This design comes from an exercise in tuning for small area on the open sky130 flow, not from production work.
In this exercise RTL edits were held to simulation tests only and were not proved equivalent to the original.
The series may have gaps, and a smaller design here may also do less where the tests do not look.

## design/flow/design.v

```verilog
module font_rom ( input [10:0]	addr,
						output logic [7:0]	data
					 );
	always_comb
	begin
		case (addr)
			11'h000: data = 8'b00000000;
			11'h001: data = 8'b00000000;
			11'h002: data = 8'b00000000;
			11'h003: data = 8'b00000000;
			11'h004: data = 8'b00000000;
			11'h005: data = 8'b00000000;
			11'h006: data = 8'b00000000;
			11'h007: data = 8'b00000000;
			11'h008: data = 8'b00000000;
			11'h009: data = 8'b00000000;
			11'h00a: data = 8'b00000000;
			11'h00b: data = 8'b00000000;
			11'h00c: data = 8'b00000000;
			11'h00d: data = 8'b00000000;
			11'h00e: data = 8'b00000000;
			11'h00f: data = 8'b00000000;
			11'h010: data = 8'b00000000;
			11'h011: data = 8'b00000000;
			11'h012: data = 8'b01111110;
			11'h013: data = 8'b10000001;
			11'h014: data = 8'b10100101;
			11'h015: data = 8'b10000001;
			11'h016: data = 8'b10000001;
			11'h017: data = 8'b10111101;
			11'h018: data = 8'b10011001;
			11'h019: data = 8'b10000001;
			11'h01a: data = 8'b10000001;
			11'h01b: data = 8'b01111110;
			11'h01c: data = 8'b00000000;
			11'h01d: data = 8'b00000000;
			11'h01e: data = 8'b00000000;
			11'h01f: data = 8'b00000000;
			11'h020: data = 8'b00000000;
			11'h021: data = 8'b00000000;
			11'h022: data = 8'b01111110;
			11'h023: data = 8'b11111111;
			11'h024: data = 8'b11011011;
			11'h025: data = 8'b11111111;
			11'h026: data = 8'b11111111;
			11'h027: data = 8'b11000011;
			11'h028: data = 8'b11100111;
			11'h029: data = 8'b11111111;
			11'h02a: data = 8'b11111111;
			11'h02b: data = 8'b01111110;
			11'h02c: data = 8'b00000000;
			11'h02d: data = 8'b00000000;
			11'h02e: data = 8'b00000000;
			11'h02f: data = 8'b00000000;
			11'h030: data = 8'b00000000;
			11'h031: data = 8'b00000000;
			11'h032: data = 8'b00000000;
			11'h033: data = 8'b00000000;
			11'h034: data = 8'b01101100;
			11'h035: data = 8'b11111110;
			11'h036: data = 8'b11111110;
			11'h037: data = 8'b11111110;
			11'h038: data = 8'b11111110;
			11'h039: data = 8'b01111100;
			11'h03a: data = 8'b00111000;
			11'h03b: data = 8'b00010000;
			11'h03c: data = 8'b00000000;
			11'h03d: data = 8'b00000000;
			11'h03e: data = 8'b00000000;
			11'h03f: data = 8'b00000000;
			11'h040: data = 8'b00000000;
			11'h041: data = 8'b00000000;
			11'h042: data = 8'b00000000;
			11'h043: data = 8'b00000000;
			11'h044: data = 8'b00010000;
			11'h045: data = 8'b00111000;
			11'h046: data = 8'b01111100;
			11'h047: data = 8'b11111110;
			11'h048: data = 8'b01111100;
			11'h049: data = 8'b00111000;
			11'h04a: data = 8'b00010000;
			11'h04b: data = 8'b00000000;
			11'h04c: data = 8'b00000000;
			11'h04d: data = 8'b00000000;
			11'h04e: data = 8'b00000000;
			11'h04f: data = 8'b00000000;
			11'h050: data = 8'b00000000;
			11'h051: data = 8'b00000000;
			11'h052: data = 8'b00000000;
			11'h053: data = 8'b00011000;
			11'h054: data = 8'b00111100;
			11'h055: data = 8'b00111100;
			11'h056: data = 8'b11100111;
			11'h057: data = 8'b11100111;
			11'h058: data = 8'b11100111;
			11'h059: data = 8'b00011000;
			11'h05a: data = 8'b00011000;
			11'h05b: data = 8'b00111100;
			11'h05c: data = 8'b00000000;
			11'h05d: data = 8'b00000000;
			11'h05e: data = 8'b00000000;
			11'h05f: data = 8'b00000000;
			11'h060: data = 8'b00000000;
			11'h061: data = 8'b00000000;
			11'h062: data = 8'b00000000;
			11'h063: data = 8'b00011000;
			11'h064: data = 8'b00111100;
			11'h065: data = 8'b01111110;
			11'h066: data = 8'b11111111;
			11'h067: data = 8'b11111111;
			11'h068: data = 8'b01111110;
			11'h069: data = 8'b00011000;
			11'h06a: data = 8'b00011000;
			11'h06b: data = 8'b00111100;
			11'h06c: data = 8'b00000000;
			11'h06d: data = 8'b00000000;
			11'h06e: data = 8'b00000000;
			11'h06f: data = 8'b00000000;
			11'h070: data = 8'b00000000;
			11'h071: data = 8'b00000000;
			11'h072: data = 8'b00000000;
			11'h073: data = 8'b00000000;
			11'h074: data = 8'b00000000;
			11'h075: data = 8'b00000000;
			11'h076: data = 8'b00011000;
			11'h077: data = 8'b00111100;
			11'h078: data = 8'b00111100;
			11'h079: data = 8'b00011000;
			11'h07a: data = 8'b00000000;
			11'h07b: data = 8'b00000000;
			11'h07c: data = 8'b00000000;
			11'h07d: data = 8'b00000000;
			11'h07e: data = 8'b00000000;
			11'h07f: data = 8'b00000000;
			11'h080: data = 8'b11111111;
			11'h081: data = 8'b11111111;
			11'h082: data = 8'b11111111;
			11'h083: data = 8'b11111111;
			11'h084: data = 8'b11111111;
			11'h085: data = 8'b11111111;
			11'h086: data = 8'b11100111;
			11'h087: data = 8'b11000011;
			11'h088: data = 8'b11000011;
			11'h089: data = 8'b11100111;
			11'h08a: data = 8'b11111111;
			11'h08b: data = 8'b11111111;
			11'h08c: data = 8'b11111111;
			11'h08d: data = 8'b11111111;
			11'h08e: data = 8'b11111111;
			11'h08f: data = 8'b11111111;
			11'h090: data = 8'b00000000;
			11'h091: data = 8'b00000000;
			11'h092: data = 8'b00000000;
			11'h093: data = 8'b00000000;
			11'h094: data = 8'b00000000;
			11'h095: data = 8'b00111100;
			11'h096: data = 8'b01100110;
			11'h097: data = 8'b01000010;
			11'h098: data = 8'b01000010;
			11'h099: data = 8'b01100110;
			11'h09a: data = 8'b00111100;
			11'h09b: data = 8'b00000000;
			11'h09c: data = 8'b00000000;
			11'h09d: data = 8'b00000000;
			11'h09e: data = 8'b00000000;
			11'h09f: data = 8'b00000000;
			11'h0a0: data = 8'b11111111;
			11'h0a1: data = 8'b11111111;
			11'h0a2: data = 8'b11111111;
			11'h0a3: data = 8'b11111111;
			11'h0a4: data = 8'b11111111;
			11'h0a5: data = 8'b11000011;
			11'h0a6: data = 8'b10011001;
			11'h0a7: data = 8'b10111101;
			11'h0a8: data = 8'b10111101;
			11'h0a9: data = 8'b10011001;
			11'h0aa: data = 8'b11000011;
			11'h0ab: data = 8'b11111111;
			11'h0ac: data = 8'b11111111;
			11'h0ad: data = 8'b11111111;
			11'h0ae: data = 8'b11111111;
			11'h0af: data = 8'b11111111;
			11'h0b0: data = 8'b00000000;
			11'h0b1: data = 8'b00000000;
			11'h0b2: data = 8'b00011110;
			11'h0b3: data = 8'b00001110;
			11'h0b4: data = 8'b00011010;
			11'h0b5: data = 8'b00110010;
			11'h0b6: data = 8'b01111000;
			11'h0b7: data = 8'b11001100;
			11'h0b8: data = 8'b11001100;
			11'h0b9: data = 8'b11001100;
			11'h0ba: data = 8'b11001100;
			11'h0bb: data = 8'b01111000;
			11'h0bc: data = 8'b00000000;
			11'h0bd: data = 8'b00000000;
			11'h0be: data = 8'b00000000;
			11'h0bf: data = 8'b00000000;
			11'h0c0: data = 8'b00000000;
			11'h0c1: data = 8'b00000000;
			11'h0c2: data = 8'b00111100;
			11'h0c3: data = 8'b01100110;
			11'h0c4: data = 8'b01100110;
			11'h0c5: data = 8'b01100110;
			11'h0c6: data = 8'b01100110;
			11'h0c7: data = 8'b00111100;
			11'h0c8: data = 8'b00011000;
			11'h0c9: data = 8'b01111110;
			11'h0ca: data = 8'b00011000;
			11'h0cb: data = 8'b00011000;
			11'h0cc: data = 8'b00000000;
			11'h0cd: data = 8'b00000000;
			11'h0ce: data = 8'b00000000;
			11'h0cf: data = 8'b00000000;
			11'h0d0: data = 8'b00000000;
			11'h0d1: data = 8'b00000000;
			11'h0d2: data = 8'b00111111;
			11'h0d3: data = 8'b00110011;
			11'h0d4: data = 8'b00111111;
			11'h0d5: data = 8'b00110000;
			11'h0d6: data = 8'b00110000;
			11'h0d7: data = 8'b00110000;
			11'h0d8: data = 8'b00110000;
			11'h0d9: data = 8'b01110000;
			11'h0da: data = 8'b11110000;
			11'h0db: data = 8'b11100000;
			11'h0dc: data = 8'b00000000;
			11'h0dd: data = 8'b00000000;
			11'h0de: data = 8'b00000000;
			11'h0df: data = 8'b00000000;
			11'h0e0: data = 8'b00000000;
			11'h0e1: data = 8'b00000000;
			11'h0e2: data = 8'b01111111;
			11'h0e3: data = 8'b01100011;
			11'h0e4: data = 8'b01111111;
			11'h0e5: data = 8'b01100011;
			11'h0e6: data = 8'b01100011;
			11'h0e7: data = 8'b01100011;
			11'h0e8: data = 8'b01100011;
			11'h0e9: data = 8'b01100111;
			11'h0ea: data = 8'b11100111;
			11'h0eb: data = 8'b11100110;
			11'h0ec: data = 8'b11000000;
			11'h0ed: data = 8'b00000000;
			11'h0ee: data = 8'b00000000;
			11'h0ef: data = 8'b00000000;
			11'h0f0: data = 8'b00000000;
			11'h0f1: data = 8'b00000000;
			11'h0f2: data = 8'b00000000;
			11'h0f3: data = 8'b00011000;
			11'h0f4: data = 8'b00011000;
			11'h0f5: data = 8'b11011011;
			11'h0f6: data = 8'b00111100;
			11'h0f7: data = 8'b11100111;
			11'h0f8: data = 8'b00111100;
			11'h0f9: data = 8'b11011011;
			11'h0fa: data = 8'b00011000;
			11'h0fb: data = 8'b00011000;
			11'h0fc: data = 8'b00000000;
			11'h0fd: data = 8'b00000000;
			11'h0fe: data = 8'b00000000;
			11'h0ff: data = 8'b00000000;
			11'h100: data = 8'b00000000;
			11'h101: data = 8'b10000000;
			11'h102: data = 8'b11000000;
			11'h103: data = 8'b11100000;
			11'h104: data = 8'b11110000;
			11'h105: data = 8'b11111000;
			11'h106: data = 8'b11111110;
			11'h107: data = 8'b11111000;
			11'h108: data = 8'b11110000;
			11'h109: data = 8'b11100000;
			11'h10a: data = 8'b11000000;
			11'h10b: data = 8'b10000000;
			11'h10c: data = 8'b00000000;
			11'h10d: data = 8'b00000000;
			11'h10e: data = 8'b00000000;
			11'h10f: data = 8'b00000000;
			11'h110: data = 8'b00000000;
			11'h111: data = 8'b00000010;
			11'h112: data = 8'b00000110;
			11'h113: data = 8'b00001110;
			11'h114: data = 8'b00011110;
			11'h115: data = 8'b00111110;
			11'h116: data = 8'b11111110;
			11'h117: data = 8'b00111110;
			11'h118: data = 8'b00011110;
			11'h119: data = 8'b00001110;
			11'h11a: data = 8'b00000110;
			11'h11b: data = 8'b00000010;
			11'h11c: data = 8'b00000000;
			11'h11d: data = 8'b00000000;
			11'h11e: data = 8'b00000000;
			11'h11f: data = 8'b00000000;
			11'h120: data = 8'b00000000;
			11'h121: data = 8'b00000000;
			11'h122: data = 8'b00011000;
			11'h123: data = 8'b00111100;
			11'h124: data = 8'b01111110;
			11'h125: data = 8'b00011000;
			11'h126: data = 8'b00011000;
			11'h127: data = 8'b00011000;
			11'h128: data = 8'b01111110;
			11'h129: data = 8'b00111100;
			11'h12a: data = 8'b00011000;
			11'h12b: data = 8'b00000000;
			11'h12c: data = 8'b00000000;
			11'h12d: data = 8'b00000000;
			11'h12e: data = 8'b00000000;
			11'h12f: data = 8'b00000000;
			11'h130: data = 8'b00000000;
			11'h131: data = 8'b00000000;
			11'h132: data = 8'b01100110;
			11'h133: data = 8'b01100110;
			11'h134: data = 8'b01100110;
			11'h135: data = 8'b01100110;
			11'h136: data = 8'b01100110;
			11'h137: data = 8'b01100110;
			11'h138: data = 8'b01100110;
			11'h139: data = 8'b00000000;
			11'h13a: data = 8'b01100110;
			11'h13b: data = 8'b01100110;
			11'h13c: data = 8'b00000000;
			11'h13d: data = 8'b00000000;
			11'h13e: data = 8'b00000000;
			11'h13f: data = 8'b00000000;
			11'h140: data = 8'b00000000;
			11'h141: data = 8'b00000000;
			11'h142: data = 8'b01111111;
			11'h143: data = 8'b11011011;
			11'h144: data = 8'b11011011;
			11'h145: data = 8'b11011011;
			11'h146: data = 8'b01111011;
			11'h147: data = 8'b00011011;
			11'h148: data = 8'b00011011;
			11'h149: data = 8'b00011011;
			11'h14a: data = 8'b00011011;
			11'h14b: data = 8'b00011011;
			11'h14c: data = 8'b00000000;
			11'h14d: data = 8'b00000000;
			11'h14e: data = 8'b00000000;
			11'h14f: data = 8'b00000000;
			11'h150: data = 8'b00000000;
			11'h151: data = 8'b01111100;
			11'h152: data = 8'b11000110;
			11'h153: data = 8'b01100000;
			11'h154: data = 8'b00111000;
			11'h155: data = 8'b01101100;
			11'h156: data = 8'b11000110;
			11'h157: data = 8'b11000110;
			11'h158: data = 8'b01101100;
			11'h159: data = 8'b00111000;
			11'h15a: data = 8'b00001100;
			11'h15b: data = 8'b11000110;
			11'h15c: data = 8'b01111100;
			11'h15d: data = 8'b00000000;
			11'h15e: data = 8'b00000000;
			11'h15f: data = 8'b00000000;
			11'h160: data = 8'b00000000;
			11'h161: data = 8'b00000000;
			11'h162: data = 8'b00000000;
			11'h163: data = 8'b00000000;
			11'h164: data = 8'b00000000;
			11'h165: data = 8'b00000000;
			11'h166: data = 8'b00000000;
			11'h167: data = 8'b00000000;
			11'h168: data = 8'b11111110;
			11'h169: data = 8'b11111110;
			11'h16a: data = 8'b11111110;
			11'h16b: data = 8'b11111110;
			11'h16c: data = 8'b00000000;
			11'h16d: data = 8'b00000000;
			11'h16e: data = 8'b00000000;
			11'h16f: data = 8'b00000000;
			11'h170: data = 8'b00000000;
			11'h171: data = 8'b00000000;
			11'h172: data = 8'b00011000;
			11'h173: data = 8'b00111100;
			11'h174: data = 8'b01111110;
			11'h175: data = 8'b00011000;
			11'h176: data = 8'b00011000;
			11'h177: data = 8'b00011000;
			11'h178: data = 8'b01111110;
			11'h179: data = 8'b00111100;
			11'h17a: data = 8'b00011000;
			11'h17b: data = 8'b01111110;
			11'h17c: data = 8'b00110000;
			11'h17d: data = 8'b00000000;
			11'h17e: data = 8'b00000000;
			11'h17f: data = 8'b00000000;
			11'h180: data = 8'b00000000;
			11'h181: data = 8'b00000000;
			11'h182: data = 8'b00011000;
			11'h183: data = 8'b00111100;
			11'h184: data = 8'b01111110;
			11'h185: data = 8'b00011000;
			11'h186: data = 8'b00011000;
			11'h187: data = 8'b00011000;
			11'h188: data = 8'b00011000;
			11'h189: data = 8'b00011000;
			11'h18a: data = 8'b00011000;
			11'h18b: data = 8'b00011000;
			11'h18c: data = 8'b00000000;
			11'h18d: data = 8'b00000000;
			11'h18e: data = 8'b00000000;
			11'h18f: data = 8'b00000000;
			11'h190: data = 8'b00000000;
			11'h191: data = 8'b00000000;
			11'h192: data = 8'b00011000;
			11'h193: data = 8'b00011000;
			11'h194: data = 8'b00011000;
			11'h195: data = 8'b00011000;
			11'h196: data = 8'b00011000;
			11'h197: data = 8'b00011000;
			11'h198: data = 8'b00011000;
			11'h199: data = 8'b01111110;
			11'h19a: data = 8'b00111100;
			11'h19b: data = 8'b00011000;
			11'h19c: data = 8'b00000000;
			11'h19d: data = 8'b00000000;
			11'h19e: data = 8'b00000000;
			11'h19f: data = 8'b00000000;
			11'h1a0: data = 8'b00000000;
			11'h1a1: data = 8'b00000000;
			11'h1a2: data = 8'b00000000;
			11'h1a3: data = 8'b00000000;
			11'h1a4: data = 8'b00000000;
			11'h1a5: data = 8'b00011000;
			11'h1a6: data = 8'b00001100;
			11'h1a7: data = 8'b11111110;
			11'h1a8: data = 8'b00001100;
			11'h1a9: data = 8'b00011000;
			11'h1aa: data = 8'b00000000;
			11'h1ab: data = 8'b00000000;
			11'h1ac: data = 8'b00000000;
			11'h1ad: data = 8'b00000000;
			11'h1ae: data = 8'b00000000;
			11'h1af: data = 8'b00000000;
			11'h1b0: data = 8'b00000000;
			11'h1b1: data = 8'b00000000;
			11'h1b2: data = 8'b00000000;
			11'h1b3: data = 8'b00000000;
			11'h1b4: data = 8'b00000000;
			11'h1b5: data = 8'b00110000;
			11'h1b6: data = 8'b01100000;
			11'h1b7: data = 8'b11111110;
			11'h1b8: data = 8'b01100000;
			11'h1b9: data = 8'b00110000;
			11'h1ba: data = 8'b00000000;
			11'h1bb: data = 8'b00000000;
			11'h1bc: data = 8'b00000000;
			11'h1bd: data = 8'b00000000;
			11'h1be: data = 8'b00000000;
			11'h1bf: data = 8'b00000000;
			11'h1c0: data = 8'b00000000;
			11'h1c1: data = 8'b00000000;
			11'h1c2: data = 8'b00000000;
			11'h1c3: data = 8'b00000000;
			11'h1c4: data = 8'b00000000;
			11'h1c5: data = 8'b00000000;
			11'h1c6: data = 8'b11000000;
			11'h1c7: data = 8'b11000000;
			11'h1c8: data = 8'b11000000;
			11'h1c9: data = 8'b11111110;
			11'h1ca: data = 8'b00000000;
			11'h1cb: data = 8'b00000000;
			11'h1cc: data = 8'b00000000;
			11'h1cd: data = 8'b00000000;
			11'h1ce: data = 8'b00000000;
			11'h1cf: data = 8'b00000000;
			11'h1d0: data = 8'b00000000;
			11'h1d1: data = 8'b00000000;
			11'h1d2: data = 8'b00000000;
			11'h1d3: data = 8'b00000000;
			11'h1d4: data = 8'b00000000;
			11'h1d5: data = 8'b00100100;
			11'h1d6: data = 8'b01100110;
			11'h1d7: data = 8'b11111111;
			11'h1d8: data = 8'b01100110;
			11'h1d9: data = 8'b00100100;
			11'h1da: data = 8'b00000000;
			11'h1db: data = 8'b00000000;
			11'h1dc: data = 8'b00000000;
			11'h1dd: data = 8'b00000000;
			11'h1de: data = 8'b00000000;
			11'h1df: data = 8'b00000000;
			11'h1e0: data = 8'b00000000;
			11'h1e1: data = 8'b00000000;
			11'h1e2: data = 8'b00000000;
			11'h1e3: data = 8'b00000000;
			11'h1e4: data = 8'b00010000;
			11'h1e5: data = 8'b00111000;
			11'h1e6: data = 8'b00111000;
			11'h1e7: data = 8'b01111100;
			11'h1e8: data = 8'b01111100;
			11'h1e9: data = 8'b11111110;
			11'h1ea: data = 8'b11111110;
			11'h1eb: data = 8'b00000000;
			11'h1ec: data = 8'b00000000;
			11'h1ed: data = 8'b00000000;
			11'h1ee: data = 8'b00000000;
			11'h1ef: data = 8'b00000000;
			11'h1f0: data = 8'b00000000;
			11'h1f1: data = 8'b00000000;
			11'h1f2: data = 8'b00000000;
			11'h1f3: data = 8'b00000000;
			11'h1f4: data = 8'b11111110;
			11'h1f5: data = 8'b11111110;
			11'h1f6: data = 8'b01111100;
			11'h1f7: data = 8'b01111100;
			11'h1f8: data = 8'b00111000;
			11'h1f9: data = 8'b00111000;
			11'h1fa: data = 8'b00010000;
			11'h1fb: data = 8'b00000000;
			11'h1fc: data = 8'b00000000;
			11'h1fd: data = 8'b00000000;
			11'h1fe: data = 8'b00000000;
			11'h1ff: data = 8'b00000000;
			11'h200: data = 8'b00000000;
			11'h201: data = 8'b00000000;
			11'h202: data = 8'b00000000;
			11'h203: data = 8'b00000000;
			11'h204: data = 8'b00000000;
			11'h205: data = 8'b00000000;
			11'h206: data = 8'b00000000;
			11'h207: data = 8'b00000000;
			11'h208: data = 8'b00000000;
			11'h209: data = 8'b00000000;
			11'h20a: data = 8'b00000000;
			11'h20b: data = 8'b00000000;
			11'h20c: data = 8'b00000000;
			11'h20d: data = 8'b00000000;
			11'h20e: data = 8'b00000000;
			11'h20f: data = 8'b00000000;
			11'h210: data = 8'b00000000;
			11'h211: data = 8'b00000000;
			11'h212: data = 8'b00011000;
			11'h213: data = 8'b00111100;
			11'h214: data = 8'b00111100;
			11'h215: data = 8'b00111100;
			11'h216: data = 8'b00011000;
			11'h217: data = 8'b00011000;
			11'h218: data = 8'b00011000;
			11'h219: data = 8'b00000000;
			11'h21a: data = 8'b00011000;
			11'h21b: data = 8'b00011000;
			11'h21c: data = 8'b00000000;
			11'h21d: data = 8'b00000000;
			11'h21e: data = 8'b00000000;
			11'h21f: data = 8'b00000000;
			11'h220: data = 8'b00000000;
			11'h221: data = 8'b01100110;
			11'h222: data = 8'b01100110;
			11'h223: data = 8'b01100110;
			11'h224: data = 8'b00100100;
			11'h225: data = 8'b00000000;
			11'h226: data = 8'b00000000;
			11'h227: data = 8'b00000000;
			11'h228: data = 8'b00000000;
			11'h229: data = 8'b00000000;
			11'h22a: data = 8'b00000000;
			11'h22b: data = 8'b00000000;
			11'h22c: data = 8'b00000000;
			11'h22d: data = 8'b00000000;
			11'h22e: data = 8'b00000000;
			11'h22f: data = 8'b00000000;
			11'h230: data = 8'b00000000;
			11'h231: data = 8'b00000000;
			11'h232: data = 8'b00000000;
			11'h233: data = 8'b01101100;
			11'h234: data = 8'b01101100;
			11'h235: data = 8'b11111110;
			11'h236: data = 8'b01101100;
			11'h237: data = 8'b01101100;
			11'h238: data = 8'b01101100;
			11'h239: data = 8'b11111110;
			11'h23a: data = 8'b01101100;
			11'h23b: data = 8'b01101100;
			11'h23c: data = 8'b00000000;
			11'h23d: data = 8'b00000000;
			11'h23e: data = 8'b00000000;
			11'h23f: data = 8'b00000000;
			11'h240: data = 8'b00011000;
			11'h241: data = 8'b00011000;
			11'h242: data = 8'b01111100;
			11'h243: data = 8'b11000110;
			11'h244: data = 8'b11000010;
			11'h245: data = 8'b11000000;
			11'h246: data = 8'b01111100;
			11'h247: data = 8'b00000110;
			11'h248: data = 8'b00000110;
			11'h249: data = 8'b10000110;
			11'h24a: data = 8'b11000110;
			11'h24b: data = 8'b01111100;
			11'h24c: data = 8'b00011000;
			11'h24d: data = 8'b00011000;
			11'h24e: data = 8'b00000000;
			11'h24f: data = 8'b00000000;
			11'h250: data = 8'b00000000;
			11'h251: data = 8'b00000000;
			11'h252: data = 8'b00000000;
			11'h253: data = 8'b00000000;
			11'h254: data = 8'b11000010;
			11'h255: data = 8'b11000110;
			11'h256: data = 8'b00001100;
			11'h257: data = 8'b00011000;
			11'h258: data = 8'b00110000;
			11'h259: data = 8'b01100000;
			11'h25a: data = 8'b11000110;
			11'h25b: data = 8'b10000110;
			11'h25c: data = 8'b00000000;
			11'h25d: data = 8'b00000000;
			11'h25e: data = 8'b00000000;
			11'h25f: data = 8'b00000000;
			11'h260: data = 8'b00000000;
			11'h261: data = 8'b00000000;
			11'h262: data = 8'b00111000;
			11'h263: data = 8'b01101100;
			11'h264: data = 8'b01101100;
			11'h265: data = 8'b00111000;
			11'h266: data = 8'b01110110;
			11'h267: data = 8'b11011100;
			11'h268: data = 8'b11001100;
			11'h269: data = 8'b11001100;
			11'h26a: data = 8'b11001100;
			11'h26b: data = 8'b01110110;
			11'h26c: data = 8'b00000000;
			11'h26d: data = 8'b00000000;
			11'h26e: data = 8'b00000000;
			11'h26f: data = 8'b00000000;
			11'h270: data = 8'b00000000;
			11'h271: data = 8'b00110000;
			11'h272: data = 8'b00110000;
			11'h273: data = 8'b00110000;
			11'h274: data = 8'b01100000;
			11'h275: data = 8'b00000000;
			11'h276: data = 8'b00000000;
			11'h277: data = 8'b00000000;
			11'h278: data = 8'b00000000;
			11'h279: data = 8'b00000000;
			11'h27a: data = 8'b00000000;
			11'h27b: data = 8'b00000000;
			11'h27c: data = 8'b00000000;
			11'h27d: data = 8'b00000000;
			11'h27e: data = 8'b00000000;
			11'h27f: data = 8'b00000000;
			11'h280: data = 8'b00000000;
			11'h281: data = 8'b00000000;
			11'h282: data = 8'b00001100;
			11'h283: data = 8'b00011000;
			11'h284: data = 8'b00110000;
			11'h285: data = 8'b00110000;
			11'h286: data = 8'b00110000;
			11'h287: data = 8'b00110000;
			11'h288: data = 8'b00110000;
			11'h289: data = 8'b00110000;
			11'h28a: data = 8'b00011000;
			11'h28b: data = 8'b00001100;
			11'h28c: data = 8'b00000000;
			11'h28d: data = 8'b00000000;
			11'h28e: data = 8'b00000000;
			11'h28f: data = 8'b00000000;
			11'h290: data = 8'b00000000;
			11'h291: data = 8'b00000000;
			11'h292: data = 8'b00110000;
			11'h293: data = 8'b00011000;
			11'h294: data = 8'b00001100;
			11'h295: data = 8'b00001100;
			11'h296: data = 8'b00001100;
			11'h297: data = 8'b00001100;
			11'h298: data = 8'b00001100;
			11'h299: data = 8'b00001100;
			11'h29a: data = 8'b00011000;
			11'h29b: data = 8'b00110000;
			11'h29c: data = 8'b00000000;
			11'h29d: data = 8'b00000000;
			11'h29e: data = 8'b00000000;
			11'h29f: data = 8'b00000000;
			11'h2a0: data = 8'b00000000;
			11'h2a1: data = 8'b00000000;
			11'h2a2: data = 8'b00000000;
			11'h2a3: data = 8'b00000000;
			11'h2a4: data = 8'b00000000;
			11'h2a5: data = 8'b01100110;
			11'h2a6: data = 8'b00111100;
			11'h2a7: data = 8'b11111111;
			11'h2a8: data = 8'b00111100;
			11'h2a9: data = 8'b01100110;
			11'h2aa: data = 8'b00000000;
			11'h2ab: data = 8'b00000000;
			11'h2ac: data = 8'b00000000;
			11'h2ad: data = 8'b00000000;
			11'h2ae: data = 8'b00000000;
			11'h2af: data = 8'b00000000;
			11'h2b0: data = 8'b00000000;
			11'h2b1: data = 8'b00000000;
			11'h2b2: data = 8'b00000000;
			11'h2b3: data = 8'b00000000;
			11'h2b4: data = 8'b00000000;
			11'h2b5: data = 8'b00011000;
			11'h2b6: data = 8'b00011000;
			11'h2b7: data = 8'b01111110;
			11'h2b8: data = 8'b00011000;
			11'h2b9: data = 8'b00011000;
			11'h2ba: data = 8'b00000000;
			11'h2bb: data = 8'b00000000;
			11'h2bc: data = 8'b00000000;
			11'h2bd: data = 8'b00000000;
			11'h2be: data = 8'b00000000;
			11'h2bf: data = 8'b00000000;
			11'h2c0: data = 8'b00000000;
			11'h2c1: data = 8'b00000000;
			11'h2c2: data = 8'b00000000;
			11'h2c3: data = 8'b00000000;
			11'h2c4: data = 8'b00000000;
			11'h2c5: data = 8'b00000000;
			11'h2c6: data = 8'b00000000;
			11'h2c7: data = 8'b00000000;
			11'h2c8: data = 8'b00000000;
			11'h2c9: data = 8'b00011000;
			11'h2ca: data = 8'b00011000;
			11'h2cb: data = 8'b00011000;
			11'h2cc: data = 8'b00110000;
			11'h2cd: data = 8'b00000000;
			11'h2ce: data = 8'b00000000;
			11'h2cf: data = 8'b00000000;
			11'h2d0: data = 8'b00000000;
			11'h2d1: data = 8'b00000000;
			11'h2d2: data = 8'b00000000;
			11'h2d3: data = 8'b00000000;
			11'h2d4: data = 8'b00000000;
			11'h2d5: data = 8'b00000000;
			11'h2d6: data = 8'b00000000;
			11'h2d7: data = 8'b01111110;
			11'h2d8: data = 8'b00000000;
			11'h2d9: data = 8'b00000000;
			11'h2da: data = 8'b00000000;
			11'h2db: data = 8'b00000000;
			11'h2dc: data = 8'b00000000;
			11'h2dd: data = 8'b00000000;
			11'h2de: data = 8'b00000000;
			11'h2df: data = 8'b00000000;
			11'h2e0: data = 8'b00000000;
			11'h2e1: data = 8'b00000000;
			11'h2e2: data = 8'b00000000;
			11'h2e3: data = 8'b00000000;
			11'h2e4: data = 8'b00000000;
			11'h2e5: data = 8'b00000000;
			11'h2e6: data = 8'b00000000;
			11'h2e7: data = 8'b00000000;
			11'h2e8: data = 8'b00000000;
			11'h2e9: data = 8'b00000000;
			11'h2ea: data = 8'b00011000;
			11'h2eb: data = 8'b00011000;
			11'h2ec: data = 8'b00000000;
			11'h2ed: data = 8'b00000000;
			11'h2ee: data = 8'b00000000;
			11'h2ef: data = 8'b00000000;
			11'h2f0: data = 8'b00000000;
			11'h2f1: data = 8'b00000000;
			11'h2f2: data = 8'b00000000;
			11'h2f3: data = 8'b00000000;
			11'h2f4: data = 8'b00000010;
			11'h2f5: data = 8'b00000110;
			11'h2f6: data = 8'b00001100;
			11'h2f7: data = 8'b00011000;
			11'h2f8: data = 8'b00110000;
			11'h2f9: data = 8'b01100000;
			11'h2fa: data = 8'b11000000;
			11'h2fb: data = 8'b10000000;
			11'h2fc: data = 8'b00000000;
			11'h2fd: data = 8'b00000000;
			11'h2fe: data = 8'b00000000;
			11'h2ff: data = 8'b00000000;
			11'h300: data = 8'b00000000;
			11'h301: data = 8'b00000000;
			11'h302: data = 8'b01111100;
			11'h303: data = 8'b11000110;
			11'h304: data = 8'b11000110;
			11'h305: data = 8'b11001110;
			11'h306: data = 8'b11011110;
			11'h307: data = 8'b11110110;
			11'h308: data = 8'b11100110;
			11'h309: data = 8'b11000110;
			11'h30a: data = 8'b11000110;
			11'h30b: data = 8'b01111100;
			11'h30c: data = 8'b00000000;
			11'h30d: data = 8'b00000000;
			11'h30e: data = 8'b00000000;
			11'h30f: data = 8'b00000000;
			11'h310: data = 8'b00000000;
			11'h311: data = 8'b00000000;
			11'h312: data = 8'b00011000;
			11'h313: data = 8'b00111000;
			11'h314: data = 8'b01111000;
			11'h315: data = 8'b00011000;
			11'h316: data = 8'b00011000;
			11'h317: data = 8'b00011000;
			11'h318: data = 8'b00011000;
			11'h319: data = 8'b00011000;
			11'h31a: data = 8'b00011000;
			11'h31b: data = 8'b01111110;
			11'h31c: data = 8'b00000000;
			11'h31d: data = 8'b00000000;
			11'h31e: data = 8'b00000000;
			11'h31f: data = 8'b00000000;
			11'h320: data = 8'b00000000;
			11'h321: data = 8'b00000000;
			11'h322: data = 8'b01111100;
			11'h323: data = 8'b11000110;
			11'h324: data = 8'b00000110;
			11'h325: data = 8'b00001100;
			11'h326: data = 8'b00011000;
			11'h327: data = 8'b00110000;
			11'h328: data = 8'b01100000;
			11'h329: data = 8'b11000000;
			11'h32a: data = 8'b11000110;
			11'h32b: data = 8'b11111110;
			11'h32c: data = 8'b00000000;
			11'h32d: data = 8'b00000000;
			11'h32e: data = 8'b00000000;
			11'h32f: data = 8'b00000000;
			11'h330: data = 8'b00000000;
			11'h331: data = 8'b00000000;
			11'h332: data = 8'b01111100;
			11'h333: data = 8'b11000110;
			11'h334: data = 8'b00000110;
			11'h335: data = 8'b00000110;
			11'h336: data = 8'b00111100;
			11'h337: data = 8'b00000110;
			11'h338: data = 8'b00000110;
			11'h339: data = 8'b00000110;
			11'h33a: data = 8'b11000110;
			11'h33b: data = 8'b01111100;
			11'h33c: data = 8'b00000000;
			11'h33d: data = 8'b00000000;
			11'h33e: data = 8'b00000000;
			11'h33f: data = 8'b00000000;
			11'h340: data = 8'b00000000;
			11'h341: data = 8'b00000000;
			11'h342: data = 8'b00001100;
			11'h343: data = 8'b00011100;
			11'h344: data = 8'b00111100;
			11'h345: data = 8'b01101100;
			11'h346: data = 8'b11001100;
			11'h347: data = 8'b11111110;
			11'h348: data = 8'b00001100;
			11'h349: data = 8'b00001100;
			11'h34a: data = 8'b00001100;
			11'h34b: data = 8'b00011110;
			11'h34c: data = 8'b00000000;
			11'h34d: data = 8'b00000000;
			11'h34e: data = 8'b00000000;
			11'h34f: data = 8'b00000000;
			11'h350: data = 8'b00000000;
			11'h351: data = 8'b00000000;
			11'h352: data = 8'b11111110;
			11'h353: data = 8'b11000000;
			11'h354: data = 8'b11000000;
			11'h355: data = 8'b11000000;
			11'h356: data = 8'b11111100;
			11'h357: data = 8'b00000110;
			11'h358: data = 8'b00000110;
			11'h359: data = 8'b00000110;
			11'h35a: data = 8'b11000110;
			11'h35b: data = 8'b01111100;
			11'h35c: data = 8'b00000000;
			11'h35d: data = 8'b00000000;
			11'h35e: data = 8'b00000000;
			11'h35f: data = 8'b00000000;
			11'h360: data = 8'b00000000;
			11'h361: data = 8'b00000000;
			11'h362: data = 8'b00111000;
			11'h363: data = 8'b01100000;
			11'h364: data = 8'b11000000;
			11'h365: data = 8'b11000000;
			11'h366: data = 8'b11111100;
			11'h367: data = 8'b11000110;
			11'h368: data = 8'b11000110;
			11'h369: data = 8'b11000110;
			11'h36a: data = 8'b11000110;
			11'h36b: data = 8'b01111100;
			11'h36c: data = 8'b00000000;
			11'h36d: data = 8'b00000000;
			11'h36e: data = 8'b00000000;
			11'h36f: data = 8'b00000000;
			11'h370: data = 8'b00000000;
			11'h371: data = 8'b00000000;
			11'h372: data = 8'b11111110;
			11'h373: data = 8'b11000110;
			11'h374: data = 8'b00000110;
			11'h375: data = 8'b00000110;
			11'h376: data = 8'b00001100;
			11'h377: data = 8'b00011000;
			11'h378: data = 8'b00110000;
			11'h379: data = 8'b00110000;
			11'h37a: data = 8'b00110000;
			11'h37b: data = 8'b00110000;
			11'h37c: data = 8'b00000000;
			11'h37d: data = 8'b00000000;
			11'h37e: data = 8'b00000000;
			11'h37f: data = 8'b00000000;
			11'h380: data = 8'b00000000;
			11'h381: data = 8'b00000000;
			11'h382: data = 8'b01111100;
			11'h383: data = 8'b11000110;
			11'h384: data = 8'b11000110;
			11'h385: data = 8'b11000110;
			11'h386: data = 8'b01111100;
			11'h387: data = 8'b11000110;
			11'h388: data = 8'b11000110;
			11'h389: data = 8'b11000110;
			11'h38a: data = 8'b11000110;
			11'h38b: data = 8'b01111100;
			11'h38c: data = 8'b00000000;
			11'h38d: data = 8'b00000000;
			11'h38e: data = 8'b00000000;
			11'h38f: data = 8'b00000000;
			11'h390: data = 8'b00000000;
			11'h391: data = 8'b00000000;
			11'h392: data = 8'b01111100;
			11'h393: data = 8'b11000110;
			11'h394: data = 8'b11000110;
			11'h395: data = 8'b11000110;
			11'h396: data = 8'b01111110;
			11'h397: data = 8'b00000110;
			11'h398: data = 8'b00000110;
			11'h399: data = 8'b00000110;
			11'h39a: data = 8'b00001100;
			11'h39b: data = 8'b01111000;
			11'h39c: data = 8'b00000000;
			11'h39d: data = 8'b00000000;
			11'h39e: data = 8'b00000000;
			11'h39f: data = 8'b00000000;
			11'h3a0: data = 8'b00000000;
			11'h3a1: data = 8'b00000000;
			11'h3a2: data = 8'b00000000;
			11'h3a3: data = 8'b00000000;
			11'h3a4: data = 8'b00011000;
			11'h3a5: data = 8'b00011000;
			11'h3a6: data = 8'b00000000;
			11'h3a7: data = 8'b00000000;
			11'h3a8: data = 8'b00000000;
			11'h3a9: data = 8'b00011000;
			11'h3aa: data = 8'b00011000;
			11'h3ab: data = 8'b00000000;
			11'h3ac: data = 8'b00000000;
			11'h3ad: data = 8'b00000000;
			11'h3ae: data = 8'b00000000;
			11'h3af: data = 8'b00000000;
			11'h3b0: data = 8'b00000000;
			11'h3b1: data = 8'b00000000;
			11'h3b2: data = 8'b00000000;
			11'h3b3: data = 8'b00000000;
			11'h3b4: data = 8'b00011000;
			11'h3b5: data = 8'b00011000;
			11'h3b6: data = 8'b00000000;
			11'h3b7: data = 8'b00000000;
			11'h3b8: data = 8'b00000000;
			11'h3b9: data = 8'b00011000;
			11'h3ba: data = 8'b00011000;
			11'h3bb: data = 8'b00110000;
			11'h3bc: data = 8'b00000000;
			11'h3bd: data = 8'b00000000;
			11'h3be: data = 8'b00000000;
			11'h3bf: data = 8'b00000000;
			11'h3c0: data = 8'b00000000;
			11'h3c1: data = 8'b00000000;
			11'h3c2: data = 8'b00000000;
			11'h3c3: data = 8'b00000110;
			11'h3c4: data = 8'b00001100;
			11'h3c5: data = 8'b00011000;
			11'h3c6: data = 8'b00110000;
			11'h3c7: data = 8'b01100000;
			11'h3c8: data = 8'b00110000;
			11'h3c9: data = 8'b00011000;
			11'h3ca: data = 8'b00001100;
			11'h3cb: data = 8'b00000110;
			11'h3cc: data = 8'b00000000;
			11'h3cd: data = 8'b00000000;
			11'h3ce: data = 8'b00000000;
			11'h3cf: data = 8'b00000000;
			11'h3d0: data = 8'b00000000;
			11'h3d1: data = 8'b00000000;
			11'h3d2: data = 8'b00000000;
			11'h3d3: data = 8'b00000000;
			11'h3d4: data = 8'b00000000;
			11'h3d5: data = 8'b01111110;
			11'h3d6: data = 8'b00000000;
			11'h3d7: data = 8'b00000000;
			11'h3d8: data = 8'b01111110;
			11'h3d9: data = 8'b00000000;
			11'h3da: data = 8'b00000000;
			11'h3db: data = 8'b00000000;
			11'h3dc: data = 8'b00000000;
			11'h3dd: data = 8'b00000000;
			11'h3de: data = 8'b00000000;
			11'h3df: data = 8'b00000000;
			11'h3e0: data = 8'b00000000;
			11'h3e1: data = 8'b00000000;
			11'h3e2: data = 8'b00000000;
			11'h3e3: data = 8'b01100000;
			11'h3e4: data = 8'b00110000;
			11'h3e5: data = 8'b00011000;
			11'h3e6: data = 8'b00001100;
			11'h3e7: data = 8'b00000110;
			11'h3e8: data = 8'b00001100;
			11'h3e9: data = 8'b00011000;
			11'h3ea: data = 8'b00110000;
			11'h3eb: data = 8'b01100000;
			11'h3ec: data = 8'b00000000;
			11'h3ed: data = 8'b00000000;
			11'h3ee: data = 8'b00000000;
			11'h3ef: data = 8'b00000000;
			11'h3f0: data = 8'b00000000;
			11'h3f1: data = 8'b00000000;
			11'h3f2: data = 8'b01111100;
			11'h3f3: data = 8'b11000110;
			11'h3f4: data = 8'b11000110;
			11'h3f5: data = 8'b00001100;
			11'h3f6: data = 8'b00011000;
			11'h3f7: data = 8'b00011000;
			11'h3f8: data = 8'b00011000;
			11'h3f9: data = 8'b00000000;
			11'h3fa: data = 8'b00011000;
			11'h3fb: data = 8'b00011000;
			11'h3fc: data = 8'b00000000;
			11'h3fd: data = 8'b00000000;
			11'h3fe: data = 8'b00000000;
			11'h3ff: data = 8'b00000000;
			11'h400: data = 8'b00000000;
			11'h401: data = 8'b00000000;
			11'h402: data = 8'b01111100;
			11'h403: data = 8'b11000110;
			11'h404: data = 8'b11000110;
			11'h405: data = 8'b11000110;
			11'h406: data = 8'b11011110;
			11'h407: data = 8'b11011110;
			11'h408: data = 8'b11011110;
			11'h409: data = 8'b11011100;
			11'h40a: data = 8'b11000000;
			11'h40b: data = 8'b01111100;
			11'h40c: data = 8'b00000000;
			11'h40d: data = 8'b00000000;
			11'h40e: data = 8'b00000000;
			11'h40f: data = 8'b00000000;
			11'h410: data = 8'b00000000;
			11'h411: data = 8'b00000000;
			11'h412: data = 8'b00010000;
			11'h413: data = 8'b00111000;
			11'h414: data = 8'b01101100;
			11'h415: data = 8'b11000110;
			11'h416: data = 8'b11000110;
			11'h417: data = 8'b11111110;
			11'h418: data = 8'b11000110;
			11'h419: data = 8'b11000110;
			11'h41a: data = 8'b11000110;
			11'h41b: data = 8'b11000110;
			11'h41c: data = 8'b00000000;
			11'h41d: data = 8'b00000000;
			11'h41e: data = 8'b00000000;
			11'h41f: data = 8'b00000000;
			11'h420: data = 8'b00000000;
			11'h421: data = 8'b00000000;
			11'h422: data = 8'b11111100;
			11'h423: data = 8'b01100110;
			11'h424: data = 8'b01100110;
			11'h425: data = 8'b01100110;
			11'h426: data = 8'b01111100;
			11'h427: data = 8'b01100110;
			11'h428: data = 8'b01100110;
			11'h429: data = 8'b01100110;
			11'h42a: data = 8'b01100110;
			11'h42b: data = 8'b11111100;
			11'h42c: data = 8'b00000000;
			11'h42d: data = 8'b00000000;
			11'h42e: data = 8'b00000000;
			11'h42f: data = 8'b00000000;
			11'h430: data = 8'b00000000;
			11'h431: data = 8'b00000000;
			11'h432: data = 8'b00111100;
			11'h433: data = 8'b01100110;
			11'h434: data = 8'b11000010;
			11'h435: data = 8'b11000000;
			11'h436: data = 8'b11000000;
			11'h437: data = 8'b11000000;
			11'h438: data = 8'b11000000;
			11'h439: data = 8'b11000010;
			11'h43a: data = 8'b01100110;
			11'h43b: data = 8'b00111100;
			11'h43c: data = 8'b00000000;
			11'h43d: data = 8'b00000000;
			11'h43e: data = 8'b00000000;
			11'h43f: data = 8'b00000000;
			11'h440: data = 8'b00000000;
			11'h441: data = 8'b00000000;
			11'h442: data = 8'b11111000;
			11'h443: data = 8'b01101100;
			11'h444: data = 8'b01100110;
			11'h445: data = 8'b01100110;
			11'h446: data = 8'b01100110;
			11'h447: data = 8'b01100110;
			11'h448: data = 8'b01100110;
			11'h449: data = 8'b01100110;
			11'h44a: data = 8'b01101100;
			11'h44b: data = 8'b11111000;
			11'h44c: data = 8'b00000000;
			11'h44d: data = 8'b00000000;
			11'h44e: data = 8'b00000000;
			11'h44f: data = 8'b00000000;
			11'h450: data = 8'b00000000;
			11'h451: data = 8'b00000000;
			11'h452: data = 8'b11111110;
			11'h453: data = 8'b01100110;
			11'h454: data = 8'b01100010;
			11'h455: data = 8'b01101000;
			11'h456: data = 8'b01111000;
			11'h457: data = 8'b01101000;
			11'h458: data = 8'b01100000;
			11'h459: data = 8'b01100010;
			11'h45a: data = 8'b01100110;
			11'h45b: data = 8'b11111110;
			11'h45c: data = 8'b00000000;
			11'h45d: data = 8'b00000000;
			11'h45e: data = 8'b00000000;
			11'h45f: data = 8'b00000000;
			11'h460: data = 8'b00000000;
			11'h461: data = 8'b00000000;
			11'h462: data = 8'b11111110;
			11'h463: data = 8'b01100110;
			11'h464: data = 8'b01100010;
			11'h465: data = 8'b01101000;
			11'h466: data = 8'b01111000;
			11'h467: data = 8'b01101000;
			11'h468: data = 8'b01100000;
			11'h469: data = 8'b01100000;
			11'h46a: data = 8'b01100000;
			11'h46b: data = 8'b11110000;
			11'h46c: data = 8'b00000000;
			11'h46d: data = 8'b00000000;
			11'h46e: data = 8'b00000000;
			11'h46f: data = 8'b00000000;
			11'h470: data = 8'b00000000;
			11'h471: data = 8'b00000000;
			11'h472: data = 8'b00111100;
			11'h473: data = 8'b01100110;
			11'h474: data = 8'b11000010;
			11'h475: data = 8'b11000000;
			11'h476: data = 8'b11000000;
			11'h477: data = 8'b11011110;
			11'h478: data = 8'b11000110;
			11'h479: data = 8'b11000110;
			11'h47a: data = 8'b01100110;
			11'h47b: data = 8'b00111010;
			11'h47c: data = 8'b00000000;
			11'h47d: data = 8'b00000000;
			11'h47e: data = 8'b00000000;
			11'h47f: data = 8'b00000000;
			11'h480: data = 8'b00000000;
			11'h481: data = 8'b00000000;
			11'h482: data = 8'b11000110;
			11'h483: data = 8'b11000110;
			11'h484: data = 8'b11000110;
			11'h485: data = 8'b11000110;
			11'h486: data = 8'b11111110;
			11'h487: data = 8'b11000110;
			11'h488: data = 8'b11000110;
			11'h489: data = 8'b11000110;
			11'h48a: data = 8'b11000110;
			11'h48b: data = 8'b11000110;
			11'h48c: data = 8'b00000000;
			11'h48d: data = 8'b00000000;
			11'h48e: data = 8'b00000000;
			11'h48f: data = 8'b00000000;
			11'h490: data = 8'b00000000;
			11'h491: data = 8'b00000000;
			11'h492: data = 8'b00111100;
			11'h493: data = 8'b00011000;
			11'h494: data = 8'b00011000;
			11'h495: data = 8'b00011000;
			11'h496: data = 8'b00011000;
			11'h497: data = 8'b00011000;
			11'h498: data = 8'b00011000;
			11'h499: data = 8'b00011000;
			11'h49a: data = 8'b00011000;
			11'h49b: data = 8'b00111100;
			11'h49c: data = 8'b00000000;
			11'h49d: data = 8'b00000000;
			11'h49e: data = 8'b00000000;
			11'h49f: data = 8'b00000000;
			11'h4a0: data = 8'b00000000;
			11'h4a1: data = 8'b00000000;
			11'h4a2: data = 8'b00011110;
			11'h4a3: data = 8'b00001100;
			11'h4a4: data = 8'b00001100;
			11'h4a5: data = 8'b00001100;
			11'h4a6: data = 8'b00001100;
			11'h4a7: data = 8'b00001100;
			11'h4a8: data = 8'b11001100;
			11'h4a9: data = 8'b11001100;
			11'h4aa: data = 8'b11001100;
			11'h4ab: data = 8'b01111000;
			11'h4ac: data = 8'b00000000;
			11'h4ad: data = 8'b00000000;
			11'h4ae: data = 8'b00000000;
			11'h4af: data = 8'b00000000;
			11'h4b0: data = 8'b00000000;
			11'h4b1: data = 8'b00000000;
			11'h4b2: data = 8'b11100110;
			11'h4b3: data = 8'b01100110;
			11'h4b4: data = 8'b01100110;
			11'h4b5: data = 8'b01101100;
			11'h4b6: data = 8'b01111000;
			11'h4b7: data = 8'b01111000;
			11'h4b8: data = 8'b01101100;
			11'h4b9: data = 8'b01100110;
			11'h4ba: data = 8'b01100110;
			11'h4bb: data = 8'b11100110;
			11'h4bc: data = 8'b00000000;
			11'h4bd: data = 8'b00000000;
			11'h4be: data = 8'b00000000;
			11'h4bf: data = 8'b00000000;
			11'h4c0: data = 8'b00000000;
			11'h4c1: data = 8'b00000000;
			11'h4c2: data = 8'b11110000;
			11'h4c3: data = 8'b01100000;
			11'h4c4: data = 8'b01100000;
			11'h4c5: data = 8'b01100000;
			11'h4c6: data = 8'b01100000;
			11'h4c7: data = 8'b01100000;
			11'h4c8: data = 8'b01100000;
			11'h4c9: data = 8'b01100010;
			11'h4ca: data = 8'b01100110;
			11'h4cb: data = 8'b11111110;
			11'h4cc: data = 8'b00000000;
			11'h4cd: data = 8'b00000000;
			11'h4ce: data = 8'b00000000;
			11'h4cf: data = 8'b00000000;
			11'h4d0: data = 8'b00000000;
			11'h4d1: data = 8'b00000000;
			11'h4d2: data = 8'b11000011;
			11'h4d3: data = 8'b11100111;
			11'h4d4: data = 8'b11111111;
			11'h4d5: data = 8'b11111111;
			11'h4d6: data = 8'b11011011;
			11'h4d7: data = 8'b11000011;
			11'h4d8: data = 8'b11000011;
			11'h4d9: data = 8'b11000011;
			11'h4da: data = 8'b11000011;
			11'h4db: data = 8'b11000011;
			11'h4dc: data = 8'b00000000;
			11'h4dd: data = 8'b00000000;
			11'h4de: data = 8'b00000000;
			11'h4df: data = 8'b00000000;
			11'h4e0: data = 8'b00000000;
			11'h4e1: data = 8'b00000000;
			11'h4e2: data = 8'b11000110;
			11'h4e3: data = 8'b11100110;
			11'h4e4: data = 8'b11110110;
			11'h4e5: data = 8'b11111110;
			11'h4e6: data = 8'b11011110;
			11'h4e7: data = 8'b11001110;
			11'h4e8: data = 8'b11000110;
			11'h4e9: data = 8'b11000110;
			11'h4ea: data = 8'b11000110;
			11'h4eb: data = 8'b11000110;
			11'h4ec: data = 8'b00000000;
			11'h4ed: data = 8'b00000000;
			11'h4ee: data = 8'b00000000;
			11'h4ef: data = 8'b00000000;
			11'h4f0: data = 8'b00000000;
			11'h4f1: data = 8'b00000000;
			11'h4f2: data = 8'b01111100;
			11'h4f3: data = 8'b11000110;
			11'h4f4: data = 8'b11000110;
			11'h4f5: data = 8'b11000110;
			11'h4f6: data = 8'b11000110;
			11'h4f7: data = 8'b11000110;
			11'h4f8: data = 8'b11000110;
			11'h4f9: data = 8'b11000110;
			11'h4fa: data = 8'b11000110;
			11'h4fb: data = 8'b01111100;
			11'h4fc: data = 8'b00000000;
			11'h4fd: data = 8'b00000000;
			11'h4fe: data = 8'b00000000;
			11'h4ff: data = 8'b00000000;
			11'h500: data = 8'b00000000;
			11'h501: data = 8'b00000000;
			11'h502: data = 8'b11111100;
			11'h503: data = 8'b01100110;
			11'h504: data = 8'b01100110;
			11'h505: data = 8'b01100110;
			11'h506: data = 8'b01111100;
			11'h507: data = 8'b01100000;
			11'h508: data = 8'b01100000;
			11'h509: data = 8'b01100000;
			11'h50a: data = 8'b01100000;
			11'h50b: data = 8'b11110000;
			11'h50c: data = 8'b00000000;
			11'h50d: data = 8'b00000000;
			11'h50e: data = 8'b00000000;
			11'h50f: data = 8'b00000000;
			11'h510: data = 8'b00000000;
			11'h511: data = 8'b00000000;
			11'h512: data = 8'b01111100;
			11'h513: data = 8'b11000110;
			11'h514: data = 8'b11000110;
			11'h515: data = 8'b11000110;
			11'h516: data = 8'b11000110;
			11'h517: data = 8'b11000110;
			11'h518: data = 8'b11000110;
			11'h519: data = 8'b11010110;
			11'h51a: data = 8'b11011110;
			11'h51b: data = 8'b01111100;
			11'h51c: data = 8'b00001100;
			11'h51d: data = 8'b00001110;
			11'h51e: data = 8'b00000000;
			11'h51f: data = 8'b00000000;
			11'h520: data = 8'b00000000;
			11'h521: data = 8'b00000000;
			11'h522: data = 8'b11111100;
			11'h523: data = 8'b01100110;
			11'h524: data = 8'b01100110;
			11'h525: data = 8'b01100110;
			11'h526: data = 8'b01111100;
			11'h527: data = 8'b01101100;
			11'h528: data = 8'b01100110;
			11'h529: data = 8'b01100110;
			11'h52a: data = 8'b01100110;
			11'h52b: data = 8'b11100110;
			11'h52c: data = 8'b00000000;
			11'h52d: data = 8'b00000000;
			11'h52e: data = 8'b00000000;
			11'h52f: data = 8'b00000000;
			11'h530: data = 8'b00000000;
			11'h531: data = 8'b00000000;
			11'h532: data = 8'b01111100;
			11'h533: data = 8'b11000110;
			11'h534: data = 8'b11000110;
			11'h535: data = 8'b01100000;
			11'h536: data = 8'b00111000;
			11'h537: data = 8'b00001100;
			11'h538: data = 8'b00000110;
			11'h539: data = 8'b11000110;
			11'h53a: data = 8'b11000110;
			11'h53b: data = 8'b01111100;
			11'h53c: data = 8'b00000000;
			11'h53d: data = 8'b00000000;
			11'h53e: data = 8'b00000000;
			11'h53f: data = 8'b00000000;
			11'h540: data = 8'b00000000;
			11'h541: data = 8'b00000000;
			11'h542: data = 8'b11111111;
			11'h543: data = 8'b11011011;
			11'h544: data = 8'b10011001;
			11'h545: data = 8'b00011000;
			11'h546: data = 8'b00011000;
			11'h547: data = 8'b00011000;
			11'h548: data = 8'b00011000;
			11'h549: data = 8'b00011000;
			11'h54a: data = 8'b00011000;
			11'h54b: data = 8'b00111100;
			11'h54c: data = 8'b00000000;
			11'h54d: data = 8'b00000000;
			11'h54e: data = 8'b00000000;
			11'h54f: data = 8'b00000000;
			11'h550: data = 8'b00000000;
			11'h551: data = 8'b00000000;
			11'h552: data = 8'b11000110;
			11'h553: data = 8'b11000110;
			11'h554: data = 8'b11000110;
			11'h555: data = 8'b11000110;
			11'h556: data = 8'b11000110;
			11'h557: data = 8'b11000110;
			11'h558: data = 8'b11000110;
			11'h559: data = 8'b11000110;
			11'h55a: data = 8'b11000110;
			11'h55b: data = 8'b01111100;
			11'h55c: data = 8'b00000000;
			11'h55d: data = 8'b00000000;
			11'h55e: data = 8'b00000000;
			11'h55f: data = 8'b00000000;
			11'h560: data = 8'b00000000;
			11'h561: data = 8'b00000000;
			11'h562: data = 8'b11000011;
			11'h563: data = 8'b11000011;
			11'h564: data = 8'b11000011;
			11'h565: data = 8'b11000011;
			11'h566: data = 8'b11000011;
			11'h567: data = 8'b11000011;
			11'h568: data = 8'b11000011;
			11'h569: data = 8'b01100110;
			11'h56a: data = 8'b00111100;
			11'h56b: data = 8'b00011000;
			11'h56c: data = 8'b00000000;
			11'h56d: data = 8'b00000000;
			11'h56e: data = 8'b00000000;
			11'h56f: data = 8'b00000000;
			11'h570: data = 8'b00000000;
			11'h571: data = 8'b00000000;
			11'h572: data = 8'b11000011;
			11'h573: data = 8'b11000011;
			11'h574: data = 8'b11000011;
			11'h575: data = 8'b11000011;
			11'h576: data = 8'b11000011;
			11'h577: data = 8'b11011011;
			11'h578: data = 8'b11011011;
			11'h579: data = 8'b11111111;
			11'h57a: data = 8'b01100110;
			11'h57b: data = 8'b01100110;
			11'h57c: data = 8'b00000000;
			11'h57d: data = 8'b00000000;
			11'h57e: data = 8'b00000000;
			11'h57f: data = 8'b00000000;
			11'h580: data = 8'b00000000;
			11'h581: data = 8'b00000000;
			11'h582: data = 8'b11000011;
			11'h583: data = 8'b11000011;
			11'h584: data = 8'b01100110;
			11'h585: data = 8'b00111100;
			11'h586: data = 8'b00011000;
			11'h587: data = 8'b00011000;
			11'h588: data = 8'b00111100;
			11'h589: data = 8'b01100110;
			11'h58a: data = 8'b11000011;
			11'h58b: data = 8'b11000011;
			11'h58c: data = 8'b00000000;
			11'h58d: data = 8'b00000000;
			11'h58e: data = 8'b00000000;
			11'h58f: data = 8'b00000000;
			11'h590: data = 8'b00000000;
			11'h591: data = 8'b00000000;
			11'h592: data = 8'b11000011;
			11'h593: data = 8'b11000011;
			11'h594: data = 8'b11000011;
			11'h595: data = 8'b01100110;
			11'h596: data = 8'b00111100;
			11'h597: data = 8'b00011000;
			11'h598: data = 8'b00011000;
			11'h599: data = 8'b00011000;
			11'h59a: data = 8'b00011000;
			11'h59b: data = 8'b00111100;
			11'h59c: data = 8'b00000000;
			11'h59d: data = 8'b00000000;
			11'h59e: data = 8'b00000000;
			11'h59f: data = 8'b00000000;
			11'h5a0: data = 8'b00000000;
			11'h5a1: data = 8'b00000000;
			11'h5a2: data = 8'b11111111;
			11'h5a3: data = 8'b11000011;
			11'h5a4: data = 8'b10000110;
			11'h5a5: data = 8'b00001100;
			11'h5a6: data = 8'b00011000;
			11'h5a7: data = 8'b00110000;
			11'h5a8: data = 8'b01100000;
			11'h5a9: data = 8'b11000001;
			11'h5aa: data = 8'b11000011;
			11'h5ab: data = 8'b11111111;
			11'h5ac: data = 8'b00000000;
			11'h5ad: data = 8'b00000000;
			11'h5ae: data = 8'b00000000;
			11'h5af: data = 8'b00000000;
			11'h5b0: data = 8'b00000000;
			11'h5b1: data = 8'b00000000;
			11'h5b2: data = 8'b00111100;
			11'h5b3: data = 8'b00110000;
			11'h5b4: data = 8'b00110000;
			11'h5b5: data = 8'b00110000;
			11'h5b6: data = 8'b00110000;
			11'h5b7: data = 8'b00110000;
			11'h5b8: data = 8'b00110000;
			11'h5b9: data = 8'b00110000;
			11'h5ba: data = 8'b00110000;
			11'h5bb: data = 8'b00111100;
			11'h5bc: data = 8'b00000000;
			11'h5bd: data = 8'b00000000;
			11'h5be: data = 8'b00000000;
			11'h5bf: data = 8'b00000000;
			11'h5c0: data = 8'b00000000;
			11'h5c1: data = 8'b00000000;
			11'h5c2: data = 8'b00000000;
			11'h5c3: data = 8'b10000000;
			11'h5c4: data = 8'b11000000;
			11'h5c5: data = 8'b11100000;
			11'h5c6: data = 8'b01110000;
			11'h5c7: data = 8'b00111000;
			11'h5c8: data = 8'b00011100;
			11'h5c9: data = 8'b00001110;
			11'h5ca: data = 8'b00000110;
			11'h5cb: data = 8'b00000010;
			11'h5cc: data = 8'b00000000;
			11'h5cd: data = 8'b00000000;
			11'h5ce: data = 8'b00000000;
			11'h5cf: data = 8'b00000000;
			11'h5d0: data = 8'b00000000;
			11'h5d1: data = 8'b00000000;
			11'h5d2: data = 8'b00111100;
			11'h5d3: data = 8'b00001100;
			11'h5d4: data = 8'b00001100;
			11'h5d5: data = 8'b00001100;
			11'h5d6: data = 8'b00001100;
			11'h5d7: data = 8'b00001100;
			11'h5d8: data = 8'b00001100;
			11'h5d9: data = 8'b00001100;
			11'h5da: data = 8'b00001100;
			11'h5db: data = 8'b00111100;
			11'h5dc: data = 8'b00000000;
			11'h5dd: data = 8'b00000000;
			11'h5de: data = 8'b00000000;
			11'h5df: data = 8'b00000000;
			11'h5e0: data = 8'b00010000;
			11'h5e1: data = 8'b00111000;
			11'h5e2: data = 8'b01101100;
			11'h5e3: data = 8'b11000110;
			11'h5e4: data = 8'b00000000;
			11'h5e5: data = 8'b00000000;
			11'h5e6: data = 8'b00000000;
			11'h5e7: data = 8'b00000000;
			11'h5e8: data = 8'b00000000;
			11'h5e9: data = 8'b00000000;
			11'h5ea: data = 8'b00000000;
			11'h5eb: data = 8'b00000000;
			11'h5ec: data = 8'b00000000;
			11'h5ed: data = 8'b00000000;
			11'h5ee: data = 8'b00000000;
			11'h5ef: data = 8'b00000000;
			11'h5f0: data = 8'b00000000;
			11'h5f1: data = 8'b00000000;
			11'h5f2: data = 8'b00000000;
			11'h5f3: data = 8'b00000000;
			11'h5f4: data = 8'b00000000;
			11'h5f5: data = 8'b00000000;
			11'h5f6: data = 8'b00000000;
			11'h5f7: data = 8'b00000000;
			11'h5f8: data = 8'b00000000;
			11'h5f9: data = 8'b00000000;
			11'h5fa: data = 8'b00000000;
			11'h5fb: data = 8'b00000000;
			11'h5fc: data = 8'b00000000;
			11'h5fd: data = 8'b11111111;
			11'h5fe: data = 8'b00000000;
			11'h5ff: data = 8'b00000000;
			11'h600: data = 8'b00110000;
			11'h601: data = 8'b00110000;
			11'h602: data = 8'b00011000;
			11'h603: data = 8'b00000000;
			11'h604: data = 8'b00000000;
			11'h605: data = 8'b00000000;
			11'h606: data = 8'b00000000;
			11'h607: data = 8'b00000000;
			11'h608: data = 8'b00000000;
			11'h609: data = 8'b00000000;
			11'h60a: data = 8'b00000000;
			11'h60b: data = 8'b00000000;
			11'h60c: data = 8'b00000000;
			11'h60d: data = 8'b00000000;
			11'h60e: data = 8'b00000000;
			11'h60f: data = 8'b00000000;
			11'h610: data = 8'b00000000;
			11'h611: data = 8'b00000000;
			11'h612: data = 8'b00000000;
			11'h613: data = 8'b00000000;
			11'h614: data = 8'b00000000;
			11'h615: data = 8'b01111000;
			11'h616: data = 8'b00001100;
			11'h617: data = 8'b01111100;
			11'h618: data = 8'b11001100;
			11'h619: data = 8'b11001100;
			11'h61a: data = 8'b11001100;
			11'h61b: data = 8'b01110110;
			11'h61c: data = 8'b00000000;
			11'h61d: data = 8'b00000000;
			11'h61e: data = 8'b00000000;
			11'h61f: data = 8'b00000000;
			11'h620: data = 8'b00000000;
			11'h621: data = 8'b00000000;
			11'h622: data = 8'b11100000;
			11'h623: data = 8'b01100000;
			11'h624: data = 8'b01100000;
			11'h625: data = 8'b01111000;
			11'h626: data = 8'b01101100;
			11'h627: data = 8'b01100110;
			11'h628: data = 8'b01100110;
			11'h629: data = 8'b01100110;
			11'h62a: data = 8'b01100110;
			11'h62b: data = 8'b01111100;
			11'h62c: data = 8'b00000000;
			11'h62d: data = 8'b00000000;
			11'h62e: data = 8'b00000000;
			11'h62f: data = 8'b00000000;
			11'h630: data = 8'b00000000;
			11'h631: data = 8'b00000000;
			11'h632: data = 8'b00000000;
			11'h633: data = 8'b00000000;
			11'h634: data = 8'b00000000;
			11'h635: data = 8'b01111100;
			11'h636: data = 8'b11000110;
			11'h637: data = 8'b11000000;
			11'h638: data = 8'b11000000;
			11'h639: data = 8'b11000000;
			11'h63a: data = 8'b11000110;
			11'h63b: data = 8'b01111100;
			11'h63c: data = 8'b00000000;
			11'h63d: data = 8'b00000000;
			11'h63e: data = 8'b00000000;
			11'h63f: data = 8'b00000000;
			11'h640: data = 8'b00000000;
			11'h641: data = 8'b00000000;
			11'h642: data = 8'b00011100;
			11'h643: data = 8'b00001100;
			11'h644: data = 8'b00001100;
			11'h645: data = 8'b00111100;
			11'h646: data = 8'b01101100;
			11'h647: data = 8'b11001100;
			11'h648: data = 8'b11001100;
			11'h649: data = 8'b11001100;
			11'h64a: data = 8'b11001100;
			11'h64b: data = 8'b01110110;
			11'h64c: data = 8'b00000000;
			11'h64d: data = 8'b00000000;
			11'h64e: data = 8'b00000000;
			11'h64f: data = 8'b00000000;
			11'h650: data = 8'b00000000;
			11'h651: data = 8'b00000000;
			11'h652: data = 8'b00000000;
			11'h653: data = 8'b00000000;
			11'h654: data = 8'b00000000;
			11'h655: data = 8'b01111100;
			11'h656: data = 8'b11000110;
			11'h657: data = 8'b11111110;
			11'h658: data = 8'b11000000;
			11'h659: data = 8'b11000000;
			11'h65a: data = 8'b11000110;
			11'h65b: data = 8'b01111100;
			11'h65c: data = 8'b00000000;
			11'h65d: data = 8'b00000000;
			11'h65e: data = 8'b00000000;
			11'h65f: data = 8'b00000000;
			11'h660: data = 8'b00000000;
			11'h661: data = 8'b00000000;
			11'h662: data = 8'b00111000;
			11'h663: data = 8'b01101100;
			11'h664: data = 8'b01100100;
			11'h665: data = 8'b01100000;
			11'h666: data = 8'b11110000;
			11'h667: data = 8'b01100000;
			11'h668: data = 8'b01100000;
			11'h669: data = 8'b01100000;
			11'h66a: data = 8'b01100000;
			11'h66b: data = 8'b11110000;
			11'h66c: data = 8'b00000000;
			11'h66d: data = 8'b00000000;
			11'h66e: data = 8'b00000000;
			11'h66f: data = 8'b00000000;
			11'h670: data = 8'b00000000;
			11'h671: data = 8'b00000000;
			11'h672: data = 8'b00000000;
			11'h673: data = 8'b00000000;
			11'h674: data = 8'b00000000;
			11'h675: data = 8'b01110110;
			11'h676: data = 8'b11001100;
			11'h677: data = 8'b11001100;
			11'h678: data = 8'b11001100;
			11'h679: data = 8'b11001100;
			11'h67a: data = 8'b11001100;
			11'h67b: data = 8'b01111100;
			11'h67c: data = 8'b00001100;
			11'h67d: data = 8'b11001100;
			11'h67e: data = 8'b01111000;
			11'h67f: data = 8'b00000000;
			11'h680: data = 8'b00000000;
			11'h681: data = 8'b00000000;
			11'h682: data = 8'b11100000;
			11'h683: data = 8'b01100000;
			11'h684: data = 8'b01100000;
			11'h685: data = 8'b01101100;
			11'h686: data = 8'b01110110;
			11'h687: data = 8'b01100110;
			11'h688: data = 8'b01100110;
			11'h689: data = 8'b01100110;
			11'h68a: data = 8'b01100110;
			11'h68b: data = 8'b11100110;
			11'h68c: data = 8'b00000000;
			11'h68d: data = 8'b00000000;
			11'h68e: data = 8'b00000000;
			11'h68f: data = 8'b00000000;
			11'h690: data = 8'b00000000;
			11'h691: data = 8'b00000000;
			11'h692: data = 8'b00011000;
			11'h693: data = 8'b00011000;
			11'h694: data = 8'b00000000;
			11'h695: data = 8'b00111000;
			11'h696: data = 8'b00011000;
			11'h697: data = 8'b00011000;
			11'h698: data = 8'b00011000;
			11'h699: data = 8'b00011000;
			11'h69a: data = 8'b00011000;
			11'h69b: data = 8'b00111100;
			11'h69c: data = 8'b00000000;
			11'h69d: data = 8'b00000000;
			11'h69e: data = 8'b00000000;
			11'h69f: data = 8'b00000000;
			11'h6a0: data = 8'b00000000;
			11'h6a1: data = 8'b00000000;
			11'h6a2: data = 8'b00000110;
			11'h6a3: data = 8'b00000110;
			11'h6a4: data = 8'b00000000;
			11'h6a5: data = 8'b00001110;
			11'h6a6: data = 8'b00000110;
			11'h6a7: data = 8'b00000110;
			11'h6a8: data = 8'b00000110;
			11'h6a9: data = 8'b00000110;
			11'h6aa: data = 8'b00000110;
			11'h6ab: data = 8'b00000110;
			11'h6ac: data = 8'b01100110;
			11'h6ad: data = 8'b01100110;
			11'h6ae: data = 8'b00111100;
			11'h6af: data = 8'b00000000;
			11'h6b0: data = 8'b00000000;
			11'h6b1: data = 8'b00000000;
			11'h6b2: data = 8'b11100000;
			11'h6b3: data = 8'b01100000;
			11'h6b4: data = 8'b01100000;
			11'h6b5: data = 8'b01100110;
			11'h6b6: data = 8'b01101100;
			11'h6b7: data = 8'b01111000;
			11'h6b8: data = 8'b01111000;
			11'h6b9: data = 8'b01101100;
			11'h6ba: data = 8'b01100110;
			11'h6bb: data = 8'b11100110;
			11'h6bc: data = 8'b00000000;
			11'h6bd: data = 8'b00000000;
			11'h6be: data = 8'b00000000;
			11'h6bf: data = 8'b00000000;
			11'h6c0: data = 8'b00000000;
			11'h6c1: data = 8'b00000000;
			11'h6c2: data = 8'b00111000;
			11'h6c3: data = 8'b00011000;
			11'h6c4: data = 8'b00011000;
			11'h6c5: data = 8'b00011000;
			11'h6c6: data = 8'b00011000;
			11'h6c7: data = 8'b00011000;
			11'h6c8: data = 8'b00011000;
			11'h6c9: data = 8'b00011000;
			11'h6ca: data = 8'b00011000;
			11'h6cb: data = 8'b00111100;
			11'h6cc: data = 8'b00000000;
			11'h6cd: data = 8'b00000000;
			11'h6ce: data = 8'b00000000;
			11'h6cf: data = 8'b00000000;
			11'h6d0: data = 8'b00000000;
			11'h6d1: data = 8'b00000000;
			11'h6d2: data = 8'b00000000;
			11'h6d3: data = 8'b00000000;
			11'h6d4: data = 8'b00000000;
			11'h6d5: data = 8'b11100110;
			11'h6d6: data = 8'b11111111;
			11'h6d7: data = 8'b11011011;
			11'h6d8: data = 8'b11011011;
			11'h6d9: data = 8'b11011011;
			11'h6da: data = 8'b11011011;
			11'h6db: data = 8'b11011011;
			11'h6dc: data = 8'b00000000;
			11'h6dd: data = 8'b00000000;
			11'h6de: data = 8'b00000000;
			11'h6df: data = 8'b00000000;
			11'h6e0: data = 8'b00000000;
			11'h6e1: data = 8'b00000000;
			11'h6e2: data = 8'b00000000;
			11'h6e3: data = 8'b00000000;
			11'h6e4: data = 8'b00000000;
			11'h6e5: data = 8'b11011100;
			11'h6e6: data = 8'b01100110;
			11'h6e7: data = 8'b01100110;
			11'h6e8: data = 8'b01100110;
			11'h6e9: data = 8'b01100110;
			11'h6ea: data = 8'b01100110;
			11'h6eb: data = 8'b01100110;
			11'h6ec: data = 8'b00000000;
			11'h6ed: data = 8'b00000000;
			11'h6ee: data = 8'b00000000;
			11'h6ef: data = 8'b00000000;
			11'h6f0: data = 8'b00000000;
			11'h6f1: data = 8'b00000000;
			11'h6f2: data = 8'b00000000;
			11'h6f3: data = 8'b00000000;
			11'h6f4: data = 8'b00000000;
			11'h6f5: data = 8'b01111100;
			11'h6f6: data = 8'b11000110;
			11'h6f7: data = 8'b11000110;
			11'h6f8: data = 8'b11000110;
			11'h6f9: data = 8'b11000110;
			11'h6fa: data = 8'b11000110;
			11'h6fb: data = 8'b01111100;
			11'h6fc: data = 8'b00000000;
			11'h6fd: data = 8'b00000000;
			11'h6fe: data = 8'b00000000;
			11'h6ff: data = 8'b00000000;
			11'h700: data = 8'b00000000;
			11'h701: data = 8'b00000000;
			11'h702: data = 8'b00000000;
			11'h703: data = 8'b00000000;
			11'h704: data = 8'b00000000;
			11'h705: data = 8'b11011100;
			11'h706: data = 8'b01100110;
			11'h707: data = 8'b01100110;
			11'h708: data = 8'b01100110;
			11'h709: data = 8'b01100110;
			11'h70a: data = 8'b01100110;
			11'h70b: data = 8'b01111100;
			11'h70c: data = 8'b01100000;
			11'h70d: data = 8'b01100000;
			11'h70e: data = 8'b11110000;
			11'h70f: data = 8'b00000000;
			11'h710: data = 8'b00000000;
			11'h711: data = 8'b00000000;
			11'h712: data = 8'b00000000;
			11'h713: data = 8'b00000000;
			11'h714: data = 8'b00000000;
			11'h715: data = 8'b01110110;
			11'h716: data = 8'b11001100;
			11'h717: data = 8'b11001100;
			11'h718: data = 8'b11001100;
			11'h719: data = 8'b11001100;
			11'h71a: data = 8'b11001100;
			11'h71b: data = 8'b01111100;
			11'h71c: data = 8'b00001100;
			11'h71d: data = 8'b00001100;
			11'h71e: data = 8'b00011110;
			11'h71f: data = 8'b00000000;
			11'h720: data = 8'b00000000;
			11'h721: data = 8'b00000000;
			11'h722: data = 8'b00000000;
			11'h723: data = 8'b00000000;
			11'h724: data = 8'b00000000;
			11'h725: data = 8'b11011100;
			11'h726: data = 8'b01110110;
			11'h727: data = 8'b01100110;
			11'h728: data = 8'b01100000;
			11'h729: data = 8'b01100000;
			11'h72a: data = 8'b01100000;
			11'h72b: data = 8'b11110000;
			11'h72c: data = 8'b00000000;
			11'h72d: data = 8'b00000000;
			11'h72e: data = 8'b00000000;
			11'h72f: data = 8'b00000000;
			11'h730: data = 8'b00000000;
			11'h731: data = 8'b00000000;
			11'h732: data = 8'b00000000;
			11'h733: data = 8'b00000000;
			11'h734: data = 8'b00000000;
			11'h735: data = 8'b01111100;
			11'h736: data = 8'b11000110;
			11'h737: data = 8'b01100000;
			11'h738: data = 8'b00111000;
			11'h739: data = 8'b00001100;
			11'h73a: data = 8'b11000110;
			11'h73b: data = 8'b01111100;
			11'h73c: data = 8'b00000000;
			11'h73d: data = 8'b00000000;
			11'h73e: data = 8'b00000000;
			11'h73f: data = 8'b00000000;
			11'h740: data = 8'b00000000;
			11'h741: data = 8'b00000000;
			11'h742: data = 8'b00010000;
			11'h743: data = 8'b00110000;
			11'h744: data = 8'b00110000;
			11'h745: data = 8'b11111100;
			11'h746: data = 8'b00110000;
			11'h747: data = 8'b00110000;
			11'h748: data = 8'b00110000;
			11'h749: data = 8'b00110000;
			11'h74a: data = 8'b00110110;
			11'h74b: data = 8'b00011100;
			11'h74c: data = 8'b00000000;
			11'h74d: data = 8'b00000000;
			11'h74e: data = 8'b00000000;
			11'h74f: data = 8'b00000000;
			11'h750: data = 8'b00000000;
			11'h751: data = 8'b00000000;
			11'h752: data = 8'b00000000;
			11'h753: data = 8'b00000000;
			11'h754: data = 8'b00000000;
			11'h755: data = 8'b11001100;
			11'h756: data = 8'b11001100;
			11'h757: data = 8'b11001100;
			11'h758: data = 8'b11001100;
			11'h759: data = 8'b11001100;
			11'h75a: data = 8'b11001100;
			11'h75b: data = 8'b01110110;
			11'h75c: data = 8'b00000000;
			11'h75d: data = 8'b00000000;
			11'h75e: data = 8'b00000000;
			11'h75f: data = 8'b00000000;
			11'h760: data = 8'b00000000;
			11'h761: data = 8'b00000000;
			11'h762: data = 8'b00000000;
			11'h763: data = 8'b00000000;
			11'h764: data = 8'b00000000;
			11'h765: data = 8'b11000011;
			11'h766: data = 8'b11000011;
			11'h767: data = 8'b11000011;
			11'h768: data = 8'b11000011;
			11'h769: data = 8'b01100110;
			11'h76a: data = 8'b00111100;
			11'h76b: data = 8'b00011000;
			11'h76c: data = 8'b00000000;
			11'h76d: data = 8'b00000000;
			11'h76e: data = 8'b00000000;
			11'h76f: data = 8'b00000000;
			11'h770: data = 8'b00000000;
			11'h771: data = 8'b00000000;
			11'h772: data = 8'b00000000;
			11'h773: data = 8'b00000000;
			11'h774: data = 8'b00000000;
			11'h775: data = 8'b11000011;
			11'h776: data = 8'b11000011;
			11'h777: data = 8'b11000011;
			11'h778: data = 8'b11011011;
			11'h779: data = 8'b11011011;
			11'h77a: data = 8'b11111111;
			11'h77b: data = 8'b01100110;
			11'h77c: data = 8'b00000000;
			11'h77d: data = 8'b00000000;
			11'h77e: data = 8'b00000000;
			11'h77f: data = 8'b00000000;
			11'h780: data = 8'b00000000;
			11'h781: data = 8'b00000000;
			11'h782: data = 8'b00000000;
			11'h783: data = 8'b00000000;
			11'h784: data = 8'b00000000;
			11'h785: data = 8'b11000011;
			11'h786: data = 8'b01100110;
			11'h787: data = 8'b00111100;
			11'h788: data = 8'b00011000;
			11'h789: data = 8'b00111100;
			11'h78a: data = 8'b01100110;
			11'h78b: data = 8'b11000011;
			11'h78c: data = 8'b00000000;
			11'h78d: data = 8'b00000000;
			11'h78e: data = 8'b00000000;
			11'h78f: data = 8'b00000000;
			11'h790: data = 8'b00000000;
			11'h791: data = 8'b00000000;
			11'h792: data = 8'b00000000;
			11'h793: data = 8'b00000000;
			11'h794: data = 8'b00000000;
			11'h795: data = 8'b11000110;
			11'h796: data = 8'b11000110;
			11'h797: data = 8'b11000110;
			11'h798: data = 8'b11000110;
			11'h799: data = 8'b11000110;
			11'h79a: data = 8'b11000110;
			11'h79b: data = 8'b01111110;
			11'h79c: data = 8'b00000110;
			11'h79d: data = 8'b00001100;
			11'h79e: data = 8'b11111000;
			11'h79f: data = 8'b00000000;
			11'h7a0: data = 8'b00000000;
			11'h7a1: data = 8'b00000000;
			11'h7a2: data = 8'b00000000;
			11'h7a3: data = 8'b00000000;
			11'h7a4: data = 8'b00000000;
			11'h7a5: data = 8'b11111110;
			11'h7a6: data = 8'b11001100;
			11'h7a7: data = 8'b00011000;
			11'h7a8: data = 8'b00110000;
			11'h7a9: data = 8'b01100000;
			11'h7aa: data = 8'b11000110;
			11'h7ab: data = 8'b11111110;
			11'h7ac: data = 8'b00000000;
			11'h7ad: data = 8'b00000000;
			11'h7ae: data = 8'b00000000;
			11'h7af: data = 8'b00000000;
			11'h7b0: data = 8'b00000000;
			11'h7b1: data = 8'b00000000;
			11'h7b2: data = 8'b00001110;
			11'h7b3: data = 8'b00011000;
			11'h7b4: data = 8'b00011000;
			11'h7b5: data = 8'b00011000;
			11'h7b6: data = 8'b01110000;
			11'h7b7: data = 8'b00011000;
			11'h7b8: data = 8'b00011000;
			11'h7b9: data = 8'b00011000;
			11'h7ba: data = 8'b00011000;
			11'h7bb: data = 8'b00001110;
			11'h7bc: data = 8'b00000000;
			11'h7bd: data = 8'b00000000;
			11'h7be: data = 8'b00000000;
			11'h7bf: data = 8'b00000000;
			11'h7c0: data = 8'b00000000;
			11'h7c1: data = 8'b00000000;
			11'h7c2: data = 8'b00011000;
			11'h7c3: data = 8'b00011000;
			11'h7c4: data = 8'b00011000;
			11'h7c5: data = 8'b00011000;
			11'h7c6: data = 8'b00000000;
			11'h7c7: data = 8'b00011000;
			11'h7c8: data = 8'b00011000;
			11'h7c9: data = 8'b00011000;
			11'h7ca: data = 8'b00011000;
			11'h7cb: data = 8'b00011000;
			11'h7cc: data = 8'b00000000;
			11'h7cd: data = 8'b00000000;
			11'h7ce: data = 8'b00000000;
			11'h7cf: data = 8'b00000000;
			11'h7d0: data = 8'b00000000;
			11'h7d1: data = 8'b00000000;
			11'h7d2: data = 8'b01110000;
			11'h7d3: data = 8'b00011000;
			11'h7d4: data = 8'b00011000;
			11'h7d5: data = 8'b00011000;
			11'h7d6: data = 8'b00001110;
			11'h7d7: data = 8'b00011000;
			11'h7d8: data = 8'b00011000;
			11'h7d9: data = 8'b00011000;
			11'h7da: data = 8'b00011000;
			11'h7db: data = 8'b01110000;
			11'h7dc: data = 8'b00000000;
			11'h7dd: data = 8'b00000000;
			11'h7de: data = 8'b00000000;
			11'h7df: data = 8'b00000000;
			11'h7e0: data = 8'b00000000;
			11'h7e1: data = 8'b00000000;
			11'h7e2: data = 8'b01110110;
			11'h7e3: data = 8'b11011100;
			11'h7e4: data = 8'b00000000;
			11'h7e5: data = 8'b00000000;
			11'h7e6: data = 8'b00000000;
			11'h7e7: data = 8'b00000000;
			11'h7e8: data = 8'b00000000;
			11'h7e9: data = 8'b00000000;
			11'h7ea: data = 8'b00000000;
			11'h7eb: data = 8'b00000000;
			11'h7ec: data = 8'b00000000;
			11'h7ed: data = 8'b00000000;
			11'h7ee: data = 8'b00000000;
			11'h7ef: data = 8'b00000000;
			11'h7f0: data = 8'b00000000;
			11'h7f1: data = 8'b00000000;
			11'h7f2: data = 8'b00000000;
			11'h7f3: data = 8'b00000000;
			11'h7f4: data = 8'b00010000;
			11'h7f5: data = 8'b00111000;
			11'h7f6: data = 8'b01101100;
			11'h7f7: data = 8'b11000110;
			11'h7f8: data = 8'b11000110;
			11'h7f9: data = 8'b11000110;
			11'h7fa: data = 8'b11111110;
			11'h7fb: data = 8'b00000000;
			11'h7fc: data = 8'b00000000;
			11'h7fd: data = 8'b00000000;
			11'h7fe: data = 8'b00000000;
			11'h7ff: data = 8'b00000000;
			default: data = 8'b00000000;
		endcase
	end
endmodule
module score_ram(
		input [9:0] score,
		input [31:0] counter,
		input [7:0] lives,
		input [7:0] data_In,
		input [7:0] write_address, read_address,
		input win, lose,
		input we, Clk,
		output logic [7:0] data_Out
);
	logic [7:0] mem [255:0];
	logic [9:0] temp_score;
	logic [7:0] hundreds;
	logic [7:0] tens;
	logic [7:0] ones;
	logic [31:0] temp_counter;
	logic [7:0] chundreds;
	logic [7:0] ctens;
	logic [7:0] cones;
	always_comb
		begin
			temp_score = score;
			ones <= temp_score % 10;
			temp_score /= 10;
			tens <= temp_score % 10;
			temp_score /= 10;
			hundreds <= temp_score % 10;
			temp_counter = counter;
			cones <= temp_counter % 10;
			temp_counter /= 10;
			ctens <= temp_counter % 10;
			temp_counter /= 10;
			chundreds <= temp_counter % 10;
		end
	always_ff @ (posedge Clk) begin
		if (we)
			mem[write_address] <= data_In;
		data_Out<= mem[read_address];
		mem[0] <= 8'h53;  
		mem[1] <= 8'h63;  
		mem[2] <= 8'h6f;  
		mem[3] <= 8'h72;  
		mem[4] <= 8'h65;  
		mem[5] <= 8'h3a;  
		mem[6] <= 8'h00;
		mem[7] <= 8'h30 + hundreds;
		mem[8] <= 8'h30 + tens;
		mem[9] <= 8'h30 + ones;
		mem[10] <= 8'h00;
		for(int i = 11; i < 25; i+= 1)
			begin
				mem[i] <= 8'h00;
			end
		mem[25] <= 8'h4c;  
		mem[26] <= 8'h69;  
		mem[27] <= 8'h76;  
		mem[28] <= 8'h65;  
		mem[29] <= 8'h73;  
		mem[30] <= 8'h3a;  
		mem[31] <= 8'h00;
		mem[32] <= 8'h33 - lives;
		for(int j = 33; j < 80; j+= 1)
			begin
				mem[j] <= 8'h00;
			end
		mem[80] <= 8'h54;  
		mem[81] <= 8'h69;  
		mem[82] <= 8'h6d;  
		mem[83] <= 8'h65;  
		mem[84] <= 8'h72;  
		mem[85] <= 8'h3a;  
		mem[86] <= 8'h00;
		mem[87] <= 8'h30 + chundreds;
		mem[88] <= 8'h30 + ctens;
		mem[89] <= 8'h30 + cones;
		for (int k = 90; k < 105; k++)
			begin
				mem[k] <= 8'h00;
			end
		mem[105] <= 8'h53;  
		mem[106] <= 8'h74;  
		mem[107] <= 8'h61;  
		mem[108] <= 8'h74;  
		mem[109] <= 8'h75;  
		mem[110] <= 8'h73;  
		mem[111] <= 8'h3a;  
		mem[112] <= 8'h00;
		if(win || lose)
			begin
				mem[113] <= 8'h47;  
				mem[114] <= 8'h61;  
				mem[115] <= 8'h6d;  
				mem[116] <= 8'h65;  
				mem[117] <= 8'h00; 
			end
		else
			begin
				mem[113] <= 8'h50;  
				mem[114] <= 8'h6c;  
				mem[115] <= 8'h61;  
				mem[116] <= 8'h79;  
				mem[117] <= 8'h21;  
			end
		if(win)
			begin
				mem[118] <= 8'h57;  
				mem[119] <= 8'h6f;  
				mem[120] <= 8'h6e;  
				mem[121] <= 8'h00;  
			end
		else if (lose)
			begin
				mem[118] <= 8'h4f;  
				mem[119] <= 8'h76;  
				mem[120] <= 8'h65;  
				mem[121] <= 8'h72;  
			end
		else
			begin
				mem[118] <= 8'h00;
				mem[119] <= 8'h00;
				mem[120] <= 8'h00;
				mem[121] <= 8'h00;
			end
		for(int l = 122; l < 256; l++)
			begin
				mem[l] = 8'h00;
			end
	end
endmodule
module  pacman_ram
(
		input [23:0] data_In,
		input [11:0] write_address, read_address,
		input we, Clk,
		output logic [23:0] data_Out
);
logic [23:0] mem [0:4095];
initial
begin
	 $readmemh("pac.hex", mem);
end
always_ff @ (posedge Clk) begin
	data_Out<= mem[read_address];
end
endmodule
module  items_ram
(
		input [23:0] data_In,
		input [11:0] write_address, read_address,
		input we, Clk,
		output logic [23:0] data_Out
);
logic [23:0] mem [0:4095];
initial
begin
	 $readmemh("items.hex", mem);
end
always_ff @ (posedge Clk) begin
	data_Out<= mem[read_address];
end
endmodule
module  redghost_ram
(
		input [23:0] data_In,
		input [9:0] write_address, read_address,
		input we, Clk,
		output logic [23:0] data_Out
);
logic [23:0] mem [0:675];
initial
begin
	$readmemh("redghost.hex", mem);
end
always_ff @ (posedge Clk) begin
	data_Out<= mem[read_address];
end
endmodule
module  orangeghost_ram
(
		input [23:0] data_In,
		input [9:0] write_address, read_address,
		input we, Clk,
		output logic [23:0] data_Out
);
logic [23:0] mem [0:675];
initial
begin
	$readmemh("orangeghost.hex", mem);
end
always_ff @ (posedge Clk) begin
	data_Out<= mem[read_address];
end
endmodule
module  blueghost_ram
(
		input [23:0] data_In,
		input [9:0] write_address, read_address,
		input we, Clk,
		output logic [23:0] data_Out
);
logic [23:0] mem [0:675];
initial
begin
	$readmemh("blueghost.hex", mem);
end
always_ff @ (posedge Clk) begin
	data_Out<= mem[read_address];
end
endmodule
module  color_mapper ( input        [9:0] BallX, BallY, DrawX, DrawY, Ball_size,
							  input 			[9:0] redghostX, redghostY, redghost_size,
							  input 			[9:0] orangeghostX, orangeghostY, orangeghost_size,
							  input 			[9:0] blueghostX, blueghostY, blueghost_size,
							  input maze_px,
							  input			[9:0] score,
							  input			[3:0] fruits,
							  input			[7:0] lives,
							  input			[63:0] counter,
							  input 			[31:0] dots_left,
							  input win, lose,
								input logic blank, Clk, VGA_Clk,
								input logic [3:0] l_dirX, l_dirY,
                       output logic [7:0]  Red, Green, Blue);
    logic ball_on;
	logic [0:31][9:0] dX;
	logic [0:31][9:0] dY;
	assign dX = {
		10'd90,    
		10'd175,
		10'd220,
		10'd307,
		10'd18,
		10'd90,
		10'd307,
		10'd379,
		10'd18,
		10'd135,
		10'd258,
		10'd379,
		10'd90,
		10'd307,
		10'd90,
		10'd307,
		10'd90,
		10'd307,
		10'd90,
		10'd307,
		10'd18,
		10'd135,
		10'd262,
		10'd379,
		10'd18,
		10'd135,
		10'd258,
		10'd379,
		10'd85,    
		10'd175,
		10'd220,
		10'd302
	};
	assign dY = {
		10'd20,
		10'd20,
		10'd20,
		10'd20,
		10'd48,
		10'd48,
		10'd48,
		10'd48,
		10'd120,
		10'd120,
		10'd120,
		10'd120,
		10'd148,
		10'd148,
		10'd186,
		10'd186,
		10'd228,
		10'd228,
		10'd258,
		10'd258,
		10'd292,
		10'd292,
		10'd292,
		10'd292,
		10'd380,
		10'd380,
		10'd380,
		10'd380,
		10'd423,
		10'd423,
		10'd423,
		10'd423
	};
    int DistX, DistY, Size;
	 int RedX, RedY, RedSize;
	 int OrangeX, OrangeY;
	 int BlueX, BlueY;
	 assign DistX = DrawX - BallX;
    assign DistY = DrawY - BallY;
    assign Size = Ball_size;
	 assign RedX = DrawX - redghostX;
	 assign RedY = DrawY - redghostY;
	 assign RedSize = redghost_size;
	 assign OrangeX = DrawX - orangeghostX;
	 assign OrangeY = DrawY - orangeghostY;
	 assign BlueX = DrawX - blueghostX;
	 assign BlueY = DrawY - blueghostY;
	 logic map_mask;
	 logic [7:0] font_data_out;
	 logic [7:0] font_read_addr;
	 logic text_mask;
	 logic [10:0] sprite_addr;
	 logic [7:0] sprite_data;
	 logic [9:0] font_y;
	 logic [23:0] pacman_color;
	 logic [11:0] pacman_addr;
	 logic [23:0] items_color;
	 logic [11:0] items_addr;
	 logic apple_mask;
	 logic peas_mask;
	 logic grapes_mask;
	 logic drink_mask;
	 logic [23:0] redghost_color;
	 logic [8:0] redghost_addr;
	 logic redghost_mask;
	 logic [23:0] orangeghost_color;
	 logic [8:0] orangeghost_addr;
	 logic orangeghost_mask;
	 logic [23:0] blueghost_color;
	 logic [8:0] blueghost_addr;
	 logic blueghost_mask;
	 logic dots_mask;
	 score_ram sr(.win(win), .lose(lose), .score(score), .lives(lives), .counter(counter), .data_In(), .write_address(), .read_address(font_read_addr), .we(1'b0), .Clk(Clk), .data_Out(font_data_out));
	 assign map_mask = maze_px;   
	 font_rom fr(.addr(sprite_addr), .data(sprite_data));
	 pacman_ram pr(.data_In(), .write_address(), .read_address(pacman_addr), .we(1'b0), .Clk(Clk), .data_Out(pacman_color));
	 items_ram ir(.data_In(), .write_address(), .read_address(items_addr), .we(1'b0), .Clk(Clk), .data_Out(items_color));
	 redghost_ram rr(.data_In(), .write_address(), .read_address(redghost_addr), .we(1'b0), .Clk(Clk), .data_Out(redghost_color));
	 orangeghost_ram orr(.data_In(), .write_address(), .read_address(orangeghost_addr), .we(1'b0), .Clk(Clk), .data_Out(orangeghost_color));
	 blueghost_ram bgr(.data_In(), .write_address(), .read_address(blueghost_addr), .we(1'b0), .Clk(Clk), .data_Out(blueghost_color));
    always_comb
    begin:PacMan_outline
        if ( ( DistX*DistX + DistY*DistY) <= (Size * Size) ) 
            ball_on = 1'b1;
        else 
            ball_on = 1'b0;
     end
	  always_comb
	  begin:rg_outline
	   if((RedX*RedX + RedY*RedY) <= (RedSize * RedSize))
			redghost_mask = 1'b1;
		else
			redghost_mask = 1'b0;
		end
	  always_comb
	  begin:og_outline
		if((OrangeX*OrangeX + OrangeY*OrangeY) <= (orangeghost_size * orangeghost_size))
			orangeghost_mask = 1'b1;
		else
			orangeghost_mask = 1'b0;
		end
	  always_comb
	  begin:bg_outline
		if((BlueX*BlueX + BlueY*BlueY) <= (blueghost_size * blueghost_size))
			blueghost_mask = 1'b1;
		else
			blueghost_mask = 1'b0;
		end
	 always_comb
	 begin
		if(fruits[0] == 0)
			begin
				if(DrawX >= 12 && DrawX <= 38 && DrawY >= 10 && DrawY <= 35)
					apple_mask = 1'b1;
				else
					apple_mask = 1'b0;
			end
		else
			apple_mask = 1'b0;
		if(fruits[1] == 0)
			begin
				if(DrawX >= 371 && DrawX <= 396 && DrawY >= 10 && DrawY <= 34)
					peas_mask = 1'b1;
				else
					peas_mask = 1'b0;
			end
		else
			peas_mask = 1'b0;
		if(fruits[2] == 0)
			begin
				if(DrawX >= 12 && DrawX <= 38 && DrawY >= 414 && DrawY <= 439)
					grapes_mask = 1'b1;
				else
					grapes_mask = 1'b0;
			end
		else
			grapes_mask = 1'b0;
		if(fruits[3] == 0)
			begin
				if(DrawX >= 370 && DrawX <= 396 && DrawY >= 413 && DrawY <= 439)
					drink_mask = 1'b1;
				else
					drink_mask = 1'b0;
			end
		else
			drink_mask = 1'b0;
	 end
	always_comb
	begin
		dots_mask = 1'b0;
		for(int dots_i = 0; dots_i < 32; dots_i++)
			begin
				if(DrawX <= dX[dots_i] + 5 && DrawX >= dX[dots_i] && 
					DrawY <= dY[dots_i] + 5 && DrawY >= dY[dots_i] && dots_left[dots_i] == 1'b0)
					begin
						if((DrawX == dX[dots_i] && DrawY == dY[dots_i]) ||  
						   (DrawX == dX[dots_i] + 5 && DrawY == dY[dots_i]) ||  
							(DrawX == dX[dots_i] && DrawY == dY[dots_i] + 5) ||  
							(DrawX == dX[dots_i] + 5 && DrawY == dY[dots_i] + 5))  
							dots_mask = 1'b0;
						else
							dots_mask = 1'b1;					
					end
			end
	end
	always_comb
	begin: Text_outline
		font_y = 10'b0;
		font_read_addr = 6'b0;
		sprite_addr = 11'b0;
		text_mask = 1'b0;
		if(DrawY > 447)
			begin
				font_y = DrawY-447;
				font_read_addr = font_y[9:4] * 80 + DrawX[9:3];
				sprite_addr = 16 * font_data_out + (DrawY[3:0]);
				if(sprite_data[7 - DrawX[2:0]] == 1'b1)
					text_mask = 1'b1;
			end
	end
    always_ff @(posedge VGA_Clk)
    begin:RGB_Display
		Red <= 8'h00;
		Green <= 8'h00;
		Blue <= 8'h00;
		if(blank == 0)
			begin
				Red <= 8'h00;
				Green <= 8'h00;
				Blue <= 8'h00;
			end
		else
			begin
				if(DrawX > 404)
					begin
						Red <= 8'h00;
						Green <= 8'h00;
						Blue <= 8'h00;
					end
				else
					begin
					if ((ball_on == 1'b1)) 
						begin
							if(l_dirX == 0 && l_dirY == 0)
								pacman_addr <= (DrawY-(BallY-Ball_size)) * 26 + DrawX-(BallX-Ball_size) + (2*676);
							if(l_dirX == 1 || l_dirX == 3)
								begin
									if(l_dirX == 3)
										begin
										pacman_addr <= (DrawY-(BallY-Ball_size)) * 26 + DrawX-(BallX-Ball_size);
										end
									else
										begin
										pacman_addr <= (DrawY-(BallY-Ball_size)) * 26 + DrawX-(BallX-Ball_size) + 676 + 1;
										end
								end
							if(l_dirY == 1 || l_dirY == 3)
								begin
									if(l_dirY == 3)
										begin
										pacman_addr <= (DrawY-(BallY-Ball_size)) * 26 + DrawX-(BallX-Ball_size) + (3*676);
										end
									else
										begin
										pacman_addr <= (DrawY-(BallY-Ball_size) - 1) * 26 + DrawX-(BallX-Ball_size) + (2*676);
										end
								end
							Red <= pacman_color[23:16];
							Green <= pacman_color[15:8];
							Blue <= pacman_color[7:0];
						end
					else if ((redghost_mask == 1'b1))
						begin
							redghost_addr <= (DrawY-(redghostY-redghost_size)) * 26 + DrawX-(redghostX-redghost_size);
							Red <= redghost_color[23:16];
							Green <= redghost_color[15:8];
							Blue <= redghost_color[7:0];
						end
					else if ((orangeghost_mask == 1'b1))
						begin
							orangeghost_addr <= (DrawY-(orangeghostY-orangeghost_size)) * 26 + DrawX-(orangeghostX-orangeghost_size);
							Red <= orangeghost_color[23:16];
							Green <= orangeghost_color[15:8];
							Blue <= orangeghost_color[7:0];
						end
					else if ((blueghost_mask == 1'b1))
						begin
							blueghost_addr <= (DrawY-(blueghostY-blueghost_size)) * 26 + DrawX-(blueghostX-blueghost_size);
							Red <= blueghost_color[23:16];
							Green <= blueghost_color[15:8];
							Blue <= blueghost_color[7:0];
						end
					else if ((apple_mask == 1'b1))
						begin
							items_addr <= (DrawY-10) * 26 + (DrawX-12) - 1;
							Red <= items_color[23:16];
							Green <= items_color[15:8];
							Blue <= items_color[7:0];
						end
					else if ((peas_mask == 1'b1))
						begin
							items_addr <= (DrawY-10) * 26 + (DrawX-370) + 676 - 2;
							Red <= items_color[23:16];
							Green <= items_color[15:8];
							Blue <= items_color[7:0];
						end
					else if ((grapes_mask == 1'b1))
						begin
							items_addr <= (DrawY-413-4) * 26 + (DrawX-12) + (2*676);
							Red <= items_color[23:16];
							Green <= items_color[15:8];
							Blue <= items_color[7:0];
						end
					else if ((drink_mask == 1'b1))
						begin
							items_addr <= (DrawY-413-4) * 26 + (DrawX-370) + (3*676);
							Red <= items_color[23:16];
							Green <= items_color[15:8];
							Blue <= items_color[7:0];
						end
					else if ((dots_mask == 1'b1))
						begin
							Red <= 8'hff;
							Green <= 8'hff;
							Blue <= 8'h00;
						end
					else if ((text_mask == 1'b1))
						begin
							Red <= 8'hff;
							Green <= 8'hff;
							Blue <= 8'hff;
						end
					else if((map_mask == 1'b1))
						begin 
							Red <= 8'h47; 
							Green <= 8'hb7;
							Blue <= 8'hae;
						end
					else
						begin
							Red <= 8'h00; 
							Green <= 8'h00;
							Blue <= 8'h00;			
						end
					end
			end
    end 
endmodule
module pixel_renderer (
	input  logic        clk,
	input  logic [9:0]  draw_x, draw_y,
	input  logic        blank,
	input  logic        maze_px,
	input  logic [9:0]  pac_x, pac_y,
	input  logic [3:0]  pac_dir_x, pac_dir_y,
	input  logic [9:0]  rg_x, rg_y,
	input  logic [9:0]  og_x, og_y,
	input  logic [9:0]  bg_x, bg_y,
	input  logic [9:0]  score,
	input  logic [3:0]  fruits,
	input  logic [7:0]  lives,
	input  logic [31:0] timer,
	input  logic [31:0] dots_left,
	input  logic        win, lose,
	output logic [7:0]  red, green, blue
);
	color_mapper cm(.Clk(clk), .VGA_Clk(clk), .maze_px(maze_px),
		.blueghostX(bg_x), .blueghostY(bg_y), .blueghost_size(10'd13),
		.redghostX(rg_x), .redghostY(rg_y), .redghost_size(10'd13),
		.orangeghostX(og_x), .orangeghostY(og_y), .orangeghost_size(10'd13),
		.BallX(pac_x), .BallY(pac_y), .DrawX(draw_x), .DrawY(draw_y), .Ball_size(10'd13),
		.Red(red), .Green(green), .Blue(blue), .blank(blank), .l_dirX(pac_dir_x), .l_dirY(pac_dir_y),
		.score(score), .fruits(fruits), .lives(lives), .counter({32'd0, timer}),
		.lose(lose), .win(win), .dots_left(dots_left));
endmodule
```

## design/flow/blueghost.hex

```
000000
000000
000000
000000
000000
000000
000000
000000
000000
00ffff
00ffff
00ffff
00ffff
00ffff
00ffff
00ffff
00ffff
000000
000000
000000
000000
000000
000000
000000
000000
000000
000000
000000
000000
000000
000000
000000
000000
000000
000000
00ffff
00ffff
00ffff
00ffff
00ffff
00ffff
00ffff
00ffff
000000
000000
000000
000000
000000
000000
000000
000000
000000
000000
000000
000000
000000
000000
000000
00ffff
00ffff
00ffff
00ffff
00ffff
00ffff
00ffff
00ffff
00ffff
00ffff
00ffff
00ffff
00ffff
00ffff
000000
000000
000000
000000
000000
000000
000000
000000
000000
000000
000000
000000
00ffff
00ffff
00ffff
00ffff
00ffff
00ffff
00ffff
00ffff
00ffff
00ffff
00ffff
00ffff
00ffff
00ffff
000000
000000
000000
000000
000000
000000
000000
000000
000000
000000
00ffff
00ffff
00ffff
00ffff
00ffff
00ffff
00ffff
00ffff
00ffff
00ffff
00ffff
00ffff
00ffff
00ffff
00ffff
00ffff
00ffff
00ffff
000000
000000
000000
000000
000000
000000
000000
000000
00ffff
00ffff
00ffff
00ffff
00ffff
00ffff
00ffff
00ffff
00ffff
00ffff
00ffff
00ffff
00ffff
00ffff
00ffff
00ffff
00ffff
00ffff
000000
000000
000000
000000
000000
000000
00ffff
00ffff
00ffff
00ffff
00ffff
00ffff
00ffff
00ffff
00ffff
00ffff
00ffff
00ffff
00ffff
00ffff
00ffff
00ffff
00ffff
00ffff
00ffff
00ffff
00ffff
00ffff
000000
000000
000000
000000
00ffff
00ffff
00ffff
00ffff
dedeff
dedeff
dedeff
00ffff
00ffff
00ffff
00ffff
00ffff
00ffff
00ffff
00ffff
dedeff
dedeff
dedeff
00ffff
00ffff
00ffff
00ffff
000000
000000
000000
000000
00ffff
00ffff
00ffff
00ffff
dedeff
dedeff
dedeff
00ffff
00ffff
00ffff
00ffff
00ffff
00ffff
00ffff
00ffff
dedeff
dedeff
dedeff
00ffff
00ffff
00ffff
00ffff
000000
000000
000000
000000
00ffff
00ffff
dedeff
dedeff
dedeff
dedeff
dedeff
dedeff
dedeff
00ffff
00ffff
00ffff
00ffff
dedeff
dedeff
dedeff
dedeff
dedeff
dedeff
dedeff
00ffff
00ffff
000000
000000
000000
000000
00ffff
00ffff
dedeff
dedeff
dedeff
dedeff
dedeff
dedeff
dedeff
00ffff
00ffff
00ffff
00ffff
dedeff
dedeff
dedeff
dedeff
dedeff
dedeff
dedeff
00ffff
00ffff
000000
000000
00ffff
00ffff
00ffff
00ffff
dedeff
dedeff
dedeff
dedeff
dedeff
dedeff
dedeff
00ffff
00ffff
00ffff
00ffff
dedeff
dedeff
dedeff
dedeff
dedeff
dedeff
dedeff
00ffff
00ffff
00ffff
00ffff
00ffff
00ffff
00ffff
00ffff
dedeff
dedeff
dedeff
dedeff
dedeff
dedeff
dedeff
00ffff
00ffff
00ffff
00ffff
dedeff
dedeff
dedeff
dedeff
dedeff
dedeff
dedeff
00ffff
00ffff
00ffff
00ffff
00ffff
00ffff
00ffff
00ffff
dedeff
dedeff
2121ff
2121ff
2121ff
dedeff
dedeff
00ffff
00ffff
00ffff
00ffff
dedeff
dedeff
2121ff
2121ff
2121ff
dedeff
dedeff
00ffff
00ffff
00ffff
00ffff
00ffff
00ffff
00ffff
00ffff
dedeff
dedeff
2121ff
2121ff
2121ff
dedeff
dedeff
00ffff
00ffff
00ffff
00ffff
dedeff
dedeff
2121ff
2121ff
2121ff
dedeff
dedeff
00ffff
00ffff
00ffff
00ffff
00ffff
00ffff
00ffff
00ffff
00ffff
00ffff
2121ff
2121ff
2121ff
00ffff
00ffff
00ffff
00ffff
00ffff
00ffff
00ffff
00ffff
2121ff
2121ff
2121ff
00ffff
00ffff
00ffff
00ffff
00ffff
00ffff
00ffff
00ffff
00ffff
00ffff
00ffff
00ffff
2121ff
2121ff
2121ff
00ffff
00ffff
00ffff
00ffff
00ffff
00ffff
00ffff
00ffff
2121ff
2121ff
2121ff
00ffff
00ffff
00ffff
00ffff
00ffff
00ffff
00ffff
00ffff
00ffff
00ffff
00ffff
00ffff
00ffff
00ffff
00ffff
00ffff
00ffff
00ffff
00ffff
00ffff
00ffff
00ffff
00ffff
00ffff
00ffff
00ffff
00ffff
00ffff
00ffff
00ffff
00ffff
00ffff
00ffff
00ffff
00ffff
00ffff
00ffff
00ffff
00ffff
00ffff
00ffff
00ffff
00ffff
00ffff
00ffff
00ffff
00ffff
00ffff
00ffff
00ffff
00ffff
00ffff
00ffff
00ffff
00ffff
00ffff
00ffff
00ffff
00ffff
00ffff
00ffff
00ffff
00ffff
00ffff
00ffff
00ffff
00ffff
00ffff
00ffff
00ffff
00ffff
00ffff
00ffff
00ffff
00ffff
00ffff
00ffff
00ffff
00ffff
00ffff
00ffff
00ffff
00ffff
00ffff
00ffff
00ffff
00ffff
00ffff
00ffff
00ffff
00ffff
00ffff
00ffff
00ffff
00ffff
00ffff
00ffff
00ffff
00ffff
00ffff
00ffff
00ffff
00ffff
00ffff
00ffff
00ffff
00ffff
00ffff
00ffff
00ffff
00ffff
00ffff
00ffff
00ffff
00ffff
00ffff
00ffff
00ffff
00ffff
00ffff
00ffff
00ffff
00ffff
00ffff
00ffff
00ffff
00ffff
00ffff
00ffff
00ffff
00ffff
00ffff
00ffff
00ffff
00ffff
00ffff
00ffff
00ffff
00ffff
00ffff
000000
000000
00ffff
00ffff
00ffff
00ffff
00ffff
000000
000000
000000
000000
00ffff
00ffff
00ffff
00ffff
00ffff
000000
000000
00ffff
00ffff
00ffff
00ffff
00ffff
00ffff
00ffff
00ffff
000000
000000
00ffff
00ffff
00ffff
00ffff
00ffff
000000
000000
000000
000000
00ffff
00ffff
00ffff
00ffff
00ffff
000000
000000
00ffff
00ffff
00ffff
00ffff
00ffff
00ffff
000000
000000
000000
000000
000000
00ffff
00ffff
00ffff
00ffff
000000
000000
000000
000000
00ffff
00ffff
00ffff
00ffff
000000
000000
000000
000000
000000
00ffff
00ffff
00ffff
00ffff
000000
000000
000000
000000
000000
00ffff
00ffff
00ffff
00ffff
000000
000000
000000
000000
00ffff
00ffff
00ffff
00ffff
000000
000000
000000
000000
000000
00ffff
00ffff
```

## design/flow/items.hex

```
000000
000000
000000
000000
000000
000000
000000
000000
000000
000000
000000
000000
000000
b76751
b76751
000000
000000
000000
000000
000000
000000
000000
000000
000000
000000
000000
000000
000000
000000
000000
000000
000000
000000
000000
000000
000000
000000
000000
000000
b76751
b76751
000000
000000
000000
000000
000000
000000
000000
000000
000000
000000
000000
000000
000000
ff0000
ff0000
ff0000
ff0000
ff0000
ff0000
ff0000
000000
000000
b76751
b76751
000000
000000
ff0000
ff0000
ff0000
ff0000
ff0000
ff0000
ff0000
000000
000000
000000
000000
000000
000000
ff0000
ff0000
ff0000
ff0000
ff0000
ff0000
ff0000
000000
000000
b76751
b76751
000000
000000
ff0000
ff0000
ff0000
ff0000
ff0000
ff0000
ff0000
000000
000000
000000
000000
ff0000
ff0000
ff0000
ff0000
ff0000
ff0000
ff0000
ff0000
ff0000
ff0000
ff0000
b76751
b76751
ff0000
ff0000
ff0000
ff0000
ff0000
ff0000
ff0000
ff0000
ff0000
ff0000
ff0000
000000
000000
ff0000
ff0000
ff0000
ff0000
ff0000
ff0000
ff0000
ff0000
ff0000
ff0000
ff0000
b76751
b76751
ff0000
ff0000
ff0000
ff0000
ff0000
ff0000
ff0000
ff0000
ff0000
ff0000
ff0000
000000
000000
ff0000
ff0000
ff0000
ff0000
ff0000
ff0000
ff0000
ff0000
ff0000
ff0000
ff0000
ff0000
ff0000
ff0000
ff0000
ff0000
ff0000
ff0000
ff0000
ff0000
ff0000
ff0000
ff0000
ff0000
ff0000
ff0000
ff0000
ff0000
ff0000
ff0000
ff0000
ff0000
ff0000
ff0000
ff0000
ff0000
ff0000
ff0000
ff0000
ff0000
ff0000
ff0000
ff0000
ff0000
ff0000
ff0000
ff0000
ff0000
ff0000
ff0000
ff0000
ff0000
ff0000
ff0000
ff0000
ff0000
ff0000
ff0000
ff0000
ff0000
ff0000
ff0000
ff0000
ff0000
ff0000
ff0000
ff0000
ff0000
ff0000
ff0000
ff0000
ff0000
ff0000
ff0000
ff0000
ff0000
ff0000
ff0000
ff0000
ff0000
ff0000
ff0000
ff0000
ff0000
ff0000
ff0000
ff0000
ff0000
ff0000
ff0000
ff0000
ff0000
ff0000
ff0000
ff0000
ff0000
ff0000
ff0000
ff0000
ff0000
ff0000
ff0000
ff0000
ff0000
ff0000
ff0000
ff0000
ff0000
ff0000
ff0000
ff0000
ff0000
ff0000
ff0000
ff0000
ff0000
ff0000
ff0000
ff0000
ff0000
ff0000
ff0000
ff0000
ff0000
ff0000
ff0000
ff0000
ff0000
ff0000
ff0000
ff0000
ff0000
ff0000
ff0000
ff0000
ff0000
ff0000
ff0000
ff0000
ff0000
ff0000
ff0000
ff0000
ff0000
ff0000
ff0000
ff0000
ff0000
ff0000
ff0000
ff0000
ff0000
ff0000
ff0000
ff0000
ff0000
ff0000
ff0000
ff0000
ff0000
ff0000
ff0000
ff0000
ff0000
ff0000
ff0000
ff0000
ff0000
ff0000
ff0000
ff0000
ff0000
ff0000
ff0000
ff0000
ff0000
ff0000
ff0000
ff0000
ff0000
ff0000
ff0000
ff0000
ff0000
ff0000
ff0000
ff0000
ff0000
ff0000
ff0000
ff0000
ff0000
ff0000
ff0000
ff0000
ff0000
ff0000
ff0000
ff0000
ff0000
ff0000
dedeff
dedeff
dedeff
ff0000
ff0000
ff0000
ff0000
ff0000
ff0000
ff0000
ff0000
ff0000
ff0000
ff0000
ff0000
ff0000
ff0000
ff0000
ff0000
ff0000
ff0000
ff0000
ff0000
ff0000
ff0000
ff0000
dedeff
dedeff
dedeff
ff0000
ff0000
ff0000
ff0000
ff0000
ff0000
ff0000
ff0000
ff0000
ff0000
ff0000
ff0000
ff0000
ff0000
ff0000
ff0000
ff0000
ff0000
ff0000
ff0000
ff0000
ff0000
ff0000
dedeff
dedeff
dedeff
ff0000
ff0000
ff0000
ff0000
ff0000
ff0000
ff0000
ff0000
ff0000
ff0000
ff0000
ff0000
ff0000
ff0000
ff0000
ff0000
ff0000
ff0000
ff0000
ff0000
ff0000
ff0000
ff0000
dedeff
dedeff
dedeff
ff0000
ff0000
ff0000
ff0000
000000
000000
ff0000
ff0000
ff0000
ff0000
ff0000
ff0000
ff0000
ff0000
ff0000
ff0000
ff0000
ff0000
ff0000
ff0000
ff0000
dedeff
dedeff
ff0000
ff0000
ff0000
ff0000
ff0000
000000
000000
000000
000000
ff0000
ff0000
ff0000
ff0000
ff0000
ff0000
ff0000
ff0000
ff0000
ff0000
ff0000
ff0000
ff0000
ff0000
ff0000
dedeff
dedeff
ff0000
ff0000
ff0000
ff0000
ff0000
000000
000000
000000
000000
ff0000
ff0000
ff0000
ff0000
ff0000
ff0000
ff0000
ff0000
ff0000
ff0000
ff0000
ff0000
ff0000
ff0000
ff0000
ff0000
ff0000
ff0000
ff0000
ff0000
ff0000
ff0000
000000
000000
000000
000000
ff0000
ff0000
ff0000
ff0000
ff0000
ff0000
ff0000
ff0000
ff0000
ff0000
ff0000
ff0000
ff0000
ff0000
ff0000
ff0000
ff0000
ff0000
ff0000
ff0000
ff0000
ff0000
000000
000000
000000
000000
ff0000
ff0000
ff0000
ff0000
ff0000
ff0000
ff0000
ff0000
ff0000
ff0000
ff0000
ff0000
ff0000
ff0000
ff0000
ff0000
ff0000
ff0000
ff0000
ff0000
ff0000
ff0000
000000
000000
000000
000000
000000
000000
ff0000
ff0000
ff0000
ff0000
ff0000
ff0000
ff0000
ff0000
ff0000
ff0000
ff0000
ff0000
ff0000
ff0000
ff0000
ff0000
ff0000
ff0000
000000
000000
000000
000000
000000
000000
000000
000000
ff0000
ff0000
ff0000
ff0000
ff0000
ff0000
ff0000
ff0000
ff0000
ff0000
ff0000
ff0000
ff0000
ff0000
ff0000
ff0000
ff0000
ff0000
000000
000000
000000
000000
000000
000000
000000
000000
000000
000000
ff0000
ff0000
ff0000
ff0000
ff0000
000000
000000
ff0000
ff0000
ff0000
ff0000
ff0000
ff0000
000000
000000
000000
000000
000000
000000
000000
000000
000000
000000
000000
000000
000000
ff0000
ff0000
ff0000
ff0000
ff0000
000000
000000
ff0000
ff0000
ff0000
ff0000
ff0000
ff0000
000000
000000
000000
000000
000000
000000
000000
000000
000000
000000
000000
000000
000000
000000
000000
000000
000000
000000
000000
000000
000000
000000
000000
00ff00
00ff00
00ff00
009700
009700
000000
000000
00ff00
00ff00
00ff00
000000
000000
000000
000000
000000
000000
000000
000000
000000
000000
000000
000000
000000
000000
000000
000000
00ff00
00ff00
00ff00
009700
009700
000000
000000
00ff00
00ff00
00ff00
000000
000000
000000
000000
000000
000000
000000
000000
000000
000000
000000
000000
000000
009700
009700
00ff00
dedeff
dedeff
009700
00ff00
00ff00
00ff00
00ff00
00ff00
000000
000000
000000
000000
000000
000000
000000
000000
000000
000000
000000
000000
000000
009700
009700
009700
009700
00ff00
dedeff
dedeff
00ff00
00ff00
00ff00
00ff00
00ff00
00ff00
000000
000000
000000
000000
000000
000000
000000
000000
000000
000000
000000
000000
000000
009700
009700
009700
009700
00ff00
dedeff
dedeff
00ff00
00ff00
00ff00
00ff00
00ff00
00ff00
000000
000000
000000
000000
000000
000000
000000
000000
000000
000000
000000
000000
00ff00
00ff00
00ff00
009700
009700
009700
00ff00
00ff00
00ff00
00ff00
00ff00
009700
009700
00ff00
000000
000000
000000
000000
000000
000000
000000
000000
000000
000000
00ff00
00ff00
dedeff
009700
009700
00ff00
00ff00
00ff00
00ff00
00ff00
00ff00
009700
009700
00ff00
00ff00
000000
000000
000000
000000
000000
000000
000000
000000
000000
000000
000000
00ff00
00ff00
dedeff
009700
009700
00ff00
00ff00
00ff00
00ff00
00ff00
00ff00
009700
009700
00ff00
00ff00
000000
000000
000000
000000
000000
000000
000000
000000
000000
009700
009700
00ff00
00ff00
dedeff
00ff00
00ff00
00ff00
00ff00
00ff00
00ff00
00ff00
00ff00
00ff00
00ff00
00ff00
00ff00
000000
000000
000000
000000
000000
000000
000000
000000
009700
009700
009700
009700
009700
00ff00
00ff00
00ff00
00ff00
00ff00
00ff00
009700
009700
00ff00
00ff00
00ff00
000000
000000
000000
000000
000000
000000
000000
000000
000000
000000
009700
009700
009700
009700
009700
00ff00
00ff00
00ff00
00ff00
00ff00
00ff00
009700
009700
00ff00
00ff00
00ff00
000000
000000
000000
000000
000000
000000
000000
000000
00ff00
00ff00
00ff00
009700
009700
009700
009700
00ff00
00ff00
00ff00
00ff00
00ff00
00ff00
009700
009700
00ff00
00ff00
00ff00
000000
000000
000000
000000
000000
000000
000000
00ff00
dedeff
dedeff
009700
00ff00
00ff00
00ff00
00ff00
00ff00
00ff00
00ff00
009700
009700
009700
00ff00
00ff00
00ff00
000000
000000
000000
000000
000000
000000
000000
000000
000000
00ff00
dedeff
dedeff
009700
00ff00
00ff00
00ff00
00ff00
00ff00
00ff00
00ff00
009700
009700
009700
00ff00
00ff00
00ff00
000000
000000
000000
000000
000000
000000
000000
000000
000000
00ff00
dedeff
dedeff
00ff00
00ff00
00ff00
00ff00
00ff00
00ff00
00ff00
00ff00
00ff00
00ff00
00ff00
00ff00
00ff00
000000
000000
000000
000000
000000
000000
000000
000000
000000
000000
00ff00
dedeff
dedeff
00ff00
00ff00
00ff00
00ff00
00ff00
00ff00
00ff00
00ff00
00ff00
00ff00
00ff00
00ff00
00ff00
000000
000000
000000
000000
000000
000000
000000
000000
000000
000000
009700
00ff00
00ff00
00ff00
00ff00
00ff00
009700
009700
00ff00
00ff00
00ff00
00ff00
00ff00
00ff00
000000
000000
000000
000000
000000
000000
000000
000000
000000
000000
000000
000000
009700
00ff00
00ff00
00ff00
009700
009700
00ff00
00ff00
00ff00
00ff00
00ff00
000000
000000
000000
000000
000000
000000
000000
000000
000000
000000
000000
000000
000000
000000
000000
009700
00ff00
00ff00
00ff00
009700
009700
00ff00
00ff00
00ff00
00ff00
00ff00
000000
000000
000000
000000
000000
000000
000000
000000
000000
000000
000000
000000
000000
000000
000000
00ff00
00ff00
00ff00
00ff00
00ff00
00ff00
00ff00
00ff00
000000
000000
000000
000000
000000
000000
000000
000000
000000
000000
000000
000000
000000
000000
000000
000000
000000
000000
00ff00
00ff00
00ff00
000000
000000
000000
000000
000000
000000
000000
000000
000000
000000
000000
000000
000000
000000
000000
000000
000000
000000
000000
000000
000000
000000
000000
00ff00
00ff00
00ff00
000000
000000
000000
000000
000000
000000
000000
000000
000000
000000
000000
000000
000000
000000
000000
000000
000000
000000
000000
000000
000000
00ff00
00ff00
000000
000000
000000
000000
000000
000000
000000
000000
000000
000000
000000
000000
000000
000000
000000
000000
000000
000000
000000
000000
000000
000000
000000
000000
000000
000000
000000
000000
000000
000000
000000
000000
000000
000000
000000
000000
000000
000000
000000
000000
000000
000000
000000
000000
000000
000000
000000
000000
000000
000000
000000
000000
000000
000000
000000
000000
000000
000000
000000
000000
000000
000000
000000
000000
000000
000000
000000
000000
000000
000000
000000
000000
000000
000000
000000
000000
000000
000000
000000
000000
000000
000000
000000
000000
000000
000000
000000
000000
000000
000000
000000
000000
b76751
b76751
000000
000000
000000
000000
000000
000000
000000
000000
000000
000000
000000
000000
000000
000000
000000
000000
000000
000000
b76751
b76751
b76751
b76751
b76751
b76751
000000
000000
000000
000000
000000
000000
000000
000000
000000
000000
000000
000000
000000
000000
000000
000000
000000
000000
000000
000000
b76751
b76751
b76751
b76751
b76751
b76751
000000
000000
000000
000000
000000
000000
000000
000000
000000
000000
000000
000000
000000
000000
000000
000000
000000
000000
000000
000000
000000
000000
000000
b76751
b76751
000000
000000
000000
000000
000000
000000
000000
000000
000000
000000
000000
000000
000000
000000
000000
000000
b747ff
b747ff
b747ff
000000
000000
000000
b747ff
b747ff
b747ff
b747ff
000000
000000
000000
b747ff
b747ff
b747ff
000000
000000
000000
000000
000000
000000
000000
000000
000000
000000
b747ff
b747ff
b747ff
000000
000000
000000
b747ff
b747ff
b747ff
b747ff
000000
000000
000000
b747ff
b747ff
b747ff
000000
000000
000000
000000
000000
000000
000000
000000
b747ff
b747ff
dedeff
dedeff
dedeff
b747ff
b747ff
b747ff
dedeff
dedeff
dedeff
dedeff
b747ff
b747ff
b747ff
dedeff
dedeff
dedeff
b747ff
b747ff
000000
000000
000000
000000
000000
000000
b747ff
b747ff
dedeff
b747ff
b747ff
b747ff
b747ff
b747ff
dedeff
dedeff
b747ff
b747ff
b747ff
b747ff
b747ff
dedeff
b747ff
b747ff
b747ff
b747ff
000000
000000
000000
000000
000000
000000
b747ff
b747ff
dedeff
b747ff
b747ff
b747ff
b747ff
b747ff
dedeff
dedeff
b747ff
b747ff
b747ff
b747ff
b747ff
dedeff
b747ff
b747ff
b747ff
b747ff
000000
000000
000000
000000
000000
000000
000000
000000
b747ff
b747ff
b747ff
000000
000000
000000
b747ff
b747ff
b747ff
b747ff
000000
000000
000000
b747ff
b747ff
b747ff
000000
000000
000000
000000
000000
000000
000000
000000
000000
000000
000000
000000
000000
b747ff
b747ff
b747ff
000000
000000
000000
000000
b747ff
b747ff
b747ff
000000
000000
000000
000000
000000
000000
000000
000000
000000
000000
000000
000000
000000
000000
000000
000000
b747ff
b747ff
b747ff
000000
000000
000000
000000
b747ff
b747ff
b747ff
000000
000000
000000
000000
000000
000000
000000
000000
000000
000000
000000
000000
000000
000000
b747ff
b747ff
dedeff
dedeff
dedeff
b747ff
b747ff
b747ff
b747ff
dedeff
dedeff
dedeff
b747ff
000000
000000
000000
000000
000000
000000
000000
000000
000000
000000
000000
000000
000000
b747ff
b747ff
dedeff
dedeff
b747ff
b747ff
b747ff
b747ff
b747ff
dedeff
b747ff
b747ff
b747ff
000000
000000
000000
000000
000000
000000
000000
000000
000000
000000
000000
000000
000000
b747ff
b747ff
dedeff
dedeff
b747ff
b747ff
b747ff
b747ff
b747ff
dedeff
b747ff
b747ff
b747ff
000000
000000
000000
000000
000000
000000
000000
000000
000000
000000
000000
000000
000000
000000
000000
b747ff
b747ff
b747ff
000000
000000
000000
000000
b747ff
b747ff
b747ff
000000
000000
000000
000000
000000
000000
000000
000000
000000
000000
000000
000000
000000
000000
000000
000000
000000
000000
000000
b747ff
b747ff
b747ff
b747ff
000000
000000
000000
000000
000000
000000
000000
000000
000000
000000
000000
000000
000000
000000
000000
000000
000000
000000
000000
000000
000000
000000
b747ff
b747ff
b747ff
b747ff
000000
000000
000000
000000
000000
000000
000000
000000
000000
000000
000000
000000
000000
000000
000000
000000
000000
000000
000000
000000
000000
b747ff
dedeff
dedeff
dedeff
dedeff
b747ff
000000
000000
000000
000000
000000
000000
000000
000000
000000
000000
000000
000000
000000
000000
000000
000000
000000
000000
000000
000000
b747ff
dedeff
dedeff
b747ff
b747ff
b747ff
000000
000000
000000
000000
000000
000000
000000
000000
000000
000000
000000
000000
000000
000000
000000
000000
000000
000000
000000
000000
b747ff
dedeff
dedeff
b747ff
b747ff
b747ff
000000
000000
000000
000000
000000
000000
000000
000000
000000
000000
000000
000000
000000
000000
000000
000000
000000
000000
000000
000000
000000
b747ff
b747ff
b747ff
b747ff
000000
000000
000000
000000
000000
000000
000000
000000
000000
000000
000000
000000
000000
000000
000000
000000
000000
000000
000000
000000
000000
000000
000000
000000
000000
000000
000000
000000
000000
000000
000000
000000
000000
000000
000000
000000
000000
000000
000000
000000
000000
000000
000000
000000
000000
000000
000000
000000
000000
000000
000000
000000
000000
000000
000000
000000
000000
000000
000000
000000
000000
000000
000000
000000
000000
000000
000000
000000
ffff00
ffff00
ffff00
ffff00
ffff00
000000
000000
000000
000000
000000
000000
000000
000000
000000
000000
000000
000000
000000
000000
000000
000000
000000
000000
000000
000000
000000
ffff00
ffff00
ffff00
ffff00
ffff00
000000
000000
000000
000000
000000
000000
000000
000000
000000
000000
000000
000000
000000
000000
000000
000000
000000
000000
000000
ffff00
ffff00
ffff00
ffff00
ffff00
ffff00
ffff00
ffff00
ffff00
000000
000000
000000
000000
000000
000000
000000
000000
000000
000000
000000
000000
000000
000000
000000
000000
000000
ffff00
ffff00
ffff00
ffff00
ffff00
ffff00
ffff00
ffff00
ffff00
000000
000000
000000
000000
000000
000000
000000
000000
000000
000000
000000
000000
000000
000000
000000
000000
000000
ffff00
ffff00
ffff00
ffff00
ffff00
ffff00
dedeff
ffff01
ffff01
000000
000000
000000
000000
000000
000000
000000
dedeff
dedeff
000000
000000
000000
000000
000000
000000
000000
000000
ffff00
ffff00
ffff00
ffff00
ffff00
ffff00
dedeff
ffff01
ffff01
000000
000000
000000
000000
000000
000000
000000
dedeff
dedeff
000000
000000
000000
000000
000000
000000
000000
000000
ffff00
ffff00
ffff00
ffff00
ffff00
ffff00
dedeff
b747ff
b747ff
b747ff
b747ff
b747ff
b747ff
b747ff
b747ff
b747ff
dedeff
dedeff
000000
000000
000000
000000
000000
000000
000000
000000
ffff00
ffff00
ffff00
ffff00
ffff00
ffff00
dedeff
b747ff
b747ff
b747ff
b747ff
b747ff
b747ff
b747ff
b747ff
b747ff
dedeff
dedeff
000000
000000
000000
000000
000000
000000
000000
000000
000000
000000
ffff00
ffff00
ffff00
ffff00
dedeff
b747ff
b747ff
b747ff
b747ff
b747ff
b747ff
b747ff
b747ff
b747ff
dedeff
dedeff
000000
000000
000000
000000
000000
000000
000000
000000
000000
000000
ffff00
ffff00
ffff00
ffff00
dedeff
b747ff
b747ff
b747ff
b747ff
b747ff
b747ff
b747ff
b747ff
b747ff
dedeff
dedeff
000000
000000
000000
000000
000000
000000
000000
000000
000000
000000
000000
000000
000000
000000
dedeff
b747ff
b747ff
b747ff
b747ff
b747ff
b747ff
b747ff
b747ff
b747ff
dedeff
dedeff
000000
000000
000000
000000
000000
000000
000000
000000
000000
000000
000000
000000
000000
000000
dedeff
b747ff
b747ff
b747ff
b747ff
b747ff
b747ff
b747ff
b747ff
b747ff
dedeff
dedeff
000000
000000
000000
000000
000000
000000
000000
000000
000000
000000
000000
000000
000000
000000
dedeff
b747ff
b747ff
b747ff
b747ff
b747ff
b747ff
dedeff
b747ff
b747ff
dedeff
dedeff
000000
000000
000000
000000
000000
000000
000000
000000
000000
000000
000000
000000
000000
000000
dedeff
b747ff
b747ff
b747ff
b747ff
b747ff
b747ff
dedeff
b747ff
b747ff
dedeff
dedeff
000000
000000
000000
000000
000000
000000
000000
000000
000000
000000
000000
000000
000000
000000
dedeff
b747ff
b747ff
b747ff
b747ff
b747ff
b747ff
dedeff
b747ff
b747ff
dedeff
dedeff
000000
000000
000000
000000
000000
000000
000000
000000
000000
000000
000000
000000
000000
000000
dedeff
b747ff
b747ff
b747ff
b747ff
dedeff
dedeff
b747ff
b747ff
b747ff
dedeff
dedeff
000000
000000
000000
000000
000000
000000
000000
000000
000000
000000
000000
000000
000000
000000
dedeff
b747ff
b747ff
b747ff
b747ff
dedeff
dedeff
b747ff
b747ff
b747ff
dedeff
dedeff
000000
000000
000000
000000
000000
000000
000000
000000
000000
000000
000000
000000
000000
000000
dedeff
dedeff
dedeff
b747ff
b747ff
b747ff
b747ff
b747ff
dedeff
dedeff
dedeff
dedeff
000000
000000
000000
000000
000000
000000
000000
000000
000000
000000
000000
000000
000000
000000
dedeff
dedeff
dedeff
b747ff
b747ff
b747ff
b747ff
b747ff
dedeff
dedeff
dedeff
dedeff
000000
000000
000000
000000
000000
000000
000000
000000
000000
000000
000000
000000
000000
000000
000000
dedeff
dedeff
dedeff
dedeff
dedeff
dedeff
dedeff
dedeff
dedeff
000000
000000
000000
000000
000000
000000
000000
000000
000000
000000
000000
000000
000000
000000
000000
000000
000000
dedeff
dedeff
dedeff
dedeff
dedeff
dedeff
dedeff
dedeff
dedeff
000000
000000
000000
000000
000000
000000
000000
000000
000000
000000
000000
000000
000000
000000
000000
000000
000000
000000
000000
000000
000000
dedeff
dedeff
000000
000000
000000
000000
000000
000000
000000
000000
000000
000000
000000
000000
000000
000000
000000
000000
000000
000000
000000
000000
000000
000000
000000
000000
dedeff
dedeff
000000
000000
000000
000000
000000
000000
000000
000000
000000
000000
000000
000000
000000
000000
000000
000000
000000
000000
000000
000000
000000
000000
000000
000000
dedeff
dedeff
000000
000000
000000
000000
000000
000000
000000
000000
000000
000000
000000
000000
000000
000000
000000
000000
000000
000000
000000
000000
000000
000000
000000
000000
dedeff
dedeff
000000
000000
000000
000000
000000
000000
000000
000000
000000
000000
000000
000000
000000
000000
000000
000000
000000
000000
000000
000000
dedeff
dedeff
dedeff
dedeff
dedeff
dedeff
dedeff
dedeff
dedeff
000000
000000
000000
000000
000000
000000
000000
000000
000000
000000
000000
000000
000000
000000
000000
000000
000000
dedeff
dedeff
dedeff
dedeff
dedeff
dedeff
dedeff
dedeff
dedeff
000000
000000
000000
000000
000000
000000
000000
000000
000000
000000
000000
000000
000000
000000
000000
000000
000000
000000
000000
000000
000000
000000
000000
000000
000000
000000
000000
000000
000000
000000
000000
000000
000000
000000
000000
000000
000000
000000
000000
000000
000000
000000
000000
000000
000000
000000
000000
000000
000000
000000
000000
000000
000000
000000
000000
000000
000000
000000
000000
000000
000000
000000
000000
000000
000000
000000
000000
000000
000000
000000
000000
000000
000000
000000
000000
000000
000000
000000
000000
000000
000000
000000
000000
000000
000000
000000
000000
000000
000000
000000
000000
000000
000000
000000
000000
000000
000000
000000
000000
000000
000000
000000
000000
000000
000000
000000
000000
000000
000000
000000
000000
000000
000000
000000
000000
000000
000000
000000
000000
000000
000000
000000
000000
000000
000000
000000
000000
000000
000000
000000
000000
000000
000000
000000
000000
000000
000000
000000
000000
000000
000000
000000
000000
000000
000000
000000
000000
000000
000000
000000
000000
000000
000000
000000
000000
000000
000000
000000
000000
000000
000000
000000
000000
000000
000000
000000
000000
000000
000000
000000
000000
000000
000000
000000
000000
000000
000000
000000
000000
000000
000000
000000
000000
000000
000000
000000
000000
000000
000000
000000
000000
000000
000000
000000
000000
000000
000000
000000
000000
000000
000000
000000
000000
000000
000000
000000
000000
000000
000000
000000
000000
000000
000000
000000
000000
000000
000000
000000
000000
000000
000000
000000
000000
000000
000000
000000
000000
000000
000000
000000
000000
000000
000000
000000
000000
000000
000000
000000
000000
000000
000000
000000
000000
000000
000000
000000
000000
000000
000000
000000
000000
000000
000000
000000
000000
000000
000000
000000
000000
000000
000000
000000
000000
000000
000000
000000
000000
000000
000000
000000
000000
000000
000000
000000
000000
000000
000000
000000
000000
000000
000000
000000
000000
000000
000000
000000
000000
000000
000000
000000
000000
000000
000000
000000
000000
000000
000000
000000
000000
000000
000000
000000
000000
000000
000000
000000
000000
000000
000000
000000
000000
000000
000000
000000
000000
000000
000000
000000
000000
000000
000000
000000
000000
000000
000000
000000
000000
000000
000000
000000
000000
000000
000000
000000
000000
000000
000000
000000
000000
000000
000000
000000
000000
000000
000000
000000
000000
000000
000000
000000
000000
000000
000000
000000
000000
000000
000000
000000
000000
000000
000000
000000
000000
000000
000000
000000
000000
000000
000000
000000
000000
000000
000000
000000
000000
000000
000000
000000
000000
000000
000000
000000
000000
000000
000000
000000
000000
000000
000000
000000
000000
000000
000000
000000
000000
000000
000000
000000
000000
000000
000000
000000
000000
000000
000000
000000
000000
000000
000000
000000
000000
000000
000000
000000
000000
000000
000000
000000
000000
000000
000000
000000
000000
000000
000000
000000
000000
000000
000000
000000
000000
000000
000000
000000
000000
000000
000000
000000
000000
000000
000000
000000
000000
000000
000000
000000
000000
000000
000000
000000
000000
000000
000000
000000
000000
000000
000000
000000
000000
000000
000000
000000
000000
000000
000000
000000
000000
000000
000000
000000
000000
000000
000000
000000
000000
000000
000000
000000
000000
000000
000000
000000
000000
000000
000000
000000
000000
000000
000000
000000
000000
000000
000000
000000
000000
000000
000000
000000
000000
000000
000000
000000
000000
000000
000000
000000
000000
000000
000000
000000
000000
000000
000000
000000
000000
000000
000000
000000
000000
000000
000000
000000
000000
000000
000000
000000
000000
000000
000000
000000
000000
000000
000000
000000
000000
000000
000000
000000
000000
000000
000000
000000
000000
000000
000000
000000
000000
000000
000000
000000
000000
000000
000000
000000
000000
000000
000000
000000
000000
000000
000000
000000
000000
000000
000000
000000
000000
000000
000000
000000
000000
000000
000000
000000
000000
000000
000000
000000
000000
000000
000000
000000
000000
000000
000000
000000
000000
000000
000000
000000
000000
000000
000000
000000
000000
000000
000000
000000
000000
000000
000000
000000
000000
000000
000000
000000
000000
000000
000000
000000
000000
000000
000000
000000
000000
000000
000000
000000
000000
000000
000000
000000
000000
000000
000000
000000
000000
000000
000000
000000
000000
000000
000000
000000
000000
000000
000000
000000
000000
000000
000000
000000
000000
000000
000000
000000
000000
000000
000000
000000
000000
000000
000000
000000
000000
000000
000000
000000
000000
000000
000000
000000
000000
000000
000000
000000
000000
000000
000000
000000
000000
000000
000000
000000
000000
000000
000000
000000
000000
000000
000000
000000
000000
000000
000000
000000
000000
000000
000000
000000
000000
000000
000000
000000
000000
000000
000000
000000
000000
000000
000000
000000
000000
000000
000000
000000
000000
000000
000000
000000
000000
000000
000000
000000
000000
000000
000000
000000
000000
000000
000000
000000
000000
000000
000000
000000
000000
000000
000000
000000
000000
000000
000000
000000
000000
000000
000000
000000
000000
000000
000000
000000
000000
000000
000000
000000
000000
000000
000000
000000
000000
000000
000000
000000
000000
000000
000000
000000
000000
000000
000000
000000
000000
000000
000000
000000
000000
000000
000000
000000
000000
000000
000000
000000
000000
000000
000000
000000
000000
000000
000000
000000
000000
000000
000000
000000
000000
000000
000000
000000
000000
000000
000000
000000
000000
000000
000000
000000
000000
000000
000000
000000
000000
000000
000000
000000
000000
000000
000000
000000
000000
000000
000000
000000
000000
000000
000000
000000
000000
000000
000000
000000
000000
000000
000000
000000
000000
000000
000000
000000
000000
000000
000000
000000
000000
000000
000000
000000
000000
000000
000000
000000
000000
000000
000000
000000
000000
000000
000000
000000
000000
000000
000000
000000
000000
000000
000000
000000
000000
000000
000000
000000
000000
000000
000000
000000
000000
000000
000000
000000
000000
000000
000000
000000
000000
000000
000000
000000
000000
000000
000000
000000
000000
000000
000000
000000
000000
000000
000000
000000
000000
000000
000000
000000
000000
000000
000000
000000
000000
000000
000000
000000
000000
000000
000000
000000
000000
000000
000000
000000
000000
000000
000000
000000
000000
000000
000000
000000
000000
000000
000000
000000
000000
000000
000000
000000
000000
000000
000000
000000
000000
000000
000000
000000
000000
000000
000000
000000
000000
000000
000000
000000
000000
000000
000000
000000
000000
000000
000000
000000
000000
000000
000000
000000
000000
000000
000000
000000
000000
000000
000000
000000
000000
000000
000000
000000
000000
000000
000000
000000
000000
000000
000000
000000
000000
000000
000000
000000
000000
000000
000000
000000
000000
000000
000000
000000
000000
000000
000000
000000
000000
000000
000000
000000
000000
000000
000000
000000
000000
000000
000000
000000
000000
000000
000000
000000
000000
000000
000000
000000
000000
000000
000000
000000
000000
000000
000000
000000
000000
000000
000000
000000
000000
000000
000000
000000
000000
000000
000000
000000
000000
000000
000000
000000
000000
000000
000000
000000
000000
000000
000000
000000
000000
000000
000000
000000
000000
000000
000000
000000
000000
000000
000000
000000
000000
000000
000000
000000
000000
000000
000000
000000
000000
000000
000000
000000
000000
000000
000000
000000
000000
000000
000000
000000
000000
000000
000000
000000
000000
000000
000000
000000
000000
000000
000000
000000
000000
000000
000000
000000
000000
000000
000000
000000
000000
000000
000000
000000
000000
000000
000000
000000
000000
000000
000000
000000
000000
000000
000000
000000
000000
000000
000000
000000
000000
000000
000000
000000
000000
000000
000000
000000
000000
000000
000000
000000
000000
000000
000000
000000
000000
000000
000000
000000
000000
000000
000000
000000
000000
000000
000000
000000
000000
000000
000000
000000
000000
000000
000000
000000
000000
000000
000000
000000
000000
000000
000000
000000
000000
000000
000000
000000
000000
000000
000000
000000
000000
000000
000000
000000
000000
000000
000000
000000
000000
000000
000000
000000
000000
000000
000000
000000
000000
000000
000000
000000
000000
000000
000000
000000
000000
000000
000000
000000
000000
000000
000000
000000
000000
000000
000000
000000
000000
000000
000000
000000
000000
000000
000000
000000
000000
000000
000000
000000
000000
000000
000000
000000
000000
000000
000000
000000
000000
000000
000000
000000
000000
000000
000000
000000
000000
000000
000000
000000
000000
000000
000000
000000
000000
000000
000000
000000
000000
000000
000000
000000
000000
000000
000000
000000
000000
000000
000000
000000
000000
000000
000000
000000
000000
000000
000000
000000
000000
000000
000000
000000
000000
000000
000000
000000
000000
000000
000000
000000
000000
000000
000000
000000
000000
000000
000000
000000
000000
000000
000000
000000
000000
000000
000000
000000
000000
000000
000000
000000
000000
000000
000000
000000
000000
000000
000000
000000
000000
000000
000000
000000
000000
000000
000000
000000
000000
000000
000000
000000
000000
000000
000000
000000
000000
000000
000000
000000
000000
000000
000000
000000
000000
000000
000000
000000
000000
000000
000000
000000
000000
000000
000000
000000
000000
000000
000000
000000
000000
000000
000000
000000
000000
000000
000000
000000
000000
000000
000000
000000
000000
000000
000000
000000
000000
000000
000000
000000
000000
000000
000000
000000
000000
000000
000000
000000
000000
000000
000000
000000
000000
000000
000000
000000
000000
000000
000000
000000
000000
000000
000000
000000
000000
000000
000000
000000
000000
000000
000000
000000
000000
000000
000000
000000
000000
000000
000000
000000
000000
000000
000000
000000
000000
000000
000000
000000
000000
000000
000000
000000
000000
000000
000000
000000
000000
000000
000000
000000
000000
000000
000000
000000
000000
000000
000000
000000
000000
000000
000000
000000
000000
000000
000000
000000
000000
000000
000000
000000
000000
000000
000000
000000
000000
000000
000000
000000
000000
```

## design/flow/orangeghost.hex

```
000000
000000
000000
000000
000000
000000
000000
000000
000000
ffB852
ffB852
ffB852
ffB852
ffB852
ffB852
ffB852
ffB852
000000
000000
000000
000000
000000
000000
000000
000000
000000
000000
000000
000000
000000
000000
000000
000000
000000
000000
ffB852
ffB852
ffB852
ffB852
ffB852
ffB852
ffB852
ffB852
000000
000000
000000
000000
000000
000000
000000
000000
000000
000000
000000
000000
000000
000000
000000
ffB852
ffB852
ffB852
ffB852
ffB852
ffB852
ffB852
ffB852
ffB852
ffB852
ffB852
ffB852
ffB852
ffB852
000000
000000
000000
000000
000000
000000
000000
000000
000000
000000
000000
000000
ffB852
ffB852
ffB852
ffB852
ffB852
ffB852
ffB852
ffB852
ffB852
ffB852
ffB852
ffB852
ffB852
ffB852
000000
000000
000000
000000
000000
000000
000000
000000
000000
000000
ffB852
ffB852
ffB852
ffB852
ffB852
ffB852
ffB852
ffB852
ffB852
ffB852
ffB852
ffB852
ffB852
ffB852
ffB852
ffB852
ffB852
ffB852
000000
000000
000000
000000
000000
000000
000000
000000
ffB852
ffB852
ffB852
ffB852
ffB852
ffB852
ffB852
ffB852
ffB852
ffB852
ffB852
ffB852
ffB852
ffB852
ffB852
ffB852
ffB852
ffB852
000000
000000
000000
000000
000000
000000
ffB852
ffB852
ffB852
ffB852
ffB852
ffB852
ffB852
ffB852
ffB852
ffB852
ffB852
ffB852
ffB852
ffB852
ffB852
ffB852
ffB852
ffB852
ffB852
ffB852
ffB852
ffB852
000000
000000
000000
000000
ffB852
ffB852
ffB852
ffB852
dedeff
dedeff
dedeff
ffB852
ffB852
ffB852
ffB852
ffB852
ffB852
ffB852
ffB852
dedeff
dedeff
dedeff
ffB852
ffB852
ffB852
ffB852
000000
000000
000000
000000
ffB852
ffB852
ffB852
ffB852
dedeff
dedeff
dedeff
ffB852
ffB852
ffB852
ffB852
ffB852
ffB852
ffB852
ffB852
dedeff
dedeff
dedeff
ffB852
ffB852
ffB852
ffB852
000000
000000
000000
000000
ffB852
ffB852
dedeff
dedeff
dedeff
dedeff
dedeff
dedeff
dedeff
ffB852
ffB852
ffB852
ffB852
dedeff
dedeff
dedeff
dedeff
dedeff
dedeff
dedeff
ffB852
ffB852
000000
000000
000000
000000
ffB852
ffB852
dedeff
dedeff
dedeff
dedeff
dedeff
dedeff
dedeff
ffB852
ffB852
ffB852
ffB852
dedeff
dedeff
dedeff
dedeff
dedeff
dedeff
dedeff
ffB852
ffB852
000000
000000
ffB852
ffB852
ffB852
ffB852
dedeff
dedeff
dedeff
dedeff
dedeff
dedeff
dedeff
ffB852
ffB852
ffB852
ffB852
dedeff
dedeff
dedeff
dedeff
dedeff
dedeff
dedeff
ffB852
ffB852
ffB852
ffB852
ffB852
ffB852
ffB852
ffB852
dedeff
dedeff
dedeff
dedeff
dedeff
dedeff
dedeff
ffB852
ffB852
ffB852
ffB852
dedeff
dedeff
dedeff
dedeff
dedeff
dedeff
dedeff
ffB852
ffB852
ffB852
ffB852
ffB852
ffB852
ffB852
ffB852
dedeff
dedeff
2121ff
2121ff
2121ff
dedeff
dedeff
ffB852
ffB852
ffB852
ffB852
dedeff
dedeff
2121ff
2121ff
2121ff
dedeff
dedeff
ffB852
ffB852
ffB852
ffB852
ffB852
ffB852
ffB852
ffB852
dedeff
dedeff
2121ff
2121ff
2121ff
dedeff
dedeff
ffB852
ffB852
ffB852
ffB852
dedeff
dedeff
2121ff
2121ff
2121ff
dedeff
dedeff
ffB852
ffB852
ffB852
ffB852
ffB852
ffB852
ffB852
ffB852
ffB852
ffB852
2121ff
2121ff
2121ff
ffB852
ffB852
ffB852
ffB852
ffB852
ffB852
ffB852
ffB852
2121ff
2121ff
2121ff
ffB852
ffB852
ffB852
ffB852
ffB852
ffB852
ffB852
ffB852
ffB852
ffB852
ffB852
ffB852
2121ff
2121ff
2121ff
ffB852
ffB852
ffB852
ffB852
ffB852
ffB852
ffB852
ffB852
2121ff
2121ff
2121ff
ffB852
ffB852
ffB852
ffB852
ffB852
ffB852
ffB852
ffB852
ffB852
ffB852
ffB852
ffB852
ffB852
ffB852
ffB852
ffB852
ffB852
ffB852
ffB852
ffB852
ffB852
ffB852
ffB852
ffB852
ffB852
ffB852
ffB852
ffB852
ffB852
ffB852
ffB852
ffB852
ffB852
ffB852
ffB852
ffB852
ffB852
ffB852
ffB852
ffB852
ffB852
ffB852
ffB852
ffB852
ffB852
ffB852
ffB852
ffB852
ffB852
ffB852
ffB852
ffB852
ffB852
ffB852
ffB852
ffB852
ffB852
ffB852
ffB852
ffB852
ffB852
ffB852
ffB852
ffB852
ffB852
ffB852
ffB852
ffB852
ffB852
ffB852
ffB852
ffB852
ffB852
ffB852
ffB852
ffB852
ffB852
ffB852
ffB852
ffB852
ffB852
ffB852
ffB852
ffB852
ffB852
ffB852
ffB852
ffB852
ffB852
ffB852
ffB852
ffB852
ffB852
ffB852
ffB852
ffB852
ffB852
ffB852
ffB852
ffB852
ffB852
ffB852
ffB852
ffB852
ffB852
ffB852
ffB852
ffB852
ffB852
ffB852
ffB852
ffB852
ffB852
ffB852
ffB852
ffB852
ffB852
ffB852
ffB852
ffB852
ffB852
ffB852
ffB852
ffB852
ffB852
ffB852
ffB852
ffB852
ffB852
ffB852
ffB852
ffB852
ffB852
ffB852
ffB852
ffB852
ffB852
ffB852
ffB852
ffB852
000000
000000
ffB852
ffB852
ffB852
ffB852
ffB852
000000
000000
000000
000000
ffB852
ffB852
ffB852
ffB852
ffB852
000000
000000
ffB852
ffB852
ffB852
ffB852
ffB852
ffB852
ffB852
ffB852
000000
000000
ffB852
ffB852
ffB852
ffB852
ffB852
000000
000000
000000
000000
ffB852
ffB852
ffB852
ffB852
ffB852
000000
000000
ffB852
ffB852
ffB852
ffB852
ffB852
ffB852
000000
000000
000000
000000
000000
ffB852
ffB852
ffB852
ffB852
000000
000000
000000
000000
ffB852
ffB852
ffB852
ffB852
000000
000000
000000
000000
000000
ffB852
ffB852
ffB852
ffB852
000000
000000
000000
000000
000000
ffB852
ffB852
ffB852
ffB852
000000
000000
000000
000000
ffB852
ffB852
ffB852
ffB852
000000
000000
000000
000000
000000
ffB852
ffB852
```

## design/flow/pac.hex

```
000000
000000
000000
000000
000000
000000
000000
000000
ffff00
ffff00
ffff00
ffff00
ffff00
ffff00
ffff00
ffff00
ffff00
ffff00
000000
000000
000000
000000
000000
000000
000000
000000
000000
000000
000000
000000
000000
000000
000000
000000
ffff00
ffff00
ffff00
ffff00
ffff00
ffff00
ffff00
ffff00
ffff00
ffff00
000000
000000
000000
000000
000000
000000
000000
000000
000000
000000
000000
000000
ffff00
ffff00
ffff00
ffff00
ffff00
ffff00
ffff00
ffff00
ffff00
ffff00
ffff00
ffff00
ffff00
ffff00
ffff00
ffff00
ffff00
ffff00
000000
000000
000000
000000
000000
000000
000000
000000
ffff00
ffff00
ffff00
ffff00
ffff00
ffff00
ffff00
ffff00
ffff00
ffff00
ffff00
ffff00
ffff00
ffff00
ffff00
ffff00
ffff00
ffff00
000000
000000
000000
000000
000000
000000
ffff00
ffff00
ffff00
ffff00
ffff00
ffff00
ffff00
ffff00
ffff00
ffff00
ffff00
ffff00
ffff00
ffff00
ffff00
ffff00
ffff00
ffff00
ffff00
ffff00
ffff00
ffff00
000000
000000
000000
000000
ffff00
ffff00
ffff00
ffff00
ffff00
ffff00
ffff00
ffff00
ffff00
ffff00
ffff00
ffff00
ffff00
ffff00
ffff00
ffff00
ffff00
ffff00
ffff00
ffff00
ffff00
ffff00
000000
000000
000000
000000
ffff00
ffff00
ffff00
ffff00
ffff00
ffff00
ffff00
ffff00
ffff00
ffff00
ffff00
ffff00
ffff00
ffff00
ffff00
ffff00
ffff00
ffff00
ffff00
ffff00
ffff00
ffff00
000000
000000
000000
000000
ffff00
ffff00
ffff00
ffff00
ffff00
ffff00
ffff00
ffff00
ffff00
ffff00
ffff00
ffff00
ffff00
ffff00
ffff00
ffff00
ffff00
ffff00
ffff00
ffff00
ffff00
ffff00
000000
000000
ffff00
ffff00
ffff00
ffff00
ffff00
ffff00
ffff00
ffff00
ffff00
ffff00
ffff00
ffff00
ffff00
ffff00
ffff00
ffff00
ffff00
ffff00
ffff00
ffff00
000000
000000
000000
000000
000000
000000
ffff00
ffff00
ffff00
ffff00
ffff00
ffff00
ffff00
ffff00
ffff00
ffff00
ffff00
ffff00
ffff00
ffff00
ffff00
ffff00
ffff00
ffff00
ffff00
ffff00
000000
000000
000000
000000
000000
000000
ffff00
ffff00
ffff00
ffff00
ffff00
ffff00
ffff00
ffff00
ffff00
ffff00
ffff00
ffff00
ffff00
ffff00
ffff00
ffff00
000000
000000
000000
000000
000000
000000
000000
000000
000000
000000
ffff00
ffff00
ffff00
ffff00
ffff00
ffff00
ffff00
ffff00
ffff00
ffff00
ffff00
ffff00
ffff00
ffff00
ffff00
ffff00
000000
000000
000000
000000
000000
000000
000000
000000
000000
000000
ffff00
ffff00
ffff00
ffff00
ffff00
ffff00
ffff00
ffff00
ffff00
ffff00
ffff00
ffff00
000000
000000
000000
000000
000000
000000
000000
000000
000000
000000
000000
000000
000000
000000
ffff00
ffff00
ffff00
ffff00
ffff00
ffff00
ffff00
ffff00
ffff00
ffff00
ffff00
ffff00
000000
000000
000000
000000
000000
000000
000000
000000
000000
000000
000000
000000
000000
000000
ffff00
ffff00
ffff00
ffff00
ffff00
ffff00
ffff00
ffff00
ffff00
ffff00
ffff00
ffff00
ffff00
ffff00
ffff00
ffff00
000000
000000
000000
000000
000000
000000
000000
000000
000000
000000
ffff00
ffff00
ffff00
ffff00
ffff00
ffff00
ffff00
ffff00
ffff00
ffff00
ffff00
ffff00
ffff00
ffff00
ffff00
ffff00
000000
000000
000000
000000
000000
000000
000000
000000
000000
000000
ffff00
ffff00
ffff00
ffff00
ffff00
ffff00
ffff00
ffff00
ffff00
ffff00
ffff00
ffff00
ffff00
ffff00
ffff00
ffff00
ffff00
ffff00
ffff00
ffff00
000000
000000
000000
000000
000000
000000
ffff00
ffff00
ffff00
ffff00
ffff00
ffff00
ffff00
ffff00
ffff00
ffff00
ffff00
ffff00
ffff00
ffff00
ffff00
ffff00
ffff00
ffff00
ffff00
ffff00
000000
000000
000000
000000
000000
000000
000000
000000
ffff00
ffff00
ffff00
ffff00
ffff00
ffff00
ffff00
ffff00
ffff00
ffff00
ffff00
ffff00
ffff00
ffff00
ffff00
ffff00
ffff00
ffff00
ffff00
ffff00
ffff00
ffff00
000000
000000
000000
000000
ffff00
ffff00
ffff00
ffff00
ffff00
ffff00
ffff00
ffff00
ffff00
ffff00
ffff00
ffff00
ffff00
ffff00
ffff00
ffff00
ffff00
ffff00
ffff00
ffff00
ffff00
ffff00
000000
000000
000000
000000
ffff00
ffff00
ffff00
ffff00
ffff00
ffff00
ffff00
ffff00
ffff00
ffff00
ffff00
ffff00
ffff00
ffff00
ffff00
ffff00
ffff00
ffff00
ffff00
ffff00
ffff00
ffff00
000000
000000
000000
000000
ffff00
ffff00
ffff00
ffff00
ffff00
ffff00
ffff00
ffff00
ffff00
ffff00
ffff00
ffff00
ffff00
ffff00
ffff00
ffff00
ffff00
ffff00
ffff00
ffff00
ffff00
ffff00
000000
000000
000000
000000
000000
000000
ffff00
ffff00
ffff00
ffff00
ffff00
ffff00
ffff00
ffff00
ffff00
ffff00
ffff00
ffff00
ffff00
ffff00
ffff00
ffff00
ffff00
ffff00
000000
000000
000000
000000
000000
000000
000000
000000
ffff00
ffff00
ffff00
ffff00
ffff00
ffff00
ffff00
ffff00
ffff00
ffff00
ffff00
ffff00
ffff00
ffff00
ffff00
ffff00
ffff00
ffff00
000000
000000
000000
000000
000000
000000
000000
000000
000000
000000
000000
000000
ffff00
ffff00
ffff00
ffff00
ffff00
ffff00
ffff00
ffff00
ffff00
ffff00
000000
000000
000000
000000
000000
000000
000000
000000
000000
000000
000000
000000
000000
000000
000000
000000
ffff00
ffff00
ffff00
ffff00
ffff00
ffff00
ffff00
ffff00
ffff00
ffff00
000000
000000
000000
000000
000000
000000
000000
000000
000000
000000
000000
000000
000000
000000
000000
000000
ffff00
ffff00
ffff00
ffff00
ffff00
ffff00
ffff00
ffff00
ffff00
ffff00
000000
000000
000000
000000
000000
000000
000000
000000
000000
000000
000000
000000
000000
000000
000000
000000
ffff00
ffff00
ffff00
ffff00
ffff00
ffff00
ffff00
ffff00
ffff00
ffff00
000000
000000
000000
000000
000000
000000
000000
000000
000000
000000
000000
000000
ffff00
ffff00
ffff00
ffff00
ffff00
ffff00
ffff00
ffff00
ffff00
ffff00
ffff00
ffff00
ffff00
ffff00
ffff00
ffff00
ffff00
ffff00
000000
000000
000000
000000
000000
000000
000000
000000
ffff00
ffff00
ffff00
ffff00
ffff00
ffff00
ffff00
ffff00
ffff00
ffff00
ffff00
ffff00
ffff00
ffff00
ffff00
ffff00
ffff00
ffff00
000000
000000
000000
000000
000000
000000
ffff00
ffff00
ffff00
ffff00
ffff00
ffff00
ffff00
ffff00
ffff00
ffff00
ffff00
ffff00
ffff00
ffff00
ffff00
ffff00
ffff00
ffff00
ffff00
ffff00
ffff00
ffff00
000000
000000
000000
000000
ffff00
ffff00
ffff00
ffff00
ffff00
ffff00
ffff00
ffff00
ffff00
ffff00
ffff00
ffff00
ffff00
ffff00
ffff00
ffff00
ffff00
ffff00
ffff00
ffff00
ffff00
ffff00
000000
000000
000000
000000
ffff00
ffff00
ffff00
ffff00
ffff00
ffff00
ffff00
ffff00
ffff00
ffff00
ffff00
ffff00
ffff00
ffff00
ffff00
ffff00
ffff00
ffff00
ffff00
ffff00
ffff00
ffff00
000000
000000
000000
000000
ffff00
ffff00
ffff00
ffff00
ffff00
ffff00
ffff00
ffff00
ffff00
ffff00
ffff00
ffff00
ffff00
ffff00
ffff00
ffff00
ffff00
ffff00
ffff00
ffff00
ffff00
ffff00
000000
000000
000000
000000
000000
000000
000000
000000
ffff00
ffff00
ffff00
ffff00
ffff00
ffff00
ffff00
ffff00
ffff00
ffff00
ffff00
ffff00
ffff00
ffff00
ffff00
ffff00
ffff00
ffff00
ffff00
ffff00
000000
000000
000000
000000
000000
000000
ffff00
ffff00
ffff00
ffff00
ffff00
ffff00
ffff00
ffff00
ffff00
ffff00
ffff00
ffff00
ffff00
ffff00
ffff00
ffff00
ffff00
ffff00
ffff00
ffff00
000000
000000
000000
000000
000000
000000
000000
000000
000000
000000
ffff00
ffff00
ffff00
ffff00
ffff00
ffff00
ffff00
ffff00
ffff00
ffff00
ffff00
ffff00
ffff00
ffff00
ffff00
ffff00
000000
000000
000000
000000
000000
000000
000000
000000
000000
000000
ffff00
ffff00
ffff00
ffff00
ffff00
ffff00
ffff00
ffff00
ffff00
ffff00
ffff00
ffff00
ffff00
ffff00
ffff00
ffff00
000000
000000
000000
000000
000000
000000
000000
000000
000000
000000
000000
000000
000000
000000
ffff00
ffff00
ffff00
ffff00
ffff00
ffff00
ffff00
ffff00
ffff00
ffff00
ffff00
ffff00
000000
000000
000000
000000
000000
000000
000000
000000
000000
000000
000000
000000
000000
000000
ffff00
ffff00
ffff00
ffff00
ffff00
ffff00
ffff00
ffff00
ffff00
ffff00
ffff00
ffff00
000000
000000
000000
000000
000000
000000
000000
000000
000000
000000
ffff00
ffff00
ffff00
ffff00
ffff00
ffff00
ffff00
ffff00
ffff00
ffff00
ffff00
ffff00
ffff00
ffff00
ffff00
ffff00
000000
000000
000000
000000
000000
000000
000000
000000
000000
000000
ffff00
ffff00
ffff00
ffff00
ffff00
ffff00
ffff00
ffff00
ffff00
ffff00
ffff00
ffff00
ffff00
ffff00
ffff00
ffff00
000000
000000
000000
000000
000000
000000
ffff00
ffff00
ffff00
ffff00
ffff00
ffff00
ffff00
ffff00
ffff00
ffff00
ffff00
ffff00
ffff00
ffff00
ffff00
ffff00
ffff00
ffff00
ffff00
ffff00
000000
000000
000000
000000
000000
000000
ffff00
ffff00
ffff00
ffff00
ffff00
ffff00
ffff00
ffff00
ffff00
ffff00
ffff00
ffff00
ffff00
ffff00
ffff00
ffff00
ffff00
ffff00
ffff00
ffff00
000000
000000
ffff00
ffff00
ffff00
ffff00
ffff00
ffff00
ffff00
ffff00
ffff00
ffff00
ffff00
ffff00
ffff00
ffff00
ffff00
ffff00
ffff00
ffff00
ffff00
ffff00
ffff00
ffff00
000000
000000
000000
000000
ffff00
ffff00
ffff00
ffff00
ffff00
ffff00
ffff00
ffff00
ffff00
ffff00
ffff00
ffff00
ffff00
ffff00
ffff00
ffff00
ffff00
ffff00
ffff00
ffff00
ffff00
ffff00
000000
000000
000000
000000
ffff00
ffff00
ffff00
ffff00
ffff00
ffff00
ffff00
ffff00
ffff00
ffff00
ffff00
ffff00
ffff00
ffff00
ffff00
ffff00
ffff00
ffff00
ffff00
ffff00
ffff00
ffff00
000000
000000
000000
000000
ffff00
ffff00
ffff00
ffff00
ffff00
ffff00
ffff00
ffff00
ffff00
ffff00
ffff00
ffff00
ffff00
ffff00
ffff00
ffff00
ffff00
ffff00
ffff00
ffff00
ffff00
ffff00
000000
000000
000000
000000
000000
000000
ffff00
ffff00
ffff00
ffff00
ffff00
ffff00
ffff00
ffff00
ffff00
ffff00
ffff00
ffff00
ffff00
ffff00
ffff00
ffff00
ffff00
ffff00
000000
000000
000000
000000
000000
000000
000000
000000
ffff00
ffff00
ffff00
ffff00
ffff00
ffff00
ffff00
ffff00
ffff00
ffff00
ffff00
ffff00
ffff00
ffff00
ffff00
ffff00
ffff00
ffff00
000000
000000
000000
000000
000000
000000
000000
000000
000000
000000
000000
000000
ffff00
ffff00
ffff00
ffff00
ffff00
ffff00
ffff00
ffff00
ffff00
ffff00
000000
000000
000000
000000
000000
000000
000000
000000
000000
000000
000000
000000
000000
000000
000000
000000
ffff00
ffff00
ffff00
ffff00
ffff00
ffff00
ffff00
ffff00
ffff00
ffff00
000000
000000
000000
000000
000000
000000
000000
000000
000000
000000
000000
000000
000000
000000
000000
000000
000000
000000
000000
000000
000000
000000
000000
000000
000000
000000
000000
000000
000000
000000
000000
000000
000000
000000
000000
000000
000000
000000
000000
000000
000000
000000
000000
000000
000000
000000
000000
000000
000000
000000
000000
000000
000000
000000
000000
000000
000000
000000
000000
000000
000000
000000
000000
000000
ffff00
ffff00
ffff00
ffff00
000000
000000
000000
000000
000000
000000
000000
000000
000000
000000
ffff00
ffff00
ffff00
ffff00
000000
000000
000000
000000
000000
000000
000000
000000
ffff00
ffff00
ffff00
ffff00
000000
000000
000000
000000
000000
000000
000000
000000
000000
000000
ffff00
ffff00
ffff00
ffff00
000000
000000
000000
000000
000000
000000
ffff00
ffff00
ffff00
ffff00
ffff00
ffff00
000000
000000
000000
000000
000000
000000
000000
000000
000000
000000
ffff00
ffff00
ffff00
ffff00
ffff00
ffff00
000000
000000
000000
000000
ffff00
ffff00
ffff00
ffff00
ffff00
ffff00
000000
000000
000000
000000
000000
000000
000000
000000
000000
000000
ffff00
ffff00
ffff00
ffff00
ffff00
ffff00
000000
000000
000000
000000
ffff00
ffff00
ffff00
ffff00
ffff00
ffff00
ffff00
ffff00
000000
000000
000000
000000
000000
000000
ffff00
ffff00
ffff00
ffff00
ffff00
ffff00
ffff00
ffff00
000000
000000
000000
000000
ffff00
ffff00
ffff00
ffff00
ffff00
ffff00
ffff00
ffff00
000000
000000
000000
000000
000000
000000
ffff00
ffff00
ffff00
ffff00
ffff00
ffff00
ffff00
ffff00
000000
000000
ffff00
ffff00
ffff00
ffff00
ffff00
ffff00
ffff00
ffff00
ffff00
ffff00
000000
000000
000000
000000
000000
000000
ffff00
ffff00
ffff00
ffff00
ffff00
ffff00
ffff00
ffff00
ffff00
ffff00
ffff00
ffff00
ffff00
ffff00
ffff00
ffff00
ffff00
ffff00
ffff00
ffff00
000000
000000
000000
000000
000000
000000
ffff00
ffff00
ffff00
ffff00
ffff00
ffff00
ffff00
ffff00
ffff00
ffff00
ffff00
ffff00
ffff00
ffff00
ffff00
ffff00
ffff00
ffff00
ffff00
ffff00
ffff00
ffff00
000000
000000
ffff00
ffff00
ffff00
ffff00
ffff00
ffff00
ffff00
ffff00
ffff00
ffff00
ffff00
ffff00
ffff00
ffff00
ffff00
ffff00
ffff00
ffff00
ffff00
ffff00
ffff00
ffff00
ffff00
ffff00
000000
000000
ffff00
ffff00
ffff00
ffff00
ffff00
ffff00
ffff00
ffff00
ffff00
ffff00
ffff00
ffff00
ffff00
ffff00
ffff00
ffff00
ffff00
ffff00
ffff00
ffff00
ffff00
ffff00
ffff00
ffff00
000000
000000
ffff00
ffff00
ffff00
ffff00
ffff00
ffff00
ffff00
ffff00
ffff00
ffff00
ffff00
ffff00
ffff00
ffff00
ffff00
ffff00
ffff00
ffff00
ffff00
ffff00
ffff00
ffff00
ffff00
ffff00
000000
000000
ffff00
ffff00
ffff00
ffff00
ffff00
ffff00
ffff00
ffff00
ffff00
ffff00
ffff00
ffff00
ffff00
ffff00
ffff00
ffff00
ffff00
ffff00
ffff00
ffff00
ffff00
ffff00
ffff00
ffff00
ffff00
ffff00
ffff00
ffff00
ffff00
ffff00
ffff00
ffff00
ffff00
ffff00
ffff00
ffff00
ffff00
ffff00
ffff00
ffff00
ffff00
ffff00
ffff00
ffff00
ffff00
ffff00
ffff00
ffff00
ffff00
ffff00
ffff00
ffff00
ffff00
ffff00
ffff00
ffff00
ffff00
ffff00
ffff00
ffff00
ffff00
ffff00
ffff00
ffff00
ffff00
ffff00
ffff00
ffff00
ffff00
ffff00
ffff00
ffff00
ffff00
ffff00
ffff00
ffff00
ffff00
ffff00
ffff00
ffff00
ffff00
ffff00
ffff00
ffff00
ffff00
ffff00
ffff00
ffff00
ffff00
ffff00
ffff00
ffff00
ffff00
ffff00
ffff00
ffff00
ffff00
ffff00
ffff00
ffff00
ffff00
ffff00
ffff00
ffff00
ffff00
ffff00
ffff00
ffff00
ffff00
ffff00
ffff00
ffff00
ffff00
ffff00
ffff00
ffff00
000000
000000
ffff00
ffff00
ffff00
ffff00
ffff00
ffff00
ffff00
ffff00
ffff00
ffff00
ffff00
ffff00
ffff00
ffff00
ffff00
ffff00
ffff00
ffff00
ffff00
ffff00
ffff00
ffff00
000000
000000
000000
000000
ffff00
ffff00
ffff00
ffff00
ffff00
ffff00
ffff00
ffff00
ffff00
ffff00
ffff00
ffff00
ffff00
ffff00
ffff00
ffff00
ffff00
ffff00
ffff00
ffff00
ffff00
ffff00
000000
000000
000000
000000
ffff00
ffff00
ffff00
ffff00
ffff00
ffff00
ffff00
ffff00
ffff00
ffff00
ffff00
ffff00
ffff00
ffff00
ffff00
ffff00
ffff00
ffff00
ffff00
ffff00
ffff00
ffff00
000000
000000
000000
000000
ffff00
ffff00
ffff00
ffff00
ffff00
ffff00
ffff00
ffff00
ffff00
ffff00
ffff00
ffff00
ffff00
ffff00
ffff00
ffff00
ffff00
ffff00
ffff00
ffff00
ffff00
ffff00
000000
000000
000000
000000
000000
000000
ffff00
ffff00
ffff00
ffff00
ffff00
ffff00
ffff00
ffff00
ffff00
ffff00
ffff00
ffff00
ffff00
ffff00
ffff00
ffff00
ffff00
ffff00
000000
000000
000000
000000
000000
000000
000000
000000
ffff00
ffff00
ffff00
ffff00
ffff00
ffff00
ffff00
ffff00
ffff00
ffff00
ffff00
ffff00
ffff00
ffff00
ffff00
ffff00
ffff00
ffff00
000000
000000
000000
000000
000000
000000
000000
000000
000000
000000
000000
000000
ffff00
ffff00
ffff00
ffff00
ffff00
ffff00
ffff00
ffff00
ffff00
ffff00
000000
000000
000000
000000
000000
000000
000000
000000
000000
000000
000000
000000
000000
000000
000000
000000
ffff00
ffff00
ffff00
ffff00
ffff00
ffff00
ffff00
ffff00
ffff00
ffff00
000000
000000
000000
000000
000000
000000
000000
000000
000000
000000
000000
000000
000000
000000
000000
000000
ffff00
ffff00
ffff00
ffff00
ffff00
ffff00
ffff00
ffff00
ffff00
ffff00
000000
000000
000000
000000
000000
000000
000000
000000
000000
000000
000000
000000
000000
000000
000000
000000
ffff00
ffff00
ffff00
ffff00
ffff00
ffff00
ffff00
ffff00
ffff00
ffff00
000000
000000
000000
000000
000000
000000
000000
000000
000000
000000
000000
000000
ffff00
ffff00
ffff00
ffff00
ffff00
ffff00
ffff00
ffff00
ffff00
ffff00
ffff00
ffff00
ffff00
ffff00
ffff00
ffff00
ffff00
ffff00
000000
000000
000000
000000
000000
000000
000000
000000
ffff00
ffff00
ffff00
ffff00
ffff00
ffff00
ffff00
ffff00
ffff00
ffff00
ffff00
ffff00
ffff00
ffff00
ffff00
ffff00
ffff00
ffff00
000000
000000
000000
000000
000000
000000
ffff00
ffff00
ffff00
ffff00
ffff00
ffff00
ffff00
ffff00
ffff00
ffff00
ffff00
ffff00
ffff00
ffff00
ffff00
ffff00
ffff00
ffff00
ffff00
ffff00
ffff00
ffff00
000000
000000
000000
000000
ffff00
ffff00
ffff00
ffff00
ffff00
ffff00
ffff00
ffff00
ffff00
ffff00
ffff00
ffff00
ffff00
ffff00
ffff00
ffff00
ffff00
ffff00
ffff00
ffff00
ffff00
ffff00
000000
000000
000000
000000
ffff00
ffff00
ffff00
ffff00
ffff00
ffff00
ffff00
ffff00
ffff00
ffff00
ffff00
ffff00
ffff00
ffff00
ffff00
ffff00
ffff00
ffff00
ffff00
ffff00
ffff00
ffff00
000000
000000
000000
000000
ffff00
ffff00
ffff00
ffff00
ffff00
ffff00
ffff00
ffff00
ffff00
ffff00
ffff00
ffff00
ffff00
ffff00
ffff00
ffff00
ffff00
ffff00
ffff00
ffff00
ffff00
ffff00
000000
000000
ffff00
ffff00
ffff00
ffff00
ffff00
ffff00
ffff00
ffff00
ffff00
ffff00
ffff00
ffff00
ffff00
ffff00
ffff00
ffff00
ffff00
ffff00
ffff00
ffff00
ffff00
ffff00
ffff00
ffff00
ffff00
ffff00
ffff00
ffff00
ffff00
ffff00
ffff00
ffff00
ffff00
ffff00
ffff00
ffff00
ffff00
ffff00
ffff00
ffff00
ffff00
ffff00
ffff00
ffff00
ffff00
ffff00
ffff00
ffff00
ffff00
ffff00
ffff00
ffff00
ffff00
ffff00
ffff00
ffff00
ffff00
ffff00
ffff00
ffff00
ffff00
ffff00
ffff00
ffff00
ffff00
ffff00
ffff00
ffff00
ffff00
ffff00
ffff00
ffff00
ffff00
ffff00
ffff00
ffff00
ffff00
ffff00
ffff00
ffff00
ffff00
ffff00
ffff00
ffff00
ffff00
ffff00
ffff00
ffff00
ffff00
ffff00
ffff00
ffff00
ffff00
ffff00
ffff00
ffff00
ffff00
ffff00
ffff00
ffff00
ffff00
ffff00
ffff00
ffff00
ffff00
ffff00
ffff00
ffff00
ffff00
ffff00
ffff00
ffff00
ffff00
ffff00
ffff00
ffff00
000000
000000
ffff00
ffff00
ffff00
ffff00
ffff00
ffff00
ffff00
ffff00
ffff00
ffff00
ffff00
ffff00
ffff00
ffff00
ffff00
ffff00
ffff00
ffff00
ffff00
ffff00
ffff00
ffff00
ffff00
ffff00
000000
000000
ffff00
ffff00
ffff00
ffff00
ffff00
ffff00
ffff00
ffff00
ffff00
ffff00
ffff00
ffff00
ffff00
ffff00
ffff00
ffff00
ffff00
ffff00
ffff00
ffff00
ffff00
ffff00
ffff00
ffff00
000000
000000
ffff00
ffff00
ffff00
ffff00
ffff00
ffff00
ffff00
ffff00
ffff00
ffff00
ffff00
ffff00
ffff00
ffff00
ffff00
ffff00
ffff00
ffff00
ffff00
ffff00
ffff00
ffff00
ffff00
ffff00
000000
000000
ffff00
ffff00
ffff00
ffff00
ffff00
ffff00
ffff00
ffff00
ffff00
ffff00
ffff00
ffff00
ffff00
ffff00
ffff00
ffff00
ffff00
ffff00
ffff00
ffff00
ffff00
ffff00
000000
000000
000000
000000
000000
000000
ffff00
ffff00
ffff00
ffff00
ffff00
ffff00
ffff00
ffff00
ffff00
ffff00
ffff00
ffff00
ffff00
ffff00
ffff00
ffff00
ffff00
ffff00
ffff00
ffff00
000000
000000
000000
000000
000000
000000
ffff00
ffff00
ffff00
ffff00
ffff00
ffff00
ffff00
ffff00
ffff00
ffff00
000000
000000
ffff00
ffff00
ffff00
ffff00
ffff00
ffff00
ffff00
ffff00
000000
000000
000000
000000
000000
000000
ffff00
ffff00
ffff00
ffff00
ffff00
ffff00
ffff00
ffff00
000000
000000
000000
000000
ffff00
ffff00
ffff00
ffff00
ffff00
ffff00
ffff00
ffff00
000000
000000
000000
000000
000000
000000
ffff00
ffff00
ffff00
ffff00
ffff00
ffff00
ffff00
ffff00
000000
000000
000000
000000
ffff00
ffff00
ffff00
ffff00
ffff00
ffff00
000000
000000
000000
000000
000000
000000
000000
000000
000000
000000
ffff00
ffff00
ffff00
ffff00
ffff00
ffff00
000000
000000
000000
000000
ffff00
ffff00
ffff00
ffff00
ffff00
ffff00
000000
000000
000000
000000
000000
000000
000000
000000
000000
000000
ffff00
ffff00
ffff00
ffff00
ffff00
ffff00
000000
000000
000000
000000
000000
000000
ffff00
ffff00
ffff00
ffff00
000000
000000
000000
000000
000000
000000
000000
000000
000000
000000
ffff00
ffff00
ffff00
ffff00
000000
000000
000000
000000
000000
000000
000000
000000
ffff00
ffff00
ffff00
ffff00
000000
000000
000000
000000
000000
000000
000000
000000
000000
000000
ffff00
ffff00
ffff00
ffff00
000000
000000
000000
000000
000000
000000
000000
000000
000000
000000
000000
000000
000000
000000
000000
000000
000000
000000
000000
000000
000000
000000
000000
000000
000000
000000
000000
000000
000000
000000
000000
000000
000000
000000
000000
000000
000000
000000
000000
000000
000000
000000
000000
000000
000000
000000
000000
000000
000000
000000
000000
000000
000000
000000
000000
000000
000000
000000
000000
000000
000000
000000
000000
000000
000000
000000
000000
000000
000000
000000
000000
000000
000000
000000
000000
000000
000000
000000
000000
000000
000000
000000
000000
000000
000000
000000
000000
000000
000000
000000
000000
000000
000000
000000
000000
000000
000000
000000
000000
000000
000000
000000
000000
000000
000000
000000
000000
000000
000000
000000
000000
000000
000000
000000
000000
000000
000000
000000
000000
000000
000000
000000
000000
000000
000000
000000
000000
000000
000000
000000
000000
000000
000000
000000
000000
000000
000000
000000
000000
000000
000000
000000
000000
000000
000000
000000
000000
000000
000000
000000
000000
000000
000000
000000
000000
000000
000000
000000
000000
000000
000000
000000
000000
000000
000000
000000
000000
000000
000000
000000
000000
000000
000000
000000
000000
000000
000000
000000
000000
000000
000000
000000
000000
000000
000000
000000
000000
000000
000000
000000
000000
000000
000000
000000
000000
000000
000000
000000
000000
000000
000000
000000
000000
000000
000000
000000
000000
000000
000000
000000
000000
000000
000000
000000
000000
000000
000000
000000
000000
000000
000000
000000
000000
000000
000000
000000
000000
000000
000000
000000
000000
000000
000000
000000
000000
000000
000000
000000
000000
000000
000000
000000
000000
000000
000000
000000
000000
000000
000000
000000
000000
000000
000000
000000
000000
000000
000000
000000
000000
000000
000000
000000
000000
000000
000000
000000
000000
000000
000000
000000
000000
000000
000000
000000
000000
000000
000000
000000
000000
000000
000000
000000
000000
000000
000000
000000
000000
000000
000000
000000
000000
000000
000000
000000
000000
000000
000000
000000
000000
000000
000000
000000
000000
000000
000000
000000
000000
000000
000000
000000
000000
000000
000000
000000
000000
000000
000000
000000
000000
000000
000000
000000
000000
000000
000000
000000
000000
000000
000000
000000
000000
000000
000000
000000
000000
000000
000000
000000
000000
000000
000000
000000
000000
000000
000000
000000
000000
000000
000000
000000
000000
000000
000000
000000
000000
000000
000000
000000
000000
000000
000000
000000
000000
000000
000000
000000
000000
000000
000000
000000
000000
000000
000000
000000
000000
000000
000000
000000
000000
000000
000000
000000
000000
000000
000000
000000
000000
000000
000000
000000
000000
000000
000000
000000
000000
000000
000000
000000
000000
000000
000000
000000
000000
000000
000000
000000
000000
000000
000000
000000
000000
000000
000000
000000
000000
000000
000000
000000
000000
000000
000000
000000
000000
000000
000000
000000
000000
000000
000000
000000
000000
000000
000000
000000
000000
000000
000000
000000
000000
000000
000000
000000
000000
000000
000000
000000
000000
000000
000000
000000
000000
000000
000000
000000
000000
000000
000000
000000
000000
000000
000000
000000
000000
000000
000000
000000
000000
000000
000000
000000
000000
000000
000000
000000
000000
000000
000000
000000
000000
000000
000000
000000
000000
000000
000000
000000
000000
000000
000000
000000
000000
000000
000000
000000
000000
000000
000000
000000
000000
000000
000000
000000
000000
000000
000000
000000
000000
000000
000000
000000
000000
000000
000000
000000
000000
000000
000000
000000
000000
000000
000000
000000
000000
000000
000000
000000
000000
000000
000000
000000
000000
000000
000000
000000
000000
000000
000000
000000
000000
000000
000000
000000
000000
000000
000000
000000
000000
000000
000000
000000
000000
000000
000000
000000
000000
000000
000000
000000
000000
000000
000000
000000
000000
000000
000000
000000
000000
000000
000000
000000
000000
000000
000000
000000
000000
000000
000000
000000
000000
000000
000000
000000
000000
000000
000000
000000
000000
000000
000000
000000
000000
000000
000000
000000
000000
000000
000000
000000
000000
000000
000000
000000
000000
000000
000000
000000
000000
000000
000000
000000
000000
000000
000000
000000
000000
000000
000000
000000
000000
000000
000000
000000
000000
000000
000000
000000
000000
000000
000000
000000
000000
000000
000000
000000
000000
000000
000000
000000
000000
000000
000000
000000
000000
000000
000000
000000
000000
000000
000000
000000
000000
000000
000000
000000
000000
000000
000000
000000
000000
000000
000000
000000
000000
000000
000000
000000
000000
000000
000000
000000
000000
000000
000000
000000
000000
000000
000000
000000
000000
000000
000000
000000
000000
000000
000000
000000
000000
000000
000000
000000
000000
000000
000000
000000
000000
000000
000000
000000
000000
000000
000000
000000
000000
000000
000000
000000
000000
000000
000000
000000
000000
000000
000000
000000
000000
000000
000000
000000
000000
000000
000000
000000
000000
000000
000000
000000
000000
000000
000000
000000
000000
000000
000000
000000
000000
000000
000000
000000
000000
000000
000000
000000
000000
000000
000000
000000
000000
000000
000000
000000
000000
000000
000000
000000
000000
000000
000000
000000
000000
000000
000000
000000
000000
000000
000000
000000
000000
000000
000000
000000
000000
000000
000000
000000
000000
000000
000000
000000
000000
000000
000000
000000
000000
000000
000000
000000
000000
000000
000000
000000
000000
000000
000000
000000
000000
000000
000000
000000
000000
000000
000000
000000
000000
000000
000000
000000
000000
000000
000000
000000
000000
000000
000000
000000
000000
000000
000000
000000
000000
000000
000000
000000
000000
000000
000000
000000
000000
000000
000000
000000
000000
000000
000000
000000
000000
000000
000000
000000
000000
000000
000000
000000
000000
000000
000000
000000
000000
000000
000000
000000
000000
000000
000000
000000
000000
000000
000000
000000
000000
000000
000000
000000
000000
000000
000000
000000
000000
000000
000000
000000
000000
000000
000000
000000
000000
000000
000000
000000
000000
000000
000000
000000
000000
000000
000000
000000
000000
000000
000000
000000
000000
000000
000000
000000
000000
000000
000000
000000
000000
000000
000000
000000
000000
000000
000000
000000
000000
000000
000000
000000
000000
000000
000000
000000
000000
000000
000000
000000
000000
000000
000000
000000
000000
000000
000000
000000
000000
000000
000000
000000
000000
000000
000000
000000
000000
000000
000000
000000
000000
000000
000000
000000
000000
000000
000000
000000
000000
000000
000000
000000
000000
000000
000000
000000
000000
000000
000000
000000
000000
000000
000000
000000
000000
000000
000000
000000
000000
000000
000000
000000
000000
000000
000000
000000
000000
000000
000000
000000
000000
000000
000000
000000
000000
000000
000000
000000
000000
000000
000000
000000
000000
000000
000000
000000
000000
000000
000000
000000
000000
000000
000000
000000
000000
000000
000000
000000
000000
000000
000000
000000
000000
000000
000000
000000
000000
000000
000000
000000
000000
000000
000000
000000
000000
000000
000000
000000
000000
000000
000000
000000
000000
000000
000000
000000
000000
000000
000000
000000
000000
000000
000000
000000
000000
000000
000000
000000
000000
000000
000000
000000
000000
000000
000000
000000
000000
000000
000000
000000
000000
000000
000000
000000
000000
000000
000000
000000
000000
000000
000000
000000
000000
000000
000000
000000
000000
000000
000000
000000
000000
000000
000000
000000
000000
000000
000000
000000
000000
000000
000000
000000
000000
000000
000000
000000
000000
000000
000000
000000
000000
000000
000000
000000
000000
000000
000000
000000
000000
000000
000000
000000
000000
000000
000000
000000
000000
000000
000000
000000
000000
000000
000000
000000
000000
000000
000000
000000
000000
000000
000000
000000
000000
000000
000000
000000
000000
000000
000000
000000
000000
000000
000000
000000
000000
000000
000000
000000
000000
000000
000000
000000
000000
000000
000000
000000
000000
000000
000000
000000
000000
000000
000000
000000
000000
000000
000000
000000
000000
000000
000000
000000
000000
000000
000000
000000
000000
000000
000000
000000
000000
000000
000000
000000
000000
000000
000000
000000
000000
000000
000000
000000
000000
000000
000000
000000
000000
000000
000000
000000
000000
000000
000000
000000
000000
000000
000000
000000
000000
000000
000000
000000
000000
000000
000000
000000
000000
000000
000000
000000
000000
000000
000000
000000
000000
000000
000000
000000
000000
000000
000000
000000
000000
000000
000000
000000
000000
000000
000000
000000
000000
000000
000000
000000
000000
000000
000000
000000
000000
000000
000000
000000
000000
000000
000000
000000
000000
000000
000000
000000
000000
000000
000000
000000
000000
000000
000000
000000
000000
000000
000000
000000
000000
000000
000000
000000
000000
000000
000000
000000
000000
000000
000000
000000
000000
000000
000000
000000
000000
000000
000000
000000
000000
000000
000000
000000
000000
000000
000000
000000
000000
000000
000000
000000
000000
000000
000000
000000
000000
000000
000000
000000
000000
000000
000000
000000
000000
000000
000000
000000
000000
000000
000000
000000
000000
000000
000000
000000
000000
000000
000000
000000
000000
000000
000000
000000
000000
000000
000000
000000
000000
000000
000000
000000
000000
000000
000000
000000
000000
000000
000000
000000
000000
000000
000000
000000
000000
000000
000000
000000
000000
000000
000000
000000
000000
000000
000000
000000
000000
000000
000000
000000
000000
000000
000000
000000
000000
000000
000000
000000
000000
000000
000000
000000
000000
000000
000000
000000
000000
000000
000000
000000
000000
000000
000000
000000
000000
000000
000000
000000
000000
000000
000000
000000
000000
000000
000000
000000
000000
000000
000000
000000
000000
000000
000000
000000
000000
000000
000000
000000
000000
000000
000000
000000
000000
000000
000000
000000
000000
000000
000000
000000
000000
000000
000000
000000
000000
000000
000000
000000
000000
000000
000000
000000
000000
000000
000000
000000
000000
000000
```

## design/flow/redghost.hex

```
000000
000000
000000
000000
000000
000000
000000
000000
000000
ff0000
ff0000
ff0000
ff0000
ff0000
ff0000
ff0000
ff0000
000000
000000
000000
000000
000000
000000
000000
000000
000000
000000
000000
000000
000000
000000
000000
000000
000000
000000
ff0000
ff0000
ff0000
ff0000
ff0000
ff0000
ff0000
ff0000
000000
000000
000000
000000
000000
000000
000000
000000
000000
000000
000000
000000
000000
000000
000000
ff0000
ff0000
ff0000
ff0000
ff0000
ff0000
ff0000
ff0000
ff0000
ff0000
ff0000
ff0000
ff0000
ff0000
000000
000000
000000
000000
000000
000000
000000
000000
000000
000000
000000
000000
ff0000
ff0000
ff0000
ff0000
ff0000
ff0000
ff0000
ff0000
ff0000
ff0000
ff0000
ff0000
ff0000
ff0000
000000
000000
000000
000000
000000
000000
000000
000000
000000
000000
ff0000
ff0000
ff0000
ff0000
ff0000
ff0000
ff0000
ff0000
ff0000
ff0000
ff0000
ff0000
ff0000
ff0000
ff0000
ff0000
ff0000
ff0000
000000
000000
000000
000000
000000
000000
000000
000000
ff0000
ff0000
ff0000
ff0000
ff0000
ff0000
ff0000
ff0000
ff0000
ff0000
ff0000
ff0000
ff0000
ff0000
ff0000
ff0000
ff0000
ff0000
000000
000000
000000
000000
000000
000000
ff0000
ff0000
ff0000
ff0000
ff0000
ff0000
ff0000
ff0000
ff0000
ff0000
ff0000
ff0000
ff0000
ff0000
ff0000
ff0000
ff0000
ff0000
ff0000
ff0000
ff0000
ff0000
000000
000000
000000
000000
ff0000
ff0000
ff0000
ff0000
dedeff
dedeff
dedeff
ff0000
ff0000
ff0000
ff0000
ff0000
ff0000
ff0000
ff0000
dedeff
dedeff
dedeff
ff0000
ff0000
ff0000
ff0000
000000
000000
000000
000000
ff0000
ff0000
ff0000
ff0000
dedeff
dedeff
dedeff
ff0000
ff0000
ff0000
ff0000
ff0000
ff0000
ff0000
ff0000
dedeff
dedeff
dedeff
ff0000
ff0000
ff0000
ff0000
000000
000000
000000
000000
ff0000
ff0000
dedeff
dedeff
dedeff
dedeff
dedeff
dedeff
dedeff
ff0000
ff0000
ff0000
ff0000
dedeff
dedeff
dedeff
dedeff
dedeff
dedeff
dedeff
ff0000
ff0000
000000
000000
000000
000000
ff0000
ff0000
dedeff
dedeff
dedeff
dedeff
dedeff
dedeff
dedeff
ff0000
ff0000
ff0000
ff0000
dedeff
dedeff
dedeff
dedeff
dedeff
dedeff
dedeff
ff0000
ff0000
000000
000000
ff0000
ff0000
ff0000
ff0000
dedeff
dedeff
dedeff
dedeff
dedeff
dedeff
dedeff
ff0000
ff0000
ff0000
ff0000
dedeff
dedeff
dedeff
dedeff
dedeff
dedeff
dedeff
ff0000
ff0000
ff0000
ff0000
ff0000
ff0000
ff0000
ff0000
dedeff
dedeff
dedeff
dedeff
dedeff
dedeff
dedeff
ff0000
ff0000
ff0000
ff0000
dedeff
dedeff
dedeff
dedeff
dedeff
dedeff
dedeff
ff0000
ff0000
ff0000
ff0000
ff0000
ff0000
ff0000
ff0000
dedeff
dedeff
2121ff
2121ff
2121ff
dedeff
dedeff
ff0000
ff0000
ff0000
ff0000
dedeff
dedeff
2121ff
2121ff
2121ff
dedeff
dedeff
ff0000
ff0000
ff0000
ff0000
ff0000
ff0000
ff0000
ff0000
dedeff
dedeff
2121ff
2121ff
2121ff
dedeff
dedeff
ff0000
ff0000
ff0000
ff0000
dedeff
dedeff
2121ff
2121ff
2121ff
dedeff
dedeff
ff0000
ff0000
ff0000
ff0000
ff0000
ff0000
ff0000
ff0000
ff0000
ff0000
2121ff
2121ff
2121ff
ff0000
ff0000
ff0000
ff0000
ff0000
ff0000
ff0000
ff0000
2121ff
2121ff
2121ff
ff0000
ff0000
ff0000
ff0000
ff0000
ff0000
ff0000
ff0000
ff0000
ff0000
ff0000
ff0000
2121ff
2121ff
2121ff
ff0000
ff0000
ff0000
ff0000
ff0000
ff0000
ff0000
ff0000
2121ff
2121ff
2121ff
ff0000
ff0000
ff0000
ff0000
ff0000
ff0000
ff0000
ff0000
ff0000
ff0000
ff0000
ff0000
ff0000
ff0000
ff0000
ff0000
ff0000
ff0000
ff0000
ff0000
ff0000
ff0000
ff0000
ff0000
ff0000
ff0000
ff0000
ff0000
ff0000
ff0000
ff0000
ff0000
ff0000
ff0000
ff0000
ff0000
ff0000
ff0000
ff0000
ff0000
ff0000
ff0000
ff0000
ff0000
ff0000
ff0000
ff0000
ff0000
ff0000
ff0000
ff0000
ff0000
ff0000
ff0000
ff0000
ff0000
ff0000
ff0000
ff0000
ff0000
ff0000
ff0000
ff0000
ff0000
ff0000
ff0000
ff0000
ff0000
ff0000
ff0000
ff0000
ff0000
ff0000
ff0000
ff0000
ff0000
ff0000
ff0000
ff0000
ff0000
ff0000
ff0000
ff0000
ff0000
ff0000
ff0000
ff0000
ff0000
ff0000
ff0000
ff0000
ff0000
ff0000
ff0000
ff0000
ff0000
ff0000
ff0000
ff0000
ff0000
ff0000
ff0000
ff0000
ff0000
ff0000
ff0000
ff0000
ff0000
ff0000
ff0000
ff0000
ff0000
ff0000
ff0000
ff0000
ff0000
ff0000
ff0000
ff0000
ff0000
ff0000
ff0000
ff0000
ff0000
ff0000
ff0000
ff0000
ff0000
ff0000
ff0000
ff0000
ff0000
ff0000
ff0000
ff0000
ff0000
ff0000
ff0000
ff0000
ff0000
000000
000000
ff0000
ff0000
ff0000
ff0000
ff0000
000000
000000
000000
000000
ff0000
ff0000
ff0000
ff0000
ff0000
000000
000000
ff0000
ff0000
ff0000
ff0000
ff0000
ff0000
ff0000
ff0000
000000
000000
ff0000
ff0000
ff0000
ff0000
ff0000
000000
000000
000000
000000
ff0000
ff0000
ff0000
ff0000
ff0000
000000
000000
ff0000
ff0000
ff0000
ff0000
ff0000
ff0000
000000
000000
000000
000000
000000
ff0000
ff0000
ff0000
ff0000
000000
000000
000000
000000
ff0000
ff0000
ff0000
ff0000
000000
000000
000000
000000
000000
ff0000
ff0000
ff0000
ff0000
000000
000000
000000
000000
000000
ff0000
ff0000
ff0000
ff0000
000000
000000
000000
000000
ff0000
ff0000
ff0000
ff0000
000000
000000
000000
000000
000000
ff0000
ff0000
```

## design/flow/run.sh

```bash
#!/bin/bash
# synth_recipe.tcl (not shown) runs the flow's synth.tcl, then flattens the netlist and writes it again
# the make line also repeats each setting of config.mk as NAME=value (left out here)
make -C /OpenROAD-flow-scripts/flow DESIGN_CONFIG=/design/flow/config.mk WORK_HOME=/design/flow/orfs CLKGATE_MAP_FILE= SYNTH_SCRIPT=/design/flow/synth_recipe.tcl finish
```

## design/flow/config.mk

```make
export PLATFORM = sky130hd
export DESIGN_NAME = pixel_renderer
export DESIGN_NICKNAME = pixel_renderer
export VERILOG_FILES = /design/flow/design.v
export SDC_FILE = /design/flow/constraint.sdc
export NUM_CORES = 4
export LEC_CHECK = 0
export CAP_MARGIN = 20
export CORE_MARGIN = 2
export CORE_UTILIZATION = 40
export PLACE_DENSITY = 0.6
export SLEW_MARGIN = 20
export SYNTH_MEMORY_MAX_BITS = 1048576
```

## design/flow/constraint.sdc

```tcl
create_clock -name core_clock -period 25.0 [get_ports {clk}]
set_input_delay 5.0000 -clock core_clock [delete_from_list [all_inputs] [get_ports {clk}]]
set_output_delay 5.0000 -clock core_clock [all_outputs]
set_load 0.01 [all_outputs]
```

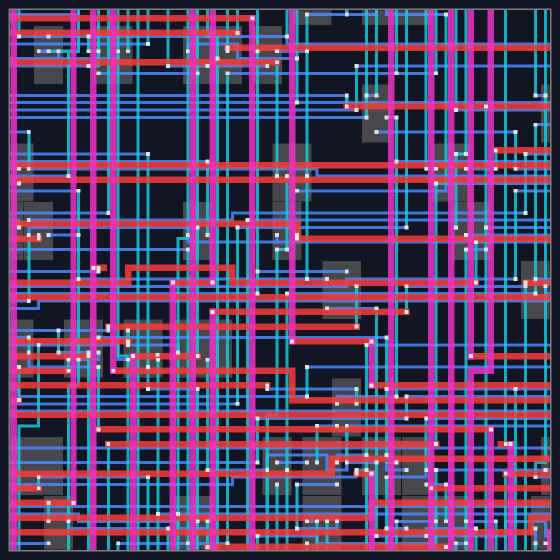
Figure 1: run 1, layout detail.
Region (245, 245) to (270, 270) um. Cells in grey, sequential cells in the stronger grey; small squares are vias.
legend:
  cyan:
    layer: met2
  magenta:
    layer: met4
  blue:
    layer: met1
  red:
    layer: met3
cells with their middle in the window: 27
sequential cells in the window: 0
most frequent: nor2_1 (9), a21oi_1 (5), o21ai_0 (4)

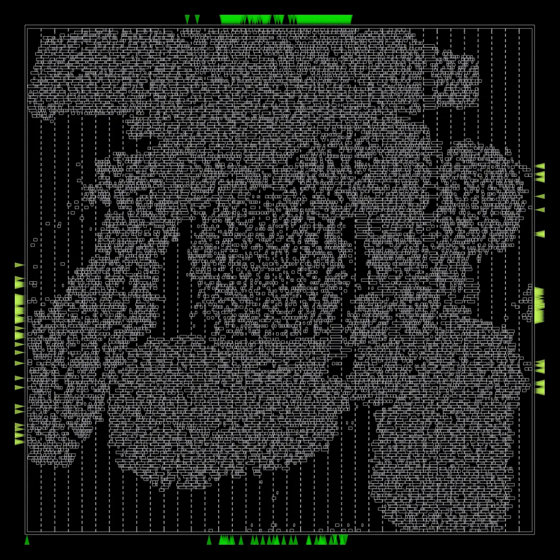
Figure 2: run 1, placement view.
Fill cells: 26400
row cnt: 187
filler-free cell count of the finished design: 16200
tap cells: 3402
num sequential: 156

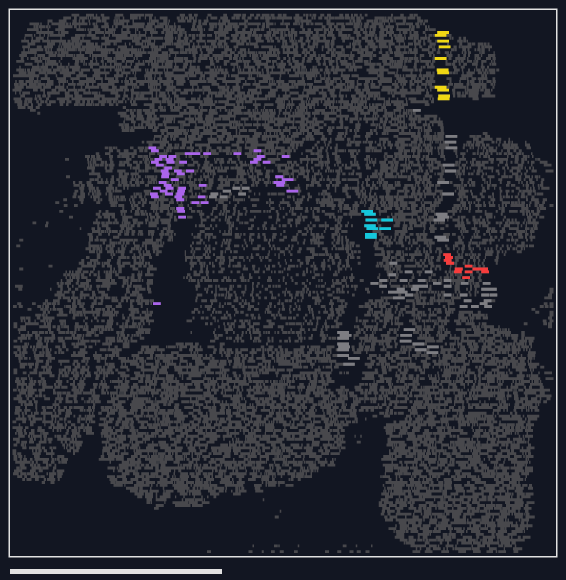
Figure 3: run 1, register map, names as in the netlist.
The bar under the picture is 200 um long.
legend:
  purple:
    signal: cm.sr.mem
    flops: 54
  cyan:
    signal: cm.redghost_addr
    flops: 9
  red:
    signal: cm.ir.data_Out
    flops: 12
    where: east
  yellow:
    signal: cm.pacman_addr
    flops: 11
    where: north-east

==> impl_metrics.ini, run 1 <==
[outcome]
status = timing/DRC/antenna clean

[synthesis]
synth_flop_cell = dfxtp_1
yosys-top-cells-area = fa_1 32%, ha_1 14%, inv_1 8.5%
synth_most_common_cell = inv_1
synth_edf_count = 53
synth_top_area_share_pct = 31.6
yosys.area.top_type = fa_1
synthCells = 12800
yosysUniqueCellTypes = 165
synthTopCellsByCount = 2374 x inv_1, 1647 x fa_1, 1161 x ha_1, 991 x nand2_1, 909 x nor2_1
syn_avg_cell_area_um2 = 8.13
ys_seq_elements = 156
ys_async_sr_fraction_pct = 0

[route]
met2_wirelength_mm = 157
dr_wl_met3_mm = 30.9
routedWlPerCell_um = 22.4
drc = 0
highest_layer = met5
drt_pass1_iterations = 9
drtIter0Drc = 10500

[min_path]
worstHoldPathType = reg2reg
min_to = cm.Blue[6]
hold_depth = 4

[timing]
tns_ns = 0
worst_hold_slack_ns = 0.558
worst_slew_pin_slew_ns = 1.25
setup_viol = 0
max_clock_freq_mhz = 46.4
rsz0062_at_grt = false
hold_violations = 0
min_period_ns = 21.55
fin_skew_ns = 0.0199

[finish]
largest_cell_class = multi-input gates
multiInputGateArea_um2 = 89300
n_all_buffers = 436
num-multi-input-gates = 9706
clk_share_pct = 0.530
n_all_inverters = 2418
nClkBuffers = 18
layout-drive-gt1-share_pct = 4.13
synthToLayoutAreaGrowth_pct = 5.99

[floorplan]
die_h_um = 515
fp.dieW_um = 515
die_area_um2 = 265000
start_util_pct = 40.2

[setup_path]
r2r-end = cm.Green[0]
critical_path_arrival_ns = 21.97
critPathLaunchType = primary input
ff2ff_path_depth = 24
critPathRequiredTime_ns = 25.42
critPathBufInv = 3
path_delay_family = compound AO/OA/AOI/OAI gates
cp_max_fo = 28

[clocking]
cts_inserted_buffers = 17
cts_tree = built
cts_max_level = 4
cts-root-buf = clkbuf_16
post_cts_buffers = 0
clk_pin_slew_worst_paths_ns = 0.09

[global_routing]
antenna_found_initial = 33
grt.overflow.total = 0
use_met2_pct = 41.3
grt_pass1_vias = 90400
grt_util_met3_pct = 5.34

[flow_run]
maxCapViolCount = 0

[place]
place.gp.congestion = 1.10
==> run 1: worst max path at each step <==
| stage | start | endpoint | slack [ns] |
|---|---|---|---|
| 3_3_place_gp | timer[26] | cm.sr.mem[87][5] | 3.08 |
| 4_1_cts | timer[30] | cm.sr.mem[87][5] | 3.56 |
| 3_5_place_dp | timer[26] | cm.sr.mem[87][5] | 3.05 |
| 6_report | timer[30] | cm.sr.mem[87][5] | 3.45 |
| 5_1_grt | timer[30] | cm.sr.mem[87][5] | 1.75 |
| 2_1_floorplan | draw_x[0] | cm.blueghost_addr[0] | 5.36 |
==> run 1: layout by cell type, fill, tap and decap left out, types with 110 or more instances in the layout <==
cell type / synthesis / routed
inv_1: 2374 / 2373
fa_1: 1647 / 1647
ha_1: 1161 / 1161
nand2_1: 991 / 988
nor2_1: 909 / 901
a21oi_1: 781 / 780
o21ai_0: 632 / 629
xnor2_1: 471 / 471
nor3_1: 244 / 243
nand3_1: 237 / 237
buf_4: 37 / 215
clkdlybuf4s50_1: 0 / 202
a21o_1: 174 / 174
a31oi_1: 154 / 153
xor2_1: 140 / 139
a211oi_1: 136 / 135
o21bai_1: 118 / 118
o211ai_1: 116 / 116
o21a_1: 110 / 110
==> run 1: cell families (layout without fill, tap and decap cells) <==
family,Yosys count,after routing,synth area share (%)
compound gates,3098,3098,19.9
simple gates,3059,3059,13.6
buf+inv,2988,2886,11.1
fa+ha+maj,2824,2824,45.6
xor+xnor,615,615,5.19
flops,156,156,3.50
mux,96,96,1.04
other cells,2,25,0.00719
==> run 1: through the flow <==
| stage | instances | setup WS [ns] | cell area (um^2) | utilization, % |
|---|---|---|---|---|
| 5_1_grt | 16200 | 1.75 | 111000 | 42.6 |
| 3_5_place_dp | 16100 | 3.05 | 110000 | 42.4 |
| 4_1_cts | 16200 | 3.56 | 111000 | 42.6 |
| 2_1_floorplan | 12900 | 5.36 | 104000 | - |
| 6_report | 16200 | 3.45 | 111000 | 42.6 |
| 3_3_place_gp | 16100 | 3.08 | 110000 | 42.4 |
Figure 4. Cells coloured by class (run 1).
The bar under the picture is 200 um long.
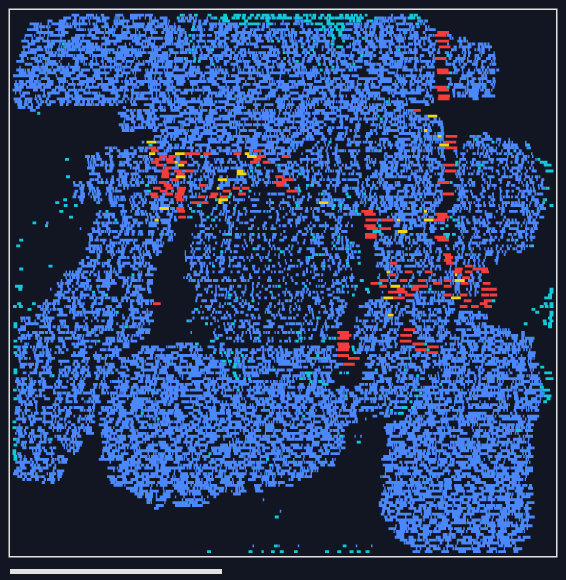

## Run 2: large edit since run 1, in outline
design/flow/design.v: 2655 -> 6055 lines; modules unchanged: 0
  font_rom: edited, 2058 -> 1092 lines
  score_ram: edited, 130 -> 82 lines
  pacman_rom: new, 2357 lines
  items_rom: new, 1292 lines
  ghost_rom: new, 546 lines
  palette: new, 21 lines
  circle_rom: new, 536 lines
  sprite_hit: new, 14 lines
  pixel_renderer: edited, 27 -> 115 lines
  removed: pacman_ram, items_ram, redghost_ram, orangeghost_ram, blueghost_ram, color_mapper
==> module circle_rom as of run 2 <==
module circle_rom (input logic [9:0] a, output logic [0:0] d);
	always_comb begin
		case (a)
			10'd13: d = 1'd1;
			10'd40: d = 1'd1;
			10'd41: d = 1'd1;
			10'd42: d = 1'd1;
			10'd43: d = 1'd1;
			10'd44: d = 1'd1;
			10'd45: d = 1'd1;
			10'd46: d = 1'd1;
			10'd47: d = 1'd1;
			10'd48: d = 1'd1;
			10'd49: d = 1'd1;
			10'd50: d = 1'd1;
			10'd71: d = 1'd1;
			10'd72: d = 1'd1;
			10'd73: d = 1'd1;
			10'd74: d = 1'd1;
			10'd75: d = 1'd1;
			10'd76: d = 1'd1;
			10'd77: d = 1'd1;
			10'd78: d = 1'd1;
			10'd79: d = 1'd1;
			10'd80: d = 1'd1;
			10'd81: d = 1'd1;
			10'd82: d = 1'd1;
			10'd83: d = 1'd1;
			10'd101: d = 1'd1;
			10'd102: d = 1'd1;
			10'd103: d = 1'd1;
			10'd104: d = 1'd1;
			10'd105: d = 1'd1;
			10'd106: d = 1'd1;
			10'd107: d = 1'd1;
			10'd108: d = 1'd1;
			10'd109: d = 1'd1;
			10'd110: d = 1'd1;
			10'd111: d = 1'd1;
			10'd112: d = 1'd1;
			10'd113: d = 1'd1;
			10'd114: d = 1'd1;
			10'd115: d = 1'd1;
			10'd116: d = 1'd1;
			10'd117: d = 1'd1;
			10'd132: d = 1'd1;
			10'd133: d = 1'd1;
			10'd134: d = 1'd1;
			10'd135: d = 1'd1;
			10'd136: d = 1'd1;
			10'd137: d = 1'd1;
			10'd138: d = 1'd1;
			10'd139: d = 1'd1;
			10'd140: d = 1'd1;
			10'd141: d = 1'd1;
			10'd142: d = 1'd1;
			10'd143: d = 1'd1;
			10'd144: d = 1'd1;
			10'd145: d = 1'd1;
			10'd146: d = 1'd1;
			10'd147: d = 1'd1;
			10'd148: d = 1'd1;
			10'd149: d = 1'd1;
			10'd150: d = 1'd1;
			10'd163: d = 1'd1;
			10'd164: d = 1'd1;
			10'd165: d = 1'd1;
			10'd166: d = 1'd1;
			10'd167: d = 1'd1;
			10'd168: d = 1'd1;
			10'd169: d = 1'd1;
			10'd170: d = 1'd1;
			10'd171: d = 1'd1;
			10'd172: d = 1'd1;
			10'd173: d = 1'd1;
			10'd174: d = 1'd1;
			10'd175: d = 1'd1;
			10'd176: d = 1'd1;
			10'd177: d = 1'd1;
			10'd178: d = 1'd1;
			10'd179: d = 1'd1;
			10'd180: d = 1'd1;
			10'd181: d = 1'd1;
			10'd182: d = 1'd1;
			10'd183: d = 1'd1;
			10'd195: d = 1'd1;
			10'd196: d = 1'd1;
			10'd197: d = 1'd1;
			10'd198: d = 1'd1;
			10'd199: d = 1'd1;
			10'd200: d = 1'd1;
			10'd201: d = 1'd1;
			10'd202: d = 1'd1;
			10'd203: d = 1'd1;
			10'd204: d = 1'd1;
			10'd205: d = 1'd1;
			10'd206: d = 1'd1;
			10'd207: d = 1'd1;
			10'd208: d = 1'd1;
			10'd209: d = 1'd1;
			10'd210: d = 1'd1;
			10'd211: d = 1'd1;
			10'd212: d = 1'd1;
			10'd213: d = 1'd1;
			10'd214: d = 1'd1;
			10'd215: d = 1'd1;
			10'd226: d = 1'd1;
			10'd227: d = 1'd1;
			10'd228: d = 1'd1;
			10'd229: d = 1'd1;
			10'd230: d = 1'd1;
			10'd231: d = 1'd1;
			10'd232: d = 1'd1;
			10'd233: d = 1'd1;
			10'd234: d = 1'd1;
			10'd235: d = 1'd1;
			10'd236: d = 1'd1;
			10'd237: d = 1'd1;
			10'd238: d = 1'd1;
			10'd239: d = 1'd1;
			10'd240: d = 1'd1;
			10'd241: d = 1'd1;
			10'd242: d = 1'd1;
			10'd243: d = 1'd1;
			10'd244: d = 1'd1;
			10'd245: d = 1'd1;
			10'd246: d = 1'd1;
			10'd247: d = 1'd1;
			10'd248: d = 1'd1;
			10'd257: d = 1'd1;
			10'd258: d = 1'd1;
			10'd259: d = 1'd1;
			10'd260: d = 1'd1;
			10'd261: d = 1'd1;
			10'd262: d = 1'd1;
			10'd263: d = 1'd1;
			10'd264: d = 1'd1;
			10'd265: d = 1'd1;
			10'd266: d = 1'd1;
			10'd267: d = 1'd1;
			10'd268: d = 1'd1;
			10'd269: d = 1'd1;
			10'd270: d = 1'd1;
			10'd271: d = 1'd1;
			10'd272: d = 1'd1;
			10'd273: d = 1'd1;
			10'd274: d = 1'd1;
			10'd275: d = 1'd1;
			10'd276: d = 1'd1;
			10'd277: d = 1'd1;
			10'd278: d = 1'd1;
			10'd279: d = 1'd1;
			10'd280: d = 1'd1;
			10'd281: d = 1'd1;
			10'd289: d = 1'd1;
			10'd290: d = 1'd1;
			10'd291: d = 1'd1;
			10'd292: d = 1'd1;
			10'd293: d = 1'd1;
			10'd294: d = 1'd1;
			10'd295: d = 1'd1;
			10'd296: d = 1'd1;
			10'd297: d = 1'd1;
			10'd298: d = 1'd1;
			10'd299: d = 1'd1;
			10'd300: d = 1'd1;
			10'd301: d = 1'd1;
			10'd302: d = 1'd1;
			10'd303: d = 1'd1;
			10'd304: d = 1'd1;
			10'd305: d = 1'd1;
			10'd306: d = 1'd1;
			10'd307: d = 1'd1;
			10'd308: d = 1'd1;
			10'd309: d = 1'd1;
			10'd310: d = 1'd1;
			10'd311: d = 1'd1;
			10'd312: d = 1'd1;
			10'd313: d = 1'd1;
			10'd321: d = 1'd1;
			10'd322: d = 1'd1;
			10'd323: d = 1'd1;
			10'd324: d = 1'd1;
			10'd325: d = 1'd1;
			10'd326: d = 1'd1;
			10'd327: d = 1'd1;
			10'd328: d = 1'd1;
			10'd329: d = 1'd1;
			10'd330: d = 1'd1;
			10'd331: d = 1'd1;
			10'd332: d = 1'd1;
			10'd333: d = 1'd1;
			10'd334: d = 1'd1;
			10'd335: d = 1'd1;
			10'd336: d = 1'd1;
			10'd337: d = 1'd1;
			10'd338: d = 1'd1;
			10'd339: d = 1'd1;
			10'd340: d = 1'd1;
			10'd341: d = 1'd1;
			10'd342: d = 1'd1;
			10'd343: d = 1'd1;
			10'd344: d = 1'd1;
			10'd345: d = 1'd1;
			10'd353: d = 1'd1;
			10'd354: d = 1'd1;
			10'd355: d = 1'd1;
			10'd356: d = 1'd1;
			10'd357: d = 1'd1;
			10'd358: d = 1'd1;
			10'd359: d = 1'd1;
			10'd360: d = 1'd1;
			10'd361: d = 1'd1;
			10'd362: d = 1'd1;
			10'd363: d = 1'd1;
			10'd364: d = 1'd1;
			10'd365: d = 1'd1;
			10'd366: d = 1'd1;
			10'd367: d = 1'd1;
			10'd368: d = 1'd1;
			10'd369: d = 1'd1;
			10'd370: d = 1'd1;
			10'd371: d = 1'd1;
			10'd372: d = 1'd1;
			10'd373: d = 1'd1;
			10'd374: d = 1'd1;
			10'd375: d = 1'd1;
			10'd376: d = 1'd1;
			10'd377: d = 1'd1;
			10'd385: d = 1'd1;
			10'd386: d = 1'd1;
			10'd387: d = 1'd1;
			10'd388: d = 1'd1;
			10'd389: d = 1'd1;
			10'd390: d = 1'd1;
			10'd391: d = 1'd1;
			10'd392: d = 1'd1;
			10'd393: d = 1'd1;
			10'd394: d = 1'd1;
			10'd395: d = 1'd1;
			10'd396: d = 1'd1;
			10'd397: d = 1'd1;
			10'd398: d = 1'd1;
			10'd399: d = 1'd1;
			10'd400: d = 1'd1;
			10'd401: d = 1'd1;
			10'd402: d = 1'd1;
			10'd403: d = 1'd1;
			10'd404: d = 1'd1;
			10'd405: d = 1'd1;
			10'd406: d = 1'd1;
			10'd407: d = 1'd1;
			10'd408: d = 1'd1;
			10'd409: d = 1'd1;
			10'd416: d = 1'd1;
			10'd417: d = 1'd1;
			10'd418: d = 1'd1;
			10'd419: d = 1'd1;
			10'd420: d = 1'd1;
			10'd421: d = 1'd1;
			10'd422: d = 1'd1;
			10'd423: d = 1'd1;
			10'd424: d = 1'd1;
			10'd425: d = 1'd1;
			10'd426: d = 1'd1;
			10'd427: d = 1'd1;
			10'd428: d = 1'd1;
			10'd429: d = 1'd1;
			10'd430: d = 1'd1;
			10'd431: d = 1'd1;
			10'd432: d = 1'd1;
			10'd433: d = 1'd1;
			10'd434: d = 1'd1;
			10'd435: d = 1'd1;
			10'd436: d = 1'd1;
			10'd437: d = 1'd1;
			10'd438: d = 1'd1;
			10'd439: d = 1'd1;
			10'd440: d = 1'd1;
			10'd441: d = 1'd1;
			10'd442: d = 1'd1;
			10'd449: d = 1'd1;
			10'd450: d = 1'd1;
			10'd451: d = 1'd1;
			10'd452: d = 1'd1;
			10'd453: d = 1'd1;
			10'd454: d = 1'd1;
			10'd455: d = 1'd1;
			10'd456: d = 1'd1;
			10'd457: d = 1'd1;
			10'd458: d = 1'd1;
			10'd459: d = 1'd1;
			10'd460: d = 1'd1;
			10'd461: d = 1'd1;
			10'd462: d = 1'd1;
			10'd463: d = 1'd1;
			10'd464: d = 1'd1;
			10'd465: d = 1'd1;
			10'd466: d = 1'd1;
			10'd467: d = 1'd1;
			10'd468: d = 1'd1;
			10'd469: d = 1'd1;
			10'd470: d = 1'd1;
			10'd471: d = 1'd1;
			10'd472: d = 1'd1;
			10'd473: d = 1'd1;
			10'd481: d = 1'd1;
			10'd482: d = 1'd1;
			10'd483: d = 1'd1;
			10'd484: d = 1'd1;
			10'd485: d = 1'd1;
			10'd486: d = 1'd1;
			10'd487: d = 1'd1;
			10'd488: d = 1'd1;
			10'd489: d = 1'd1;
			10'd490: d = 1'd1;
			10'd491: d = 1'd1;
			10'd492: d = 1'd1;
			10'd493: d = 1'd1;
			10'd494: d = 1'd1;
			10'd495: d = 1'd1;
			10'd496: d = 1'd1;
			10'd497: d = 1'd1;
			10'd498: d = 1'd1;
			10'd499: d = 1'd1;
			10'd500: d = 1'd1;
			10'd501: d = 1'd1;
			10'd502: d = 1'd1;
			10'd503: d = 1'd1;
			10'd504: d = 1'd1;
			10'd505: d = 1'd1;
			10'd513: d = 1'd1;
			10'd514: d = 1'd1;
			10'd515: d = 1'd1;
			10'd516: d = 1'd1;
			10'd517: d = 1'd1;
			10'd518: d = 1'd1;
			10'd519: d = 1'd1;
			10'd520: d = 1'd1;
			10'd521: d = 1'd1;
			10'd522: d = 1'd1;
			10'd523: d = 1'd1;
			10'd524: d = 1'd1;
			10'd525: d = 1'd1;
			10'd526: d = 1'd1;
			10'd527: d = 1'd1;
			10'd528: d = 1'd1;
			10'd529: d = 1'd1;
			10'd530: d = 1'd1;
			10'd531: d = 1'd1;
			10'd532: d = 1'd1;
			10'd533: d = 1'd1;
			10'd534: d = 1'd1;
			10'd535: d = 1'd1;
			10'd536: d = 1'd1;
			10'd537: d = 1'd1;
			10'd545: d = 1'd1;
			10'd546: d = 1'd1;
			10'd547: d = 1'd1;
			10'd548: d = 1'd1;
			10'd549: d = 1'd1;
			10'd550: d = 1'd1;
			10'd551: d = 1'd1;
			10'd552: d = 1'd1;
			10'd553: d = 1'd1;
			10'd554: d = 1'd1;
			10'd555: d = 1'd1;
			10'd556: d = 1'd1;
			10'd557: d = 1'd1;
			10'd558: d = 1'd1;
			10'd559: d = 1'd1;
			10'd560: d = 1'd1;
			10'd561: d = 1'd1;
			10'd562: d = 1'd1;
			10'd563: d = 1'd1;
			10'd564: d = 1'd1;
			10'd565: d = 1'd1;
			10'd566: d = 1'd1;
			10'd567: d = 1'd1;
			10'd568: d = 1'd1;
			10'd569: d = 1'd1;
			10'd577: d = 1'd1;
			10'd578: d = 1'd1;
			10'd579: d = 1'd1;
			10'd580: d = 1'd1;
			10'd581: d = 1'd1;
			10'd582: d = 1'd1;
			10'd583: d = 1'd1;
			10'd584: d = 1'd1;
			10'd585: d = 1'd1;
			10'd586: d = 1'd1;
			10'd587: d = 1'd1;
			10'd588: d = 1'd1;
			10'd589: d = 1'd1;
			10'd590: d = 1'd1;
			10'd591: d = 1'd1;
			10'd592: d = 1'd1;
			10'd593: d = 1'd1;
			10'd594: d = 1'd1;
			10'd595: d = 1'd1;
			10'd596: d = 1'd1;
			10'd597: d = 1'd1;
			10'd598: d = 1'd1;
			10'd599: d = 1'd1;
			10'd600: d = 1'd1;
			10'd601: d = 1'd1;
			10'd610: d = 1'd1;
			10'd611: d = 1'd1;
			10'd612: d = 1'd1;
			10'd613: d = 1'd1;
			10'd614: d = 1'd1;
			10'd615: d = 1'd1;
			10'd616: d = 1'd1;
			10'd617: d = 1'd1;
			10'd618: d = 1'd1;
			10'd619: d = 1'd1;
			10'd620: d = 1'd1;
			10'd621: d = 1'd1;
			10'd622: d = 1'd1;
			10'd623: d = 1'd1;
			10'd624: d = 1'd1;
			10'd625: d = 1'd1;
			10'd626: d = 1'd1;
			10'd627: d = 1'd1;
			10'd628: d = 1'd1;
			10'd629: d = 1'd1;
			10'd630: d = 1'd1;
			10'd631: d = 1'd1;
			10'd632: d = 1'd1;
			10'd643: d = 1'd1;
			10'd644: d = 1'd1;
			10'd645: d = 1'd1;
			10'd646: d = 1'd1;
			10'd647: d = 1'd1;
			10'd648: d = 1'd1;
			10'd649: d = 1'd1;
			10'd650: d = 1'd1;
			10'd651: d = 1'd1;
			10'd652: d = 1'd1;
			10'd653: d = 1'd1;
			10'd654: d = 1'd1;
			10'd655: d = 1'd1;
			10'd656: d = 1'd1;
			10'd657: d = 1'd1;
			10'd658: d = 1'd1;
			10'd659: d = 1'd1;
			10'd660: d = 1'd1;
			10'd661: d = 1'd1;
			10'd662: d = 1'd1;
			10'd663: d = 1'd1;
			10'd675: d = 1'd1;
			10'd676: d = 1'd1;
			10'd677: d = 1'd1;
			10'd678: d = 1'd1;
			10'd679: d = 1'd1;
			10'd680: d = 1'd1;
			10'd681: d = 1'd1;
			10'd682: d = 1'd1;
			10'd683: d = 1'd1;
			10'd684: d = 1'd1;
			10'd685: d = 1'd1;
			10'd686: d = 1'd1;
			10'd687: d = 1'd1;
			10'd688: d = 1'd1;
			10'd689: d = 1'd1;
			10'd690: d = 1'd1;
			10'd691: d = 1'd1;
			10'd692: d = 1'd1;
			10'd693: d = 1'd1;
			10'd694: d = 1'd1;
			10'd695: d = 1'd1;
			10'd708: d = 1'd1;
			10'd709: d = 1'd1;
			10'd710: d = 1'd1;
			10'd711: d = 1'd1;
			10'd712: d = 1'd1;
			10'd713: d = 1'd1;
			10'd714: d = 1'd1;
			10'd715: d = 1'd1;
			10'd716: d = 1'd1;
			10'd717: d = 1'd1;
			10'd718: d = 1'd1;
			10'd719: d = 1'd1;
			10'd720: d = 1'd1;
			10'd721: d = 1'd1;
			10'd722: d = 1'd1;
			10'd723: d = 1'd1;
			10'd724: d = 1'd1;
			10'd725: d = 1'd1;
			10'd726: d = 1'd1;
			10'd741: d = 1'd1;
			10'd742: d = 1'd1;
			10'd743: d = 1'd1;
			10'd744: d = 1'd1;
			10'd745: d = 1'd1;
			10'd746: d = 1'd1;
			10'd747: d = 1'd1;
			10'd748: d = 1'd1;
			10'd749: d = 1'd1;
			10'd750: d = 1'd1;
			10'd751: d = 1'd1;
			10'd752: d = 1'd1;
			10'd753: d = 1'd1;
			10'd754: d = 1'd1;
			10'd755: d = 1'd1;
			10'd756: d = 1'd1;
			10'd757: d = 1'd1;
			10'd775: d = 1'd1;
			10'd776: d = 1'd1;
			10'd777: d = 1'd1;
			10'd778: d = 1'd1;
			10'd779: d = 1'd1;
			10'd780: d = 1'd1;
			10'd781: d = 1'd1;
			10'd782: d = 1'd1;
			10'd783: d = 1'd1;
			10'd784: d = 1'd1;
			10'd785: d = 1'd1;
			10'd786: d = 1'd1;
			10'd787: d = 1'd1;
			10'd808: d = 1'd1;
			10'd809: d = 1'd1;
			10'd810: d = 1'd1;
			10'd811: d = 1'd1;
			10'd812: d = 1'd1;
			10'd813: d = 1'd1;
			10'd814: d = 1'd1;
			10'd815: d = 1'd1;
			10'd816: d = 1'd1;
			10'd817: d = 1'd1;
			10'd818: d = 1'd1;
			10'd845: d = 1'd1;
			default: d = 1'd0;
		endcase
	end
endmodule
==> module palette as of run 2 <==
module palette (input logic [3:0] i, output logic [23:0] rgb);
	always_comb begin
		case (i)
			4'd0: rgb = 24'h000000;
			4'd1: rgb = 24'hffff00;
			4'd2: rgb = 24'hffffff;
			4'd3: rgb = 24'h47b7ae;
			4'd4: rgb = 24'hff0000;
			4'd5: rgb = 24'hffb852;
			4'd6: rgb = 24'h00ffff;
			4'd7: rgb = 24'hdedeff;
			4'd8: rgb = 24'h2121ff;
			4'd9: rgb = 24'hb747ff;
			4'd10: rgb = 24'h00ff00;
			4'd11: rgb = 24'h009700;
			4'd12: rgb = 24'hb76751;
			4'd13: rgb = 24'hffff01;
			default: rgb = 24'h000000;
		endcase
	end
endmodule
==> module sprite_hit as of run 2 <==
module sprite_hit (
	input  logic [9:0] draw_x, draw_y, cx, cy,
	output logic       on,
	output logic [4:0] r, c
);
	logic [11:0] ux, uy;
	logic        circ;
	assign ux = {2'b0, draw_x} - {2'b0, cx} + 12'd13;
	assign uy = {2'b0, draw_y} - {2'b0, cy} + 12'd13;
	assign c  = ux[4:0];
	assign r  = uy[4:0];
	circle_rom cr(.a({r, c}), .d(circ));
	assign on = (ux <= 12'd26) && (uy <= 12'd26) && circ;
endmodule
--- a/design/flow/config.mk
+++ b/design/flow/config.mk
@@ -6,4 +6,5 @@
 export NUM_CORES = 4
 export LEC_CHECK = 0
+export ABC_AREA = 1
 export CAP_MARGIN = 20
 export CORE_MARGIN = 2
removed: design/flow/blueghost.hex
removed: design/flow/items.hex
removed: design/flow/orangeghost.hex
removed: design/flow/pac.hex
removed: design/flow/redghost.hex
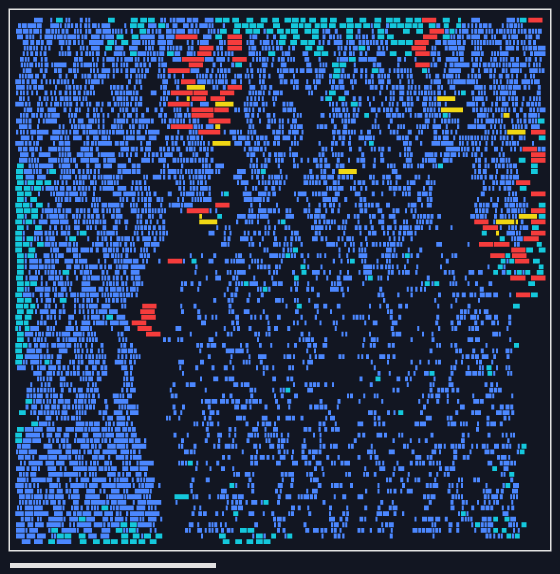
Figure 5: run 2, cells coloured by class.
The bar under the picture is 100 um long.
legend:
  yellow:
    class: clock drivers and dummy loads
    cells: 16
  blue:
    class: all other logic
    cells: 4484
  red:
    class: flip-flops
    cells: 62
  cyan:
    class: other buffers and delay cells
    cells: 301

==> run 2 against run 1 <==
Compared with the run above: still clean on timing, DRC and antenna; register-to-register slack gained 2.1 ns; maximum frequency grew 44%; synthesized area shrank 75%; non-clock buffer count shrank 135; synthesized cell count shrank 63%; global-route usage grew 15 points; sequential share of layout area grew 1.2 points; cell area shrank 73%; highest routed layer unchanged.
==> impl_metrics.ini, run 2 <==
[outcome]
status = timing/DRC/antenna clean

[floorplan]
die_h_um = 262
core_um2 = 65900
fp.dieW_um = 262
start_util_pct = 40.4
rows = 94
die_area_um2 = 68600

[clocking]
cts-root-buf = clkbuf_16
cts_tree = built
cts_max_level = 3
cts.hold.buffers_added = 0
clk_pin_slew_worst_paths_ns = 0.06
cts_inserted_buffers = 9
post_cts_buffers = 0

[global_routing]
grt_pass1_vias = 32800
use_met2_pct = 64.4
antenna_found_initial = 12
grt.overflow.total = 0
grt_util_met1_pct = 52.3
grt_max_degree = 57
grt_util_met3_pct = 13.1

[setup_path]
critical_path_arrival_ns = 15.23
critPathRequiredTime_ns = 25.29
cp_max_fo = 6
critPathLaunchType = primary input
crit_slowest_cell = fa_1
crit_top_cell = inv_1

[timing]
max_clock_freq_mhz = 66.9
fin_skew_ns = 0.00303
rsz0062_at_grt = false
tns_ns = 0
min_period_ns = 14.94
worst_slew_pin_slew_ns = 1.21
hold_violations = 0
setup_viol = 0

[min_path]
worstHoldPathType = reg2reg

[finish]
layout-drive-gt1-share_pct = 5.28
final_cell_mix = 893 x nand2_1, 802 x inv_1, 523 x nor2_1
synthToLayoutAreaGrowth_pct = 13.5
final_cells = 5738
mostFrequentLayoutCell = nand2_1

[route]
drtIter0Drc = 4538
drt_pass1_iterations = 6
routedWlPerCell_um = 26.1
drc = 0

[synthesis]
synth_flop_cell = dfxtp_1
yosys.area.top_type = ha_1
ys_seq_elements = 62
ys_async_sr_fraction_pct = 0
synth_most_common_cell = nand2_1
yosys-top-cells-area = ha_1 13%, nand2_1 13%, inv_1 11%
yosysSeqAreaShare_pct = 5.08
syn_avg_cell_area_um2 = 5.67
synthCells = 4690
yosysUniqueCellTypes = 76
synth_top_area_share_pct = 13.2
synthTopCellsByCount = 893 x nand2_1, 804 x inv_1, 527 x nor2_1, 361 x o21ai_0, 324 x a21oi_1
synth_edf_count = 11

[place]
place_inst = 5711
place_hpwl_mm = 118
place.gp.congestion = 1.13
io_buffers = 221

[flow_run]
maxCapViolCount = 0
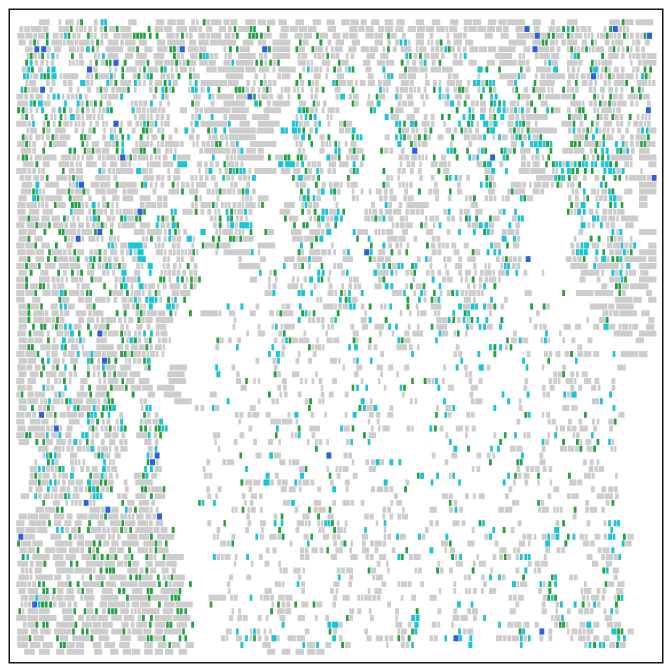
Figure 6: run 2, gate-type map.
legend:
  blue:
    family: AND and OR gates
    cells: 40
    where: widely spread
  green:
    family: inverters
    cells: 848
    where: widely spread
  cyan:
    family: NOR gates
    cells: 668
    where: widely spread

==> run 2: per-layer routing <==
| layer | wire, um | vias to the layer above |
|---|---|---|
| li1 | - | 16100 |
| met1 | 58300 | 16500 |
| met2 | 62900 | 2468 |
| met3 | 18500 | 593 |
| met4 | 10100 | 10 |
| met5 | 64 | - |
==> run 2: per-stage QoR <==
stage	utilization [%]	setup slack, ns	instance area [um^2]	hold WS, ns
global route	45.8	9.42	30200	0.344
floorplan	-	11.18	26600	0.323
CTS	45.8	10.18	30200	0.339
finish	45.9	10.06	30200	0.339
global placement	45.4	10.08	29900	0.325
detailed placement	45.4	9.82	29900	0.327
==> run 2: cell type report <==
class	count	area, um^2
Tap cell	864	1080
Multi-Input combinational cell	3636	21500
Sequential cell	62	1360
Fill cell	7211	35700
Inverter	848	3180
Clock inverter	6	61.3
Timing Repair Buffer	301	2820
Antenna cell	11	27.5
Clock buffer	10	229
==> run 2: path summary, 6_finish.rpt <==
kind	start	to	slack, ns	cells past startpoint
worst min register to register	p_bg[1]	d_bg[1]	0.34	0
worst min-delay path	p_bg[1]	d_bg[1]	0.34	0
worst max-delay path	timer[26]	sr.tm_q[7]	10.06	47
worst max register to register	sr.tm_q[8]	sr.chr[3]	18.80	48
==> run 2: kinds of logic after synthesis <==
group                    synth area share (%)
AO/OA/AOI/OAI                            27.0
XOR/XNOR                                 4.36
adder cells (fa/ha/maj)                  16.3
buffers and inverters                    14.3
flip-flops                               5.08
multiplexers                           0.0376
AND/OR/NAND/NOR                          32.9
==> run 2: critical path: cells and delay by family <==
family / cells / cell delay, ns
compound gates: 11 / 2.08
fa+ha+maj: 13 / 5.30
xor+xnor: 4 / 0.77
simple gates: 8 / 0.91
buf+inv: 11 / 1.15

[afterwards: timing with drivers on the ports]
In the flow no input, the clock included, has a driving cell. The finished layouts below were timed again as built, in two steps.
Step 1, drivers: a clkbuf_16 drives clk and a buf_2 each remaining input, both assumed.
Step 2 moves the port delays by t, midway between the first and last clock arrival at a register: inputs arrive t later, outputs are due t later. That takes back most of the time a late clock gives input paths.
a / b / c = no drivers / after step 1 / after step 2; a / b = the first two.
| run | shift t [ns] | slack for setup (ns) | pins driven straight from the clock port |
|---|---|---|---|
| run 1 | 0.559 | 3.450 / 3.485 / 2.926 | 1 |
| run 2 | 0.411 | 10.063 / 10.096 / 9.684 | 1 |
After both steps setup and hold are still met in every run listed. The setup slack of run 1, which loses most, moves by +0.035 ns with the drivers and by -0.524 ns with both steps.
